Background: an optimization exercise with open tools, aiming at small area. Do not read the settings as production practice. RTL that was checked went through simulation tests only; none was proved equivalent to the original. Some runs may be left out. An edit can pass the tests and still lose a function that they never use. No functional check of the RTL was part of runs 2 to 5. Power is estimated from default activity; no workload was simulated. The flow treats the clock pin as an ideal source, which a real chip does not have.

### run.sh
#!/bin/bash
# synth_recipe.tcl (not shown) runs the flow's synth.tcl, then flattens the netlist and writes it again
# the make line also repeats each setting of config.mk as NAME=value (left out here)
make -C /OpenROAD-flow-scripts/flow DESIGN_CONFIG=/design/flow/config.mk WORK_HOME=/design/flow/orfs CLKGATE_MAP_FILE= SYNTH_SCRIPT=/design/flow/synth_recipe.tcl finish
### config.mk
export PLATFORM = sky130hd
export DESIGN_NAME = XFabric
export DESIGN_NICKNAME = XFabric
export VERILOG_FILES = /design/flow/design.v
export SDC_FILE = /design/flow/constraint.sdc
export NUM_CORES = 4
export LEC_CHECK = 0
export CAP_MARGIN = 20
export CORE_MARGIN = 2
export CORE_UTILIZATION = 40
export SLEW_MARGIN = 20
### constraint.sdc
create_clock -name core_clock -period 6.0 [get_ports {clk}]
set_input_delay 1.2000 -clock core_clock [delete_from_list [all_inputs] [get_ports {clk}]]
set_output_delay 1.2000 -clock core_clock [all_outputs]
set_load 0.01 [all_outputs]
### design.v
module XHndSk #(parameter D_WIDTH = 16)
(
  input  logic clk,
  input  logic rstn,
  input  logic vldi,
  input  logic rdyo,
  input  logic [D_WIDTH-1:0] datai,
  output logic vldo,
  output logic rdyi,
  output logic [D_WIDTH-1:0] datao
);
  logic nxt_vldo;
  logic [D_WIDTH-1:0] nxt_datao;
  assign nxt_vldo  = vldo ? ~rdyo : vldi;
  assign nxt_datao = vldo ? datao : datai;
always @(posedge clk or negedge rstn) begin
  if (rstn == 1'b0) begin
		vldo  <= 1'b0;
		datao <= {(D_WIDTH){1'b0}};
	end else begin
		vldo  <= nxt_vldo;
		datao <= nxt_datao;
	end
end
assign rdyi = ~vldo;
endmodule
module XSyncer #(parameter DW = 2, N = 2) (
	input logic clk,
	input logic rstn,
	input  logic [DW-1:0] d,
	output logic [DW-1:0] q
);
logic [DW-1:0] sync_ff [0:N-2];
integer i;
always @(posedge clk or negedge rstn) begin
	if (~rstn) begin
		for (i = 0; i < N-1; i++)
			sync_ff [i] <= {DW{1'b0}};		
		q <= {DW{1'b0}};
	end else begin
		sync_ff [0] <= d;
		for (i = 1; i < N-1; i++)
			sync_ff [i] <= sync_ff [i-1];
		q <= sync_ff [N-2];
	end
end
endmodule
module XArbFirstOneBit #(parameter DW = 8, MASK_OUT = 0) (
  input  logic [DW-1:0] i,
  output logic [DW-1:0] o
);
logic [DW-1:0] mask;
localparam N = $clog2(DW);
logic [DW*(N+1)-1:0] comp_grid;
integer k, l;
always @(*) begin
  comp_grid [DW-1:0] = i;
  for (l = 1; l <=N; l++) begin
    for (k = 0; k < DW; k=k+2)
      if (k < (l == 1 ? 0 : 1 << (l-1))) begin
        comp_grid[DW*l + k]   = comp_grid[(l-1)*DW + k];
        if (k < DW-1)
          comp_grid[DW*l + k+1] = comp_grid[(l-1)*DW + k+1];
      end else begin
        comp_grid[l*DW + k]   = comp_grid[(l-1)*DW + k]   | comp_grid[(l-1)*DW + k -( (1 << (l-1))-1 )];
        if (k < DW-1)
          comp_grid[l*DW + k+1] = comp_grid[(l-1)*DW + k+1] | comp_grid[(l-1)*DW + k -( (1 << (l-1))-1 )];
      end
  end
end
assign mask = comp_grid [(N*DW) +: DW];
assign o = MASK_OUT == 0 ? i & ~(mask << 1) : mask << 1;
endmodule
module XArbiter_RR #(parameter REQ_N = 3) (
    input logic clk
  , input logic rstn
  , input  logic [REQ_N-1:0] req
  , output logic [REQ_N-1:0] gnt
);
logic [REQ_N-1:0] mask, nxt_mask;
logic [REQ_N-1:0] masked_req;
XArbFirstOneBit #(.DW(REQ_N), .MASK_OUT(1)) mask_gen (.i(gnt), .o(nxt_mask));
always @(posedge clk or negedge rstn) begin
  if (~rstn) mask <= {REQ_N{1'b1}};
  else       mask <= |gnt ? nxt_mask : mask;
end
assign masked_req = req & mask;
logic [REQ_N-1:0] pre_gnt, pos_gnt;
XArbFirstOneBit #(.DW(REQ_N), .MASK_OUT(0)) pre_gnt_gen (.i(req), .o(pre_gnt));
XArbFirstOneBit #(.DW(REQ_N), .MASK_OUT(0)) pos_gnt_gen (.i(masked_req), .o(pos_gnt));
assign gnt = |masked_req ? pos_gnt : pre_gnt;
endmodule
module XMem #(parameter DW = 8, DEPTH = 4) (
    input  logic clk
  , input  logic we
  , input  logic [$clog2(DEPTH)-1:0] waddr
  , input  logic [$clog2(DEPTH)-1:0] raddr
  , input  logic [DW-1:0] d
  , output logic [DW-1:0] q
);
reg [DW-1:0] mem [0:DEPTH-1];
always @(posedge clk)
  if (we)
    mem[waddr] <= d;
assign q = mem[raddr];
endmodule
module XFifo #(parameter DW = 8, DEPTH = 4) (
    input  logic clk
  , input  logic rstn
  , input  logic we
  , input  logic re
	, input  [DW-1:0] din
	, output [DW-1:0] dout
  , output logic full_n
  , output logic empty_n
);
localparam AW = DEPTH > 1 ? $clog2(DEPTH) : 1;
logic [AW-1:0] rptr, wptr;
logic          we_ok;
XFifoCtrl #(DEPTH)
	Ctrl (.clk(clk), .rstn(rstn), .we(we), .re(re), .full_n(full_n), .empty_n(empty_n),
				.we_ok(we_ok), .wptr(wptr), .rptr(rptr));
XMem #(.DW(DW), .DEPTH(DEPTH))
	Mem (.clk(clk), .we(we_ok), .waddr(wptr), .raddr(rptr), .d(din), .q(dout));
endmodule
module XFifoCtrl #(parameter DEPTH = 4) (
    input  logic clk
  , input  logic rstn
  , input  logic we
  , input  logic re
	, output logic we_ok
	, output logic [$clog2(DEPTH)-1:0] wptr
	, output logic [$clog2(DEPTH)-1:0] rptr
  , output logic full_n
  , output logic empty_n
);
localparam AW = DEPTH > 1 ? $clog2(DEPTH) : 1;
logic re_ok;
logic [AW-1:0] nxt_rptr;
logic r_ovf, nxt_r_ovf, tmp_nxt_r_ovf;
logic [AW-1:0] nxt_wptr;
logic w_ovf, nxt_w_ovf, tmp_nxt_w_ovf;
assign re_ok                     = re & empty_n;
assign {tmp_nxt_r_ovf, nxt_rptr} = re_ok ? rptr + 1'b1 : {1'b0, rptr}; 
assign nxt_r_ovf                 = r_ovf ^ tmp_nxt_r_ovf;
always @(posedge clk or negedge rstn) begin
  if (rstn == 1'b0) begin
    {r_ovf, rptr} <= {1'b0, {AW{1'b0}}};
    empty_n       <= 1'b0;
  end else begin
    {r_ovf, rptr} <= {nxt_r_ovf, nxt_rptr};
		empty_n       <= {nxt_w_ovf, nxt_wptr} == {nxt_r_ovf, nxt_rptr} ? 1'b0 : 1'b1;
  end
end
assign we_ok                     = we & full_n;
assign {tmp_nxt_w_ovf, nxt_wptr} = we_ok ? wptr + 1'b1 : {1'b0, wptr}; 
assign nxt_w_ovf                 = w_ovf ^ tmp_nxt_w_ovf;
always @(posedge clk or negedge rstn) begin
  if (rstn == 1'b0) begin
    {w_ovf, wptr} <= {1'b0, {AW{1'b0}}};
    full_n        <= 1'b1;
  end else begin
    {w_ovf, wptr} <= {nxt_w_ovf, nxt_wptr};
		full_n        <= {nxt_w_ovf, nxt_wptr} == {~nxt_r_ovf, nxt_rptr} ? 1'b0 : 1'b1;
  end
end
endmodule
module XMstRWSTrans #(parameter AW = 19, DW = 8, VDW = 74, OUTSTANDING_NUM = 2, ID = 0, SYS_AW = 32, SYS_DW = 32) (
    input logic clk
  , input logic rstn
  , input  logic              req_vld
  , output logic              req_gnt
  , input  logic [AW-1:0]     req_adr
  , input  logic [DW-1:0]     req_dat
	, input  logic              req_wr
	, input  logic [(DW/8)-1:0] req_strb
  , output logic           tpkt_vld
  , output logic [VDW-1:0] tpkt_dat  
  , input  logic           tpkt_gnt
  , input  logic                               rpkt_vld
  , output logic                               rpkt_gnt
  , input  logic [VDW-SYS_AW-(SYS_DW/8)-1-1:0] rpkt_dat  
  , output logic           rsp_vld
  , input  logic           rsp_gnt
  , output logic [DW-1:0]  rsp_dat
);
logic [2:0] tgtid;
logic T0_hit, T1_hit, T2_hit, T3_hit, T4_hit;
/*verilator lint_off WIDTH*/
assign T0_hit = (req_adr & 24'hE0_0000) == 24'h20_0000 ? 1'b1 : 1'b0;
assign T1_hit = (req_adr & 24'hE0_0000) == 24'h40_0000 ? 1'b1 : 1'b0;
assign T2_hit = (req_adr & 24'hE0_0000) == 24'h60_0000 ? 1'b1 : 1'b0;
assign T3_hit = (req_adr & 24'hE0_0000) == 24'h00_0000 ? 1'b1 : 1'b0;
assign T4_hit = (req_adr & 24'hE0_0000) == 24'h80_0000 ? 1'b1 : 1'b0;
/*verilator lint_on WIDTH*/
assign tgtid = {3{T0_hit}} & 3'd0 | {3{T1_hit}} & 3'd1 | {3{T2_hit}} & 3'd2 | {3{T3_hit}} & 3'd3 | {3{T4_hit}} & 3'd4;
localparam HIDX = $clog2 (SYS_DW / 8) - 1;
localparam LIDX = $clog2 (DW / 8);
localparam SYS_STRB  = SYS_DW / 8;
localparam LOC_VDW   = AW + SYS_DW + SYS_STRB + 1 + 3;
localparam FB_VDW = VDW - SYS_AW - SYS_STRB - 1;
localparam MUL_DW       = $clog2(DW);
localparam MUL_DW_1_8th = $clog2(DW/8);
logic [LOC_VDW-1:0]  req_pkt, tmp_tpkt_dat;
logic [SYS_DW-1:0]   aligned_req_dat;
logic [SYS_STRB-1:0] aligned_req_strb;
/*verilator lint_off WIDTH*/
always @(*) begin
	aligned_req_strb = {(SYS_STRB){1'b0}};
	aligned_req_dat  = {(SYS_DW){1'b0}};
	aligned_req_strb [(req_adr [HIDX:LIDX] * (DW/8)) +: (DW/8)] = req_strb; 
	aligned_req_dat  [(req_adr [HIDX:LIDX] * DW) +: DW] = req_dat; 
end
/*verilator lint_on WIDTH*/
assign req_pkt = {tgtid, req_adr, req_wr, aligned_req_strb, aligned_req_dat};
logic [HIDX - LIDX : 0] rpkt_dat_idx;
logic wait_rsp;
always @(posedge clk or negedge rstn) begin
	if (rstn == 1'b0) begin
		wait_rsp <= 1'b0;
	end else begin
		if (tpkt_vld & tpkt_gnt)
			wait_rsp <= 1'b1;
		else if (rsp_vld & rsp_gnt)
			wait_rsp <= 1'b0;
		else
			wait_rsp <= wait_rsp;
	end
end
logic tmp_tpkt_vld, tmp_tpkt_gnt;
assign tmp_tpkt_gnt = tpkt_gnt & ~wait_rsp;
assign tpkt_vld     = tmp_tpkt_vld & ~wait_rsp;
XFifo #(.DW(LOC_VDW), .DEPTH(OUTSTANDING_NUM))
  ReqBuff (.clk (clk), .rstn (rstn),
        .din    (req_pkt),      .we      (req_vld),
        .dout   (tmp_tpkt_dat), .re      (tmp_tpkt_gnt),
        .full_n (req_gnt),      .empty_n (tmp_tpkt_vld)
);
assign tpkt_dat = {ID[1:0], tmp_tpkt_dat [(LOC_VDW-1) -: 3], {(SYS_AW-AW){1'b0}}, tmp_tpkt_dat [SYS_DW + SYS_STRB + 1 + AW - 1 : 0]};
always @(posedge clk) begin
	if (tpkt_vld & tpkt_gnt)
		rpkt_dat_idx <= tpkt_dat [(SYS_DW + SYS_STRB + 1 + LIDX) +: (HIDX - LIDX + 1)];
end
XHndSk #(.D_WIDTH (DW))
	RspHndSk (.clk (clk), .rstn (rstn),
					  .vldi  (rpkt_vld), .rdyi (rpkt_gnt),
						.vldo  (rsp_vld),  .rdyo (rsp_gnt),
						/*verilator lint_off WIDTH*/
						.datai (rpkt_dat [(rpkt_dat_idx * DW) +: DW]),
						/*verilator lint_on WIDTH*/
						.datao (rsp_dat)
);
endmodule
module XSlvRWSTrans #(parameter AW = 19, DW = 8, VDW = 74, SYS_AW = 32, SYS_DW = 32, OUTSTANDING_NUM = 2, ID = 0) (
    input logic clk
  , input logic rstn
  , input  logic           tpkt_vld
  , input  logic [VDW-1:0] tpkt_dat  
  , output logic           tpkt_gnt
  , output logic              req_vld
  , input  logic              req_gnt
	, output logic              req_wr
  , output logic [AW-1:0]     req_adr
	, output logic [(DW/8)-1:0] req_strb
  , output logic [DW-1:0]     req_dat
  , input  logic           rsp_vld
  , output logic           rsp_gnt
  , input  logic [DW-1:0]  rsp_dat
  , output logic                               rpkt_vld
  , input  logic                               rpkt_gnt
  , output logic [VDW-SYS_AW-(SYS_DW/8)-1-1:0] rpkt_dat  
);
localparam SYS_STRB  = SYS_DW / 8;
localparam LOC_VDW = AW + DW + 2 + 1 + DW/8;
localparam FB_VDW = VDW - SYS_AW - SYS_STRB - 1;
localparam HIDX = $clog2 (SYS_DW / 8) - 1;
localparam LIDX = $clog2 (DW / 8);
localparam MUL_DW       = $clog2(DW);
localparam MUL_DW_1_8th = $clog2(DW/8);
logic [LOC_VDW-1:0] req_pkt, tmp_req_attr;
logic [DW-1:0]     tmp_req_dat;
logic [(DW/8)-1:0] tmp_req_strb;
logic [AW-1:0]     tmp_req_adr;
logic              tmp_req_wr;
assign tmp_req_adr  = tpkt_dat [(SYS_DW + SYS_STRB + 1) +: AW];
/*verilator lint_off WIDTH*/
assign tmp_req_dat  = tpkt_dat [(tmp_req_adr [HIDX:LIDX] * DW) +: DW];
assign tmp_req_strb = tpkt_dat [(SYS_DW + (tmp_req_adr [HIDX:LIDX] * (DW/8))) +: (DW/8)];
/*verilator lint_on WIDTH*/
assign tmp_req_wr   = tpkt_dat [SYS_DW + SYS_STRB];
assign req_pkt = {tpkt_dat[(VDW-1) -: 2], tmp_req_adr, tmp_req_wr, tmp_req_strb, tmp_req_dat};
XFifo #(.DW(LOC_VDW), .DEPTH(OUTSTANDING_NUM))
  ReqBuff (.clk (clk), .rstn (rstn),
        .din    (req_pkt),     .we      (tpkt_vld),
        .dout   (tmp_req_attr), .re      (req_gnt),
        .full_n (tpkt_gnt),    .empty_n (req_vld)
);
assign {req_adr, req_wr, req_strb, req_dat} = tmp_req_attr [DW + DW/8 + 1 + AW - 1 : 0];
logic [1:0] init_id;
XFifo #(.DW(2), .DEPTH(OUTSTANDING_NUM))
  IdBuff (.clk (clk), .rstn (rstn),
        .din    (tmp_req_attr [(LOC_VDW-1) -: 2]), .we (req_vld & req_gnt),
        .dout   (init_id),                       .re (rsp_vld & rsp_gnt),
        .full_n (), .empty_n ()
);
logic [HIDX - LIDX : 0] rsp_dat_idx;
XFifo #(.DW(HIDX - LIDX + 1), .DEPTH(OUTSTANDING_NUM))
  AdrBuff (.clk (clk), .rstn (rstn),
        .din    (tmp_req_attr [(DW + DW/8 + 1 + LIDX) +: (HIDX - LIDX + 1)]), .we (req_vld & req_gnt),
        .dout   (rsp_dat_idx),                       .re (rsp_vld & rsp_gnt),
        .full_n (), .empty_n ()
);
logic [FB_VDW-1:0] tmp_rpkt_dat;
logic [SYS_DW-1:0] rsp_sys_dat;
always @(*) begin
	rsp_sys_dat = {(SYS_DW){1'b0}};
/*verilator lint_off WIDTH*/
	rsp_sys_dat [(rsp_dat_idx * DW) +: DW] = rsp_dat;
/*verilator lint_on WIDTH*/
end
assign tmp_rpkt_dat = {ID [2:0], init_id, rsp_sys_dat};
XHndSk #(.D_WIDTH (FB_VDW))
	RspHndSk (.clk (clk), .rstn (rstn),
					  .vldi (rsp_vld),  .rdyi (rsp_gnt),
						.vldo (rpkt_vld), .rdyo (rpkt_gnt),
						.datai (tmp_rpkt_dat),
						.datao (rpkt_dat)
);
endmodule
module XMstRWTrans #(parameter AW = 19, VDW = 74, OUTSTANDING_NUM = 2, ID = 0, SYS_AW = 32, SYS_DW = 32) (
    input logic clk
  , input logic rstn
  , input  logic                  req_vld
  , output logic                  req_gnt
  , input  logic [AW-1:0]         req_adr
  , input  logic [SYS_DW-1:0]     req_dat
	, input  logic                  req_wr
	, input  logic [(SYS_DW/8)-1:0] req_strb
  , output logic           tpkt_vld
  , output logic [VDW-1:0] tpkt_dat  
  , input  logic           tpkt_gnt
  , input  logic                               rpkt_vld
  , output logic                               rpkt_gnt
  , input  logic [VDW-SYS_AW-(SYS_DW/8)-1-1:0] rpkt_dat  
  , output logic               rsp_vld
  , input  logic               rsp_gnt
  , output logic [SYS_DW-1:0]  rsp_dat
);
logic [2:0] tgtid;
logic T0_hit, T1_hit, T2_hit, T3_hit, T4_hit;
/*verilator lint_off WIDTH*/
assign T0_hit = (req_adr & 24'hE0_0000) == 24'h20_0000 ? 1'b1 : 1'b0;
assign T1_hit = (req_adr & 24'hE0_0000) == 24'h40_0000 ? 1'b1 : 1'b0;
assign T2_hit = (req_adr & 24'hE0_0000) == 24'h60_0000 ? 1'b1 : 1'b0;
assign T3_hit = (req_adr & 24'hE0_0000) == 24'h00_0000 ? 1'b1 : 1'b0;
assign T4_hit = (req_adr & 24'hE0_0000) == 24'h80_0000 ? 1'b1 : 1'b0;
/*verilator lint_on WIDTH*/
assign tgtid = {3{T0_hit}} & 3'd0 | {3{T1_hit}} & 3'd1 | {3{T2_hit}} & 3'd2 | {3{T3_hit}} & 3'd3 | {3{T4_hit}} & 3'd4;
localparam SYS_STRB  = SYS_DW / 8;
localparam LOC_VDW   = AW + SYS_DW + SYS_STRB + 1 + 3;
localparam FB_VDW = VDW - SYS_AW - SYS_STRB - 1;
logic [LOC_VDW-1:0]  req_pkt, tmp_tpkt_dat;
logic [SYS_DW-1:0]   aligned_req_dat;
logic [SYS_STRB-1:0] aligned_req_strb;
assign aligned_req_strb = req_strb; 
assign aligned_req_dat  = req_dat; 
assign req_pkt = {tgtid, req_adr, req_wr, aligned_req_strb, aligned_req_dat};
logic wait_rsp;
always @(posedge clk or negedge rstn) begin
	if (rstn == 1'b0) begin
		wait_rsp <= 1'b0;
	end else begin
		if (tpkt_vld & tpkt_gnt)
			wait_rsp <= 1'b1;
		else if (rsp_vld & rsp_gnt)
			wait_rsp <= 1'b0;
		else
			wait_rsp <= wait_rsp;
	end
end
logic tmp_tpkt_vld, tmp_tpkt_gnt;
assign tmp_tpkt_gnt = tpkt_gnt & ~wait_rsp;
assign tpkt_vld     = tmp_tpkt_vld & ~wait_rsp;
XFifo #(.DW(LOC_VDW), .DEPTH(OUTSTANDING_NUM))
  ReqBuff (.clk (clk), .rstn (rstn),
        .din    (req_pkt),      .we      (req_vld),
        .dout   (tmp_tpkt_dat), .re      (tmp_tpkt_gnt),
        .full_n (req_gnt),      .empty_n (tmp_tpkt_vld)
);
assign tpkt_dat = {ID[1:0], tmp_tpkt_dat [(LOC_VDW-1) -: 3], {(SYS_AW-AW){1'b0}}, tmp_tpkt_dat [SYS_DW + SYS_STRB + 1 + AW - 1 : 0]};
XHndSk #(.D_WIDTH (SYS_DW))
	RspHndSk (.clk (clk), .rstn (rstn),
					  .vldi  (rpkt_vld), .rdyi (rpkt_gnt),
						.vldo  (rsp_vld),  .rdyo (rsp_gnt),
						.datai (rpkt_dat [SYS_DW-1:0]),
						.datao (rsp_dat)
);
endmodule
module XSlvRWTrans #(parameter AW = 19, VDW = 74, SYS_AW = 32, SYS_DW = 32, OUTSTANDING_NUM = 2, ID = 0) (
    input logic clk
  , input logic rstn
  , input  logic           tpkt_vld
  , input  logic [VDW-1:0] tpkt_dat  
  , output logic           tpkt_gnt
  , output logic                  req_vld
  , input  logic                  req_gnt
	, output logic                  req_wr
  , output logic [AW-1:0]         req_adr
	, output logic [(SYS_DW/8)-1:0] req_strb
  , output logic [SYS_DW-1:0]     req_dat
  , input  logic               rsp_vld
  , output logic               rsp_gnt
  , input  logic [SYS_DW-1:0]  rsp_dat
  , output logic                               rpkt_vld
  , input  logic                               rpkt_gnt
  , output logic [VDW-SYS_AW-(SYS_DW/8)-1-1:0] rpkt_dat  
);
localparam SYS_STRB  = SYS_DW / 8;
localparam LOC_VDW = AW + SYS_DW + 2 + 1 + SYS_DW/8;
localparam FB_VDW = VDW - SYS_AW - SYS_STRB - 1;
logic [LOC_VDW-1:0] req_pkt, tmp_req_attr;
logic [SYS_DW-1:0]     tmp_req_dat;
logic [(SYS_DW/8)-1:0] tmp_req_strb;
logic [AW-1:0]     tmp_req_adr;
logic              tmp_req_wr;
assign tmp_req_adr  = tpkt_dat [(SYS_DW + SYS_STRB + 1) +: AW];
assign tmp_req_dat  = tpkt_dat [SYS_DW-1:0];
assign tmp_req_strb = tpkt_dat [SYS_DW + SYS_STRB - 1 : SYS_DW];
assign tmp_req_wr   = tpkt_dat [SYS_DW + SYS_STRB];
assign req_pkt = {tpkt_dat[(VDW-1) -: 2], tmp_req_adr, tmp_req_wr, tmp_req_strb, tmp_req_dat};
XFifo #(.DW(LOC_VDW), .DEPTH(OUTSTANDING_NUM))
  ReqBuff (.clk (clk), .rstn (rstn),
        .din    (req_pkt),     .we      (tpkt_vld),
        .dout   (tmp_req_attr), .re      (req_gnt),
        .full_n (tpkt_gnt),    .empty_n (req_vld)
);
assign {req_adr, req_wr, req_strb, req_dat} = tmp_req_attr [SYS_DW + SYS_STRB + 1 + AW - 1 : 0];
logic [1:0] init_id;
XFifo #(.DW(2), .DEPTH(OUTSTANDING_NUM))
  IdBuff (.clk (clk), .rstn (rstn),
        .din    (tmp_req_attr [(LOC_VDW-1) -: 2]), .we (req_vld & req_gnt),
        .dout   (init_id),                       .re (rsp_vld & rsp_gnt),
        .full_n (), .empty_n ()
);
logic [FB_VDW-1:0] tmp_rpkt_dat;
assign tmp_rpkt_dat = {ID [2:0], init_id, rsp_dat};
XHndSk #(.D_WIDTH (FB_VDW))
	RspHndSk (.clk (clk), .rstn (rstn),
					  .vldi (rsp_vld),  .rdyi (rsp_gnt),
						.vldo (rpkt_vld), .rdyo (rpkt_gnt),
						.datai (tmp_rpkt_dat),
						.datao (rpkt_dat)
);
endmodule
module req_XArbiter (
    input logic clk
  , input logic rstn
  , input  logic [4:0] I0_req
  , output logic [4:0] I0_vreq
  , input  logic [4:0] I1_req
  , output logic [4:0] I1_vreq
  , input  logic [4:0] I2_req
  , output logic [4:0] I2_vreq
  , input logic [4:0] T_rdy
);
logic [4:0] I0_req_avail;
assign I0_req_avail = I0_req & T_rdy;
logic [4:0] I1_req_avail;
assign I1_req_avail = I1_req & T_rdy;
logic [4:0] I2_req_avail;
assign I2_req_avail = I2_req & T_rdy;
logic [2:0] T0_gnt, req_T0;
assign req_T0 = {I2_req_avail [0], I1_req_avail [0], I0_req_avail [0]};
XArbiter_RR #(3) T0_RR (.clk (clk), .rstn (rstn), .req (req_T0), .gnt (T0_gnt));
logic [2:0] T1_gnt, req_T1;
assign req_T1 = {I2_req_avail [1], I1_req_avail [1], I0_req_avail [1]};
XArbiter_RR #(3) T1_RR (.clk (clk), .rstn (rstn), .req (req_T1), .gnt (T1_gnt));
logic [2:0] T2_gnt, req_T2;
assign req_T2 = {I2_req_avail [2], I1_req_avail [2], I0_req_avail [2]};
XArbiter_RR #(3) T2_RR (.clk (clk), .rstn (rstn), .req (req_T2), .gnt (T2_gnt));
logic [2:0] T3_gnt, req_T3;
assign req_T3 = {I2_req_avail [3], I1_req_avail [3], I0_req_avail [3]};
XArbiter_RR #(3) T3_RR (.clk (clk), .rstn (rstn), .req (req_T3), .gnt (T3_gnt));
logic [2:0] T4_gnt, req_T4;
assign req_T4 = {I2_req_avail [4], I1_req_avail [4], I0_req_avail [4]};
XArbiter_RR #(3) T4_RR (.clk (clk), .rstn (rstn), .req (req_T4), .gnt (T4_gnt));
assign I0_vreq = {T4_gnt [0], T3_gnt [0], T2_gnt [0], T1_gnt [0], T0_gnt [0]};
assign I1_vreq = {T4_gnt [1], T3_gnt [1], T2_gnt [1], T1_gnt [1], T0_gnt [1]};
assign I2_vreq = {T4_gnt [2], T3_gnt [2], T2_gnt [2], T1_gnt [2], T0_gnt [2]};
endmodule
module req_XMatrix #(parameter VDW = 66) (
    input  logic [4:0] I0_req
  , input  logic [4:0] I1_req
  , input  logic [4:0] I2_req
  , input  logic [VDW-1 : 0] I0 
  , input  logic [VDW-1 : 0] I1 
  , input  logic [VDW-1 : 0] I2 
  , output logic [VDW-1 : 0] T0 
  , output logic [VDW-1 : 0] T1 
  , output logic [VDW-1 : 0] T2 
  , output logic [VDW-1 : 0] T3 
  , output logic [VDW-1 : 0] T4 
);
logic  X00_BEN;
logic [VDW-1:0] X00_I0, X00_I1, X00_O0, X00_O1;
logic  X01_BEN;
logic [VDW-1:0] X01_I0, X01_I1, X01_O0, X01_O1;
logic  X02_BEN;
logic [VDW-1:0] X02_I0, X02_I1, X02_O0, X02_O1;
logic  X03_BEN;
logic [VDW-1:0] X03_I0, X03_I1, X03_O0, X03_O1;
logic  X04_BEN;
logic [VDW-1:0] X04_I0, X04_I1, X04_O0, X04_O1;
logic  X10_BEN;
logic [VDW-1:0] X10_I0, X10_I1, X10_O0, X10_O1;
logic  X11_BEN;
logic [VDW-1:0] X11_I0, X11_I1, X11_O0, X11_O1;
logic  X12_BEN;
logic [VDW-1:0] X12_I0, X12_I1, X12_O0, X12_O1;
logic  X13_BEN;
logic [VDW-1:0] X13_I0, X13_I1, X13_O0, X13_O1;
logic  X14_BEN;
logic [VDW-1:0] X14_I0, X14_I1, X14_O0, X14_O1;
logic  X20_BEN;
logic [VDW-1:0] X20_I0, X20_I1, X20_O0, X20_O1;
logic  X21_BEN;
logic [VDW-1:0] X21_I0, X21_I1, X21_O0, X21_O1;
logic  X22_BEN;
logic [VDW-1:0] X22_I0, X22_I1, X22_O0, X22_O1;
logic  X23_BEN;
logic [VDW-1:0] X23_I0, X23_I1, X23_O0, X23_O1;
logic  X24_BEN;
logic [VDW-1:0] X24_I0, X24_I1, X24_O0, X24_O1;
assign X00_I0 = {VDW{1'b0}};
assign X00_I1 = X01_O0;
assign X01_I0 = {VDW{1'b0}};
assign X01_I1 = X02_O0;
assign X02_I0 = {VDW{1'b0}};
assign X02_I1 = X03_O0;
assign X03_I0 = {VDW{1'b0}};
assign X03_I1 = X04_O0;
assign X04_I0 = {VDW{1'b0}};
assign X04_I1 = I0;
assign X10_I0 = X00_O1;
assign X10_I1 = X11_O0;
assign X11_I0 = X01_O1;
assign X11_I1 = X12_O0;
assign X12_I0 = X02_O1;
assign X12_I1 = X13_O0;
assign X13_I0 = X03_O1;
assign X13_I1 = X14_O0;
assign X14_I0 = X04_O1;
assign X14_I1 = I1;
assign X20_I0 = X10_O1;
assign X20_I1 = X21_O0;
assign X21_I0 = X11_O1;
assign X21_I1 = X22_O0;
assign X22_I0 = X12_O1;
assign X22_I1 = X23_O0;
assign X23_I0 = X13_O1;
assign X23_I1 = X24_O0;
assign X24_I0 = X14_O1;
assign X24_I1 = I2;
assign T0 = X20_O1;
assign T1 = X21_O1;
assign T2 = X22_O1;
assign T3 = X23_O1;
assign T4 = X24_O1;
assign X00_BEN = 1'b0;  
assign X01_BEN = I0_req [1];
assign X02_BEN = I0_req [2];
assign X03_BEN = I0_req [3];
assign X04_BEN = 1'b0;  
assign X10_BEN = 1'b0;  
assign X11_BEN = 1'b0;  
assign X12_BEN = 1'b0;  
assign X13_BEN = I1_req [3];
assign X14_BEN = 1'b0;  
assign X20_BEN = I2_req [0];
assign X21_BEN = 1'b0;  
assign X22_BEN = 1'b0;  
assign X23_BEN = I2_req [3];
assign X24_BEN = I2_req [4];
assign X00_O0 =  X00_BEN ? X00_I0 : X00_I1;
assign X00_O1 =  X00_BEN ? X00_I1 : X00_I0;
assign X01_O0 =  X01_BEN ? X01_I0 : X01_I1;
assign X01_O1 =  X01_BEN ? X01_I1 : X01_I0;
assign X02_O0 =  X02_BEN ? X02_I0 : X02_I1;
assign X02_O1 =  X02_BEN ? X02_I1 : X02_I0;
assign X03_O0 =  X03_BEN ? X03_I0 : X03_I1;
assign X03_O1 =  X03_BEN ? X03_I1 : X03_I0;
assign X04_O0 =  X04_BEN ? X04_I0 : X04_I1;
assign X04_O1 =  X04_BEN ? X04_I1 : X04_I0;
assign X10_O0 =  X10_BEN ? X10_I0 : X10_I1;
assign X10_O1 =  X10_BEN ? X10_I1 : X10_I0;
assign X11_O0 =  X11_BEN ? X11_I0 : X11_I1;
assign X11_O1 =  X11_BEN ? X11_I1 : X11_I0;
assign X12_O0 =  X12_BEN ? X12_I0 : X12_I1;
assign X12_O1 =  X12_BEN ? X12_I1 : X12_I0;
assign X13_O0 =  X13_BEN ? X13_I0 : X13_I1;
assign X13_O1 =  X13_BEN ? X13_I1 : X13_I0;
assign X14_O0 =  X14_BEN ? X14_I0 : X14_I1;
assign X14_O1 =  X14_BEN ? X14_I1 : X14_I0;
assign X20_O0 =  X20_BEN ? X20_I0 : X20_I1;
assign X20_O1 =  X20_BEN ? X20_I1 : X20_I0;
assign X21_O0 =  X21_BEN ? X21_I0 : X21_I1;
assign X21_O1 =  X21_BEN ? X21_I1 : X21_I0;
assign X22_O0 =  X22_BEN ? X22_I0 : X22_I1;
assign X22_O1 =  X22_BEN ? X22_I1 : X22_I0;
assign X23_O0 =  X23_BEN ? X23_I0 : X23_I1;
assign X23_O1 =  X23_BEN ? X23_I1 : X23_I0;
assign X24_O0 =  X24_BEN ? X24_I0 : X24_I1;
assign X24_O1 =  X24_BEN ? X24_I1 : X24_I0;
endmodule
module req_XRouter #(parameter VDW = 66, DW = 61) (
    input logic clk
  , input logic rstn
  , input  logic           I0_vld
  , input  logic [VDW-1:0] I0_pkt  
  , output logic           I0_gnt
  , input  logic           I1_vld
  , input  logic [VDW-1:0] I1_pkt  
  , output logic           I1_gnt
  , input  logic           I2_vld
  , input  logic [VDW-1:0] I2_pkt  
  , output logic           I2_gnt
  , input  logic           T0_rdy
  , output logic           T0_vld
  , output logic [VDW-1:0] T0_pkt  
  , input  logic           T1_rdy
  , output logic           T1_vld
  , output logic [VDW-1:0] T1_pkt  
  , input  logic           T2_rdy
  , output logic           T2_vld
  , output logic [VDW-1:0] T2_pkt  
  , input  logic           T3_rdy
  , output logic           T3_vld
  , output logic [VDW-1:0] T3_pkt  
  , input  logic           T4_rdy
  , output logic           T4_vld
  , output logic [VDW-1:0] T4_pkt  
);
logic [4:0] I0_req, I0_vreq;
logic [4:0] I1_req, I1_vreq;
logic [4:0] I2_req, I2_vreq;
always @(*) begin
  case (I0_pkt [63:61])
    3'd0    : I0_req = {4'b0, I0_vld};
    3'd1    : I0_req = {3'b0, I0_vld, 1'b0};
    3'd2    : I0_req = {2'b0, I0_vld, 2'b0};
    3'd3    : I0_req = {1'b0, I0_vld, 3'b0};
    3'd4    : I0_req = { I0_vld, 4'b0};
    default : I0_req = 5'b0;
  endcase
end
always @(*) begin
  case (I1_pkt [63:61])
    3'd0    : I1_req = {4'b0, I1_vld};
    3'd1    : I1_req = {3'b0, I1_vld, 1'b0};
    3'd2    : I1_req = {2'b0, I1_vld, 2'b0};
    3'd3    : I1_req = {1'b0, I1_vld, 3'b0};
    3'd4    : I1_req = { I1_vld, 4'b0};
    default : I1_req = 5'b0;
  endcase
end
always @(*) begin
  case (I2_pkt [63:61])
    3'd0    : I2_req = {4'b0, I2_vld};
    3'd1    : I2_req = {3'b0, I2_vld, 1'b0};
    3'd2    : I2_req = {2'b0, I2_vld, 2'b0};
    3'd3    : I2_req = {1'b0, I2_vld, 3'b0};
    3'd4    : I2_req = { I2_vld, 4'b0};
    default : I2_req = 5'b0;
  endcase
end
assign I0_gnt = |I0_vreq;
assign I1_gnt = |I1_vreq;
assign I2_gnt = |I2_vreq;
logic [4:0] T_rdy;
assign T_rdy = {T4_rdy, T3_rdy, T2_rdy, T1_rdy, T0_rdy};
logic [VDW:0] I0_pkt_ex;
assign I0_pkt_ex = {I0_pkt, I0_vld};
logic [VDW:0] I1_pkt_ex;
assign I1_pkt_ex = {I1_pkt, I1_vld};
logic [VDW:0] I2_pkt_ex;
assign I2_pkt_ex = {I2_pkt, I2_vld};
logic [VDW:0] T0_pkt_ex;
assign {T0_pkt, T0_vld} = T0_pkt_ex;
logic [VDW:0] T1_pkt_ex;
assign {T1_pkt, T1_vld} = T1_pkt_ex;
logic [VDW:0] T2_pkt_ex;
assign {T2_pkt, T2_vld} = T2_pkt_ex;
logic [VDW:0] T3_pkt_ex;
assign {T3_pkt, T3_vld} = T3_pkt_ex;
logic [VDW:0] T4_pkt_ex;
assign {T4_pkt, T4_vld} = T4_pkt_ex;
req_XArbiter XArbiter (.clk (clk), .rstn (rstn)
                   , .T_rdy   (T_rdy)
                   , .I0_req  (I0_req)
                   , .I0_vreq (I0_vreq)
                   , .I1_req  (I1_req)
                   , .I1_vreq (I1_vreq)
                   , .I2_req  (I2_req)
                   , .I2_vreq (I2_vreq)
                  );
req_XMatrix #(VDW+1) XMatrix (
                          .T0 (T0_pkt_ex)
                        , .T1 (T1_pkt_ex)
                        , .T2 (T2_pkt_ex)
                        , .T3 (T3_pkt_ex)
                        , .T4 (T4_pkt_ex)
                        , .I0_req (I0_vreq)
                        , .I0     (I0_pkt_ex)
                        , .I1_req (I1_vreq)
                        , .I1     (I1_pkt_ex)
                        , .I2_req (I2_vreq)
                        , .I2     (I2_pkt_ex)
                       );
endmodule
module rsp_XArbiter (
    input logic clk
  , input logic rstn
  , input  logic [2:0] I0_req
  , output logic [2:0] I0_vreq
  , input  logic [2:0] I1_req
  , output logic [2:0] I1_vreq
  , input  logic [2:0] I2_req
  , output logic [2:0] I2_vreq
  , input  logic [2:0] I3_req
  , output logic [2:0] I3_vreq
  , input  logic [2:0] I4_req
  , output logic [2:0] I4_vreq
  , input logic [2:0] T_rdy
);
logic [2:0] I0_req_avail;
assign I0_req_avail = I0_req & T_rdy;
logic [2:0] I1_req_avail;
assign I1_req_avail = I1_req & T_rdy;
logic [2:0] I2_req_avail;
assign I2_req_avail = I2_req & T_rdy;
logic [2:0] I3_req_avail;
assign I3_req_avail = I3_req & T_rdy;
logic [2:0] I4_req_avail;
assign I4_req_avail = I4_req & T_rdy;
logic [4:0] T0_gnt, req_T0;
assign req_T0 = {I4_req_avail [0], I3_req_avail [0], I2_req_avail [0], I1_req_avail [0], I0_req_avail [0]};
XArbiter_RR #(5) T0_RR (.clk (clk), .rstn (rstn), .req (req_T0), .gnt (T0_gnt));
logic [4:0] T1_gnt, req_T1;
assign req_T1 = {I4_req_avail [1], I3_req_avail [1], I2_req_avail [1], I1_req_avail [1], I0_req_avail [1]};
XArbiter_RR #(5) T1_RR (.clk (clk), .rstn (rstn), .req (req_T1), .gnt (T1_gnt));
logic [4:0] T2_gnt, req_T2;
assign req_T2 = {I4_req_avail [2], I3_req_avail [2], I2_req_avail [2], I1_req_avail [2], I0_req_avail [2]};
XArbiter_RR #(5) T2_RR (.clk (clk), .rstn (rstn), .req (req_T2), .gnt (T2_gnt));
assign I0_vreq = {T2_gnt [0], T1_gnt [0], T0_gnt [0]};
assign I1_vreq = {T2_gnt [1], T1_gnt [1], T0_gnt [1]};
assign I2_vreq = {T2_gnt [2], T1_gnt [2], T0_gnt [2]};
assign I3_vreq = {T2_gnt [3], T1_gnt [3], T0_gnt [3]};
assign I4_vreq = {T2_gnt [4], T1_gnt [4], T0_gnt [4]};
endmodule
module rsp_XMatrix #(parameter VDW = 37) (
    input  logic [2:0] I0_req
  , input  logic [2:0] I1_req
  , input  logic [2:0] I2_req
  , input  logic [2:0] I3_req
  , input  logic [2:0] I4_req
  , input  logic [VDW-1 : 0] I0 
  , input  logic [VDW-1 : 0] I1 
  , input  logic [VDW-1 : 0] I2 
  , input  logic [VDW-1 : 0] I3 
  , input  logic [VDW-1 : 0] I4 
  , output logic [VDW-1 : 0] T0 
  , output logic [VDW-1 : 0] T1 
  , output logic [VDW-1 : 0] T2 
);
logic  X00_BEN;
logic [VDW-1:0] X00_I0, X00_I1, X00_O0, X00_O1;
logic  X01_BEN;
logic [VDW-1:0] X01_I0, X01_I1, X01_O0, X01_O1;
logic  X02_BEN;
logic [VDW-1:0] X02_I0, X02_I1, X02_O0, X02_O1;
logic  X10_BEN;
logic [VDW-1:0] X10_I0, X10_I1, X10_O0, X10_O1;
logic  X11_BEN;
logic [VDW-1:0] X11_I0, X11_I1, X11_O0, X11_O1;
logic  X12_BEN;
logic [VDW-1:0] X12_I0, X12_I1, X12_O0, X12_O1;
logic  X20_BEN;
logic [VDW-1:0] X20_I0, X20_I1, X20_O0, X20_O1;
logic  X21_BEN;
logic [VDW-1:0] X21_I0, X21_I1, X21_O0, X21_O1;
logic  X22_BEN;
logic [VDW-1:0] X22_I0, X22_I1, X22_O0, X22_O1;
logic  X30_BEN;
logic [VDW-1:0] X30_I0, X30_I1, X30_O0, X30_O1;
logic  X31_BEN;
logic [VDW-1:0] X31_I0, X31_I1, X31_O0, X31_O1;
logic  X32_BEN;
logic [VDW-1:0] X32_I0, X32_I1, X32_O0, X32_O1;
logic  X40_BEN;
logic [VDW-1:0] X40_I0, X40_I1, X40_O0, X40_O1;
logic  X41_BEN;
logic [VDW-1:0] X41_I0, X41_I1, X41_O0, X41_O1;
logic  X42_BEN;
logic [VDW-1:0] X42_I0, X42_I1, X42_O0, X42_O1;
assign X00_I0 = {VDW{1'b0}};
assign X00_I1 = X01_O0;
assign X01_I0 = {VDW{1'b0}};
assign X01_I1 = X02_O0;
assign X02_I0 = {VDW{1'b0}};
assign X02_I1 = I0;
assign X10_I0 = X00_O1;
assign X10_I1 = X11_O0;
assign X11_I0 = X01_O1;
assign X11_I1 = X12_O0;
assign X12_I0 = X02_O1;
assign X12_I1 = I1;
assign X20_I0 = X10_O1;
assign X20_I1 = X21_O0;
assign X21_I0 = X11_O1;
assign X21_I1 = X22_O0;
assign X22_I0 = X12_O1;
assign X22_I1 = I2;
assign X30_I0 = X20_O1;
assign X30_I1 = X31_O0;
assign X31_I0 = X21_O1;
assign X31_I1 = X32_O0;
assign X32_I0 = X22_O1;
assign X32_I1 = I3;
assign X40_I0 = X30_O1;
assign X40_I1 = X41_O0;
assign X41_I0 = X31_O1;
assign X41_I1 = X42_O0;
assign X42_I0 = X32_O1;
assign X42_I1 = I4;
assign T0 = X40_O1;
assign T1 = X41_O1;
assign T2 = X42_O1;
assign X00_BEN = 1'b0;  
assign X01_BEN = 1'b0;  
assign X02_BEN = I0_req [2];
assign X10_BEN = I1_req [0];
assign X11_BEN = 1'b0;  
assign X12_BEN = 1'b0;  
assign X20_BEN = I2_req [0];
assign X21_BEN = 1'b0;  
assign X22_BEN = 1'b0;  
assign X30_BEN = I3_req [0];
assign X31_BEN = I3_req [1];
assign X32_BEN = I3_req [2];
assign X40_BEN = 1'b0;  
assign X41_BEN = 1'b0;  
assign X42_BEN = I4_req [2];
assign X00_O0 =  X00_BEN ? X00_I0 : X00_I1;
assign X00_O1 =  X00_BEN ? X00_I1 : X00_I0;
assign X01_O0 =  X01_BEN ? X01_I0 : X01_I1;
assign X01_O1 =  X01_BEN ? X01_I1 : X01_I0;
assign X02_O0 =  X02_BEN ? X02_I0 : X02_I1;
assign X02_O1 =  X02_BEN ? X02_I1 : X02_I0;
assign X10_O0 =  X10_BEN ? X10_I0 : X10_I1;
assign X10_O1 =  X10_BEN ? X10_I1 : X10_I0;
assign X11_O0 =  X11_BEN ? X11_I0 : X11_I1;
assign X11_O1 =  X11_BEN ? X11_I1 : X11_I0;
assign X12_O0 =  X12_BEN ? X12_I0 : X12_I1;
assign X12_O1 =  X12_BEN ? X12_I1 : X12_I0;
assign X20_O0 =  X20_BEN ? X20_I0 : X20_I1;
assign X20_O1 =  X20_BEN ? X20_I1 : X20_I0;
assign X21_O0 =  X21_BEN ? X21_I0 : X21_I1;
assign X21_O1 =  X21_BEN ? X21_I1 : X21_I0;
assign X22_O0 =  X22_BEN ? X22_I0 : X22_I1;
assign X22_O1 =  X22_BEN ? X22_I1 : X22_I0;
assign X30_O0 =  X30_BEN ? X30_I0 : X30_I1;
assign X30_O1 =  X30_BEN ? X30_I1 : X30_I0;
assign X31_O0 =  X31_BEN ? X31_I0 : X31_I1;
assign X31_O1 =  X31_BEN ? X31_I1 : X31_I0;
assign X32_O0 =  X32_BEN ? X32_I0 : X32_I1;
assign X32_O1 =  X32_BEN ? X32_I1 : X32_I0;
assign X40_O0 =  X40_BEN ? X40_I0 : X40_I1;
assign X40_O1 =  X40_BEN ? X40_I1 : X40_I0;
assign X41_O0 =  X41_BEN ? X41_I0 : X41_I1;
assign X41_O1 =  X41_BEN ? X41_I1 : X41_I0;
assign X42_O0 =  X42_BEN ? X42_I0 : X42_I1;
assign X42_O1 =  X42_BEN ? X42_I1 : X42_I0;
endmodule
module rsp_XRouter #(parameter VDW = 37, DW = 32) (
    input logic clk
  , input logic rstn
  , input  logic           I0_vld
  , input  logic [VDW-1:0] I0_pkt  
  , output logic           I0_gnt
  , input  logic           I1_vld
  , input  logic [VDW-1:0] I1_pkt  
  , output logic           I1_gnt
  , input  logic           I2_vld
  , input  logic [VDW-1:0] I2_pkt  
  , output logic           I2_gnt
  , input  logic           I3_vld
  , input  logic [VDW-1:0] I3_pkt  
  , output logic           I3_gnt
  , input  logic           I4_vld
  , input  logic [VDW-1:0] I4_pkt  
  , output logic           I4_gnt
  , input  logic           T0_rdy
  , output logic           T0_vld
  , output logic [VDW-1:0] T0_pkt  
  , input  logic           T1_rdy
  , output logic           T1_vld
  , output logic [VDW-1:0] T1_pkt  
  , input  logic           T2_rdy
  , output logic           T2_vld
  , output logic [VDW-1:0] T2_pkt  
);
logic [2:0] I0_req, I0_vreq;
logic [2:0] I1_req, I1_vreq;
logic [2:0] I2_req, I2_vreq;
logic [2:0] I3_req, I3_vreq;
logic [2:0] I4_req, I4_vreq;
always @(*) begin
  case (I0_pkt [33:32])
    2'd0    : I0_req = {2'b0, I0_vld};
    2'd1    : I0_req = {1'b0, I0_vld, 1'b0};
    2'd2    : I0_req = { I0_vld, 2'b0};
    default : I0_req = 3'b0;
  endcase
end
always @(*) begin
  case (I1_pkt [33:32])
    2'd0    : I1_req = {2'b0, I1_vld};
    2'd1    : I1_req = {1'b0, I1_vld, 1'b0};
    2'd2    : I1_req = { I1_vld, 2'b0};
    default : I1_req = 3'b0;
  endcase
end
always @(*) begin
  case (I2_pkt [33:32])
    2'd0    : I2_req = {2'b0, I2_vld};
    2'd1    : I2_req = {1'b0, I2_vld, 1'b0};
    2'd2    : I2_req = { I2_vld, 2'b0};
    default : I2_req = 3'b0;
  endcase
end
always @(*) begin
  case (I3_pkt [33:32])
    2'd0    : I3_req = {2'b0, I3_vld};
    2'd1    : I3_req = {1'b0, I3_vld, 1'b0};
    2'd2    : I3_req = { I3_vld, 2'b0};
    default : I3_req = 3'b0;
  endcase
end
always @(*) begin
  case (I4_pkt [33:32])
    2'd0    : I4_req = {2'b0, I4_vld};
    2'd1    : I4_req = {1'b0, I4_vld, 1'b0};
    2'd2    : I4_req = { I4_vld, 2'b0};
    default : I4_req = 3'b0;
  endcase
end
assign I0_gnt = |I0_vreq;
assign I1_gnt = |I1_vreq;
assign I2_gnt = |I2_vreq;
assign I3_gnt = |I3_vreq;
assign I4_gnt = |I4_vreq;
logic [2:0] T_rdy;
assign T_rdy = {T2_rdy, T1_rdy, T0_rdy};
logic [VDW:0] I0_pkt_ex;
assign I0_pkt_ex = {I0_pkt, I0_vld};
logic [VDW:0] I1_pkt_ex;
assign I1_pkt_ex = {I1_pkt, I1_vld};
logic [VDW:0] I2_pkt_ex;
assign I2_pkt_ex = {I2_pkt, I2_vld};
logic [VDW:0] I3_pkt_ex;
assign I3_pkt_ex = {I3_pkt, I3_vld};
logic [VDW:0] I4_pkt_ex;
assign I4_pkt_ex = {I4_pkt, I4_vld};
logic [VDW:0] T0_pkt_ex;
assign {T0_pkt, T0_vld} = T0_pkt_ex;
logic [VDW:0] T1_pkt_ex;
assign {T1_pkt, T1_vld} = T1_pkt_ex;
logic [VDW:0] T2_pkt_ex;
assign {T2_pkt, T2_vld} = T2_pkt_ex;
rsp_XArbiter XArbiter (.clk (clk), .rstn (rstn)
                   , .T_rdy   (T_rdy)
                   , .I0_req  (I0_req)
                   , .I0_vreq (I0_vreq)
                   , .I1_req  (I1_req)
                   , .I1_vreq (I1_vreq)
                   , .I2_req  (I2_req)
                   , .I2_vreq (I2_vreq)
                   , .I3_req  (I3_req)
                   , .I3_vreq (I3_vreq)
                   , .I4_req  (I4_req)
                   , .I4_vreq (I4_vreq)
                  );
rsp_XMatrix #(VDW+1) XMatrix (
                          .T0 (T0_pkt_ex)
                        , .T1 (T1_pkt_ex)
                        , .T2 (T2_pkt_ex)
                        , .I0_req (I0_vreq)
                        , .I0     (I0_pkt_ex)
                        , .I1_req (I1_vreq)
                        , .I1     (I1_pkt_ex)
                        , .I2_req (I2_vreq)
                        , .I2     (I2_pkt_ex)
                        , .I3_req (I3_vreq)
                        , .I3     (I3_pkt_ex)
                        , .I4_req (I4_vreq)
                        , .I4     (I4_pkt_ex)
                       );
endmodule
module XSwitch (
    input logic clk
  , input logic rstn
  , input  logic           CPUm_req_vld
  , input  logic [65:0] CPUm_req_pkt
  , output logic           CPUm_req_gnt
  , output logic           CPUm_rsp_vld
  , output logic [36:0] CPUm_rsp_pkt
  , input  logic           CPUm_rsp_gnt
  , input  logic           SCRm_req_vld
  , input  logic [65:0] SCRm_req_pkt
  , output logic           SCRm_req_gnt
  , output logic           SCRm_rsp_vld
  , output logic [36:0] SCRm_rsp_pkt
  , input  logic           SCRm_rsp_gnt
  , input  logic           BRUm_req_vld
  , input  logic [65:0] BRUm_req_pkt
  , output logic           BRUm_req_gnt
  , output logic           BRUm_rsp_vld
  , output logic [36:0] BRUm_rsp_pkt
  , input  logic           BRUm_rsp_gnt
  , output logic           CPUs_req_vld
  , output logic [65:0] CPUs_req_pkt
  , input  logic           CPUs_req_gnt
  , input  logic           CPUs_rsp_vld
  , input  logic [36:0] CPUs_rsp_pkt
  , output logic           CPUs_rsp_gnt
  , output logic           SCRs_req_vld
  , output logic [65:0] SCRs_req_pkt
  , input  logic           SCRs_req_gnt
  , input  logic           SCRs_rsp_vld
  , input  logic [36:0] SCRs_rsp_pkt
  , output logic           SCRs_rsp_gnt
  , output logic           KBDs_req_vld
  , output logic [65:0] KBDs_req_pkt
  , input  logic           KBDs_req_gnt
  , input  logic           KBDs_rsp_vld
  , input  logic [36:0] KBDs_rsp_pkt
  , output logic           KBDs_rsp_gnt
  , output logic           RAMs_req_vld
  , output logic [65:0] RAMs_req_pkt
  , input  logic           RAMs_req_gnt
  , input  logic           RAMs_rsp_vld
  , input  logic [36:0] RAMs_rsp_pkt
  , output logic           RAMs_rsp_gnt
  , output logic           ROMs_req_vld
  , output logic [65:0] ROMs_req_pkt
  , input  logic           ROMs_req_gnt
  , input  logic           ROMs_rsp_vld
  , input  logic [36:0] ROMs_rsp_pkt
  , output logic           ROMs_rsp_gnt
);
req_XRouter req_route (  .clk (clk), .rstn (rstn)
                 , .I0_vld (CPUm_req_vld)
                 , .I0_pkt (CPUm_req_pkt)
                 , .I0_gnt (CPUm_req_gnt)
                 , .I1_vld (SCRm_req_vld)
                 , .I1_pkt (SCRm_req_pkt)
                 , .I1_gnt (SCRm_req_gnt)
                 , .I2_vld (BRUm_req_vld)
                 , .I2_pkt (BRUm_req_pkt)
                 , .I2_gnt (BRUm_req_gnt)
                 , .T0_vld (CPUs_req_vld)
                 , .T0_pkt (CPUs_req_pkt)
                 , .T0_rdy (CPUs_req_gnt)
                 , .T1_vld (SCRs_req_vld)
                 , .T1_pkt (SCRs_req_pkt)
                 , .T1_rdy (SCRs_req_gnt)
                 , .T2_vld (KBDs_req_vld)
                 , .T2_pkt (KBDs_req_pkt)
                 , .T2_rdy (KBDs_req_gnt)
                 , .T3_vld (RAMs_req_vld)
                 , .T3_pkt (RAMs_req_pkt)
                 , .T3_rdy (RAMs_req_gnt)
                 , .T4_vld (ROMs_req_vld)
                 , .T4_pkt (ROMs_req_pkt)
                 , .T4_rdy (ROMs_req_gnt)
                );
rsp_XRouter rsp_route (  .clk (clk), .rstn (rstn)
                 , .I0_vld (CPUs_rsp_vld)
                 , .I0_pkt (CPUs_rsp_pkt)
                 , .I0_gnt (CPUs_rsp_gnt)
                 , .I1_vld (SCRs_rsp_vld)
                 , .I1_pkt (SCRs_rsp_pkt)
                 , .I1_gnt (SCRs_rsp_gnt)
                 , .I2_vld (KBDs_rsp_vld)
                 , .I2_pkt (KBDs_rsp_pkt)
                 , .I2_gnt (KBDs_rsp_gnt)
                 , .I3_vld (RAMs_rsp_vld)
                 , .I3_pkt (RAMs_rsp_pkt)
                 , .I3_gnt (RAMs_rsp_gnt)
                 , .I4_vld (ROMs_rsp_vld)
                 , .I4_pkt (ROMs_rsp_pkt)
                 , .I4_gnt (ROMs_rsp_gnt)
                 , .T0_vld (CPUm_rsp_vld)
                 , .T0_pkt (CPUm_rsp_pkt)
                 , .T0_rdy (CPUm_rsp_gnt)
                 , .T1_vld (SCRm_rsp_vld)
                 , .T1_pkt (SCRm_rsp_pkt)
                 , .T1_rdy (SCRm_rsp_gnt)
                 , .T2_vld (BRUm_rsp_vld)
                 , .T2_pkt (BRUm_rsp_pkt)
                 , .T2_rdy (BRUm_rsp_gnt)
                );
endmodule
module XFabric (
    input logic clk
  , input logic rstn
  , input  logic           CPUm_req_vld
  , input  logic           CPUm_req_wr
  , input  logic [23:0] CPUm_req_adr
  , input  logic [3:0] CPUm_req_strb
  , input  logic [31:0] CPUm_req_dat
  , output logic           CPUm_req_gnt
  , output logic           CPUm_rsp_vld
  , output logic [31:0] CPUm_rsp_dat
  , input  logic           CPUm_rsp_gnt
  , input  logic           SCRm_req_vld
  , input  logic           SCRm_req_wr
  , input  logic [23:0] SCRm_req_adr
  , input  logic [3:0] SCRm_req_strb
  , input  logic [31:0] SCRm_req_dat
  , output logic           SCRm_req_gnt
  , output logic           SCRm_rsp_vld
  , output logic [31:0] SCRm_rsp_dat
  , input  logic           SCRm_rsp_gnt
  , input  logic           BRUm_req_vld
  , input  logic           BRUm_req_wr
  , input  logic [23:0] BRUm_req_adr
  , input  logic [1:0] BRUm_req_strb
  , input  logic [15:0] BRUm_req_dat
  , output logic           BRUm_req_gnt
  , output logic           BRUm_rsp_vld
  , output logic [15:0] BRUm_rsp_dat
  , input  logic           BRUm_rsp_gnt
  , output logic           CPUs_req_vld
  , output logic           CPUs_req_wr
  , output logic [15:0] CPUs_req_adr
  , output logic [1:0] CPUs_req_strb
  , output logic [15:0] CPUs_req_dat
  , input  logic      CPUs_req_gnt
  , input  logic      CPUs_rsp_vld
  , input  logic [15:0] CPUs_rsp_dat
  , output logic           CPUs_rsp_gnt
  , output logic           SCRs_req_vld
  , output logic           SCRs_req_wr
  , output logic [15:0] SCRs_req_adr
  , output logic [1:0] SCRs_req_strb
  , output logic [15:0] SCRs_req_dat
  , input  logic      SCRs_req_gnt
  , input  logic      SCRs_rsp_vld
  , input  logic [15:0] SCRs_rsp_dat
  , output logic           SCRs_rsp_gnt
  , output logic           KBDs_req_vld
  , output logic           KBDs_req_wr
  , output logic [15:0] KBDs_req_adr
  , output logic [0:0] KBDs_req_strb
  , output logic [7:0] KBDs_req_dat
  , input  logic      KBDs_req_gnt
  , input  logic      KBDs_rsp_vld
  , input  logic [7:0] KBDs_rsp_dat
  , output logic           KBDs_rsp_gnt
  , output logic           RAMs_req_vld
  , output logic           RAMs_req_wr
  , output logic [20:0] RAMs_req_adr
  , output logic [3:0] RAMs_req_strb
  , output logic [31:0] RAMs_req_dat
  , input  logic      RAMs_req_gnt
  , input  logic      RAMs_rsp_vld
  , input  logic [31:0] RAMs_rsp_dat
  , output logic           RAMs_rsp_gnt
  , output logic           ROMs_req_vld
  , output logic           ROMs_req_wr
  , output logic [14:0] ROMs_req_adr
  , output logic [1:0] ROMs_req_strb
  , output logic [15:0] ROMs_req_dat
  , input  logic      ROMs_req_gnt
  , input  logic      ROMs_rsp_vld
  , input  logic [15:0] ROMs_rsp_dat
  , output logic           ROMs_rsp_gnt
);
logic           CPUm_tpkt_vld;
logic [65:0] CPUm_tpkt_pld;
logic           CPUm_tpkt_gnt;
logic           CPUm_rpkt_vld;
logic [36:0] CPUm_rpkt_pld;
logic           CPUm_rpkt_gnt;
logic           SCRm_tpkt_vld;
logic [65:0] SCRm_tpkt_pld;
logic           SCRm_tpkt_gnt;
logic           SCRm_rpkt_vld;
logic [36:0] SCRm_rpkt_pld;
logic           SCRm_rpkt_gnt;
logic           BRUm_tpkt_vld;
logic [65:0] BRUm_tpkt_pld;
logic           BRUm_tpkt_gnt;
logic           BRUm_rpkt_vld;
logic [36:0] BRUm_rpkt_pld;
logic           BRUm_rpkt_gnt;
logic           CPUs_tpkt_vld;
logic [65:0] CPUs_tpkt_pld;
logic           CPUs_tpkt_gnt;
logic           CPUs_rpkt_vld;
logic [36:0] CPUs_rpkt_pld;
logic           CPUs_rpkt_gnt;
logic           SCRs_tpkt_vld;
logic [65:0] SCRs_tpkt_pld;
logic           SCRs_tpkt_gnt;
logic           SCRs_rpkt_vld;
logic [36:0] SCRs_rpkt_pld;
logic           SCRs_rpkt_gnt;
logic           KBDs_tpkt_vld;
logic [65:0] KBDs_tpkt_pld;
logic           KBDs_tpkt_gnt;
logic           KBDs_rpkt_vld;
logic [36:0] KBDs_rpkt_pld;
logic           KBDs_rpkt_gnt;
logic           RAMs_tpkt_vld;
logic [65:0] RAMs_tpkt_pld;
logic           RAMs_tpkt_gnt;
logic           RAMs_rpkt_vld;
logic [36:0] RAMs_rpkt_pld;
logic           RAMs_rpkt_gnt;
logic           ROMs_tpkt_vld;
logic [65:0] ROMs_tpkt_pld;
logic           ROMs_tpkt_gnt;
logic           ROMs_rpkt_vld;
logic [36:0] ROMs_rpkt_pld;
logic           ROMs_rpkt_gnt;
XSwitch Switch ( .clk (clk), .rstn (rstn)
		  , .CPUm_req_vld (CPUm_tpkt_vld)
 		  , .CPUm_req_pkt (CPUm_tpkt_pld)
 		  , .CPUm_req_gnt (CPUm_tpkt_gnt)
 		  , .CPUm_rsp_vld (CPUm_rpkt_vld)
 		  , .CPUm_rsp_pkt (CPUm_rpkt_pld)
 		  , .CPUm_rsp_gnt (CPUm_rpkt_gnt)
		  , .SCRm_req_vld (SCRm_tpkt_vld)
 		  , .SCRm_req_pkt (SCRm_tpkt_pld)
 		  , .SCRm_req_gnt (SCRm_tpkt_gnt)
 		  , .SCRm_rsp_vld (SCRm_rpkt_vld)
 		  , .SCRm_rsp_pkt (SCRm_rpkt_pld)
 		  , .SCRm_rsp_gnt (SCRm_rpkt_gnt)
		  , .BRUm_req_vld (BRUm_tpkt_vld)
 		  , .BRUm_req_pkt (BRUm_tpkt_pld)
 		  , .BRUm_req_gnt (BRUm_tpkt_gnt)
 		  , .BRUm_rsp_vld (BRUm_rpkt_vld)
 		  , .BRUm_rsp_pkt (BRUm_rpkt_pld)
 		  , .BRUm_rsp_gnt (BRUm_rpkt_gnt)
		  , .CPUs_req_vld (CPUs_tpkt_vld)
 		  , .CPUs_req_pkt (CPUs_tpkt_pld)
 		  , .CPUs_req_gnt (CPUs_tpkt_gnt)
 		  , .CPUs_rsp_vld (CPUs_rpkt_vld)
 		  , .CPUs_rsp_pkt (CPUs_rpkt_pld)
 		  , .CPUs_rsp_gnt (CPUs_rpkt_gnt)
		  , .SCRs_req_vld (SCRs_tpkt_vld)
 		  , .SCRs_req_pkt (SCRs_tpkt_pld)
 		  , .SCRs_req_gnt (SCRs_tpkt_gnt)
 		  , .SCRs_rsp_vld (SCRs_rpkt_vld)
 		  , .SCRs_rsp_pkt (SCRs_rpkt_pld)
 		  , .SCRs_rsp_gnt (SCRs_rpkt_gnt)
		  , .KBDs_req_vld (KBDs_tpkt_vld)
 		  , .KBDs_req_pkt (KBDs_tpkt_pld)
 		  , .KBDs_req_gnt (KBDs_tpkt_gnt)
 		  , .KBDs_rsp_vld (KBDs_rpkt_vld)
 		  , .KBDs_rsp_pkt (KBDs_rpkt_pld)
 		  , .KBDs_rsp_gnt (KBDs_rpkt_gnt)
		  , .RAMs_req_vld (RAMs_tpkt_vld)
 		  , .RAMs_req_pkt (RAMs_tpkt_pld)
 		  , .RAMs_req_gnt (RAMs_tpkt_gnt)
 		  , .RAMs_rsp_vld (RAMs_rpkt_vld)
 		  , .RAMs_rsp_pkt (RAMs_rpkt_pld)
 		  , .RAMs_rsp_gnt (RAMs_rpkt_gnt)
		  , .ROMs_req_vld (ROMs_tpkt_vld)
 		  , .ROMs_req_pkt (ROMs_tpkt_pld)
 		  , .ROMs_req_gnt (ROMs_tpkt_gnt)
 		  , .ROMs_rsp_vld (ROMs_rpkt_vld)
 		  , .ROMs_rsp_pkt (ROMs_rpkt_pld)
 		  , .ROMs_rsp_gnt (ROMs_rpkt_gnt)
);
XMstRWTrans #(.AW(24), .VDW(66), .OUTSTANDING_NUM(4),
													 .ID(0), .SYS_AW (24), .SYS_DW(32))
		CPUm_trans ( .clk (clk), .rstn (rstn)
					, .req_vld  (CPUm_req_vld)
					, .req_gnt  (CPUm_req_gnt)
					, .req_wr   (CPUm_req_wr)
					, .req_strb (CPUm_req_strb)
					, .req_adr  (CPUm_req_adr)
					, .req_dat  (CPUm_req_dat)
					, .tpkt_vld (CPUm_tpkt_vld)
					, .tpkt_dat (CPUm_tpkt_pld)
					, .tpkt_gnt (CPUm_tpkt_gnt)
					, .rpkt_vld (CPUm_rpkt_vld)
					, .rpkt_gnt (CPUm_rpkt_gnt)
					, .rpkt_dat (CPUm_rpkt_pld)
					, .rsp_vld (CPUm_rsp_vld)
					, .rsp_gnt (CPUm_rsp_gnt)
					, .rsp_dat (CPUm_rsp_dat)
				);
XMstRWTrans #(.AW(24), .VDW(66), .OUTSTANDING_NUM(4),
													 .ID(1), .SYS_AW (24), .SYS_DW(32))
		SCRm_trans ( .clk (clk), .rstn (rstn)
					, .req_vld  (SCRm_req_vld)
					, .req_gnt  (SCRm_req_gnt)
					, .req_wr   (SCRm_req_wr)
					, .req_strb (SCRm_req_strb)
					, .req_adr  (SCRm_req_adr)
					, .req_dat  (SCRm_req_dat)
					, .tpkt_vld (SCRm_tpkt_vld)
					, .tpkt_dat (SCRm_tpkt_pld)
					, .tpkt_gnt (SCRm_tpkt_gnt)
					, .rpkt_vld (SCRm_rpkt_vld)
					, .rpkt_gnt (SCRm_rpkt_gnt)
					, .rpkt_dat (SCRm_rpkt_pld)
					, .rsp_vld (SCRm_rsp_vld)
					, .rsp_gnt (SCRm_rsp_gnt)
					, .rsp_dat (SCRm_rsp_dat)
				);
XMstRWSTrans #(.AW(24), .DW(16), .VDW(66), .OUTSTANDING_NUM(4),
													 .ID(2), .SYS_AW (24), .SYS_DW(32))
		BRUm_trans ( .clk (clk), .rstn (rstn)
					, .req_vld  (BRUm_req_vld)
					, .req_gnt  (BRUm_req_gnt)
					, .req_wr   (BRUm_req_wr)
					, .req_strb (BRUm_req_strb)
					, .req_adr  (BRUm_req_adr)
					, .req_dat  (BRUm_req_dat)
					, .tpkt_vld (BRUm_tpkt_vld)
					, .tpkt_dat (BRUm_tpkt_pld)
					, .tpkt_gnt (BRUm_tpkt_gnt)
					, .rpkt_vld (BRUm_rpkt_vld)
					, .rpkt_gnt (BRUm_rpkt_gnt)
					, .rpkt_dat (BRUm_rpkt_pld)
					, .rsp_vld (BRUm_rsp_vld)
					, .rsp_gnt (BRUm_rsp_gnt)
					, .rsp_dat (BRUm_rsp_dat)
				);
XSlvRWSTrans #(.AW(16), .DW(16), .VDW(66), .OUTSTANDING_NUM(2),
													 .ID(0), .SYS_AW (24), .SYS_DW(32))
		CPUs_trans ( .clk (clk), .rstn (rstn)
					, .tpkt_vld (CPUs_tpkt_vld)
					, .tpkt_dat (CPUs_tpkt_pld)
					, .tpkt_gnt (CPUs_tpkt_gnt)
					, .req_vld  (CPUs_req_vld)
					, .req_gnt  (CPUs_req_gnt)
					, .req_adr  (CPUs_req_adr)
					, .req_wr   (CPUs_req_wr)
					, .req_strb (CPUs_req_strb)
					, .req_dat  (CPUs_req_dat)
					, .rsp_vld (CPUs_rsp_vld)
					, .rsp_gnt (CPUs_rsp_gnt)
					, .rsp_dat (CPUs_rsp_dat)
					, .rpkt_vld (CPUs_rpkt_vld)
					, .rpkt_gnt (CPUs_rpkt_gnt)
					, .rpkt_dat (CPUs_rpkt_pld)
				);
XSlvRWSTrans #(.AW(16), .DW(16), .VDW(66), .OUTSTANDING_NUM(2),
													 .ID(1), .SYS_AW (24), .SYS_DW(32))
		SCRs_trans ( .clk (clk), .rstn (rstn)
					, .tpkt_vld (SCRs_tpkt_vld)
					, .tpkt_dat (SCRs_tpkt_pld)
					, .tpkt_gnt (SCRs_tpkt_gnt)
					, .req_vld  (SCRs_req_vld)
					, .req_gnt  (SCRs_req_gnt)
					, .req_adr  (SCRs_req_adr)
					, .req_wr   (SCRs_req_wr)
					, .req_strb (SCRs_req_strb)
					, .req_dat  (SCRs_req_dat)
					, .rsp_vld (SCRs_rsp_vld)
					, .rsp_gnt (SCRs_rsp_gnt)
					, .rsp_dat (SCRs_rsp_dat)
					, .rpkt_vld (SCRs_rpkt_vld)
					, .rpkt_gnt (SCRs_rpkt_gnt)
					, .rpkt_dat (SCRs_rpkt_pld)
				);
XSlvRWSTrans #(.AW(16), .DW(8), .VDW(66), .OUTSTANDING_NUM(2),
													 .ID(2), .SYS_AW (24), .SYS_DW(32))
		KBDs_trans ( .clk (clk), .rstn (rstn)
					, .tpkt_vld (KBDs_tpkt_vld)
					, .tpkt_dat (KBDs_tpkt_pld)
					, .tpkt_gnt (KBDs_tpkt_gnt)
					, .req_vld  (KBDs_req_vld)
					, .req_gnt  (KBDs_req_gnt)
					, .req_adr  (KBDs_req_adr)
					, .req_wr   (KBDs_req_wr)
					, .req_strb (KBDs_req_strb)
					, .req_dat  (KBDs_req_dat)
					, .rsp_vld (KBDs_rsp_vld)
					, .rsp_gnt (KBDs_rsp_gnt)
					, .rsp_dat (KBDs_rsp_dat)
					, .rpkt_vld (KBDs_rpkt_vld)
					, .rpkt_gnt (KBDs_rpkt_gnt)
					, .rpkt_dat (KBDs_rpkt_pld)
				);
XSlvRWTrans #(.AW(21), .VDW(66), .OUTSTANDING_NUM(2),
													 .ID(3), .SYS_AW (24), .SYS_DW(32))
		RAMs_trans ( .clk (clk), .rstn (rstn)
					, .tpkt_vld (RAMs_tpkt_vld)
					, .tpkt_dat (RAMs_tpkt_pld)
					, .tpkt_gnt (RAMs_tpkt_gnt)
					, .req_vld  (RAMs_req_vld)
					, .req_gnt  (RAMs_req_gnt)
					, .req_adr  (RAMs_req_adr)
					, .req_wr   (RAMs_req_wr)
					, .req_strb (RAMs_req_strb)
					, .req_dat  (RAMs_req_dat)
					, .rsp_vld (RAMs_rsp_vld)
					, .rsp_gnt (RAMs_rsp_gnt)
					, .rsp_dat (RAMs_rsp_dat)
					, .rpkt_vld (RAMs_rpkt_vld)
					, .rpkt_gnt (RAMs_rpkt_gnt)
					, .rpkt_dat (RAMs_rpkt_pld)
				);
XSlvRWSTrans #(.AW(15), .DW(16), .VDW(66), .OUTSTANDING_NUM(2),
													 .ID(4), .SYS_AW (24), .SYS_DW(32))
		ROMs_trans ( .clk (clk), .rstn (rstn)
					, .tpkt_vld (ROMs_tpkt_vld)
					, .tpkt_dat (ROMs_tpkt_pld)
					, .tpkt_gnt (ROMs_tpkt_gnt)
					, .req_vld  (ROMs_req_vld)
					, .req_gnt  (ROMs_req_gnt)
					, .req_adr  (ROMs_req_adr)
					, .req_wr   (ROMs_req_wr)
					, .req_strb (ROMs_req_strb)
					, .req_dat  (ROMs_req_dat)
					, .rsp_vld (ROMs_rsp_vld)
					, .rsp_gnt (ROMs_rsp_gnt)
					, .rsp_dat (ROMs_rsp_dat)
					, .rpkt_vld (ROMs_rpkt_vld)
					, .rpkt_gnt (ROMs_rpkt_gnt)
					, .rpkt_dat (ROMs_rpkt_pld)
				);
endmodule
Fig. 1: run 1, finished layout with every layer on
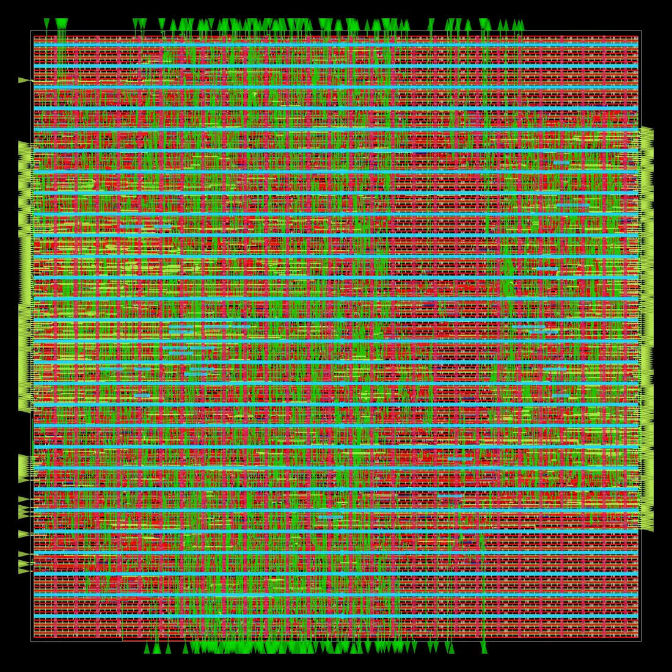
cell area after layout: 0.0736 mm2
y dimension of the die: 393 um
ports placed on the boundary: 555
Die ar.: 0.154 mm2

Fig. 2: run 1, wiring heat map
39 x 39 tiles, from dark blue (low) to red (high), scaled to the fullest tile. Values are wire area over tile area, all layers added.
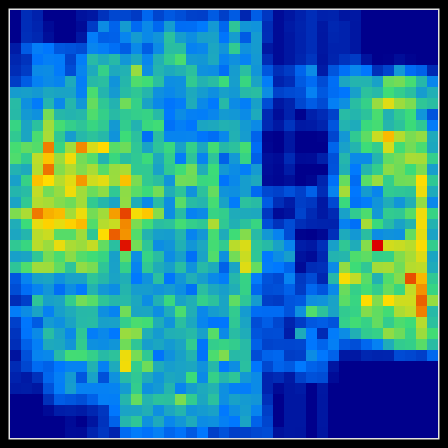
nearly empty tiles	10%
tiles over half the peak	17%
emptiest ninth of the die	bottom right
fullest tile	0.59

Fig. 3: run 1, M4 wires
The bar under the picture is 100 um long.
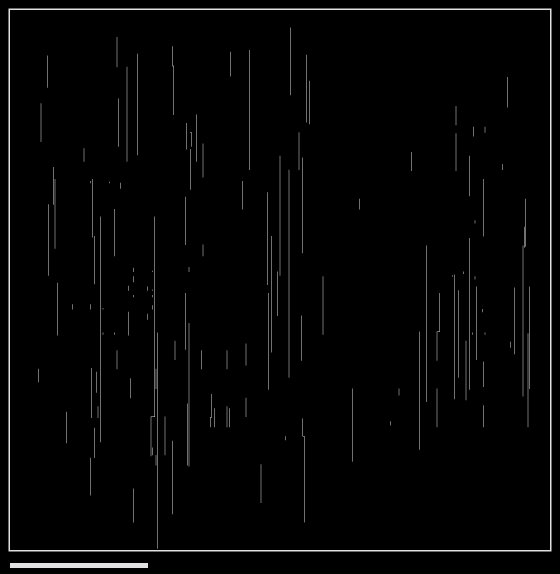
nets with wire on the layer	80
main direction	vertical
WL final: 172000 um
via count: 34400

==> results list, run 1 <==
- Timing would allow up to around 0.22 GHz.
- Summing internal, switching and leakage power gives 38.9 mW.
* Starting density of the core: around 40%
- The synthesized design spends more area on one cell type than any other, namely sky130_fd_sc_hd__edfxtp_1.
* Placed Cells: just over 6000
* Number of nets in the finished design: ~4600
- TritonCTS built the clock tree.
- Sum of negative setup slack: 0 ns
* Final RePlAce weighted congestion: 0.826
* Number of buffers inserted to repair setup after CTS: 0
* Total clock network power: between 9 and 10 mW
- The worst register-to-register path has a depth of 10.
- Across the whole layout, multi-input logic makes up between 20% and 30% of the cell area.
- Count of sequential standard cells: roughly 1500
- Of the total power, registers draw approximately two fifths.
- For the worst setup path, the data arrival time is between 5 and 6 ns.
* Hold endpoint: Switch.rsp_route.XArbiter.T1_RR.mask[3]$_DFFE_PN1P_
* Final Max Tran Viols: 0
* Number of nets with antenna violations after routing: 0
- Hold buffer count at cts: 0
- In the synthesized netlist the dominant register cell turns out to be sky130_fd_sc_hd__edfxtp_1.
- Final hold analysis gives a worst-case slack of roughly 0.46 ns.
- Critical R2R Launch: BRUm_trans.ReqBuff.Ctrl.rptr[0]$_DFF_PN0_
* Multiplexer area fraction after synthesis: between 10% and 20%
- RSZ-0062 raised after global routing: no
- Areal power density over the cells: 528 mW/mm2
- The worst setup path is captured at a register.
* Post-synthesis average cell area: between 15 and 20 um2
- Dividing the detail-routed via count by the number of cells gives ~5.4.
- The setup check on the worst reg-to-reg path leaves a slack of 1.49 ns.
* Later-pin clock latency in the skew report: about 0.80 ns
- After layout, the inverter instance count without clock inverters stands at between 100 and 150.
- Yosys printed 27 warnings.
- Final Core Density: between 40% and 50%
- Summing all placed instances gives a cell area of 0.0684 mm2.
- After detailed routing, the number of remaining DRC violations is 0.
* Worst Path Required: ~6.7 ns
- Startpoint Class: register
* Sequential share of the synthesized area: slightly above 70%
* Largest driver fanout on the critical path: 38
- The worst setup path is of the reg -> reg kind.
- Cells after synthesis: around 3600
- Clock-pin transition on the worst setup and hold timing paths: around 0.06 ns
- Total sequential power: 15.6 mW
* Met3 routed wirelength: approximately 14000 um
- Min Clock Period, post-route: 4.51 ns
- For this run, global-route usage on met2 was measured as between 30% and 40%.
* Stage delay of the slowest cell on the critical path: between 0.9 and 1 ns
- Fin cells: 6377
* Ordered list of cells on the worst path: mux4_2, nor2_1, nand3_1, or4_1, buf_4, inv_2, ha_2, xor2_1, xor2_1, nand2b_1
- Status: timing/DRC/antenna clean
* Cell type with the highest occurrence count on the critical path: sky130_fd_sc_hd__xor2_1
* Number of global-route vias before repair: roughly 34000
- The first global-routing pass estimated 244000 um of wire.
- Counting flops with a built-in enable in the synthesized netlist gives about 1100.
* Global-route met1 utilization: 27.4%
- 1814 cells are multi-input combinational gates.
- The clock network burns approximately a quarter of the power.
* Maximum clock path buffer count: 3
Fig. 4: run 1, met2 routing
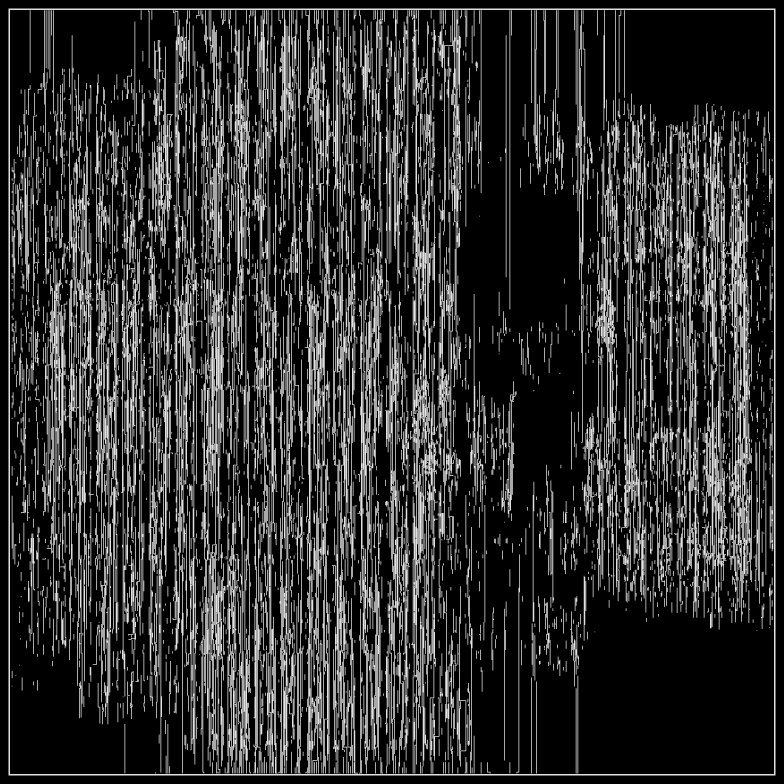

==> run 2: a larger rewrite; changed files in full <==
==> design.v <==
module XMq #(parameter W = 60, DW = 32) (
    input  logic          clk
  , input  logic          rstn
  , input  logic          in_vld
  , input  logic [W-1:0]  in_pld
  , output logic          in_gnt
  , output logic          hd_vld    
  , output logic [W-1:0]  hd_pld
  , input  logic          send
  , output logic [W-1:0]  fl_pld    
  , input  logic          rsp_we
  , input  logic [DW-1:0] rsp_d
  , input  logic          rsp_set   
  , output logic          rsp_vld
  , input  logic          rsp_gnt
);
logic [W-1:0] mem [0:3];
logic [1:0]   wptr;
logic [3:0]   rsel;     
logic         full_n, empty_n, wait_rsp;
logic         we_ok;
assign in_gnt = full_n;
assign we_ok  = in_vld & full_n;
assign hd_pld = ({W{rsel[0]}} & mem[0]) | ({W{rsel[1]}} & mem[1]) |
                ({W{rsel[2]}} & mem[2]) | ({W{rsel[3]}} & mem[3]);
assign hd_vld = empty_n & ~wait_rsp;
always @(posedge clk)
  if (we_ok)
    mem[wptr] <= in_pld;
always @(posedge clk) begin
  if (send)
    fl_pld <= hd_pld;
  else if (rsp_we)
    fl_pld[DW-1:0] <= rsp_d;
end
always @(posedge clk or negedge rstn) begin
  if (~rstn) begin
    wptr     <= 2'd0;
    rsel     <= 4'b0001;
    full_n   <= 1'b1;
    empty_n  <= 1'b0;
    wait_rsp <= 1'b0;
    rsp_vld  <= 1'b0;
  end else begin
    if (we_ok) wptr <= wptr + 2'd1;
    if (send)  rsel <= {rsel[2:0], rsel[3]};
    if (we_ok & ~send) begin
      empty_n <= 1'b1;
      full_n  <= ~rsel[wptr + 2'd1];
    end else if (~we_ok & send) begin
      full_n  <= 1'b1;
      empty_n <= ~rsel[wptr - 2'd1];
    end
    if (send)
      wait_rsp <= 1'b1;
    else if (rsp_vld & rsp_gnt)
      wait_rsp <= 1'b0;
    rsp_vld <= rsp_vld ? ~rsp_gnt : rsp_set;
  end
end
endmodule
module XFabric (
    input logic clk
  , input logic rstn
  , input  logic           CPUm_req_vld
  , input  logic           CPUm_req_wr
  , input  logic [23:0] CPUm_req_adr
  , input  logic [3:0] CPUm_req_strb
  , input  logic [31:0] CPUm_req_dat
  , output logic           CPUm_req_gnt
  , output logic           CPUm_rsp_vld
  , output logic [31:0] CPUm_rsp_dat
  , input  logic           CPUm_rsp_gnt
  , input  logic           SCRm_req_vld
  , input  logic           SCRm_req_wr
  , input  logic [23:0] SCRm_req_adr
  , input  logic [3:0] SCRm_req_strb
  , input  logic [31:0] SCRm_req_dat
  , output logic           SCRm_req_gnt
  , output logic           SCRm_rsp_vld
  , output logic [31:0] SCRm_rsp_dat
  , input  logic           SCRm_rsp_gnt
  , input  logic           BRUm_req_vld
  , input  logic           BRUm_req_wr
  , input  logic [23:0] BRUm_req_adr
  , input  logic [1:0] BRUm_req_strb
  , input  logic [15:0] BRUm_req_dat
  , output logic           BRUm_req_gnt
  , output logic           BRUm_rsp_vld
  , output logic [15:0] BRUm_rsp_dat
  , input  logic           BRUm_rsp_gnt
  , output logic           CPUs_req_vld
  , output logic           CPUs_req_wr
  , output logic [15:0] CPUs_req_adr
  , output logic [1:0] CPUs_req_strb
  , output logic [15:0] CPUs_req_dat
  , input  logic      CPUs_req_gnt
  , input  logic      CPUs_rsp_vld
  , input  logic [15:0] CPUs_rsp_dat
  , output logic           CPUs_rsp_gnt
  , output logic           SCRs_req_vld
  , output logic           SCRs_req_wr
  , output logic [15:0] SCRs_req_adr
  , output logic [1:0] SCRs_req_strb
  , output logic [15:0] SCRs_req_dat
  , input  logic      SCRs_req_gnt
  , input  logic      SCRs_rsp_vld
  , input  logic [15:0] SCRs_rsp_dat
  , output logic           SCRs_rsp_gnt
  , output logic           KBDs_req_vld
  , output logic           KBDs_req_wr
  , output logic [15:0] KBDs_req_adr
  , output logic [0:0] KBDs_req_strb
  , output logic [7:0] KBDs_req_dat
  , input  logic      KBDs_req_gnt
  , input  logic      KBDs_rsp_vld
  , input  logic [7:0] KBDs_rsp_dat
  , output logic           KBDs_rsp_gnt
  , output logic           RAMs_req_vld
  , output logic           RAMs_req_wr
  , output logic [20:0] RAMs_req_adr
  , output logic [3:0] RAMs_req_strb
  , output logic [31:0] RAMs_req_dat
  , input  logic      RAMs_req_gnt
  , input  logic      RAMs_rsp_vld
  , input  logic [31:0] RAMs_rsp_dat
  , output logic           RAMs_rsp_gnt
  , output logic           ROMs_req_vld
  , output logic           ROMs_req_wr
  , output logic [14:0] ROMs_req_adr
  , output logic [1:0] ROMs_req_strb
  , output logic [15:0] ROMs_req_dat
  , input  logic      ROMs_req_gnt
  , input  logic      ROMs_rsp_vld
  , input  logic [15:0] ROMs_rsp_dat
  , output logic           ROMs_rsp_gnt
);
localparam WC = 60, WS = 58, WB = 42;
logic          c_hv, s_hv, b_hv;
logic [WC-1:0] c_hd, c_fl;
logic [WS-1:0] s_hd, s_fl;
logic [WB-1:0] b_hd, b_fl;
logic          c_send, s_send, b_send;
logic          c_rwe, s_rwe, b_rwe;
logic [31:0]   c_rd, s_rd;
logic [15:0]   b_rd;
logic          c_rset, s_rset, b_rset;
XMq #(.W(WC), .DW(32)) CPUm_q (.clk(clk), .rstn(rstn),
  .in_vld(CPUm_req_vld), .in_pld({CPUm_req_adr[22:0], CPUm_req_wr, CPUm_req_strb, CPUm_req_dat}),
  .in_gnt(CPUm_req_gnt), .hd_vld(c_hv), .hd_pld(c_hd), .send(c_send), .fl_pld(c_fl),
  .rsp_we(c_rwe), .rsp_d(c_rd), .rsp_set(c_rset), .rsp_vld(CPUm_rsp_vld), .rsp_gnt(CPUm_rsp_gnt));
XMq #(.W(WS), .DW(32)) SCRm_q (.clk(clk), .rstn(rstn),
  .in_vld(SCRm_req_vld), .in_pld({SCRm_req_adr[20:0], SCRm_req_wr, SCRm_req_strb, SCRm_req_dat}),
  .in_gnt(SCRm_req_gnt), .hd_vld(s_hv), .hd_pld(s_hd), .send(s_send), .fl_pld(s_fl),
  .rsp_we(s_rwe), .rsp_d(s_rd), .rsp_set(s_rset), .rsp_vld(SCRm_rsp_vld), .rsp_gnt(SCRm_rsp_gnt));
XMq #(.W(WB), .DW(16)) BRUm_q (.clk(clk), .rstn(rstn),
  .in_vld(BRUm_req_vld), .in_pld({BRUm_req_adr[23], BRUm_req_adr[21:0], BRUm_req_wr, BRUm_req_strb, BRUm_req_dat}),
  .in_gnt(BRUm_req_gnt), .hd_vld(b_hv), .hd_pld(b_hd), .send(b_send), .fl_pld(b_fl),
  .rsp_we(b_rwe), .rsp_d(b_rd), .rsp_set(b_rset), .rsp_vld(BRUm_rsp_vld), .rsp_gnt(BRUm_rsp_gnt));
assign CPUm_rsp_dat = c_fl[31:0];
assign SCRm_rsp_dat = s_fl[31:0];
assign BRUm_rsp_dat = b_fl[15:0];
logic [22:0] c_adr;  logic c_wr;  logic [3:0] c_strb;  logic [31:0] c_dat;
logic [20:0] s_adr;  logic s_wr;  logic [3:0] s_strb;  logic [31:0] s_dat;
logic [21:0] b_adr;  logic b_a23; logic b_wr; logic [1:0] b_strb; logic [15:0] b_dat;
assign {c_adr, c_wr, c_strb, c_dat} = c_fl;
assign {s_adr, s_wr, s_strb, s_dat} = s_fl;
assign {b_a23, b_adr, b_wr, b_strb, b_dat} = b_fl;
logic c_to_ram, b_to_ram;
assign c_to_ram = c_hv & ~c_hd[WC-1];
assign b_to_ram = b_hv & ~b_hd[WB-1] & ~b_hd[WB-2];
logic       l0, l1, ram_rdy;
logic [2:0] ram_req, ram_mreq, ram_gnt;
assign ram_req  = {b_to_ram, s_hv, c_to_ram} & {3{ram_rdy}};
assign ram_mreq = ram_req & {1'b1, ~l1, ~(l0 | l1)};
always @(*) begin
  if (|ram_mreq)
    ram_gnt = ram_mreq[0] ? 3'b001 : ram_mreq[1] ? 3'b010 : 3'b100;
  else
    ram_gnt = ram_req[0] ? 3'b001 : ram_req[1] ? 3'b010 : {ram_req[2], 2'b00};
end
always @(posedge clk or negedge rstn)
  if (~rstn) begin
    l0 <= 1'b0;
    l1 <= 1'b0;
  end else if (|ram_gnt) begin
    l0 <= ram_gnt[0];
    l1 <= ram_gnt[1];
  end
logic scr_send, kbd_send, cpu_send, rom_send, ram_send;
assign scr_send = c_hv & c_hd[WC-1] & ~c_hd[WC-2];
assign kbd_send = c_hv & c_hd[WC-1] &  c_hd[WC-2];
assign rom_send = b_hv & b_hd[WB-1];
assign cpu_send = b_hv & ~b_hd[WB-1] & b_hd[WB-2];
assign ram_send = |ram_gnt;
assign c_send = scr_send | kbd_send | ram_gnt[0];
assign s_send = ram_gnt[1];
assign b_send = rom_send | cpu_send | ram_gnt[2];
logic scr_rv, kbd_rv, cpu_rv, rom_rv;
logic scr_tsv, kbd_tsv, cpu_tsv, rom_tsv, ram_tsv;
logic scr_hs, kbd_hs, cpu_hs, rom_hs, ram_hs;
assign scr_hs = SCRs_rsp_vld & ~scr_tsv;
assign kbd_hs = KBDs_rsp_vld & ~kbd_tsv;
assign cpu_hs = CPUs_rsp_vld & ~cpu_tsv;
assign rom_hs = ROMs_rsp_vld & ~rom_tsv;
assign ram_hs = RAMs_rsp_vld & ~ram_tsv;
logic [1:0] rq0, rq1, iq0, iq1, rid;
logic       rq_e, rq_f, iq_w, iq_r;
logic [1:0] ram_gid, iq_hd;
assign ram_rdy = ~rq_f;
assign ram_gid = {ram_gnt[2], ram_gnt[1]};
assign iq_hd   = iq_r ? iq1 : iq0;
logic ram_take;
assign ram_take = rq_e & RAMs_req_gnt;
always @(posedge clk or negedge rstn) begin
  if (~rstn) begin
    scr_rv  <= 1'b0; kbd_rv  <= 1'b0; cpu_rv  <= 1'b0; rom_rv  <= 1'b0;
    scr_tsv <= 1'b0; kbd_tsv <= 1'b0; cpu_tsv <= 1'b0; rom_tsv <= 1'b0; ram_tsv <= 1'b0;
    rq_e <= 1'b0; rq_f <= 1'b0; iq_w <= 1'b0; iq_r <= 1'b0;
  end else begin
    scr_rv <= scr_send | (scr_rv & ~SCRs_req_gnt);
    kbd_rv <= kbd_send | (kbd_rv & ~KBDs_req_gnt);
    cpu_rv <= cpu_send | (cpu_rv & ~CPUs_req_gnt);
    rom_rv <= rom_send | (rom_rv & ~ROMs_req_gnt);
    scr_tsv <= scr_hs;
    kbd_tsv <= kbd_hs;
    cpu_tsv <= cpu_hs;
    rom_tsv <= rom_hs;
    ram_tsv <= ram_hs;
    if (ram_send & ~ram_take) begin
      rq_e <= 1'b1;
      rq_f <= rq_e;
    end else if (~ram_send & ram_take) begin
      rq_f <= 1'b0;
      rq_e <= rq_f;
    end
    if (ram_take) iq_w <= ~iq_w;
    if (ram_hs)   iq_r <= ~iq_r;
  end
end
always @(posedge clk) begin
  if (ram_send & (~rq_e | (rq_e & ~rq_f & ram_take)))
    rq0 <= ram_gid;
  else if (ram_take)
    rq0 <= rq1;
  if (ram_send & rq_e & ~ram_take)
    rq1 <= ram_gid;
  if (ram_take & ~iq_w) iq0 <= rq0;
  if (ram_take &  iq_w) iq1 <= rq0;
  if (ram_hs) rid <= iq_hd;
end
assign SCRs_rsp_gnt = ~scr_tsv;
assign KBDs_rsp_gnt = ~kbd_tsv;
assign CPUs_rsp_gnt = ~cpu_tsv;
assign ROMs_rsp_gnt = ~rom_tsv;
assign RAMs_rsp_gnt = ~ram_tsv;
assign c_rset = scr_tsv | kbd_tsv | (ram_tsv & rid == 2'd0);
assign s_rset = ram_tsv & rid == 2'd1;
assign b_rset = cpu_tsv | rom_tsv | (ram_tsv & rid == 2'd2);
assign c_rwe = scr_hs | kbd_hs | (ram_hs & iq_hd == 2'd0);
assign s_rwe = ram_hs & iq_hd == 2'd1;
assign b_rwe = cpu_hs | rom_hs | (ram_hs & iq_hd == 2'd2);
always @(*) begin
  if (~c_adr[22])
    c_rd = RAMs_rsp_dat;
  else if (~c_adr[21])
    c_rd = c_adr[1] ? {SCRs_rsp_dat, 16'h0} : {16'h0, SCRs_rsp_dat};
  else
    c_rd = {24'h0, KBDs_rsp_dat} << {c_adr[1:0], 3'b000};
end
assign s_rd = RAMs_rsp_dat;
assign b_rd = b_a23 ? ROMs_rsp_dat : b_adr[21] ? CPUs_rsp_dat :
              b_adr[1] ? RAMs_rsp_dat[31:16] : RAMs_rsp_dat[15:0];
assign SCRs_req_vld  = scr_rv;
assign SCRs_req_wr   = c_wr;
assign SCRs_req_adr  = c_adr[15:0];
assign SCRs_req_strb = c_adr[1] ? c_strb[3:2] : c_strb[1:0];
assign SCRs_req_dat  = c_adr[1] ? c_dat[31:16] : c_dat[15:0];
assign KBDs_req_vld  = kbd_rv;
assign KBDs_req_wr   = c_wr;
assign KBDs_req_adr  = c_adr[15:0];
assign KBDs_req_strb = c_strb[c_adr[1:0]];
assign KBDs_req_dat  = c_dat[{c_adr[1:0], 3'b000} +: 8];
assign CPUs_req_vld  = cpu_rv;
assign CPUs_req_wr   = b_wr;
assign CPUs_req_adr  = b_adr[15:0];
assign CPUs_req_strb = b_strb;
assign CPUs_req_dat  = b_dat;
assign ROMs_req_vld  = rom_rv;
assign ROMs_req_wr   = b_wr;
assign ROMs_req_adr  = b_adr[14:0];
assign ROMs_req_strb = b_strb;
assign ROMs_req_dat  = b_dat;
assign RAMs_req_vld  = rq_e;
always @(*) begin
  if (rq0[1]) begin
    RAMs_req_wr   = b_wr;
    RAMs_req_adr  = b_adr[20:0];
    RAMs_req_strb = b_adr[1] ? {b_strb, 2'b00} : {2'b00, b_strb};
    RAMs_req_dat  = b_adr[1] ? {b_dat, 16'h0} : {16'h0, b_dat};
  end else if (rq0[0]) begin
    RAMs_req_wr   = s_wr;
    RAMs_req_adr  = s_adr;
    RAMs_req_strb = s_strb;
    RAMs_req_dat  = s_dat;
  end else begin
    RAMs_req_wr   = c_wr;
    RAMs_req_adr  = c_adr[20:0];
    RAMs_req_strb = c_strb;
    RAMs_req_dat  = c_dat;
  end
end
endmodule
==> config.mk <==
export PLATFORM = sky130hd
export DESIGN_NAME = XFabric
export DESIGN_NICKNAME = XFabric
export VERILOG_FILES = /design/flow/design.v
export SDC_FILE = /design/flow/constraint.sdc
export NUM_CORES = 4
export LEC_CHECK = 0
export CAP_MARGIN = 20
export CORE_MARGIN = 2
export CORE_UTILIZATION = 70
export PLACE_DENSITY = 0.8
export SLEW_MARGIN = 20
Fig. 5: run 2, met2 routing
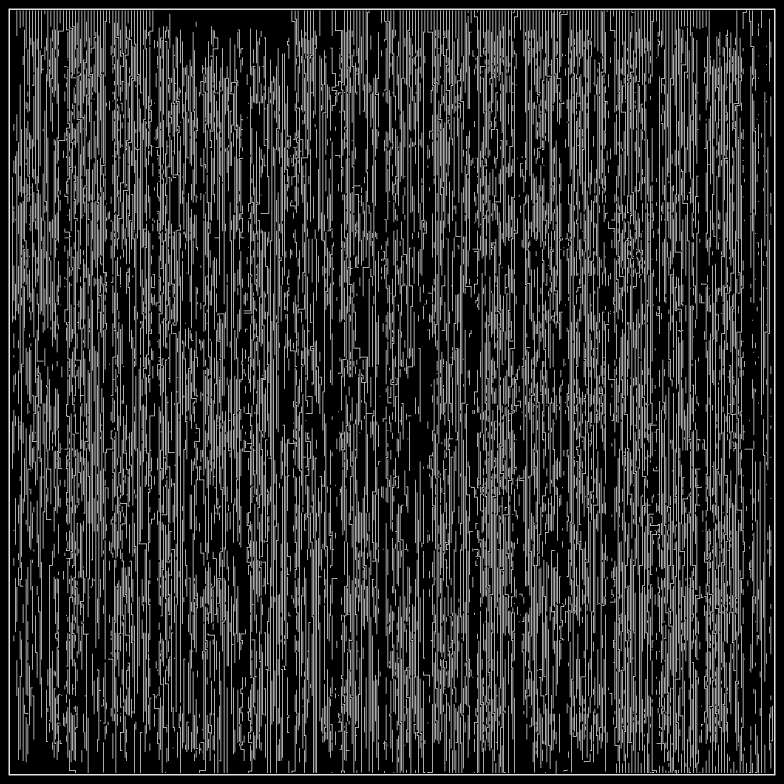
wire length on this layer	52.6 mm
share of all routed wire	48%
longest straight run	127 um
nets with wire on the layer	2621
main direction	vertical

Fig. 6: run 2, sequential cells colored by instance or generate block
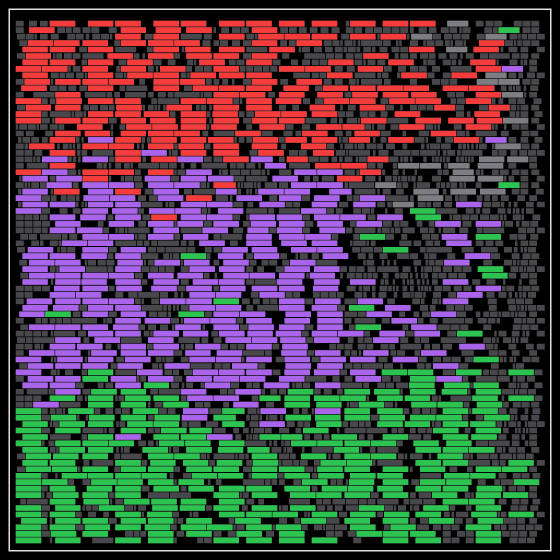
color	scope	sequential cells
red	BRUm_q	220
green	SCRm_q	300
purple	CPUm_q	310
not colored	25
Die ar.: 0.0517 mm2
fin cells: 3329
Final Core Density: 86.4%

==> run 2 against run 1 <==
Effect of this change:
- still clean on timing, DRC and antenna
- flip-flop and latch count fell by 661
- core utilization rose by 37 points
- die area fell by 66%
- non-clock buffer count fell by 36
- global-route usage rose by 20 points
- critical endpoint is now RAMs_req_dat[30]
==> results list, run 2 <==
- Status: timing/DRC/antenna clean
- Final RePlAce weighted congestion: 0.998 (+21%)
- Maximum clock path buffer count: 3 (unchanged)
- The synthesized netlist occupies a cell area of about 0.035 mm2.
* R2R setup slack: 2.35 ns (+0.86 ns)
- Number of nets in the finished design: 2861 (-37%)
* Post-synthesis average cell area: 15.8 um2 (-4.8%)
* Hold buffer count at cts: 0 (unchanged)
- The number of inverters outside the clock class in the layout came to 40 (-67%).
- Vias/cell: 6.73 (+25%)
- Final critical-path share of the clock period: between 70% and 80%
- Ports placed on the boundary: 555 (unchanged)
- The critical path is of the reg -> out type.
- Maximum achievable frequency: 0.217 GHz (-2.1%)
* Met2 routed WL: approximately 53000 um
* Number of global-route vias before repair: 21600 (-37%)
* Areal power density over the cells: 497 mW/mm2 (-5.9%)
* Clock-pin transition on the worst setup and hold timing paths: 0.06 ns (about the same)
- The worst path arrival time is 3.40 ns (-1.80 ns).
- The synthesized instance count was 2213 (-39%).
- Stage delay of the slowest cell on the critical path: 0.92 ns (about the same)
- Number of port buffers: 549
- The starting density of the core was 71.1% (+31 points).
- Total sequential power: 9.51 mW (-39%)
* Global-route wire length before repair: 150000 um (-38%)
* Via count: 22400 (-35%)
* Met3 routed wirelength: 12800 um (-10%)
- Largest driver fanout on the critical path: 19 (-50%)
- Min Clock Period, post-route: 4.60 ns (+0.0984 ns)
- Largest area contributor in the synthesized netlist: sky130_fd_sc_hd__edfxtp_1
- The path depth of the worst reg2reg path came to 7 (-3).
- Later-pin clock latency in the skew report: 0.63 ns (-0.17 ns)
* Total chip power: 21.1 mW (-46%)
- WL final: 109000 um (-37%)
- Number of buffers inserted to repair setup after CTS: 0 (unchanged)
- Y dimension of the die: 227 um (-42%)
- Sum of negative setup slack: 0 ns (unchanged)
- RSZ-0062 raised after global routing: no
* # clk buffers: between 100 and 150
- The multi-input combinational area share came to 17.6% (-3.6 points).
* Sequential share of cell area: approximately three fifths
- Clock group share of total power: 24.6% (-0.5 points)
- The portion of netlist area occupied by mux cells came to 7.03% (-5.0 points).
- Critical R2R Launch: BRUm_q.rsel[1]$_DFFE_PN0P_
- DRC violation count after routing: 0 (unchanged)
* Commonest cells post-synth: sky130_fd_sc_hd__edfxtp_1, sky130_fd_sc_hd__a22oi_1, sky130_fd_sc_hd__nand2_1
- The placed instance count is 3153 (-48%).
- The number of max-slew violations in the final report was 0 (unchanged).
- The number of sequential cells came to 855 (-44%).
- The final worst hold slack was 0.483 ns (+0.0192 ns).
* Die outline width: around 230 um
* Total clock network power: 5.18 mW (-47%)
* Ordered list of cells on the worst path: and2_1, nand2_1, o21ai_0, clkdlybuf4s50_1
- The sequential share of the synthesized area was 72.8% (+0.55 points).
* CTS tree: built
- Routing usage on met2: 66.5% (+29 points)
- The number of enable flip-flop cells after synthesis came to 810 (-29%).
- The yosys synthesis warning count was 4 (-85%).
- Multi-Input Combinational: 1011 (-44%)
* Startpoint Class: register
- Simple logic cell fraction of the synthesized area: under 10%
* Sequential cell fraction of total power: 45.1% (+4.9 points)
- Primary flip-flop cell chosen by synthesis mapping: sky130_fd_sc_hd__edfxtp_1
* Internal power: ~14 mW
* Hold endpoint: cpu_tsv$_DFF_PN0_
- The instance area after placement was 0.0397 mm2 (-42%).
* Cell area after layout: 0.0424 mm2 (-42%)
- Number of nets with antenna violations after routing: 0 (unchanged)
* Capturing element type of the critical path: output port
Fig. 7: run 2, wiring heat map
23 x 23 tiles, from dark blue (low) to red (high), scaled to the fullest tile. Values are wire area over tile area, all layers added.
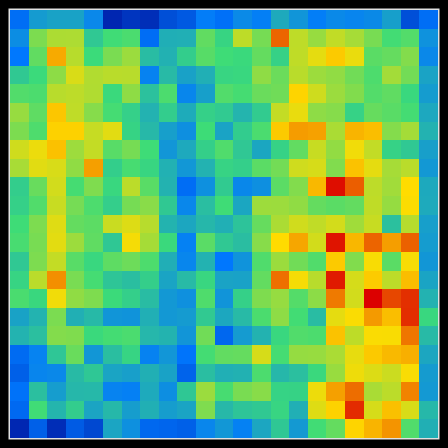
mean over tiles	0.37
fullest tile	0.72
tiles over half the peak	55%

Fig. 8: run 2, M4 wires
The bar under the picture is 50 um long.
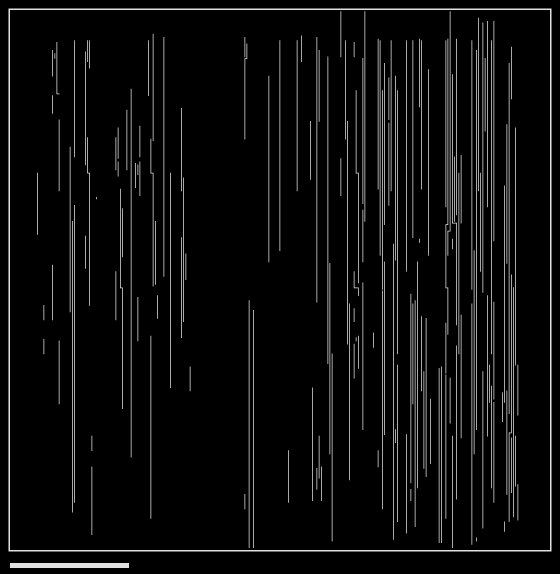

==> run 2 -> run 3 <==
==> flow/run.sh (new file) <==
#!/bin/bash
# Own layout flow: the standard ORFS flow, with two changes in how the layout is made:
#  - port buffers use the smallest buffer cell (sky130_fd_sc_hd__buf_1) instead of the
#    tool's default pick; every input and output port still gets its own buffer;
#  - clock tree synthesis does not add dummy loads.
# Each tool's full output goes to the ORFS logs under orfs/logs and to flow_make.log here.
set -euo pipefail
export BUFFER_PORTS_ARGS="-buffer_cell sky130_fd_sc_hd__buf_1"
export CTS_ARGS="-sink_clustering_enable -repair_clock_nets -dont_use_dummy_load"
bash standard.sh > flow_make.log 2>&1
==> standard.sh (new file) <==
#!/bin/bash
# synth_recipe.tcl (not shown) runs the flow's synth.tcl, then flattens the netlist and writes it again
# the make line also repeats each setting of config.mk as NAME=value (left out here)
make -C /OpenROAD-flow-scripts/flow DESIGN_CONFIG=/design/flow/config.mk WORK_HOME=/design/flow/orfs CLKGATE_MAP_FILE= SYNTH_SCRIPT=/design/flow/synth_recipe.tcl "${@:-finish}"
--- a/config.mk
+++ b/config.mk
@@ -9,4 +9,3 @@
 export CORE_MARGIN = 2
-export CORE_UTILIZATION = 70
-export PLACE_DENSITY = 0.8
+export CORE_UTILIZATION = 40
 export SLEW_MARGIN = 20
removed: run.sh
Fig. 9: run 3, M4 wires
The bar under the picture is 100 um long.
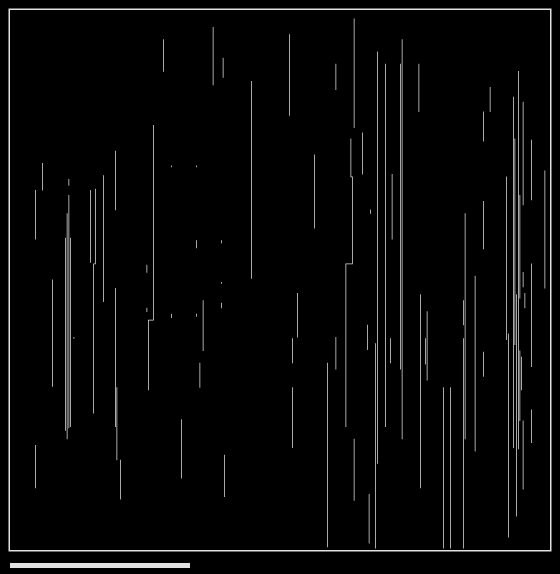
main direction	vertical
nets with wire on the layer	61
share of all routed wire	4.6%
longest straight run	229 um
wire length on this layer	5070 um

Fig. 10: run 3, sequential cells colored by instance or generate block
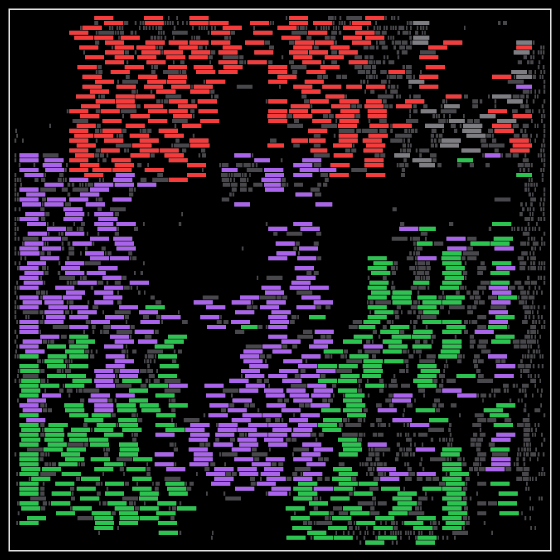
color	scope	sequential cells
green	SCRm_q	300
purple	CPUm_q	310
red	BRUm_q	220
not colored	25
fin cells: 3748
Die ar.: 0.0898 mm2
Final Core Density: 45.2%

Fig. 11: run 3, finished layout with every layer on
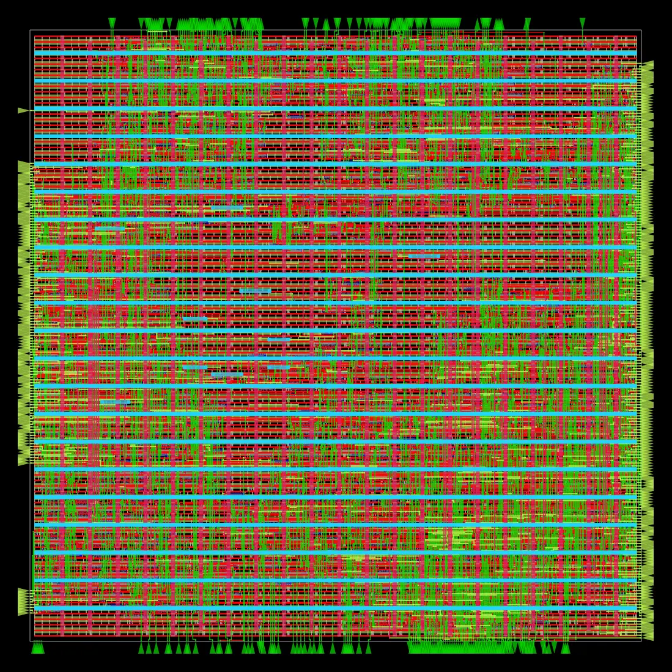
die outline width: 300 um
y dimension of the die: 300 um

==> run 3 against run 2 <==
Effect of this change:
- flip-flop and latch count unchanged
- fmax increased by 6.3%
- still clean
- clock skew increased by 0.049 ns
- count of clock-buffer cells in the layout decreased by 15
- highest routed layer unchanged
- sequential share of layout area increased by 5.0 points
- synthesized cell count unchanged
- via count decreased by 6.4%
- largest cell class unchanged
- non-clock buffer count increased by 2
==> results list, run 3 <==
- The final non-filler cell area came to 0.0392 mm2 (-7.7%).
- The number of primary I/O pins came to 555 (unchanged).
- Later-pin clock latency in the skew report: 0.65 ns (+0.02 ns)
- Area of placed instances: 0.0369 mm2 (-7.1%)
* Global routing met3 resource utilization: 5.29%
- The most used flip-flop cell after synthesis is sky130_fd_sc_hd__edfxtp_1.
* Post-synthesis average cell area: 15.8 um2 (unchanged)
- The hold-fix buffer count after cts is 0 (unchanged).
- The reg-to-reg setup timing slack is 2.43 ns (+0.08 ns).
- The detail-routed via count per cell was 5.59 (-17%).
- Sequential cell fraction of total power: 49.1% (+4.0 points)
* Setup violations, final: 0
* Fraction of area in multi-input gates: 19.1% (+1.5 points)
* Internal power: 12.5 mW (-12%)
- Status: timing/DRC/antenna clean
- Final Max Tran Viols: 0 (unchanged)
- Yosys warning total: 4 (unchanged)
* CTS tree: built
* # clk buffers: 90 (-14%)
* Number of buffers inserted to repair setup after CTS: 0 (unchanged)
* WL/cell: approximately 29 um
- Commonest cells post-synth: sky130_fd_sc_hd__edfxtp_1, sky130_fd_sc_hd__a22oi_1, sky130_fd_sc_hd__nand2_1
- Synth Cell Area: 0.0350 mm2 (unchanged)
- The power consumed by the clock network came to 4.66 mW (-10%).
- The number of nets at the end of the flow came to 2871 (+0.35%).
* Largest driver fanout on the critical path: 37 (+18)
- Hold endpoint: kbd_tsv$_DFF_PN0_
- Multi-Input Combinational: 1011 (unchanged)
- The worst path arrival time came to 3.13 ns (-0.27 ns).
* Sum of negative setup slack: 0 ns (unchanged)
* Maximum clock path buffer count: 3 (unchanged)
- The largest individual stage delay along the critical path comes from the cell sky130_fd_sc_hd__edfxtp_1.
* Areal power density over the cells: 488 mW/mm2 (-1.7%)
- Clock-pin transition on the worst setup and hold timing paths: 0.06 ns (about the same)
* Count of sequential standard cells: 855 (unchanged)
* Ordered list of cells on the worst path: nor2b_2, buf_4, nand2_1, o21ai_0, buf_1
- The share of the clock period used by the worst path was 72.2% (-4.5 points).
- Worst Setup Slack, final: around 1.7 ns
* Number of global-route vias before repair: 20600 (-4.4%)
- The part of the power in the clock network came to 24.4% (-0.2 points).
- Number of H-tree levels: 3
- The area fraction in and, or, nand and nor cells after synthesis came to 3.45% (unchanged).
* Critical R2R Launch: BRUm_q.rsel[0]$_DFFE_PN1P_
* Largest area contributor in the synthesized netlist: sky130_fd_sc_hd__edfxtp_1
* Starting density of the core: 40.4% (-31 points)
- After Yosys synthesis, full adders, half adders and majority gates account for less than 1% of the synthesized area.
- Sequential share of cell area: 65.0% (+5.0 points)
- RSZ-0062 raised after global routing: no
- The post-detailed-routing wire length is 110000 um (+1.3%).
- FF-to-FF path depth: 8 (+1)
* Stage delay of the slowest cell on the critical path: 1.09 ns (+0.17 ns)
- The count of nets left with antenna violations after detail routing is 0 (unchanged).
- The detailed route wirelength on metal2 came to 53900 um (+2.6%).
- The placed instance count was 3646 (+16%).
- The number of enable flip-flop cells after synthesis is 810 (unchanged).
* Min Clock Period, post-route: 4.33 ns (-0.273 ns)
- Number of inverters outside the clock class in the layout: 40 (unchanged)
- FFs w/ async S/R, synth: around 5.3%
- The worst setup path is captured at an output port.
- Global-route wire length before repair: 153000 um (+1.6%)
- Startpoint Class: register
- In this run switching power makes up 34.6% of total power.
- Type of the worst setup path: reg -> out
- The number of DRC violations after detailed routing came to 0 (unchanged).
- Number of maximum-capacitance constraint violations: 0
* Maximum achievable frequency: 0.231 GHz (+6.3%)
Fig. 12: run 3, met2 routing
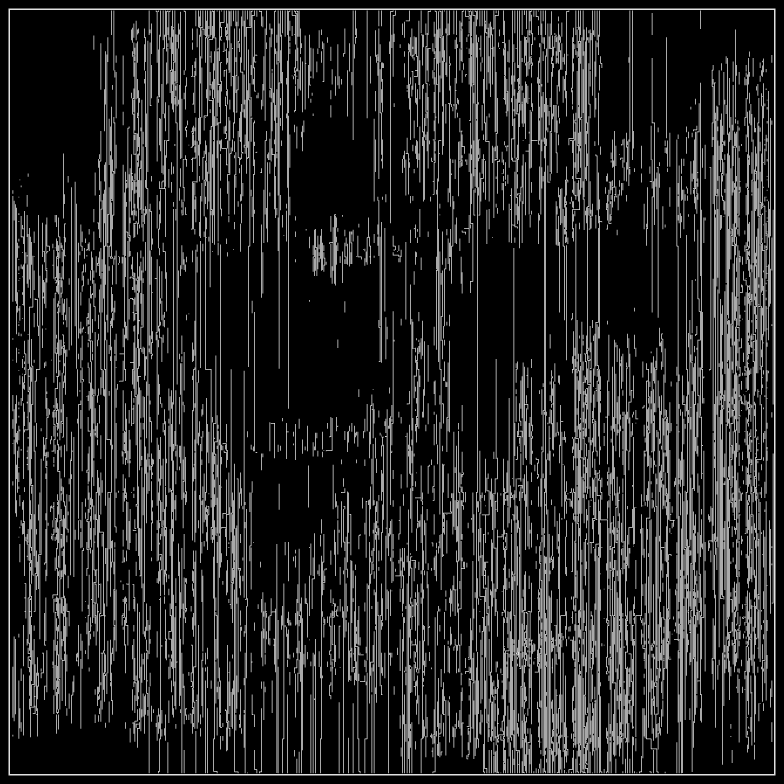

==> run 3 -> run 4 <==
--- a/flow/run.sh
+++ b/flow/run.sh
@@ -8,3 +8,3 @@
 export BUFFER_PORTS_ARGS="-buffer_cell sky130_fd_sc_hd__buf_1"
-export CTS_ARGS="-sink_clustering_enable -repair_clock_nets -dont_use_dummy_load"
+export CTS_ARGS="-sink_clustering_enable -repair_clock_nets -dont_use_dummy_load -sink_clustering_size 30 -sink_clustering_max_diameter 100 -buf_list sky130_fd_sc_hd__clkbuf_16"
 bash standard.sh > flow_make.log 2>&1
Fig. 13: run 4, met2 routing
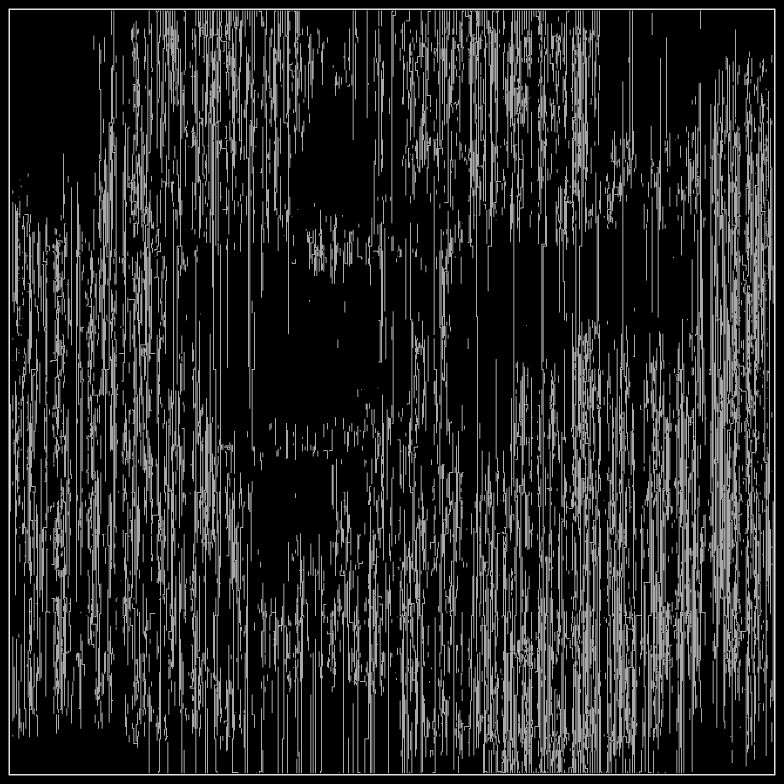
wire length on this layer	54.1 mm
share of all routed wire	50%
nets with wire on the layer	2417
longest straight run	141 um
main direction	vertical

Fig. 14: run 4, wiring heat map
30 x 30 tiles, from dark blue (low) to red (high), scaled to the fullest tile. Values are wire area over tile area, all layers added.
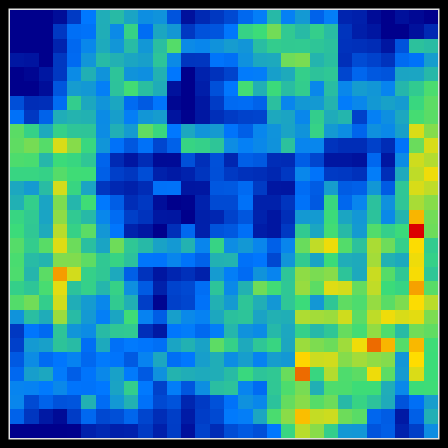
mean over tiles	0.20
fullest tile	0.61
tiles over half the peak	18%
emptiest ninth of the die	middle
densest ninth of the die	bottom right
nearly empty tiles	3.8%
global-route usage over all layers: 23.7%
via count: 20500
WL final: 109000 um
WL/cell: 29.5 um

==> run 4 against run 3 <==
Effect of this change:
- still clean
- global-route usage decreased by 0.39 points
- hold slack improved by 0.0084 ns
- register-to-register slack got worse by 0.02 ns
- sequential share of layout area increased by 2.2 points
- setup slack got worse by 0.15 ns
- first-iteration DRC count increased by 0.82%
- core utilization decreased by 1.5 points
- critical path depth decreased by 1
- die area unchanged
- final cell count decreased by 1.4%
- largest power group unchanged
- highest routed layer unchanged
==> results list, run 4 <==
* R2R setup slack: 2.41 ns (-0.02 ns)
- The path with the worst hold slack has its endpoint at kbd_tsv$_DFF_PN0_.
* Placed Cells: 3646 (unchanged)
- Type of the worst setup path: reg -> out
* Cell area after layout: 0.0379 mm2 (-3.3%)
- Multi-Input Combinational: 1011 (unchanged)
- The delay of the slowest cell on the worst path is 1.11 ns (+0.02 ns).
* Final critical-path share of the clock period: 74.7% (+2.5 points)
- Global routing met3 resource utilization: 4.81% (-0.49 points)
* Hold buffer count at cts: 0 (unchanged)
* Areal power density over the cells: 457 mW/mm2 (-6.3%)
- The detail-routed via count per cell was 5.55 (-0.77%).
- The multi-input combinational area share was 19.8% (+0.65 points).
- The worst path arrival time came to 3.28 ns (+0.15 ns).
- Setup repair after global routing left no endpoint under its margin.
- Ports placed on the boundary: 555 (unchanged)
- # clk buffers: 39 (-57%)
- Min Clock Period, post-route: 4.48 ns (+0.147 ns)
* Switching share of total power: 36.4% (+1.7 points)
- The biggest area contributor in the post-synthesis netlist is sky130_fd_sc_hd__edfxtp_1.
- The proportion of register bits with asynchronous set or reset after synthesis came to 5.26% (unchanged).
- DRC violation count after routing: 0 (unchanged)
- The core utilization of the finished layout came to 43.7% (-1.5 points).
* Number of H-tree levels: 2 (-1)
- The number of nets at the end of the flow came to 2820 (-1.8%).
* Critical R2R Launch: BRUm_q.rsel[0]$_DFFE_PN1P_
* Worst Setup Slack, final: 1.52 ns (-0.147 ns)
- The first-pass GRT wire length is 151000 um (-1.3%).
* Maximum clock path buffer count: 3 (unchanged)
- The detailed route wirelength on metal2 was 54100 um (+0.31%).
- Counting instances in the post-synthesis netlist gives the leading cell types as sky130_fd_sc_hd__edfxtp_1, sky130_fd_sc_hd__a22oi_1, sky130_fd_sc_hd__nand2_1.
- The share of synthesized cell area in full adder, half adder and majority cells is 0.573% (unchanged).
* Cell variety after synth: between 50 and 60
* Total clock network power: 2.90 mW (-38%)
- The final setup violation count was 0 (unchanged).
- Synth Cell Area: 0.0350 mm2 (unchanged)
- The clock-pin slew of the registers on the worst-case setup and hold paths is 0.10 ns (+0.04 ns).
- Number of maximum-capacitance constraint violations: 0 (unchanged)
- The internal power was 11.0 mW (-12%).
- CTS tree: built
- Area of placed instances: 0.0369 mm2 (unchanged)
- The run finished with no timing, DRC or antenna violations.
- The area fraction in and, or, nand and nor cells after synthesis came to 3.45% (unchanged).
- The path depth of the worst reg2reg path came to 8 (unchanged).
- Largest driver fanout on the critical path: 37 (unchanged)
- Startpoint Class: register
- Capturing element type of the critical path: output port
- The number of enable flip-flop cells after synthesis was 810 (unchanged).
* Number of nets with antenna violations after routing: 0 (unchanged)
- Maximum achievable frequency: 0.223 GHz (-3.3%)
* Ordered list of cells on the worst path: and2_1, nand2_1, o21ai_0, buf_1
* Post-synthesis average cell area: 15.8 um2 (unchanged)
* Primary flip-flop cell chosen by synthesis mapping: sky130_fd_sc_hd__edfxtp_1
* Starting density of the core: 40.4% (unchanged)
* Clock group share of total power: 16.7% (-7.7 points)
* Sequential share of cell area: 67.2% (+2.2 points)
* Number of inverters outside the clock class in the layout: 40 (unchanged)
* CP max stage cell: sky130_fd_sc_hd__edfxtp_1
Fig. 15: run 4, sequential cells colored by instance or generate block
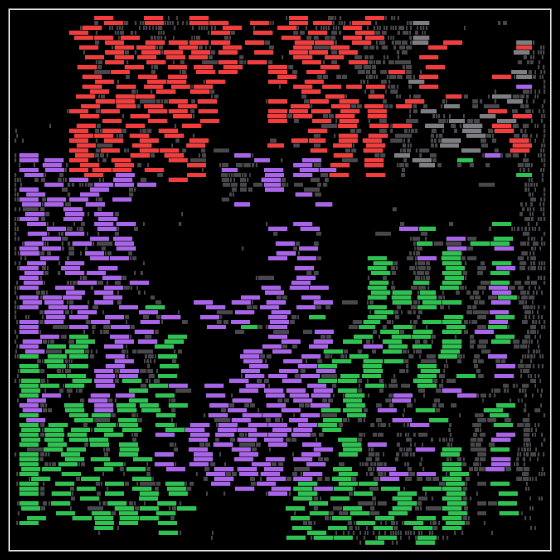
color	scope	sequential cells
green	SCRm_q	300
purple	CPUm_q	310
red	BRUm_q	220
not colored	25

Fig. 16: run 4, finished layout with every layer on
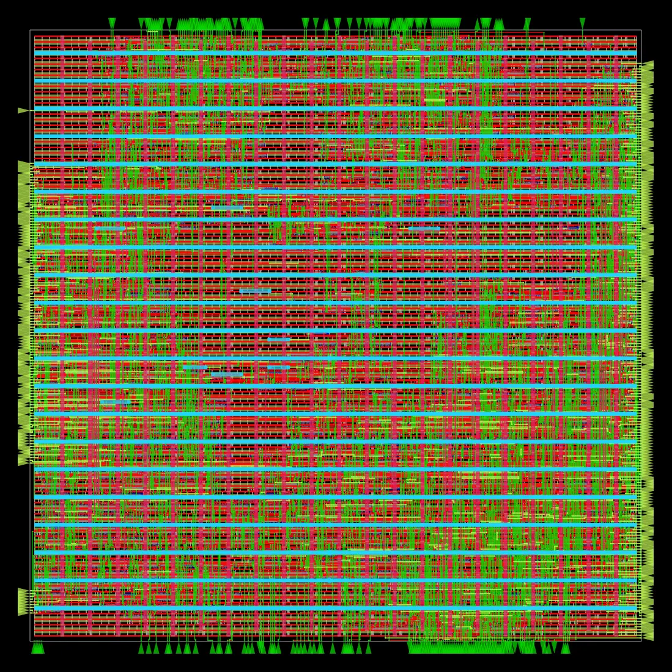

==> run 4 -> run 5 <==
--- a/flow/run.sh
+++ b/flow/run.sh
@@ -8,3 +8,3 @@
 export BUFFER_PORTS_ARGS="-buffer_cell sky130_fd_sc_hd__buf_1"
-export CTS_ARGS="-sink_clustering_enable -repair_clock_nets -dont_use_dummy_load -sink_clustering_size 30 -sink_clustering_max_diameter 100 -buf_list sky130_fd_sc_hd__clkbuf_16"
+export CTS_ARGS="-sink_clustering_enable -repair_clock_nets -dont_use_dummy_load -sink_clustering_size 16 -sink_clustering_max_diameter 60 -buf_list sky130_fd_sc_hd__clkbuf_8"
 bash standard.sh > flow_make.log 2>&1
Fig. 17: run 5, finished layout with every layer on
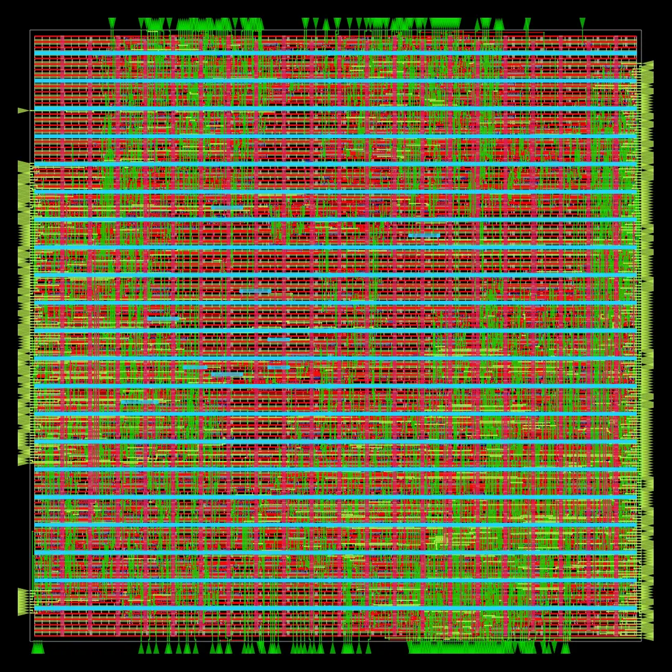
cell area after layout: 0.0379 mm2
WL final: 110000 um
Final Core Density: 43.8%

Fig. 18: run 5, wiring heat map
30 x 30 tiles, from dark blue (low) to red (high), scaled to the fullest tile. Values are wire area over tile area, all layers added.
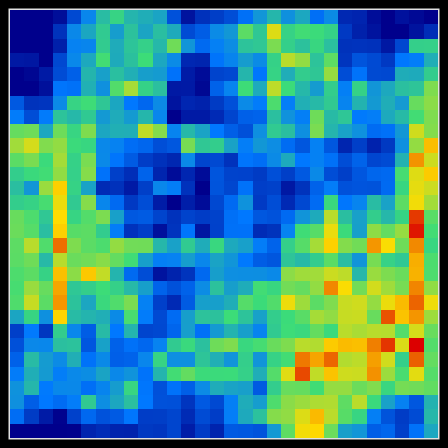
tiles over half the peak	28%
nearly empty tiles	3.2%
emptiest ninth of the die	middle
densest ninth of the die	bottom right
mean over tiles	0.20

==> run 5 against run 4 <==
Effect of this change:
- critical path type unchanged
- sequential share of layout area shrank 0.095 points
- highest routed layer unchanged
- via count rose by 0.89%
- register-to-register slack worse by 0.04 ns
- sequential power is essentially flat
- clock power is essentially flat
- synthesized area stayed put
- fmax down 0.54%
- largest power group unchanged
- clock skew grew 0.031 ns
- synthesized cell count stayed put
- flip-flop and latch count is the same
==> results list, run 5 <==
- Status: timing/DRC/antenna clean
- The worst setup path is of the reg -> out kind.
* Stage delay of the slowest cell on the critical path: 1.10 ns (about the same)
* CP max stage cell: sky130_fd_sc_hd__edfxtp_1
* Largest area contributor in the synthesized netlist: sky130_fd_sc_hd__edfxtp_1
* Simple logic cell fraction of the synthesized area: 3.45% (unchanged)
* Met2 routed WL: 53900 um (-0.43%)
- In this run the critical register-to-register path is launched from BRUm_q.rsel[0]$_DFFE_PN1P_.
- DRC violation count after routing: 0 (unchanged)
* Capturing element type of the critical path: output port
- The final setup violation count came to 0 (unchanged).
* Maximum clock path buffer count: 3 (unchanged)
* FF-to-FF path depth: 8 (unchanged)
- Placed Cells: 3646 (unchanged)
- Fraction of area in multi-input gates: 19.7% (-0.028 points)
- CTS tree: built
* Multi-Input Combinational: 1011 (unchanged)
- The internal power came to 11.0 mW (-0.45%).
- Commonest cells post-synth: sky130_fd_sc_hd__edfxtp_1, sky130_fd_sc_hd__a22oi_1, sky130_fd_sc_hd__nand2_1
- The number of nets at the end of the flow is 2855 (+1.2%).
* Commonest non-fill, non-tap cell in the layout: sky130_fd_sc_hd__edfxtp_1
- Sequential share of cell area: 67.1% (-0.095 points)
* Clock-pin transition on the worst setup and hold timing paths: 0.10 ns (about the same)
- The reg-to-reg setup timing slack was 2.37 ns (-0.04 ns).
- Starting density of the core: 40.4% (unchanged)
* Min Clock Period, post-route: 4.50 ns (+0.0243 ns)
* WL/cell: 29.4 um (-0.42%)
- The met3 layer usage reported by global route is 5.32% (+0.51 points).
* Hold endpoint: kbd_tsv$_DFF_PN0_
- RSZ-0062 raised after global routing: no
- Number of inverters outside the clock class in the layout: 40 (unchanged)
* Vias/cell: 5.54 (-0.11%)
- The total of max-cap violations is 0 (unchanged).
- The maximum level of the CTS H-tree came to 3 (+1).
- Ports placed on the boundary: 555 (unchanged)
- # clk buffers: 75 (+92%)
- Areal power density over the cells: 457 mW/mm2 (about the same)
* Clock group share of total power: 16.9% (+0.2 points)
* Area of placed instances: 0.0369 mm2 (unchanged)
* Hold buffer count at cts: 0 (unchanged)
- Worst Setup Slack, final: 1.50 ns (-0.0243 ns)
* Number of synthesized flops with an enable pin: 810 (unchanged)
- The proportion of register bits with asynchronous set or reset after synthesis was 5.26% (unchanged).
- The share of total power consumed by net switching is 36.7% (+0.38 points).
* Cell variety after synth: 58 (unchanged)
- Post-synthesis average cell area: 15.8 um2 (unchanged)
* Maximum achievable frequency: 0.222 GHz (-0.54%)
- The power consumed by the clock network is 2.93 mW (about the same).
- Startpoint Class: register
- The highest net fanout along the worst path is 37 (unchanged).
- The routed via count was 20700 (+0.89%).
- Walking the worst path, the cells encountered are and2_1, nand2_1, o21ai_0, buf_1.
* Global-route usage over all layers: 23.9% (+0.27 points)
- Number of nets with antenna violations after routing: 0 (unchanged)
Fig. 19: run 5, M4 wires
The bar under the picture is 100 um long.
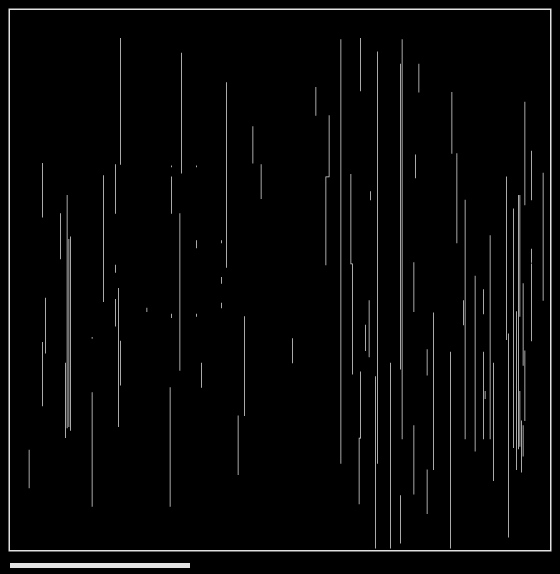
wire length on this layer	4730 um
nets with wire on the layer	63

Fig. 20: run 5, met2 routing
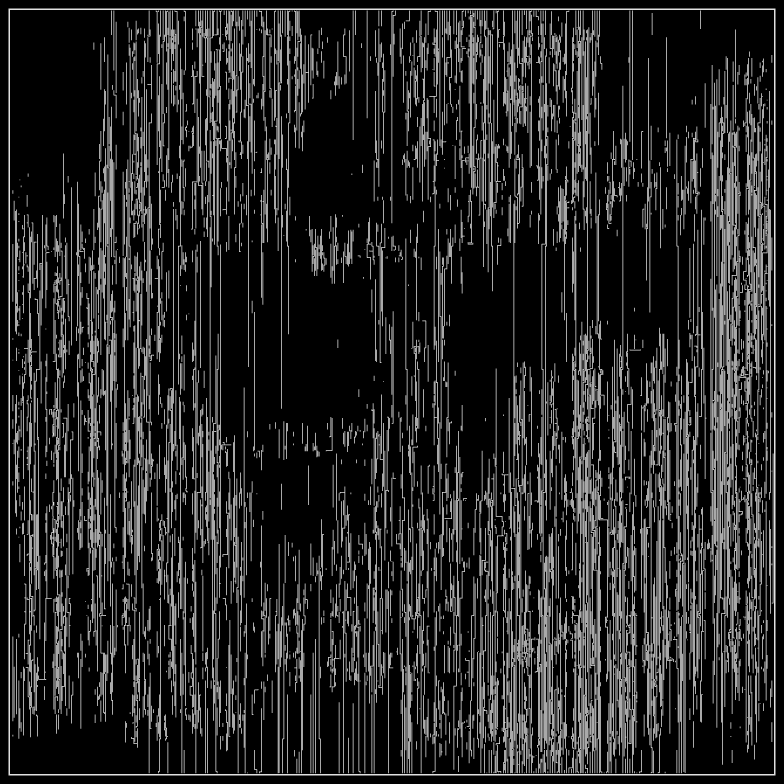

==> run 5 -> run 6 <==
--- a/design.v
+++ b/design.v
@@ -17,4 +17,3 @@
 logic [W-1:0] mem [0:3];
-logic [1:0]   wptr;
-logic [3:0]   rsel;     
+logic [1:0]   wptr, rptr;
 logic         full_n, empty_n, wait_rsp;
@@ -23,4 +22,3 @@
 assign we_ok  = in_vld & full_n;
-assign hd_pld = ({W{rsel[0]}} & mem[0]) | ({W{rsel[1]}} & mem[1]) |
-                ({W{rsel[2]}} & mem[2]) | ({W{rsel[3]}} & mem[3]);
+assign hd_pld = mem[rptr];
 assign hd_vld = empty_n & ~wait_rsp;
@@ -38,3 +36,3 @@
     wptr     <= 2'd0;
-    rsel     <= 4'b0001;
+    rptr     <= 2'd0;
     full_n   <= 1'b1;
@@ -45,9 +43,9 @@
     if (we_ok) wptr <= wptr + 2'd1;
-    if (send)  rsel <= {rsel[2:0], rsel[3]};
+    if (send)  rptr <= rptr + 2'd1;
     if (we_ok & ~send) begin
       empty_n <= 1'b1;
-      full_n  <= ~rsel[wptr + 2'd1];
+      full_n  <= (wptr + 2'd1) != rptr;
     end else if (~we_ok & send) begin
       full_n  <= 1'b1;
-      empty_n <= ~rsel[wptr - 2'd1];
+      empty_n <= (rptr + 2'd1) != wptr;
     end
==> run.sh (new file) <==
#!/bin/bash
# synth_recipe.tcl (not shown) runs the flow's synth.tcl, then flattens the netlist and writes it again
# the make line also repeats each setting of config.mk as NAME=value (left out here)
make -C /OpenROAD-flow-scripts/flow DESIGN_CONFIG=/design/flow/config.mk WORK_HOME=/design/flow/orfs CLKGATE_MAP_FILE= SYNTH_SCRIPT=/design/flow/synth_recipe.tcl finish
removed: flow/run.sh
removed: standard.sh
Fig. 21: run 6, met2 routing
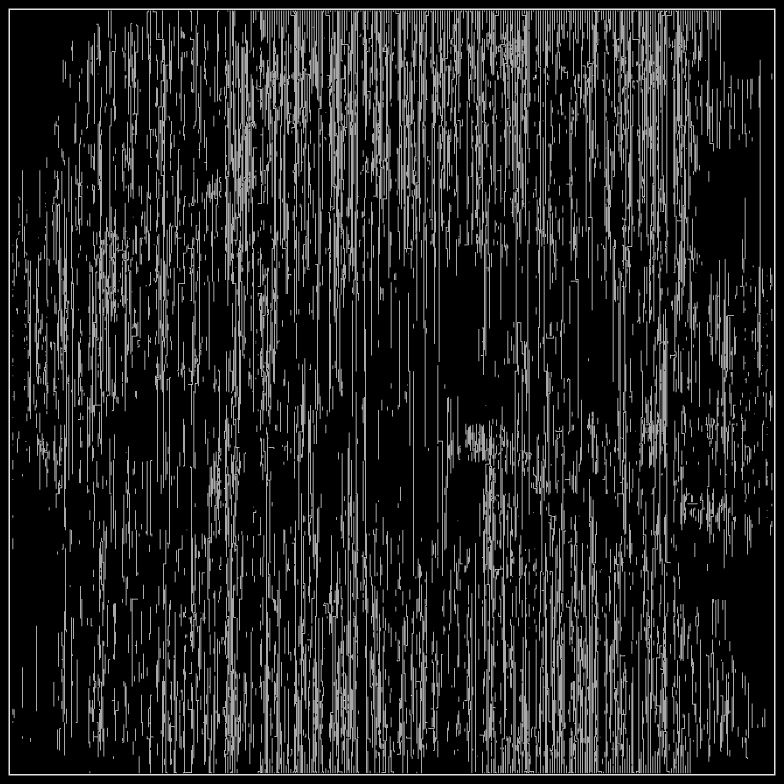
longest straight run	118 um
main direction	vertical
wire length on this layer	49.0 mm
nets with wire on the layer	2389
share of all routed wire	47%

Fig. 22: run 6, finished layout with every layer on
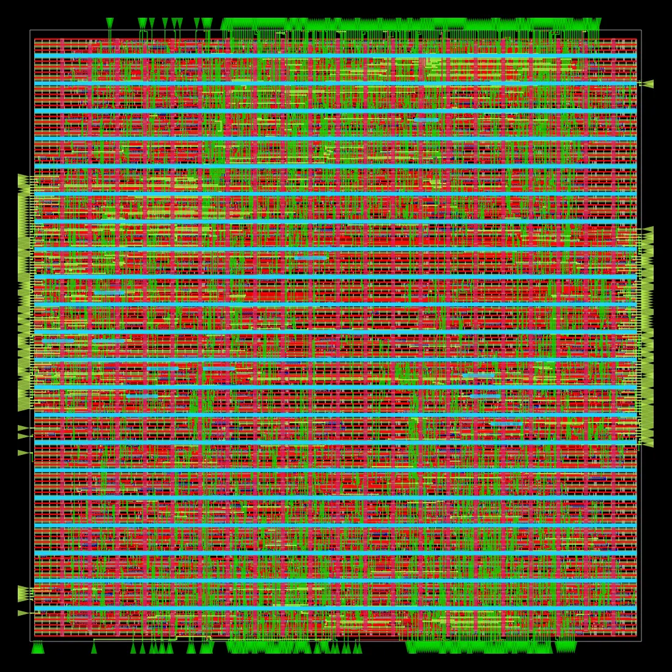
y dimension of the die: 301 um
Rows: 108
die outline width: 301 um

Fig. 23: run 6, sequential cells colored by instance or generate block
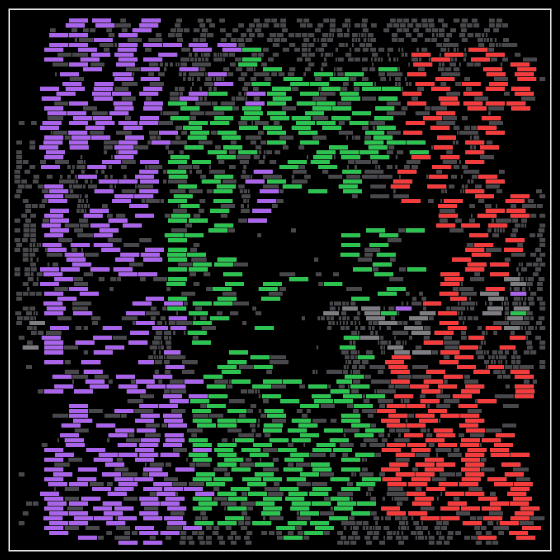
color	scope	sequential cells
red	BRUm_q	218
purple	CPUm_q	308
green	SCRm_q	298
Die ar.: 0.0906 mm2
fin cells: 3588
Final Core Density: 50.6%

==> run 6 against run 5 <==
Effect of this change:
- first-iteration DRC count down 24%
- wire length down 4.9%
- total power grew 45%
- fmax fell by 3.5%
- critical path type unchanged
- critical endpoint is now RAMs_req_strb[1]
- highest routed layer unchanged
==> results list, run 6 <==
* Number of synthesized flops with an enable pin: 810 (unchanged)
- CTS tree: built
- The hold-fix buffer count after cts was 0 (unchanged).
- Hold endpoint: scr_tsv$_DFF_PN0_
- FFs w/ async S/R, synth: 4.59% (-0.67 points)
* Setup violations, final: 0 (unchanged)
- The path depth of the worst reg2reg path came to 6 (-2).
- Type of the worst setup path: reg -> out
- Clock-pin transition on the worst setup and hold timing paths: 0.06 ns (-0.04 ns)
- Stage delay of the slowest cell on the critical path: 0.93 ns (-0.17 ns)
- The detailed router put a total of 45600 um of wire on met1.
- The count of nets left with antenna violations after detail routing is 0 (unchanged).
- Commonest cells post-synth: sky130_fd_sc_hd__edfxtp_1, sky130_fd_sc_hd__buf_4, sky130_fd_sc_hd__mux4_2
- The number of DRC violations after detailed routing is 0 (unchanged).
- Number of maximum-capacitance constraint violations: 0 (unchanged)
- Top-count cell post-synth: sky130_fd_sc_hd__edfxtp_1
* RSZ-0062 raised after global routing: no
* Sequential share of cell area: 57.5% (-9.6 points)
- The post-layout minimum cycle time was 4.67 ns (+0.163 ns).
* Clock group share of total power: 23.5% (+6.6 points)
- Largest driver fanout on the critical path: 32 (-14%)
- The peak clock frequency supported by timing was 0.214 GHz (-3.5%).
- Worst Setup Slack, final: 1.33 ns (-0.163 ns)
- The worst setup path is launched from a register.
- Global routing met3 resource utilization: 5.15% (-0.17 points)
- The ratio of total power to cell area came to 570 mW/mm2 (+25%).
- WL final: 104000 um (-4.9%)
* Largest area contributor in the synthesized netlist: sky130_fd_sc_hd__edfxtp_1
- In this run the cell area of the synthesized design comes to around 0.035 mm2.
- The count of cell types in the netlist came to 46 (-21%).
* Fraction of area in multi-input gates: 18.3% (-1.4 points)
* Commonest non-fill, non-tap cells in the layout: sky130_fd_sc_hd__edfxtp_1, sky130_fd_sc_hd__clkdlybuf4s50_1, sky130_fd_sc_hd__mux4_2
- The number of primary I/O pins came to 555 (unchanged).
- Vias/cell: 5.32 (-4.0%)
- Number of H-tree levels: 3 (unchanged)
- Met2 routed WL: 49000 um (-9.1%)
- The average routed wire per standard cell is 29.1 um (-1.0%).
- Capturing element type of the critical path: output port
* Number of inverters outside the clock class in the layout: 60 (+50%)
* Via count: 19100 (-7.7%)
* Placed Cells: 3403 (-6.7%)
- The overall track demand over capacity in global routing is 22.7% (-1.2 points).
* CP max stage cell: sky130_fd_sc_hd__nor2b_2
- Critical R2R Launch: CPUm_q.rptr[0]$_DFFE_PN0P_
- The flow ran to the end and the layout has no timing, DRC or antenna violations.
- Simple logic cell fraction of the synthesized area: 2.54% (-0.90 points)
- Total clock network power: 5.90 mW (+100%)
- Internal power: 16.7 mW (+52%)
- Area delta synth->final: 24.9%
* Ordered list of cells on the worst path: buf_4, nor2b_2, buf_4, nand2_1, o21ai_0, clkdlybuf4s50_1
- The share of total power consumed by net switching was 33.5% (-3.3 points).
- Maximum clock path buffer count: 3 (unchanged)
* Multi-Input Combinational: 758 (-25%)
Fig. 24: run 6, M4 wires
The bar under the picture is 100 um long.
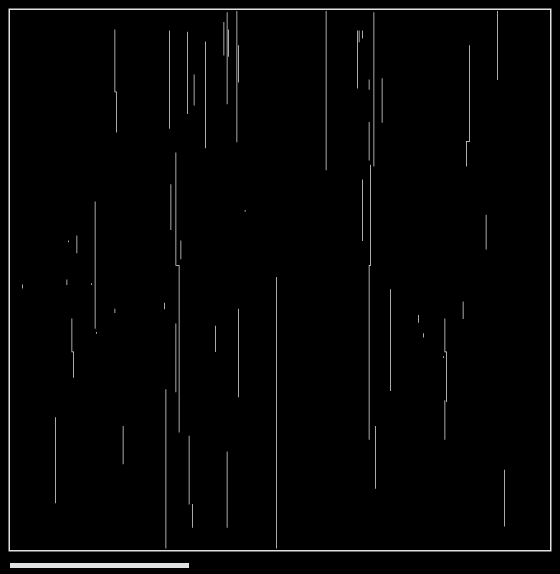

==> run 6 -> run 7 <==
--- a/design.v
+++ b/design.v
@@ -11,3 +11,4 @@
   , input  logic          rsp_we
-  , input  logic [DW-1:0] rsp_d
+  , input  logic [DW-1:0] rsp_d     
+  , output logic          busy      
   , input  logic          rsp_set   
@@ -17,3 +18,4 @@
 logic [W-1:0] mem [0:3];
-logic [1:0]   wptr, rptr;
+logic [1:0]   wptr;
+logic [3:0]   rsel;     
 logic         full_n, empty_n, wait_rsp;
@@ -22,3 +24,4 @@
 assign we_ok  = in_vld & full_n;
-assign hd_pld = mem[rptr];
+assign hd_pld = ({W{rsel[0]}} & mem[0]) | ({W{rsel[1]}} & mem[1]) |
+                ({W{rsel[2]}} & mem[2]) | ({W{rsel[3]}} & mem[3]);
 assign hd_vld = empty_n & ~wait_rsp;
@@ -27,7 +30,8 @@
     mem[wptr] <= in_pld;
+assign busy = wait_rsp;
 always @(posedge clk) begin
   if (send)
-    fl_pld <= hd_pld;
-  else if (rsp_we)
-    fl_pld[DW-1:0] <= rsp_d;
+    fl_pld[W-1:DW] <= hd_pld[W-1:DW];
+  if (send | rsp_we)
+    fl_pld[DW-1:0] <= ({DW{send}} & hd_pld[DW-1:0]) | rsp_d;
 end
@@ -36,3 +40,3 @@
     wptr     <= 2'd0;
-    rptr     <= 2'd0;
+    rsel     <= 4'b0001;
     full_n   <= 1'b1;
@@ -43,9 +47,9 @@
     if (we_ok) wptr <= wptr + 2'd1;
-    if (send)  rptr <= rptr + 2'd1;
+    if (send)  rsel <= {rsel[2:0], rsel[3]};
     if (we_ok & ~send) begin
       empty_n <= 1'b1;
-      full_n  <= (wptr + 2'd1) != rptr;
+      full_n  <= ~rsel[wptr + 2'd1];
     end else if (~we_ok & send) begin
       full_n  <= 1'b1;
-      empty_n <= (rptr + 2'd1) != wptr;
+      empty_n <= ~rsel[wptr - 2'd1];
     end
@@ -145,2 +149,3 @@
 logic          c_rset, s_rset, b_rset;
+logic          c_busy, s_busy, b_busy;
 XMq #(.W(WC), .DW(32)) CPUm_q (.clk(clk), .rstn(rstn),
@@ -148,3 +153,3 @@
   .in_gnt(CPUm_req_gnt), .hd_vld(c_hv), .hd_pld(c_hd), .send(c_send), .fl_pld(c_fl),
-  .rsp_we(c_rwe), .rsp_d(c_rd), .rsp_set(c_rset), .rsp_vld(CPUm_rsp_vld), .rsp_gnt(CPUm_rsp_gnt));
+  .rsp_we(c_rwe), .rsp_d(c_rd), .busy(c_busy), .rsp_set(c_rset), .rsp_vld(CPUm_rsp_vld), .rsp_gnt(CPUm_rsp_gnt));
 XMq #(.W(WS), .DW(32)) SCRm_q (.clk(clk), .rstn(rstn),
@@ -152,3 +157,3 @@
   .in_gnt(SCRm_req_gnt), .hd_vld(s_hv), .hd_pld(s_hd), .send(s_send), .fl_pld(s_fl),
-  .rsp_we(s_rwe), .rsp_d(s_rd), .rsp_set(s_rset), .rsp_vld(SCRm_rsp_vld), .rsp_gnt(SCRm_rsp_gnt));
+  .rsp_we(s_rwe), .rsp_d(s_rd), .busy(s_busy), .rsp_set(s_rset), .rsp_vld(SCRm_rsp_vld), .rsp_gnt(SCRm_rsp_gnt));
 XMq #(.W(WB), .DW(16)) BRUm_q (.clk(clk), .rstn(rstn),
@@ -156,3 +161,3 @@
   .in_gnt(BRUm_req_gnt), .hd_vld(b_hv), .hd_pld(b_hd), .send(b_send), .fl_pld(b_fl),
-  .rsp_we(b_rwe), .rsp_d(b_rd), .rsp_set(b_rset), .rsp_vld(BRUm_rsp_vld), .rsp_gnt(BRUm_rsp_gnt));
+  .rsp_we(b_rwe), .rsp_d(b_rd), .busy(b_busy), .rsp_set(b_rset), .rsp_vld(BRUm_rsp_vld), .rsp_gnt(BRUm_rsp_gnt));
 assign CPUm_rsp_dat = c_fl[31:0];
@@ -204,7 +209,7 @@
 assign ram_hs = RAMs_rsp_vld & ~ram_tsv;
-logic [1:0] rq0, rq1, iq0, iq1, rid;
+logic [2:0] rq0, rq1;    
+logic [1:0] iq0, iq1, rid;
 logic       rq_e, rq_f, iq_w, iq_r;
-logic [1:0] ram_gid, iq_hd;
+logic [1:0] iq_hd;
 assign ram_rdy = ~rq_f;
-assign ram_gid = {ram_gnt[2], ram_gnt[1]};
 assign iq_hd   = iq_r ? iq1 : iq0;
@@ -240,3 +245,3 @@
   if (ram_send & (~rq_e | (rq_e & ~rq_f & ram_take)))
-    rq0 <= ram_gid;
+    rq0 <= ram_gnt;
   else if (ram_take)
@@ -244,5 +249,5 @@
   if (ram_send & rq_e & ~ram_take)
-    rq1 <= ram_gid;
-  if (ram_take & ~iq_w) iq0 <= rq0;
-  if (ram_take &  iq_w) iq1 <= rq0;
+    rq1 <= ram_gnt;
+  if (ram_take & ~iq_w) iq0 <= rq0[2:1];
+  if (ram_take &  iq_w) iq1 <= rq0[2:1];
   if (ram_hs) rid <= iq_hd;
@@ -260,13 +265,20 @@
 assign b_rwe = cpu_hs | rom_hs | (ram_hs & iq_hd == 2'd2);
-always @(*) begin
-  if (~c_adr[22])
-    c_rd = RAMs_rsp_dat;
-  else if (~c_adr[21])
-    c_rd = c_adr[1] ? {SCRs_rsp_dat, 16'h0} : {16'h0, SCRs_rsp_dat};
-  else
-    c_rd = {24'h0, KBDs_rsp_dat} << {c_adr[1:0], 3'b000};
-end
-assign s_rd = RAMs_rsp_dat;
-assign b_rd = b_a23 ? ROMs_rsp_dat : b_adr[21] ? CPUs_rsp_dat :
-              b_adr[1] ? RAMs_rsp_dat[31:16] : RAMs_rsp_dat[15:0];
+logic c_sr, c_sh, c_sl;
+logic [3:0] c_sk;
+assign c_sr = c_busy & ~c_adr[22];
+assign c_sh = c_busy & c_adr[22] & ~c_adr[21] &  c_adr[1];
+assign c_sl = c_busy & c_adr[22] & ~c_adr[21] & ~c_adr[1];
+assign c_sk = {4{c_busy & c_adr[22] & c_adr[21]}} & (4'b0001 << c_adr[1:0]);
+assign c_rd = ({32{c_sr}} & RAMs_rsp_dat) |
+              {{16{c_sh}} & SCRs_rsp_dat, {16{c_sl}} & SCRs_rsp_dat} |
+              {{8{c_sk[3]}} & KBDs_rsp_dat, {8{c_sk[2]}} & KBDs_rsp_dat,
+               {8{c_sk[1]}} & KBDs_rsp_dat, {8{c_sk[0]}} & KBDs_rsp_dat};
+assign s_rd = {32{s_busy}} & RAMs_rsp_dat;
+logic b_sm, b_sc, b_sh, b_sl;
+assign b_sm = b_busy & b_a23;
+assign b_sc = b_busy & ~b_a23 & b_adr[21];
+assign b_sh = b_busy & ~b_a23 & ~b_adr[21] &  b_adr[1];
+assign b_sl = b_busy & ~b_a23 & ~b_adr[21] & ~b_adr[1];
+assign b_rd = ({16{b_sm}} & ROMs_rsp_dat) | ({16{b_sc}} & CPUs_rsp_dat) |
+              ({16{b_sh}} & RAMs_rsp_dat[31:16]) | ({16{b_sl}} & RAMs_rsp_dat[15:0]);
 assign SCRs_req_vld  = scr_rv;
@@ -292,20 +304,8 @@
 assign RAMs_req_vld  = rq_e;
-always @(*) begin
-  if (rq0[1]) begin
-    RAMs_req_wr   = b_wr;
-    RAMs_req_adr  = b_adr[20:0];
-    RAMs_req_strb = b_adr[1] ? {b_strb, 2'b00} : {2'b00, b_strb};
-    RAMs_req_dat  = b_adr[1] ? {b_dat, 16'h0} : {16'h0, b_dat};
-  end else if (rq0[0]) begin
-    RAMs_req_wr   = s_wr;
-    RAMs_req_adr  = s_adr;
-    RAMs_req_strb = s_strb;
-    RAMs_req_dat  = s_dat;
-  end else begin
-    RAMs_req_wr   = c_wr;
-    RAMs_req_adr  = c_adr[20:0];
-    RAMs_req_strb = c_strb;
-    RAMs_req_dat  = c_dat;
-  end
-end
+assign RAMs_req_wr   = (c_wr & rq0[0]) | (s_wr & rq0[1]) | (b_wr & rq0[2]);
+assign RAMs_req_adr  = ({21{rq0[0]}} & c_adr[20:0]) | ({21{rq0[1]}} & s_adr) | ({21{rq0[2]}} & b_adr[20:0]);
+assign RAMs_req_strb = ({4{rq0[0]}} & c_strb) | ({4{rq0[1]}} & s_strb) |
+                       {{2{rq0[2] & b_adr[1]}} & b_strb, {2{rq0[2] & ~b_adr[1]}} & b_strb};
+assign RAMs_req_dat  = ({32{rq0[0]}} & c_dat) | ({32{rq0[1]}} & s_dat) |
+                       {{16{rq0[2] & b_adr[1]}} & b_dat, {16{rq0[2] & ~b_adr[1]}} & b_dat};
 endmodule
==> flow/run.sh (new file) <==
#!/bin/bash
# Own layout flow: the standard ORFS flow, with two changes in how the layout is made:
#  - port buffers use the smallest buffer cell (sky130_fd_sc_hd__buf_1) instead of the
#    tool's default pick; every input and output port still gets its own buffer;
#  - clock tree synthesis does not add dummy loads, and clusters up to 30 sinks within
#    100 um under each clkbuf_16.
# Each tool's full output goes to the ORFS logs under orfs/logs and to flow_make.log here.
set -euo pipefail
export BUFFER_PORTS_ARGS="-buffer_cell sky130_fd_sc_hd__buf_1"
export CTS_ARGS="-sink_clustering_enable -repair_clock_nets -dont_use_dummy_load -sink_clustering_size 30 -sink_clustering_max_diameter 100 -buf_list sky130_fd_sc_hd__clkbuf_16"
bash standard.sh > flow_make.log 2>&1
==> standard.sh (new file) <==
#!/bin/bash
# synth_recipe.tcl (not shown) runs the flow's synth.tcl, then flattens the netlist and writes it again
# the make line also repeats each setting of config.mk as NAME=value (left out here)
make -C /OpenROAD-flow-scripts/flow DESIGN_CONFIG=/design/flow/config.mk WORK_HOME=/design/flow/orfs CLKGATE_MAP_FILE= SYNTH_SCRIPT=/design/flow/synth_recipe.tcl "${@:-finish}"
--- a/config.mk
+++ b/config.mk
@@ -9,3 +9,4 @@
 export CORE_MARGIN = 2
-export CORE_UTILIZATION = 40
+export CORE_UTILIZATION = 60
+export PLACE_DENSITY = 0.72
 export SLEW_MARGIN = 20
removed: run.sh
Fig. 25: run 7, M4 wires
The bar under the picture is 50 um long.
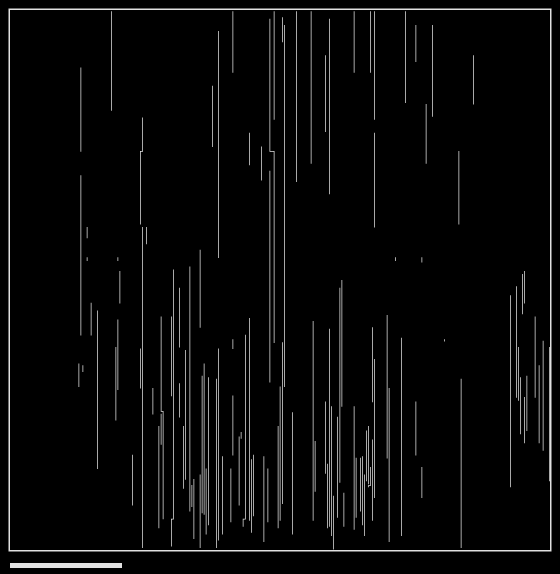
share of all routed wire	5.1%
nets with wire on the layer	89
wire length on this layer	5180 um
longest straight run	162 um
main direction	vertical
WL final: 101000 um
via count: 21300

Fig. 26: run 7, met2 routing
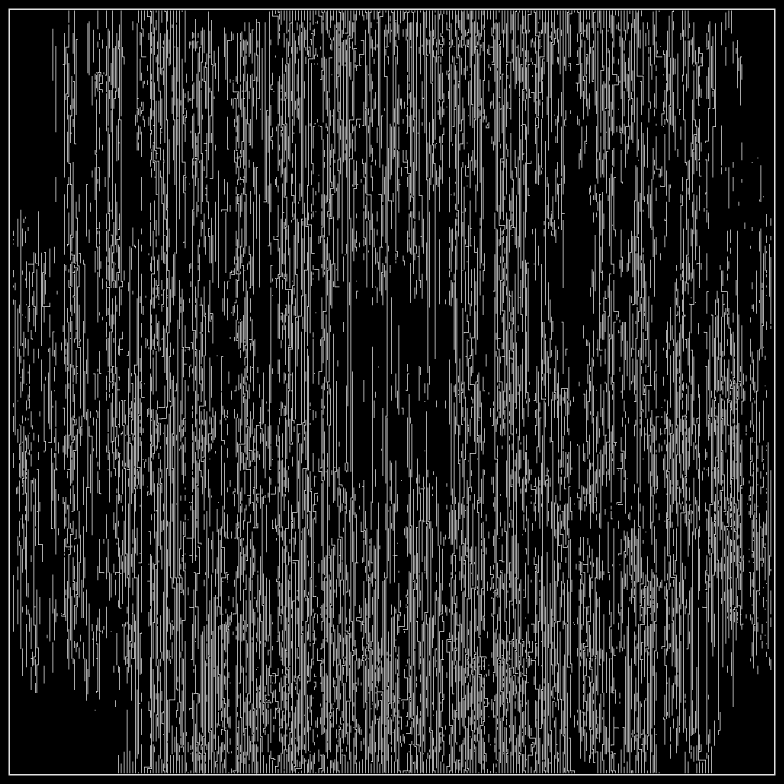
nets with wire on the layer	2398
main direction	vertical
wire length on this layer	45.8 mm
routing usage on met2: 51.4%

==> run 7 against run 6 <==
Effect of this change:
- still clean
- wire length shrank 2.9%
- cell area fell by 17%
- via count is 12% higher
- hold slack better by 0.0065 ns
- final cell count down 12%
- die area decreased by 35%
- synthesized area down 3.8%
- sequential share of layout area rose by 13 points
- clock power decreased by 55%
- core utilization is 14 points higher
- non-clock buffer count grew 9
- largest cell class unchanged
- largest power group unchanged
- highest routed layer unchanged
==> results list, run 7 <==
- At the end of the flow, the number of nets in the layout was roughly 2700.
- Total sequential power: between 9 and 10 mW
- STA puts the critical path data arrival time at between 3 and 4 ns.
- Number of synthesized flops with an enable pin: 812 (+0.25%)
* Status: timing/DRC/antenna clean
- In this run the static leakage power is about 12 nW.
* Startpoint Class: register
- Following the worst setup path forward leads to its endpoint at RAMs_req_dat[25].
- Yosys warning total: 4
* Arithmetic-cell share of the synthesized area counting full adders, half adders and majority gates: 0.590%
* Met2 routed WL: 45800 um (-6.5%)
- The power consumed by the clock network was 2.67 mW (-55%).
- Maximum achievable frequency: 0.231 GHz (+7.7%)
* Hold buffer count at cts: 0 (unchanged)
- Global-route met1 utilization: between 40% and 50%
- Ordered list of cells on the worst path: and2_2, a222oi_1, inv_1, buf_1
* Area fraction of the dominant cell type after synthesis: between 70% and 80%
- The group that draws the most power in this run is registers.
* Maximum clock path buffer count: 3 (unchanged)
* Worst Setup Slack, final: 1.67 ns (+0.332 ns)
- Grouping stages by cell kind, the critical path spends the most delay in flip-flops.
- The path depth of the worst reg2reg path was 7 (+1).
- Detailed router's first-iteration violation count: between 3000 and 4000
* Die ar.: 0.0585 mm2 (-35%)
* Simple logic cell fraction of the synthesized area: 2.84% (+0.30 points)
- Placed Cells: 3127 (-8.1%)
* Capturing element type of the critical path: output port
* Type of the worst setup path: reg -> out
- In the final timing run, aggregate negative setup slack is 0 ns.
* Cells after synthesis: between 2000 and 2500
* Final Core Density: 64.7% (+14 points)
- Clock-pin transition on the worst setup and hold timing paths: 0.11 ns (+0.05 ns)
- The initial utilization of the core area, before any placement, comes to between 60% and 70%.
- The part of the power in the clock network is 16.5% (-7.0 points).
* Number of H-tree levels: 2 (-1)
* Uppermost routed layer: met5
* Fraction of area in multi-input gates: 17.3% (-1.1 points)
* Cell variety after synth: 60 (+30%)
- Clk cell area share: under 10%
- Prior to clock tree synthesis, the placed netlist has a worst setup slack of 2.32 ns.
- Across the VDD grid, the largest voltage drop is ~0.28 mV.
- The ratio of total power to cell area is 444 mW/mm2 (-22%).
- The horizontal die dimension came to 242 um (-20%).
* R2R setup slack: 2.61 ns
- Rows: 87 (-19%)
- Actual slew at the worst max-slew pin: ~1.2 ns
* Final RePlAce weighted congestion: roughly 0.97
- The path with the worst hold slack has its endpoint at kbd_tsv$_DFF_PN0_.
* Primary flip-flop cell chosen by synthesis mapping: sky130_fd_sc_hd__edfxtp_1
- Timing startpoint of the critical path: rq0[2]$_DFFE_PP_
* HPWL after detailed placement: roughly 70000 um
- Critical Path Stages: 4
* Number of nets with antenna violations after routing: 0 (unchanged)
* Vias/cell: 6.72 (+26%)
* Grt peak-use layer: met2
* Switch Pwr: 5.71 mW
* Maximum number of pins on one net before global-route repair: 64
* Stage delay of the slowest cell on the critical path: 1.16 ns (+0.23 ns)
* RSZ-0062 raised after global routing: no
- In the detailed route, the total length drawn on met3 is ~14000 um.
- Number of inverters outside the clock class in the layout: 91 (+52%)
* Top-count cell post-synth: sky130_fd_sc_hd__edfxtp_1
- By area, flip-flops and latches come first.
- The first detailed-routing pass took 12 iterations.
- In this run the critical register-to-register path is launched from CPUm_q.rsel[2]$_DFFE_PN0P_.
- Remaining global-route overflow: 0
- Along the worst hold path, the cell count comes to 1.
- The proportion of register bits with asynchronous set or reset after synthesis came to 5.25% (+0.66 points).
- The finished cells cover 0.0364 mm2.
* Internal power: 10.4 mW (-37%)
- Number of maximum-capacitance constraint violations: 0 (unchanged)
- The highest net fanout along the worst path was 25 (-22%).
* Switching share of total power: 35.4% (+1.9 points)
- The wire length the detailed router placed on met1 is 36700 um (-20%).
- Global routing met3 resource utilization: 9.16% (+4.0 points)
* Number of port buffers: ~550
- Power attributed to combinational cells is roughly 4.2 mW.
- Area delta synth->final: 7.20%
- The slowest stage of the critical path is the sky130_fd_sc_hd__edfxtp_1 cell.
* Largest area contributor in the synthesized netlist: sky130_fd_sc_hd__edfxtp_1
* Layout non-clock buf frac: under 10%
* Worst Hold Class: reg -> reg
* Area of placed instances: ~0.035 mm2
- Worst hold slack: between 0.4 and 0.5 ns
- The cell area after synthesis came to 0.0339 mm2 (-3.8%).
* Share of the synthesized area in compound gates (AO/OA/AOI/OAI): around 13%
- The number of primary I/O pins is 555 (unchanged).
* Number of global-route vias before repair: roughly 20000
- Registers with the most flip-flops: CPUm_q.mem x240, SCRm_q.mem x232, BRUm_q.mem x168
- The filler-free cell count of the finished design is 3172 (-12%).
- The multi-input gate count came to 834 (+10%).
- The final setup violation count is 0 (unchanged).
* Sequential share of cell area: 70.2% (+13 points)
- The worst hold path begins at kbd_tsv$_DFF_PN0_.
- Sorting the synthesized cells by how often they occur yields sky130_fd_sc_hd__edfxtp_1, sky130_fd_sc_hd__buf_4, sky130_fd_sc_hd__a22oi_1, sky130_fd_sc_hd__nand2_1, sky130_fd_sc_hd__a222oi_1.
* Largest reg by FF count: CPUm_q.mem
- Y dimension of the die: 242 um (-20%)
- Commonest non-fill, non-tap cells in the layout: sky130_fd_sc_hd__edfxtp_1, sky130_fd_sc_hd__buf_1, sky130_fd_sc_hd__a22oi_1, sky130_fd_sc_hd__nand2_1, sky130_fd_sc_hd__a222oi_1
* Worst relative slew slack: 17.4%
- DRC violation count after routing: 0 (unchanged)
- TritonCTS built the clock tree.
- The post-layout minimum cycle time came to 4.33 ns (-0.332 ns).
Fig. 27: run 7, wiring heat map
24 x 24 tiles, from dark blue (low) to red (high), scaled to the fullest tile. Values are wire area over tile area, all layers added.
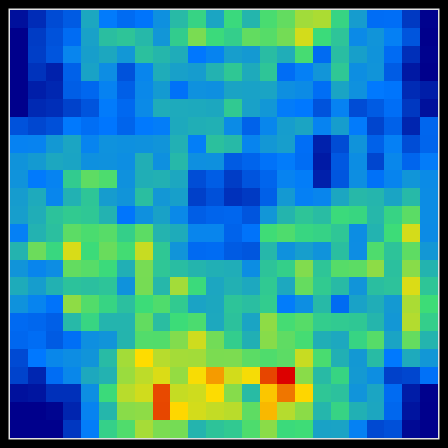
densest ninth of the die	bottom middle
tiles over half the peak	20%
fullest tile	0.85
mean over tiles	0.31
global-route usage over all layers: 34.0%
WL/cell: 32.0 um

Fig. 28: run 7, finished layout with every layer on
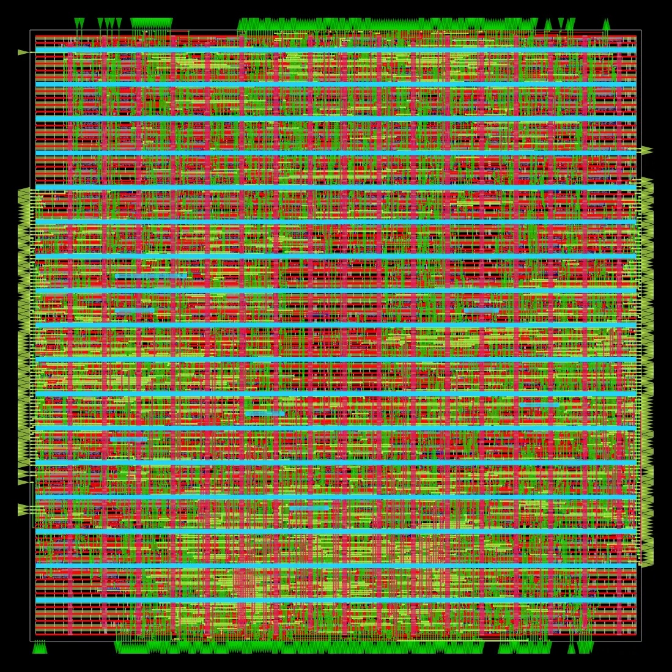

==> run 7 -> run 8 <==
--- a/config.mk
+++ b/config.mk
@@ -9,4 +9,3 @@
 export CORE_MARGIN = 2
-export CORE_UTILIZATION = 60
-export PLACE_DENSITY = 0.72
+export CORE_UTILIZATION = 40
 export SLEW_MARGIN = 20
Fig. 29: run 8, finished layout with every layer on
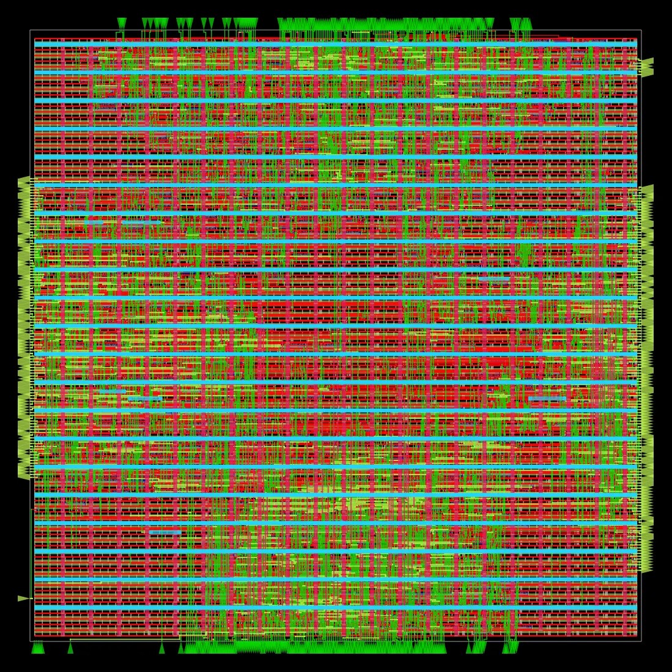
fin cells: 3563
Die ar.: 0.0872 mm2
y dimension of the die: 295 um

Fig. 30: run 8, wiring heat map
30 x 30 tiles, from dark blue (low) to red (high), scaled to the fullest tile. Values are wire area over tile area, all layers added.
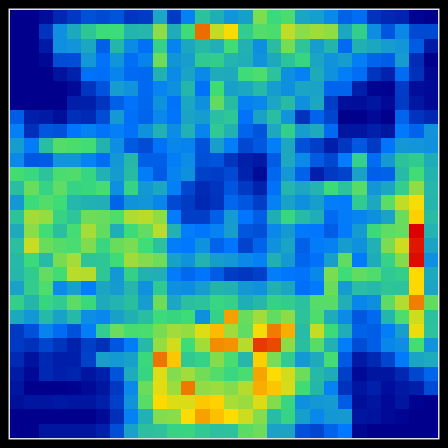
mean over tiles	0.22
nearly empty tiles	5.8%
densest ninth of the die	bottom middle
tiles over half the peak	20%

Fig. 31: run 8, met2 routing
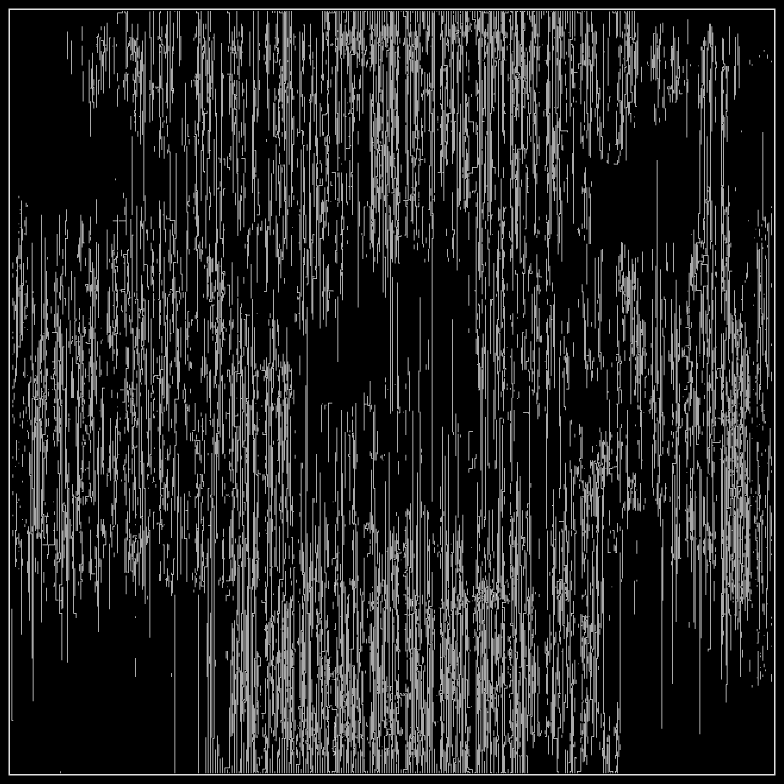
share of all routed wire	45%
wire length on this layer	51.1 mm
main direction	vertical
longest straight run	144 um
WL final: 113000 um
via count: 21000
routing usage on met2: 38.8%

==> run 8 against run 7 <==
Effect of this change:
- clock skew increased by 0.018 ns
- fmax grew 7.8%
- hold slack better by 0.019 ns
- non-clock buffer count grew 6
==> results list, run 8 <==
- The deepest clock path buffer count is 3 (unchanged).
- Endpoint arrival time on the critical path: 2.82 ns (-0.31 ns)
- Capturing element type of the critical path: output port
* Share of the synthesized area in compound gates (AO/OA/AOI/OAI): 13.0% (unchanged)
- Cell area after layout: 0.0369 mm2 (+1.6%)
- The worst hold path begins at kbd_tsv$_DFF_PN0_.
- Among all flip-flop cells after synthesis, the most frequent one is sky130_fd_sc_hd__edfxtp_1.
- From synthesis to final layout, the design area changed by 8.87%.
* Startpoint Class: register
* Actual slew at the worst max-slew pin: 1.07 ns (-0.163 ns)
- The critical path is of the reg -> out type.
* Stage delay of the slowest cell on the critical path: 0.79 ns (-0.37 ns)
* Number of H-tree levels: 2 (unchanged)
- Worst relative slew slack: 28.7% (+11 points)
- Yosys instantiated no cell more often than sky130_fd_sc_hd__edfxtp_1.
- Commonest non-fill, non-tap cells in the layout: sky130_fd_sc_hd__edfxtp_1, sky130_fd_sc_hd__buf_1, sky130_fd_sc_hd__a22oi_1, sky130_fd_sc_hd__nand2_1, sky130_fd_sc_hd__a222oi_1
* Met3 routed wirelength: 11700 um (-14%)
- The instance area after placement is 0.0360 mm2 (+1.5%).
- The wire length the detailed router placed on met1 came to 46200 um (+26%).
- WL/cell: 31.8 um (-0.49%)
- The multi-input gate count was 834 (unchanged).
- The largest registers in the layout are CPUm_q.mem x240, SCRm_q.mem x232, BRUm_q.mem x168.
* Layout non-clock buf frac: 6.55% (-0.040 points)
- Internal power: 10.5 mW (+0.52%)
- Hold endpoint: kbd_tsv$_DFF_PN0_
- Worst hold path stage count: 1 (unchanged)
- The met1 capacity usage during global routing was 35.7% (-11 points).
- The horizontal die dimension was 295 um (+22%).
- Sequential share of cell area: 69.1% (-1.1 points)
- The violation count after the first detailed-route iteration was 3204 (-6.4%).
- The detailed placement HPWL was 79300 um (+15%).
- Global routing met3 resource utilization: 5.67% (-3.5 points)
- The proportion of register bits with asynchronous set or reset after synthesis was 5.25% (unchanged).
- Comb. pwr: 4.28 mW (+3%)
- Among all cell classes, the greatest summed area belongs to flip-flops and latches.
- Switch Pwr: 5.97 mW (+4.5%)
- The total negative setup slack is 0 ns (unchanged).
- Arithmetic-cell share of the synthesized area counting full adders, half adders and majority gates: 0.590% (unchanged)
* Ports placed on the boundary: 555 (unchanged)
- Switching share of total power: 36.3% (+0.90 points)
- The critical path ends at RAMs_req_dat[28].
- Setup repair after global routing left no endpoint under its margin.
* Number of inverters outside the clock class in the layout: 91 (unchanged)
* Setup violations, final: 0 (unchanged)
* Met2 routed WL: 51100 um (+12%)
- The cell area after synthesis was 0.0339 mm2 (unchanged).
- Number of nets with antenna violations after routing: 0 (unchanged)
- The total leakage power is 12.2 nW (+0.34%).
- Number of port buffers: 549 (unchanged)
* Placed Cells: 3512 (+12%)
* Clk cell area share: 2.44% (+0.10 points)
* Number of maximum-capacitance constraint violations: 0 (unchanged)
- The fraction of post-synthesis cell area in the top cell type by area is 71.9% (unchanged).
* Starting density of the core: 40.5% (-20 points)
- Among all stages on the critical path, the largest delay is contributed by sky130_fd_sc_hd__edfxtp_1.
- The power consumed by the clock network was 2.81 mW (+5%).
* Worst hold slack: 0.497 ns (+0.0185 ns)
* Remaining global-route overflow: 0 (unchanged)
- The via count of the first global-routing pass was 20200 (-0.035%).
- Post-placement worst setup slack: 2.24 ns (-0.0756 ns)
* Final Core Density: 44.1% (-21 points)
* Maximum number of pins on one net before global-route repair: 64 (unchanged)
* Min Clock Period, post-route: 4.02 ns (-0.315 ns)
- The global routing stage identified its most utilized layer as met2.
- The reg-to-reg setup timing slack came to 2.40 ns (-0.21 ns).
- CTS tree: built
- Peak VDD IR: 0.211 mV (-23%)
- Ordered list of cells on the worst path: buf_4, a222oi_1, buf_2, inv_1, buf_1
* Maximum achievable frequency: 0.249 GHz (+7.8%)
* Largest area contributor in the synthesized netlist: sky130_fd_sc_hd__edfxtp_1
- Areal power density over the cells: 446 mW/mm2 (+0.38%)
- Number of iterations in the first detailed-routing pass: 10 (-2)
* Vias/cell: 5.90 (-12%)
- Status: timing/DRC/antenna clean
- Largest driver fanout on the critical path: 43 (+72%)
- The synthesized instance count was 2088 (unchanged).
- The yosys synthesis warning count came to 4 (unchanged).
* Number of synthesized flops with an enable pin: 812 (unchanged)
- CP top delay family: buffers and inverters
* Clock group share of total power: 17.1% (+0.6 points)
Fig. 32: run 8, sequential cells colored by instance or generate block
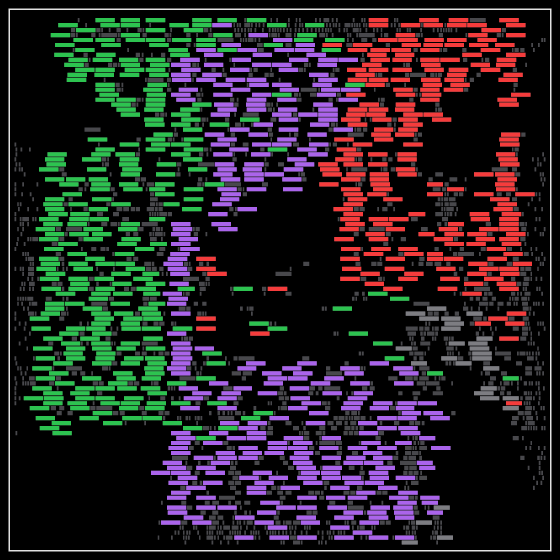

==> run 8 -> run 9 <==
--- a/flow/run.sh
+++ b/flow/run.sh
@@ -9,3 +9,3 @@
 export BUFFER_PORTS_ARGS="-buffer_cell sky130_fd_sc_hd__buf_1"
-export CTS_ARGS="-sink_clustering_enable -repair_clock_nets -dont_use_dummy_load -sink_clustering_size 30 -sink_clustering_max_diameter 100 -buf_list sky130_fd_sc_hd__clkbuf_16"
+export CTS_ARGS="-sink_clustering_enable -repair_clock_nets -dont_use_dummy_load -sink_clustering_size 24 -sink_clustering_max_diameter 80 -buf_list sky130_fd_sc_hd__clkbuf_16"
 bash standard.sh > flow_make.log 2>&1
Fig. 33: run 9, sequential cells colored by instance or generate block
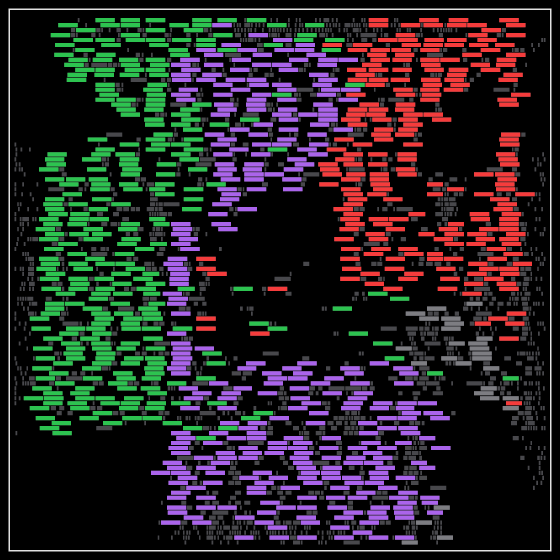
color	scope	sequential cells
purple	CPUm_q	310
red	BRUm_q	220
green	SCRm_q	300
not colored	27
fin cells: 3576
Final Core Density: 44.4%

Fig. 34: run 9, wiring heat map
30 x 30 tiles, from dark blue (low) to red (high), scaled to the fullest tile. Values are wire area over tile area, all layers added.
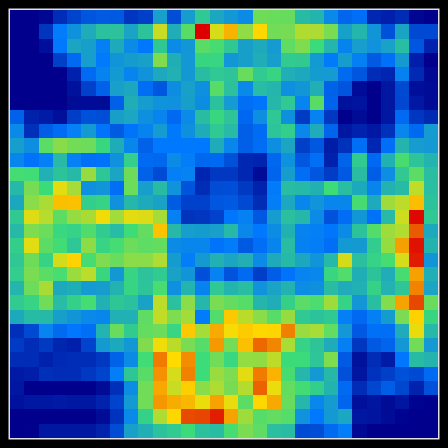
mean over tiles	0.22
tiles over half the peak	24%
densest ninth of the die	bottom middle
fullest tile	0.63
nearly empty tiles	6.0%

Fig. 35: run 9, finished layout with every layer on
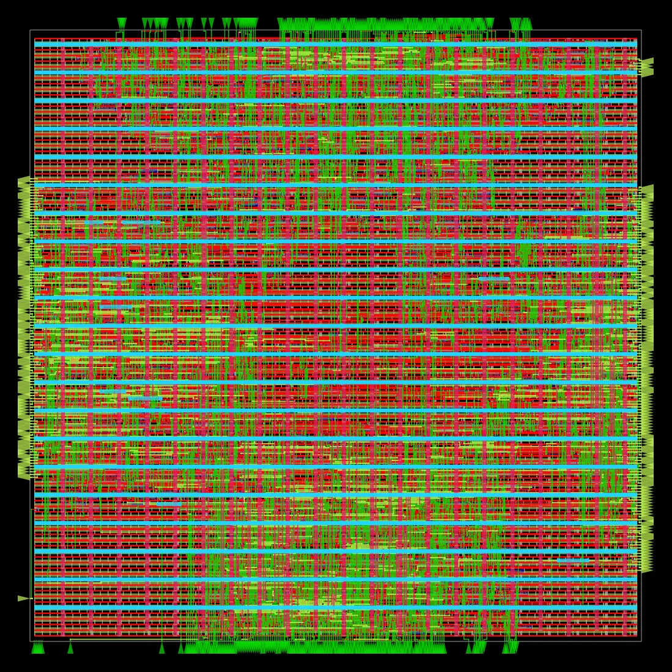
Rows: 106
cell area after layout: 0.0372 mm2

==> run 9 against run 8 <==
Effect of this change:
- count of clock-buffer cells in the layout rose by 10
- clock power up 12%
- core utilization is 0.31 points higher
- still clean on timing, DRC and antenna
- setup slack better by 0.032 ns
- fmax grew 0.80%
- flip-flop and latch count unchanged
- non-clock buffer count stayed put
- synthesized area did not move
- global-route usage grew 0.081 points
- register-to-register slack is essentially flat
- combinational power hardly changed
- cell area is 0.70% higher
==> results list, run 9 <==
* Arithmetic-cell share of the synthesized area counting full adders, half adders and majority gates: 0.590% (unchanged)
* Maximum number of pins on one net before global-route repair: 64 (unchanged)
- Count of sequential standard cells: about 860
- The count of nets left with antenna violations after detail routing came to 0 (unchanged).
* Capturing element type of the critical path: output port
* Total chip power: around 17 mW
- Yosys warning total: 4 (unchanged)
* Met2 routed WL: 51800 um (+1.4%)
- The post-layout minimum cycle time is 3.99 ns (-0.0319 ns).
- CP max stage cell: sky130_fd_sc_hd__edfxtp_1
* Worst hold path stage count: 1 (unchanged)
* Starting density of the core: 40.5% (unchanged)
- The routed via count is 21200 (+0.72%).
- Worst relative slew slack: 28.1% (-0.59 points)
- Number of global-route vias before repair: 20300 (+0.49%)
- Largest area contributor in the synthesized netlist: sky130_fd_sc_hd__edfxtp_1
* Endpoint arrival time on the critical path: 2.79 ns (-0.03 ns)
- STA puts the critical path data required time at 4.80 ns.
- Maximum achievable frequency: 0.251 GHz (+0.80%)
* Registers with the most flip-flops: CPUm_q.mem x240, SCRm_q.mem x232, BRUm_q.mem x168
- The met1 capacity usage during global routing is 35.7% (+0.089 points).
* FFs w/ async S/R, synth: 5.25% (unchanged)
* Synth Cell Area: 0.0339 mm2 (unchanged)
- Ports placed on the boundary: 555 (unchanged)
* Clk cell area share: 3.10% (+0.66 points)
- The total negative setup slack was 0 ns (unchanged).
* Die ar.: 0.0872 mm2 (unchanged)
* Status: timing/DRC/antenna clean
- The final worst hold slack is 0.488 ns (-0.00822 ns).
- Beginning of the worst hold path: kbd_tsv$_DFF_PN0_
- Number of H-tree levels: 2 (unchanged)
- Internal power: 10.8 mW (+2.7%)
- TritonCTS built the clock tree.
* Placed Cells: 3512 (unchanged)
- For hold timing, the worst endpoint is kbd_tsv$_DFF_PN0_.
- The post-detailed-routing wire length is 114000 um (+0.44%).
* Share of the synthesized area in compound gates (AO/OA/AOI/OAI): 13.0% (unchanged)
* Met3 routed wirelength: 11400 um (-2.7%)
- Maximum clock path buffer count: 3 (unchanged)
- The delay of the slowest cell on the worst path came to 0.79 ns (about the same).
- The ratio of total power to cell area came to 453 mW/mm2 (+1.5%).
- Cells after synthesis: 2088 (unchanged)
* R2R setup slack: 2.41 ns (about the same)
- In this run the worst setup path terminates at RAMs_req_dat[28].
* Area delta synth->final: 9.63%
- The critical path is of the reg -> out type.
- The final setup violation count came to 0 (unchanged).
* Area of placed instances: 0.0360 mm2 (unchanged)
- Die outline width: 295 um (unchanged)
* Ordered list of cells on the worst path: buf_4, a222oi_1, buf_2, inv_1, buf_1
- Remaining global-route overflow: 0 (unchanged)
* Vias/cell: 5.92 (+0.36%)
* HPWL after detailed placement: 79300 um (unchanged)
* Layout non-clock buf frac: 6.51% (-0.045 points)
- Actual slew at the worst max-slew pin: 1.08 ns (+0.00885 ns)
- Y dimension of the die: 295 um (unchanged)
- Post-CTS timing repair inserted 0 buffers for setup.
* Global routing met3 resource utilization: 5.62% (-0.045 points)
- Peak VDD IR: 0.280 mV (+32%)
- Top-count cell post-synth: sky130_fd_sc_hd__edfxtp_1
* Detailed router's first-iteration violation count: 2948 (-8.0%)
- Length of routed wiring on met1: 46300 um (about the same)
* Post-placement worst setup slack: 2.24 ns (unchanged)
* Worst R2R End: CPUm_q.fl_pld[45]$_DFFE_PP_
* Routing usage on met2: 38.7% (-0.10 points)
- Switching share of total power: 36.0% (-0.29 points)
- The number of inverters outside the clock class in the layout came to 91 (unchanged).
- The highest net fanout along the worst path is 43 (unchanged).
* Startpoint Class: register
* Comb. pwr: 4.28 mW (about the same)
- The part of the power in the clock network came to 18.8% (+1.7 points).
- The number of search-and-repair iterations in the first detailed-routing pass is 7 (-3).
==> run 9 -> run 10 <==
--- a/flow/run.sh
+++ b/flow/run.sh
@@ -4,4 +4,4 @@
 #    tool's default pick; every input and output port still gets its own buffer;
-#  - clock tree synthesis does not add dummy loads, and clusters up to 30 sinks within
-#    100 um under each clkbuf_16.
+#  - clock tree synthesis does not add dummy loads, and clusters up to 24 sinks within
+#    80 um under each clkbuf_16.
 # Each tool's full output goes to the ORFS logs under orfs/logs and to flow_make.log here.
Fig. 36: run 10, M4 wires
The bar under the picture is 100 um long.
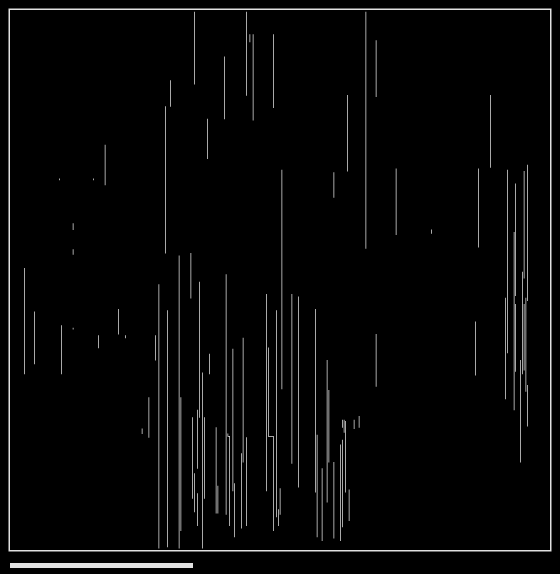
main direction	vertical
longest straight run	160 um

Fig. 37: run 10, met2 routing
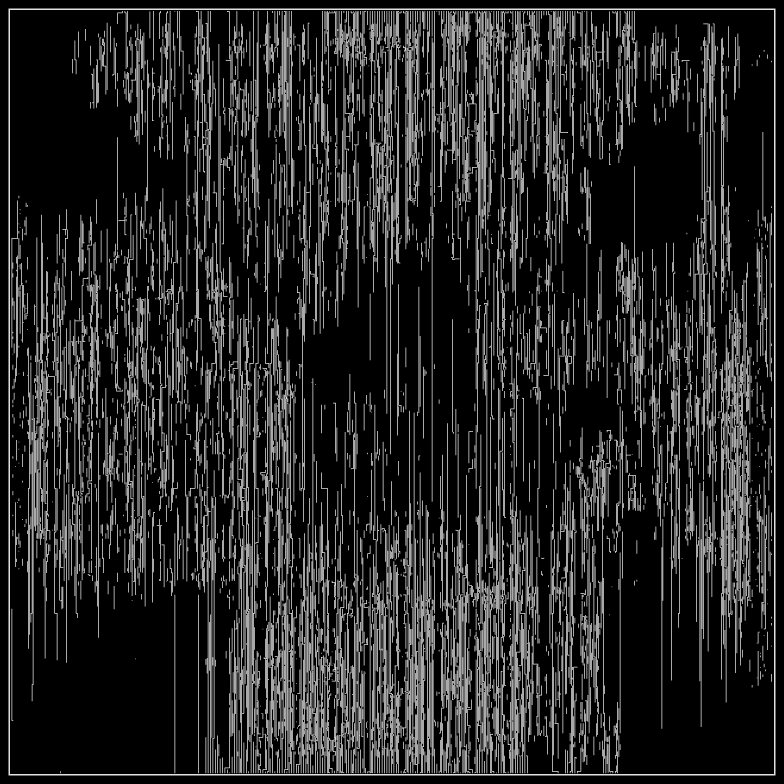
longest straight run	156 um
main direction	vertical
share of all routed wire	46%
wire length on this layer	51.8 mm
routing usage on met2: 38.7%
WL final: 114000 um
via count: 21200

==> run 10 against run 9 <==
Effect of this change:
- setup slack unchanged
- largest cell class unchanged
- synthesized cell count is the same
- count of clock-buffer cells in the layout unchanged
- highest routed layer unchanged
- still clean on timing, DRC and antenna
- critical path depth is the same
==> results list, run 10 <==
- The number of max-slew violations in the final report is 0.
* Beginning of the worst hold path: kbd_tsv$_DFF_PN0_
* Worst Path Required: 4.80 ns (about the same)
- The highest net fanout along the worst path is 43 (unchanged).
* Ports placed on the boundary: 555 (unchanged)
* Combinational family with the most area after synthesis: compound AO/OA/AOI/OAI gates
- Final Core Density: 44.4% (unchanged)
- Yosys warning total: 4 (unchanged)
* Clock-pin transition on the worst setup and hold timing paths: 0.07 ns
- Endpoint arrival time on the critical path: 2.79 ns (about the same)
- The leftover overflow at the end of global routing was 0 (unchanged).
- Actual slew at the worst max-slew pin: 1.08 ns (unchanged)
- Sum of negative setup slack: 0 ns (unchanged)
* Area delta synth->final: 9.63% (unchanged)
- The endpoint identified for the worst register-to-register timing path is CPUm_q.fl_pld[45]$_DFFE_PP_.
- Global routing met3 resource utilization: 5.62% (unchanged)
* Stage delay of the slowest cell on the critical path: 0.79 ns (about the same)
* Clock group share of total power: 18.8% (about the same)
* Total of cells resized after clock tree synthesis: 0
* Fin cells: 3576 (unchanged)
* Number of inserted diodes: 17
- The total length of routed met3 wires is 11400 um (unchanged).
- The number of search-and-repair iterations in the first detailed-routing pass is 7 (unchanged).
- Total sequential power: between 9 and 10 mW
- Sequential cells burn roughly 56% of the power.
- Startpoint Class: register
* Rows: 106 (unchanged)
* Areal power density over the cells: 453 mW/mm2 (unchanged)
- The critical path is of the reg -> out type.
- Tapcell count: around 1100
- Worst relative slew slack: 28.1% (unchanged)
- Synth Cell Area: 0.0339 mm2 (unchanged)
- Top cell category: flip-flops and latches
- Layout non-clock buf frac: 6.51% (unchanged)
- R2R setup slack: 2.41 ns (about the same)
- The clock network area share came to 3.10% (unchanged).
* Commonest non-fill, non-tap cells in the layout: sky130_fd_sc_hd__edfxtp_1, sky130_fd_sc_hd__buf_1, sky130_fd_sc_hd__a22oi_1, sky130_fd_sc_hd__nand2_1, sky130_fd_sc_hd__a222oi_1
- The final non-filler cell area came to 0.0372 mm2 (unchanged).
- The slowest stage of the critical path belongs to the cell sky130_fd_sc_hd__edfxtp_1.
- The largest registers in the layout are CPUm_q.mem x240, SCRm_q.mem x232, BRUm_q.mem x168.
- The peak clock frequency supported by timing is 0.251 GHz (unchanged).
- The instance area after placement was 0.0360 mm2 (unchanged).
- The post-layout minimum cycle time was 3.99 ns (unchanged).
- The proportion of register bits with asynchronous set or reset after synthesis is 5.25% (unchanged).
- TritonCTS created 46 clock buffers.
* Met2 routed WL: 51800 um (unchanged)
- Counting flops and latches in the post-synthesis netlist gives approximately 860.
- Placed Cells: 3512 (unchanged)
- The number of sequential cells is 857 (unchanged).
- The maximum number of pins on one net before global-route repair is 64 (unchanged).
- For hold timing, the worst endpoint is kbd_tsv$_DFF_PN0_.
* Top-count cell post-synth: sky130_fd_sc_hd__edfxtp_1
* # clk buffers: between 40 and 50
- The pre-CTS worst setup slack was 2.24 ns (unchanged).
* Number of inverters outside the clock class in the layout: 91 (unchanged)
* Vias/cell: 5.92 (unchanged)
- Traced cell by cell, the critical path runs through buf_4, a222oi_1, buf_2, inv_1, buf_1.
- Leakage power figure: ~12 nW
* Share of the synthesized area in compound gates (AO/OA/AOI/OAI): 13.0% (unchanged)
- Cells after synthesis: 2088 (unchanged)
* Length of routed wiring on met1: 46300 um (unchanged)
- Number of H-tree levels: 2 (unchanged)
- Die outline width: 295 um (unchanged)
- Commonest non-fill, non-tap cell in the layout: sky130_fd_sc_hd__edfxtp_1
- The final worst hold slack came to 0.488 ns (unchanged).
- The total power of the final layout was 16.8 mW (unchanged).
* Largest reg by FF count: CPUm_q.mem
- The final layout contains between 2000 and 3000 nets.
- The deepest clock path buffer count was 3 (unchanged).
* Dominant cells by area after synthesis: sky130_fd_sc_hd__edfxtp_1, sky130_fd_sc_hd__buf_4, sky130_fd_sc_hd__a22oi_1, sky130_fd_sc_hd__a222oi_1, sky130_fd_sc_hd__dfrtp_1
* Number of global-route vias before repair: 20300 (unchanged)
* Status: timing/DRC/antenna clean
- Fill cells in the final layout number between 7000 and 8000.
- Grt peak-use layer: met2
- The count of nets left with antenna violations after detail routing is 0 (unchanged).
* Capturing element type of the critical path: output port
- The final setup violation count was 0 (unchanged).
- By count the netlist is led by sky130_fd_sc_hd__edfxtp_1, sky130_fd_sc_hd__buf_4, sky130_fd_sc_hd__a22oi_1, sky130_fd_sc_hd__nand2_1, sky130_fd_sc_hd__a222oi_1.
* Detailed router's first-iteration violation count: 2948 (unchanged)
- Sequential share of cell area: 68.7%
* Primary flip-flop cell chosen by synthesis mapping: sky130_fd_sc_hd__edfxtp_1
* Starting density of the core: 40.5% (unchanged)
- Number of buffers inserted to repair setup after CTS: 0 (unchanged)
* Non-clock buffer total of the final layout: a little under 600
* Largest area contributor in the synthesized netlist: sky130_fd_sc_hd__edfxtp_1
- Sequential share of the synthesized area: roughly 75%
- CTS tree: built
* Switching share of total power: 36.0% (unchanged)
- Antenna violations before repair: 30
- The detailed placement HPWL came to 79300 um (unchanged).
* Comb. pwr: 4.28 mW (about the same)
- The die extent in y came to 295 um (unchanged).
- The critical path ends at RAMs_req_dat[28].
- The share of synthesized cell area in full adder, half adder and majority cells came to 0.590% (unchanged).
* Global-route met1 utilization: 35.7% (unchanged)
- In this run the mean area of a mapped cell was 16.2 um2.
* Die ar.: 0.0872 mm2 (unchanged)
- Internal power: 10.8 mW (unchanged)
- The worst ir drop on vdd was 0.280 mV (unchanged).
* Worst hold path stage count: 1 (unchanged)
* Worst Hold Class: reg -> reg
==> run 10 -> run 11 <==
--- a/flow/run.sh
+++ b/flow/run.sh
@@ -9,3 +9,3 @@
 export BUFFER_PORTS_ARGS="-buffer_cell sky130_fd_sc_hd__buf_1"
-export CTS_ARGS="-sink_clustering_enable -repair_clock_nets -dont_use_dummy_load -sink_clustering_size 24 -sink_clustering_max_diameter 80 -buf_list sky130_fd_sc_hd__clkbuf_16"
+export CTS_ARGS="-sink_clustering_enable -repair_clock_nets -dont_use_dummy_load -sink_clustering_size 24 -sink_clustering_max_diameter 80 -buf_list \"sky130_fd_sc_hd__clkbuf_8 sky130_fd_sc_hd__clkbuf_16\""
 bash standard.sh > flow_make.log 2>&1
==> run 11 against run 10 <==
Effect of this change:
- setup slack unchanged
- count of clock-buffer cells in the layout unchanged
- critical endpoint unchanged
- global-route usage unchanged
- clock power about the same
- synthesized cell count unchanged
- non-clock buffer count unchanged
- wire length unchanged
- critical path depth unchanged
- largest power group unchanged
- combinational power about the same
- die area unchanged
- sequential power about the same
- total power unchanged
- still clean on timing, DRC and antenna
==> results list, run 11 <==
- Status: timing/DRC/antenna clean
* Registers with the most flip-flops: CPUm_q.mem x240, SCRm_q.mem x232, BRUm_q.mem x168
* Number of inserted diodes: 17 (unchanged)
- The total negative setup slack is 0 ns (unchanged).
- CP max stage cell: sky130_fd_sc_hd__edfxtp_1
* Areal power density over the cells: 453 mW/mm2 (unchanged)
- Tapcell count: 1134 (unchanged)
* Maximum number of pins on one net before global-route repair: 64 (unchanged)
- The share of total power consumed by net switching came to 36.0% (unchanged).
* Remaining global-route overflow: 0 (unchanged)
- Synth Cell Area: 0.0339 mm2 (unchanged)
* Hold endpoint: kbd_tsv$_DFF_PN0_
* Power group with the largest share: registers
- Area delta synth->final: 9.63% (unchanged)
* Startpoint Class: register
- Comb. pwr: 4.28 mW (about the same)
* Length of routed wiring on met1: 46300 um (unchanged)
* Destination of the critical timing path: RAMs_req_dat[28]
- The part of the power in the clock network is 18.8% (about the same).
* Maximum achievable frequency: 0.251 GHz (unchanged)
- The share of synthesized cell area in full adder, half adder and majority cells was 0.590% (unchanged).
* Clock buffer count from CTS: 46 (unchanged)
- The internal power was 10.8 mW (unchanged).
- The worst setup path is captured at an output port.
* Fin cells: 3576 (unchanged)
- The detailed route wirelength on metal2 was 51800 um (unchanged).
- Beginning of the worst hold path: kbd_tsv$_DFF_PN0_
- In this run, power in the clock network comes to ~3.2 mW.
* Sequential cell fraction of total power: 55.8% (about the same)
- Rows: 106 (unchanged)
- Y dimension of the die: 295 um (unchanged)
- The clock network area share is 3.10% (unchanged).
- The final non-filler cell area came to 0.0372 mm2 (unchanged).
- RSZ-0062 raised after global routing: no
* Final Core Density: 44.4% (unchanged)
* Top cell category: flip-flops and latches
* Cells after synthesis: 2088 (unchanged)
- Die outline width: 295 um (unchanged)
- Met3 routed wirelength: 11400 um (unchanged)
- Sequential share of the synthesized area: 75.2% (unchanged)
* WL final: 114000 um (unchanged)
- The total leakage power came to 12.3 nW (unchanged).
* FF-to-FF path depth: 7
- The pre-CTS worst setup slack is 2.24 ns (unchanged).
- The met3 layer usage reported by global route came to 5.62% (unchanged).
- The initial antenna violation count was 30 (unchanged).
* CTS tree: built
- The number of non-clock buffers came to 597 (unchanged).
* Largest reg by FF count: CPUm_q.mem
* Largest area contributor in the synthesized netlist: sky130_fd_sc_hd__edfxtp_1
- The endpoint identified for the worst register-to-register timing path is CPUm_q.fl_pld[45]$_DFFE_PP_.
* Min Clock Period, post-route: 3.99 ns (unchanged)
* # clk buffers: 46 (unchanged)
- Yosys warning total: 4 (unchanged)
- Dominant cells by area after synthesis: sky130_fd_sc_hd__edfxtp_1, sky130_fd_sc_hd__buf_4, sky130_fd_sc_hd__a22oi_1, sky130_fd_sc_hd__a222oi_1, sky130_fd_sc_hd__dfrtp_1
* Combined area of the multi-input logic cells: roughly 0.0063 mm2
- Total sequential power: 9.40 mW (about the same)
- Type of the worst setup path: reg -> out
* Total chip power: 16.8 mW (unchanged)
- The critical path crosses 5 cells after its start point.
* Total of cells resized after clock tree synthesis: 0 (unchanged)
- Sequential share of cell area: 68.7% (unchanged)
* Number of inverters outside the clock class in the layout: 91 (unchanged)
- The count of state elements after synthesis is 857 (unchanged).
* Die ar.: 0.0872 mm2 (unchanged)
- Fill cell instance count of the final layout: 7517 (unchanged)
- Stage delay of the slowest cell on the critical path: 0.79 ns (about the same)
- The maximum level of the CTS H-tree is 2 (unchanged).
* Buf/Inv on CP: 4
- Clock-pin transition on the worst setup and hold timing paths: 0.07 ns (about the same)
* Commonest non-fill, non-tap cell in the layout: sky130_fd_sc_hd__edfxtp_1
- The placed instance count came to 3512 (unchanged).
* Starting density of the core: 40.5% (unchanged)
* Worst hold slack: 0.488 ns (unchanged)
- The deepest clock path buffer count was 3 (unchanged).
- The count of nets left with antenna violations after detail routing came to 0 (unchanged).
- Detailed router's first-iteration violation count: 2948 (unchanged)
- The signal on the critical path passes through buf_4, a222oi_1, buf_2, inv_1, buf_1.
- Primary flip-flop cell chosen by synthesis mapping: sky130_fd_sc_hd__edfxtp_1
- The proportion of register bits with asynchronous set or reset after synthesis was 5.25% (unchanged).
- The number of primary I/O pins is 555 (unchanged).
- Worst relative slew slack: 28.1% (unchanged)
- Switch Pwr: slightly above 6 mW
- Routing usage on met2: 38.7% (unchanged)
- The worst hold path cell count is 1 (unchanged).
- The routed via count was 21200 (unchanged).
- Combinational family with the most area after synthesis: compound AO/OA/AOI/OAI gates
- The post-synthesis average cell area came to 16.2 um2 (unchanged).
- Count of sequential standard cells: 857 (unchanged)
- The instance area after placement is 0.0360 mm2 (unchanged).
- The number of nets at the end of the flow came to 2714 (unchanged).
- The detail-routed via count per cell was 5.92 (unchanged).
* Worst Hold Class: reg -> reg
* Peak VDD IR: 0.280 mV (unchanged)
- Number of buffers inserted to repair setup after CTS: 0 (unchanged)
- Number of global-route vias before repair: 20300 (unchanged)
* Commonest cells post-synth: sky130_fd_sc_hd__edfxtp_1, sky130_fd_sc_hd__buf_4, sky130_fd_sc_hd__a22oi_1, sky130_fd_sc_hd__nand2_1, sky130_fd_sc_hd__a222oi_1
- Leaving out fill and tap cells, the most frequent cells in the layout are sky130_fd_sc_hd__edfxtp_1, sky130_fd_sc_hd__buf_1, sky130_fd_sc_hd__a22oi_1, sky130_fd_sc_hd__nand2_1, sky130_fd_sc_hd__a222oi_1.
- Endpoint arrival time on the critical path: 2.79 ns (about the same)
* Global-route met1 utilization: 35.7% (unchanged)
* Final Max Tran Viols: 0 (unchanged)
* Critical R2R Launch: BRUm_q.rsel[0]$_DFFE_PN1P_
* Top-count cell post-synth: sky130_fd_sc_hd__edfxtp_1
* HPWL after detailed placement: 79300 um (unchanged)
* Number of iterations in the first detailed-routing pass: 7 (unchanged)
- The data required time at the worst endpoint is 4.80 ns (about the same).
- The transition time at the pin with the least slew margin is 1.08 ns (unchanged).
- The area share of buffers outside the clock network came to 6.51% (unchanged).
- Setup violations, final: 0 (unchanged)
* Largest driver fanout on the critical path: 43 (unchanged)

## what the ideal ports hide
The flow's constraints put no driver on any port. The routed layouts listed below were extracted and timed again, unchanged, in two steps. Step 1: set_driving_cell puts a clkbuf_16 on clk and a buf_2 on each other input, an assumption about the parent block. Step 2 adds t to the input delays and takes it off the output delays; t is the mean of the earliest and latest rising clock arrival at the registers after step 1. Input paths then give back, and output paths get back, about the clock's delay inside the block. Three values: ideal ports, drivers, drivers and shift; two values: the first two.
| run | t (ns) | setup slack, ns | worst register clock-pin slew, ns | worst data-port slew with drivers (ns) |
|---|---|---|---|---|
| run 1 | 0.860 | 1.494 / 1.494 / 1.494 | 0.07 / 0.07 | 0.25 |
| run 2 | 0.679 | 1.395 / 1.335 / 2.014 | 0.07 / 0.07 | 0.20 |
| run 3 | 0.670 | 1.668 / 1.608 / 2.278 | 0.06 / 0.06 | 0.18 |
| run 4 | 0.632 | 1.521 / 1.462 / 2.094 | 0.11 / 0.11 | 0.17 |
| run 5 | 0.702 | 1.496 / 1.440 / 2.142 | 0.11 / 0.11 | 0.17 |
| run 6 | 0.689 | 1.333 / 1.272 / 1.961 | 0.06 / 0.06 | 0.13 |
| run 7 | 0.635 | 1.666 / 1.606 / 2.240 | 0.12 / 0.12 | 0.15 |
| run 8 | 0.645 | 1.981 / 1.915 / 2.396 | 0.12 / 0.12 | 0.17 |
| run 9 | 0.654 | 2.013 / 1.948 / 2.406 | 0.10 / 0.10 | 0.17 |
| run 10 | 0.654 | 2.013 / 1.948 / 2.406 | 0.10 / 0.10 | 0.17 |
| run 11 | 0.654 | 2.013 / 1.948 / 2.406 | 0.10 / 0.10 | 0.17 |
After both steps setup and hold are still met in every run listed.
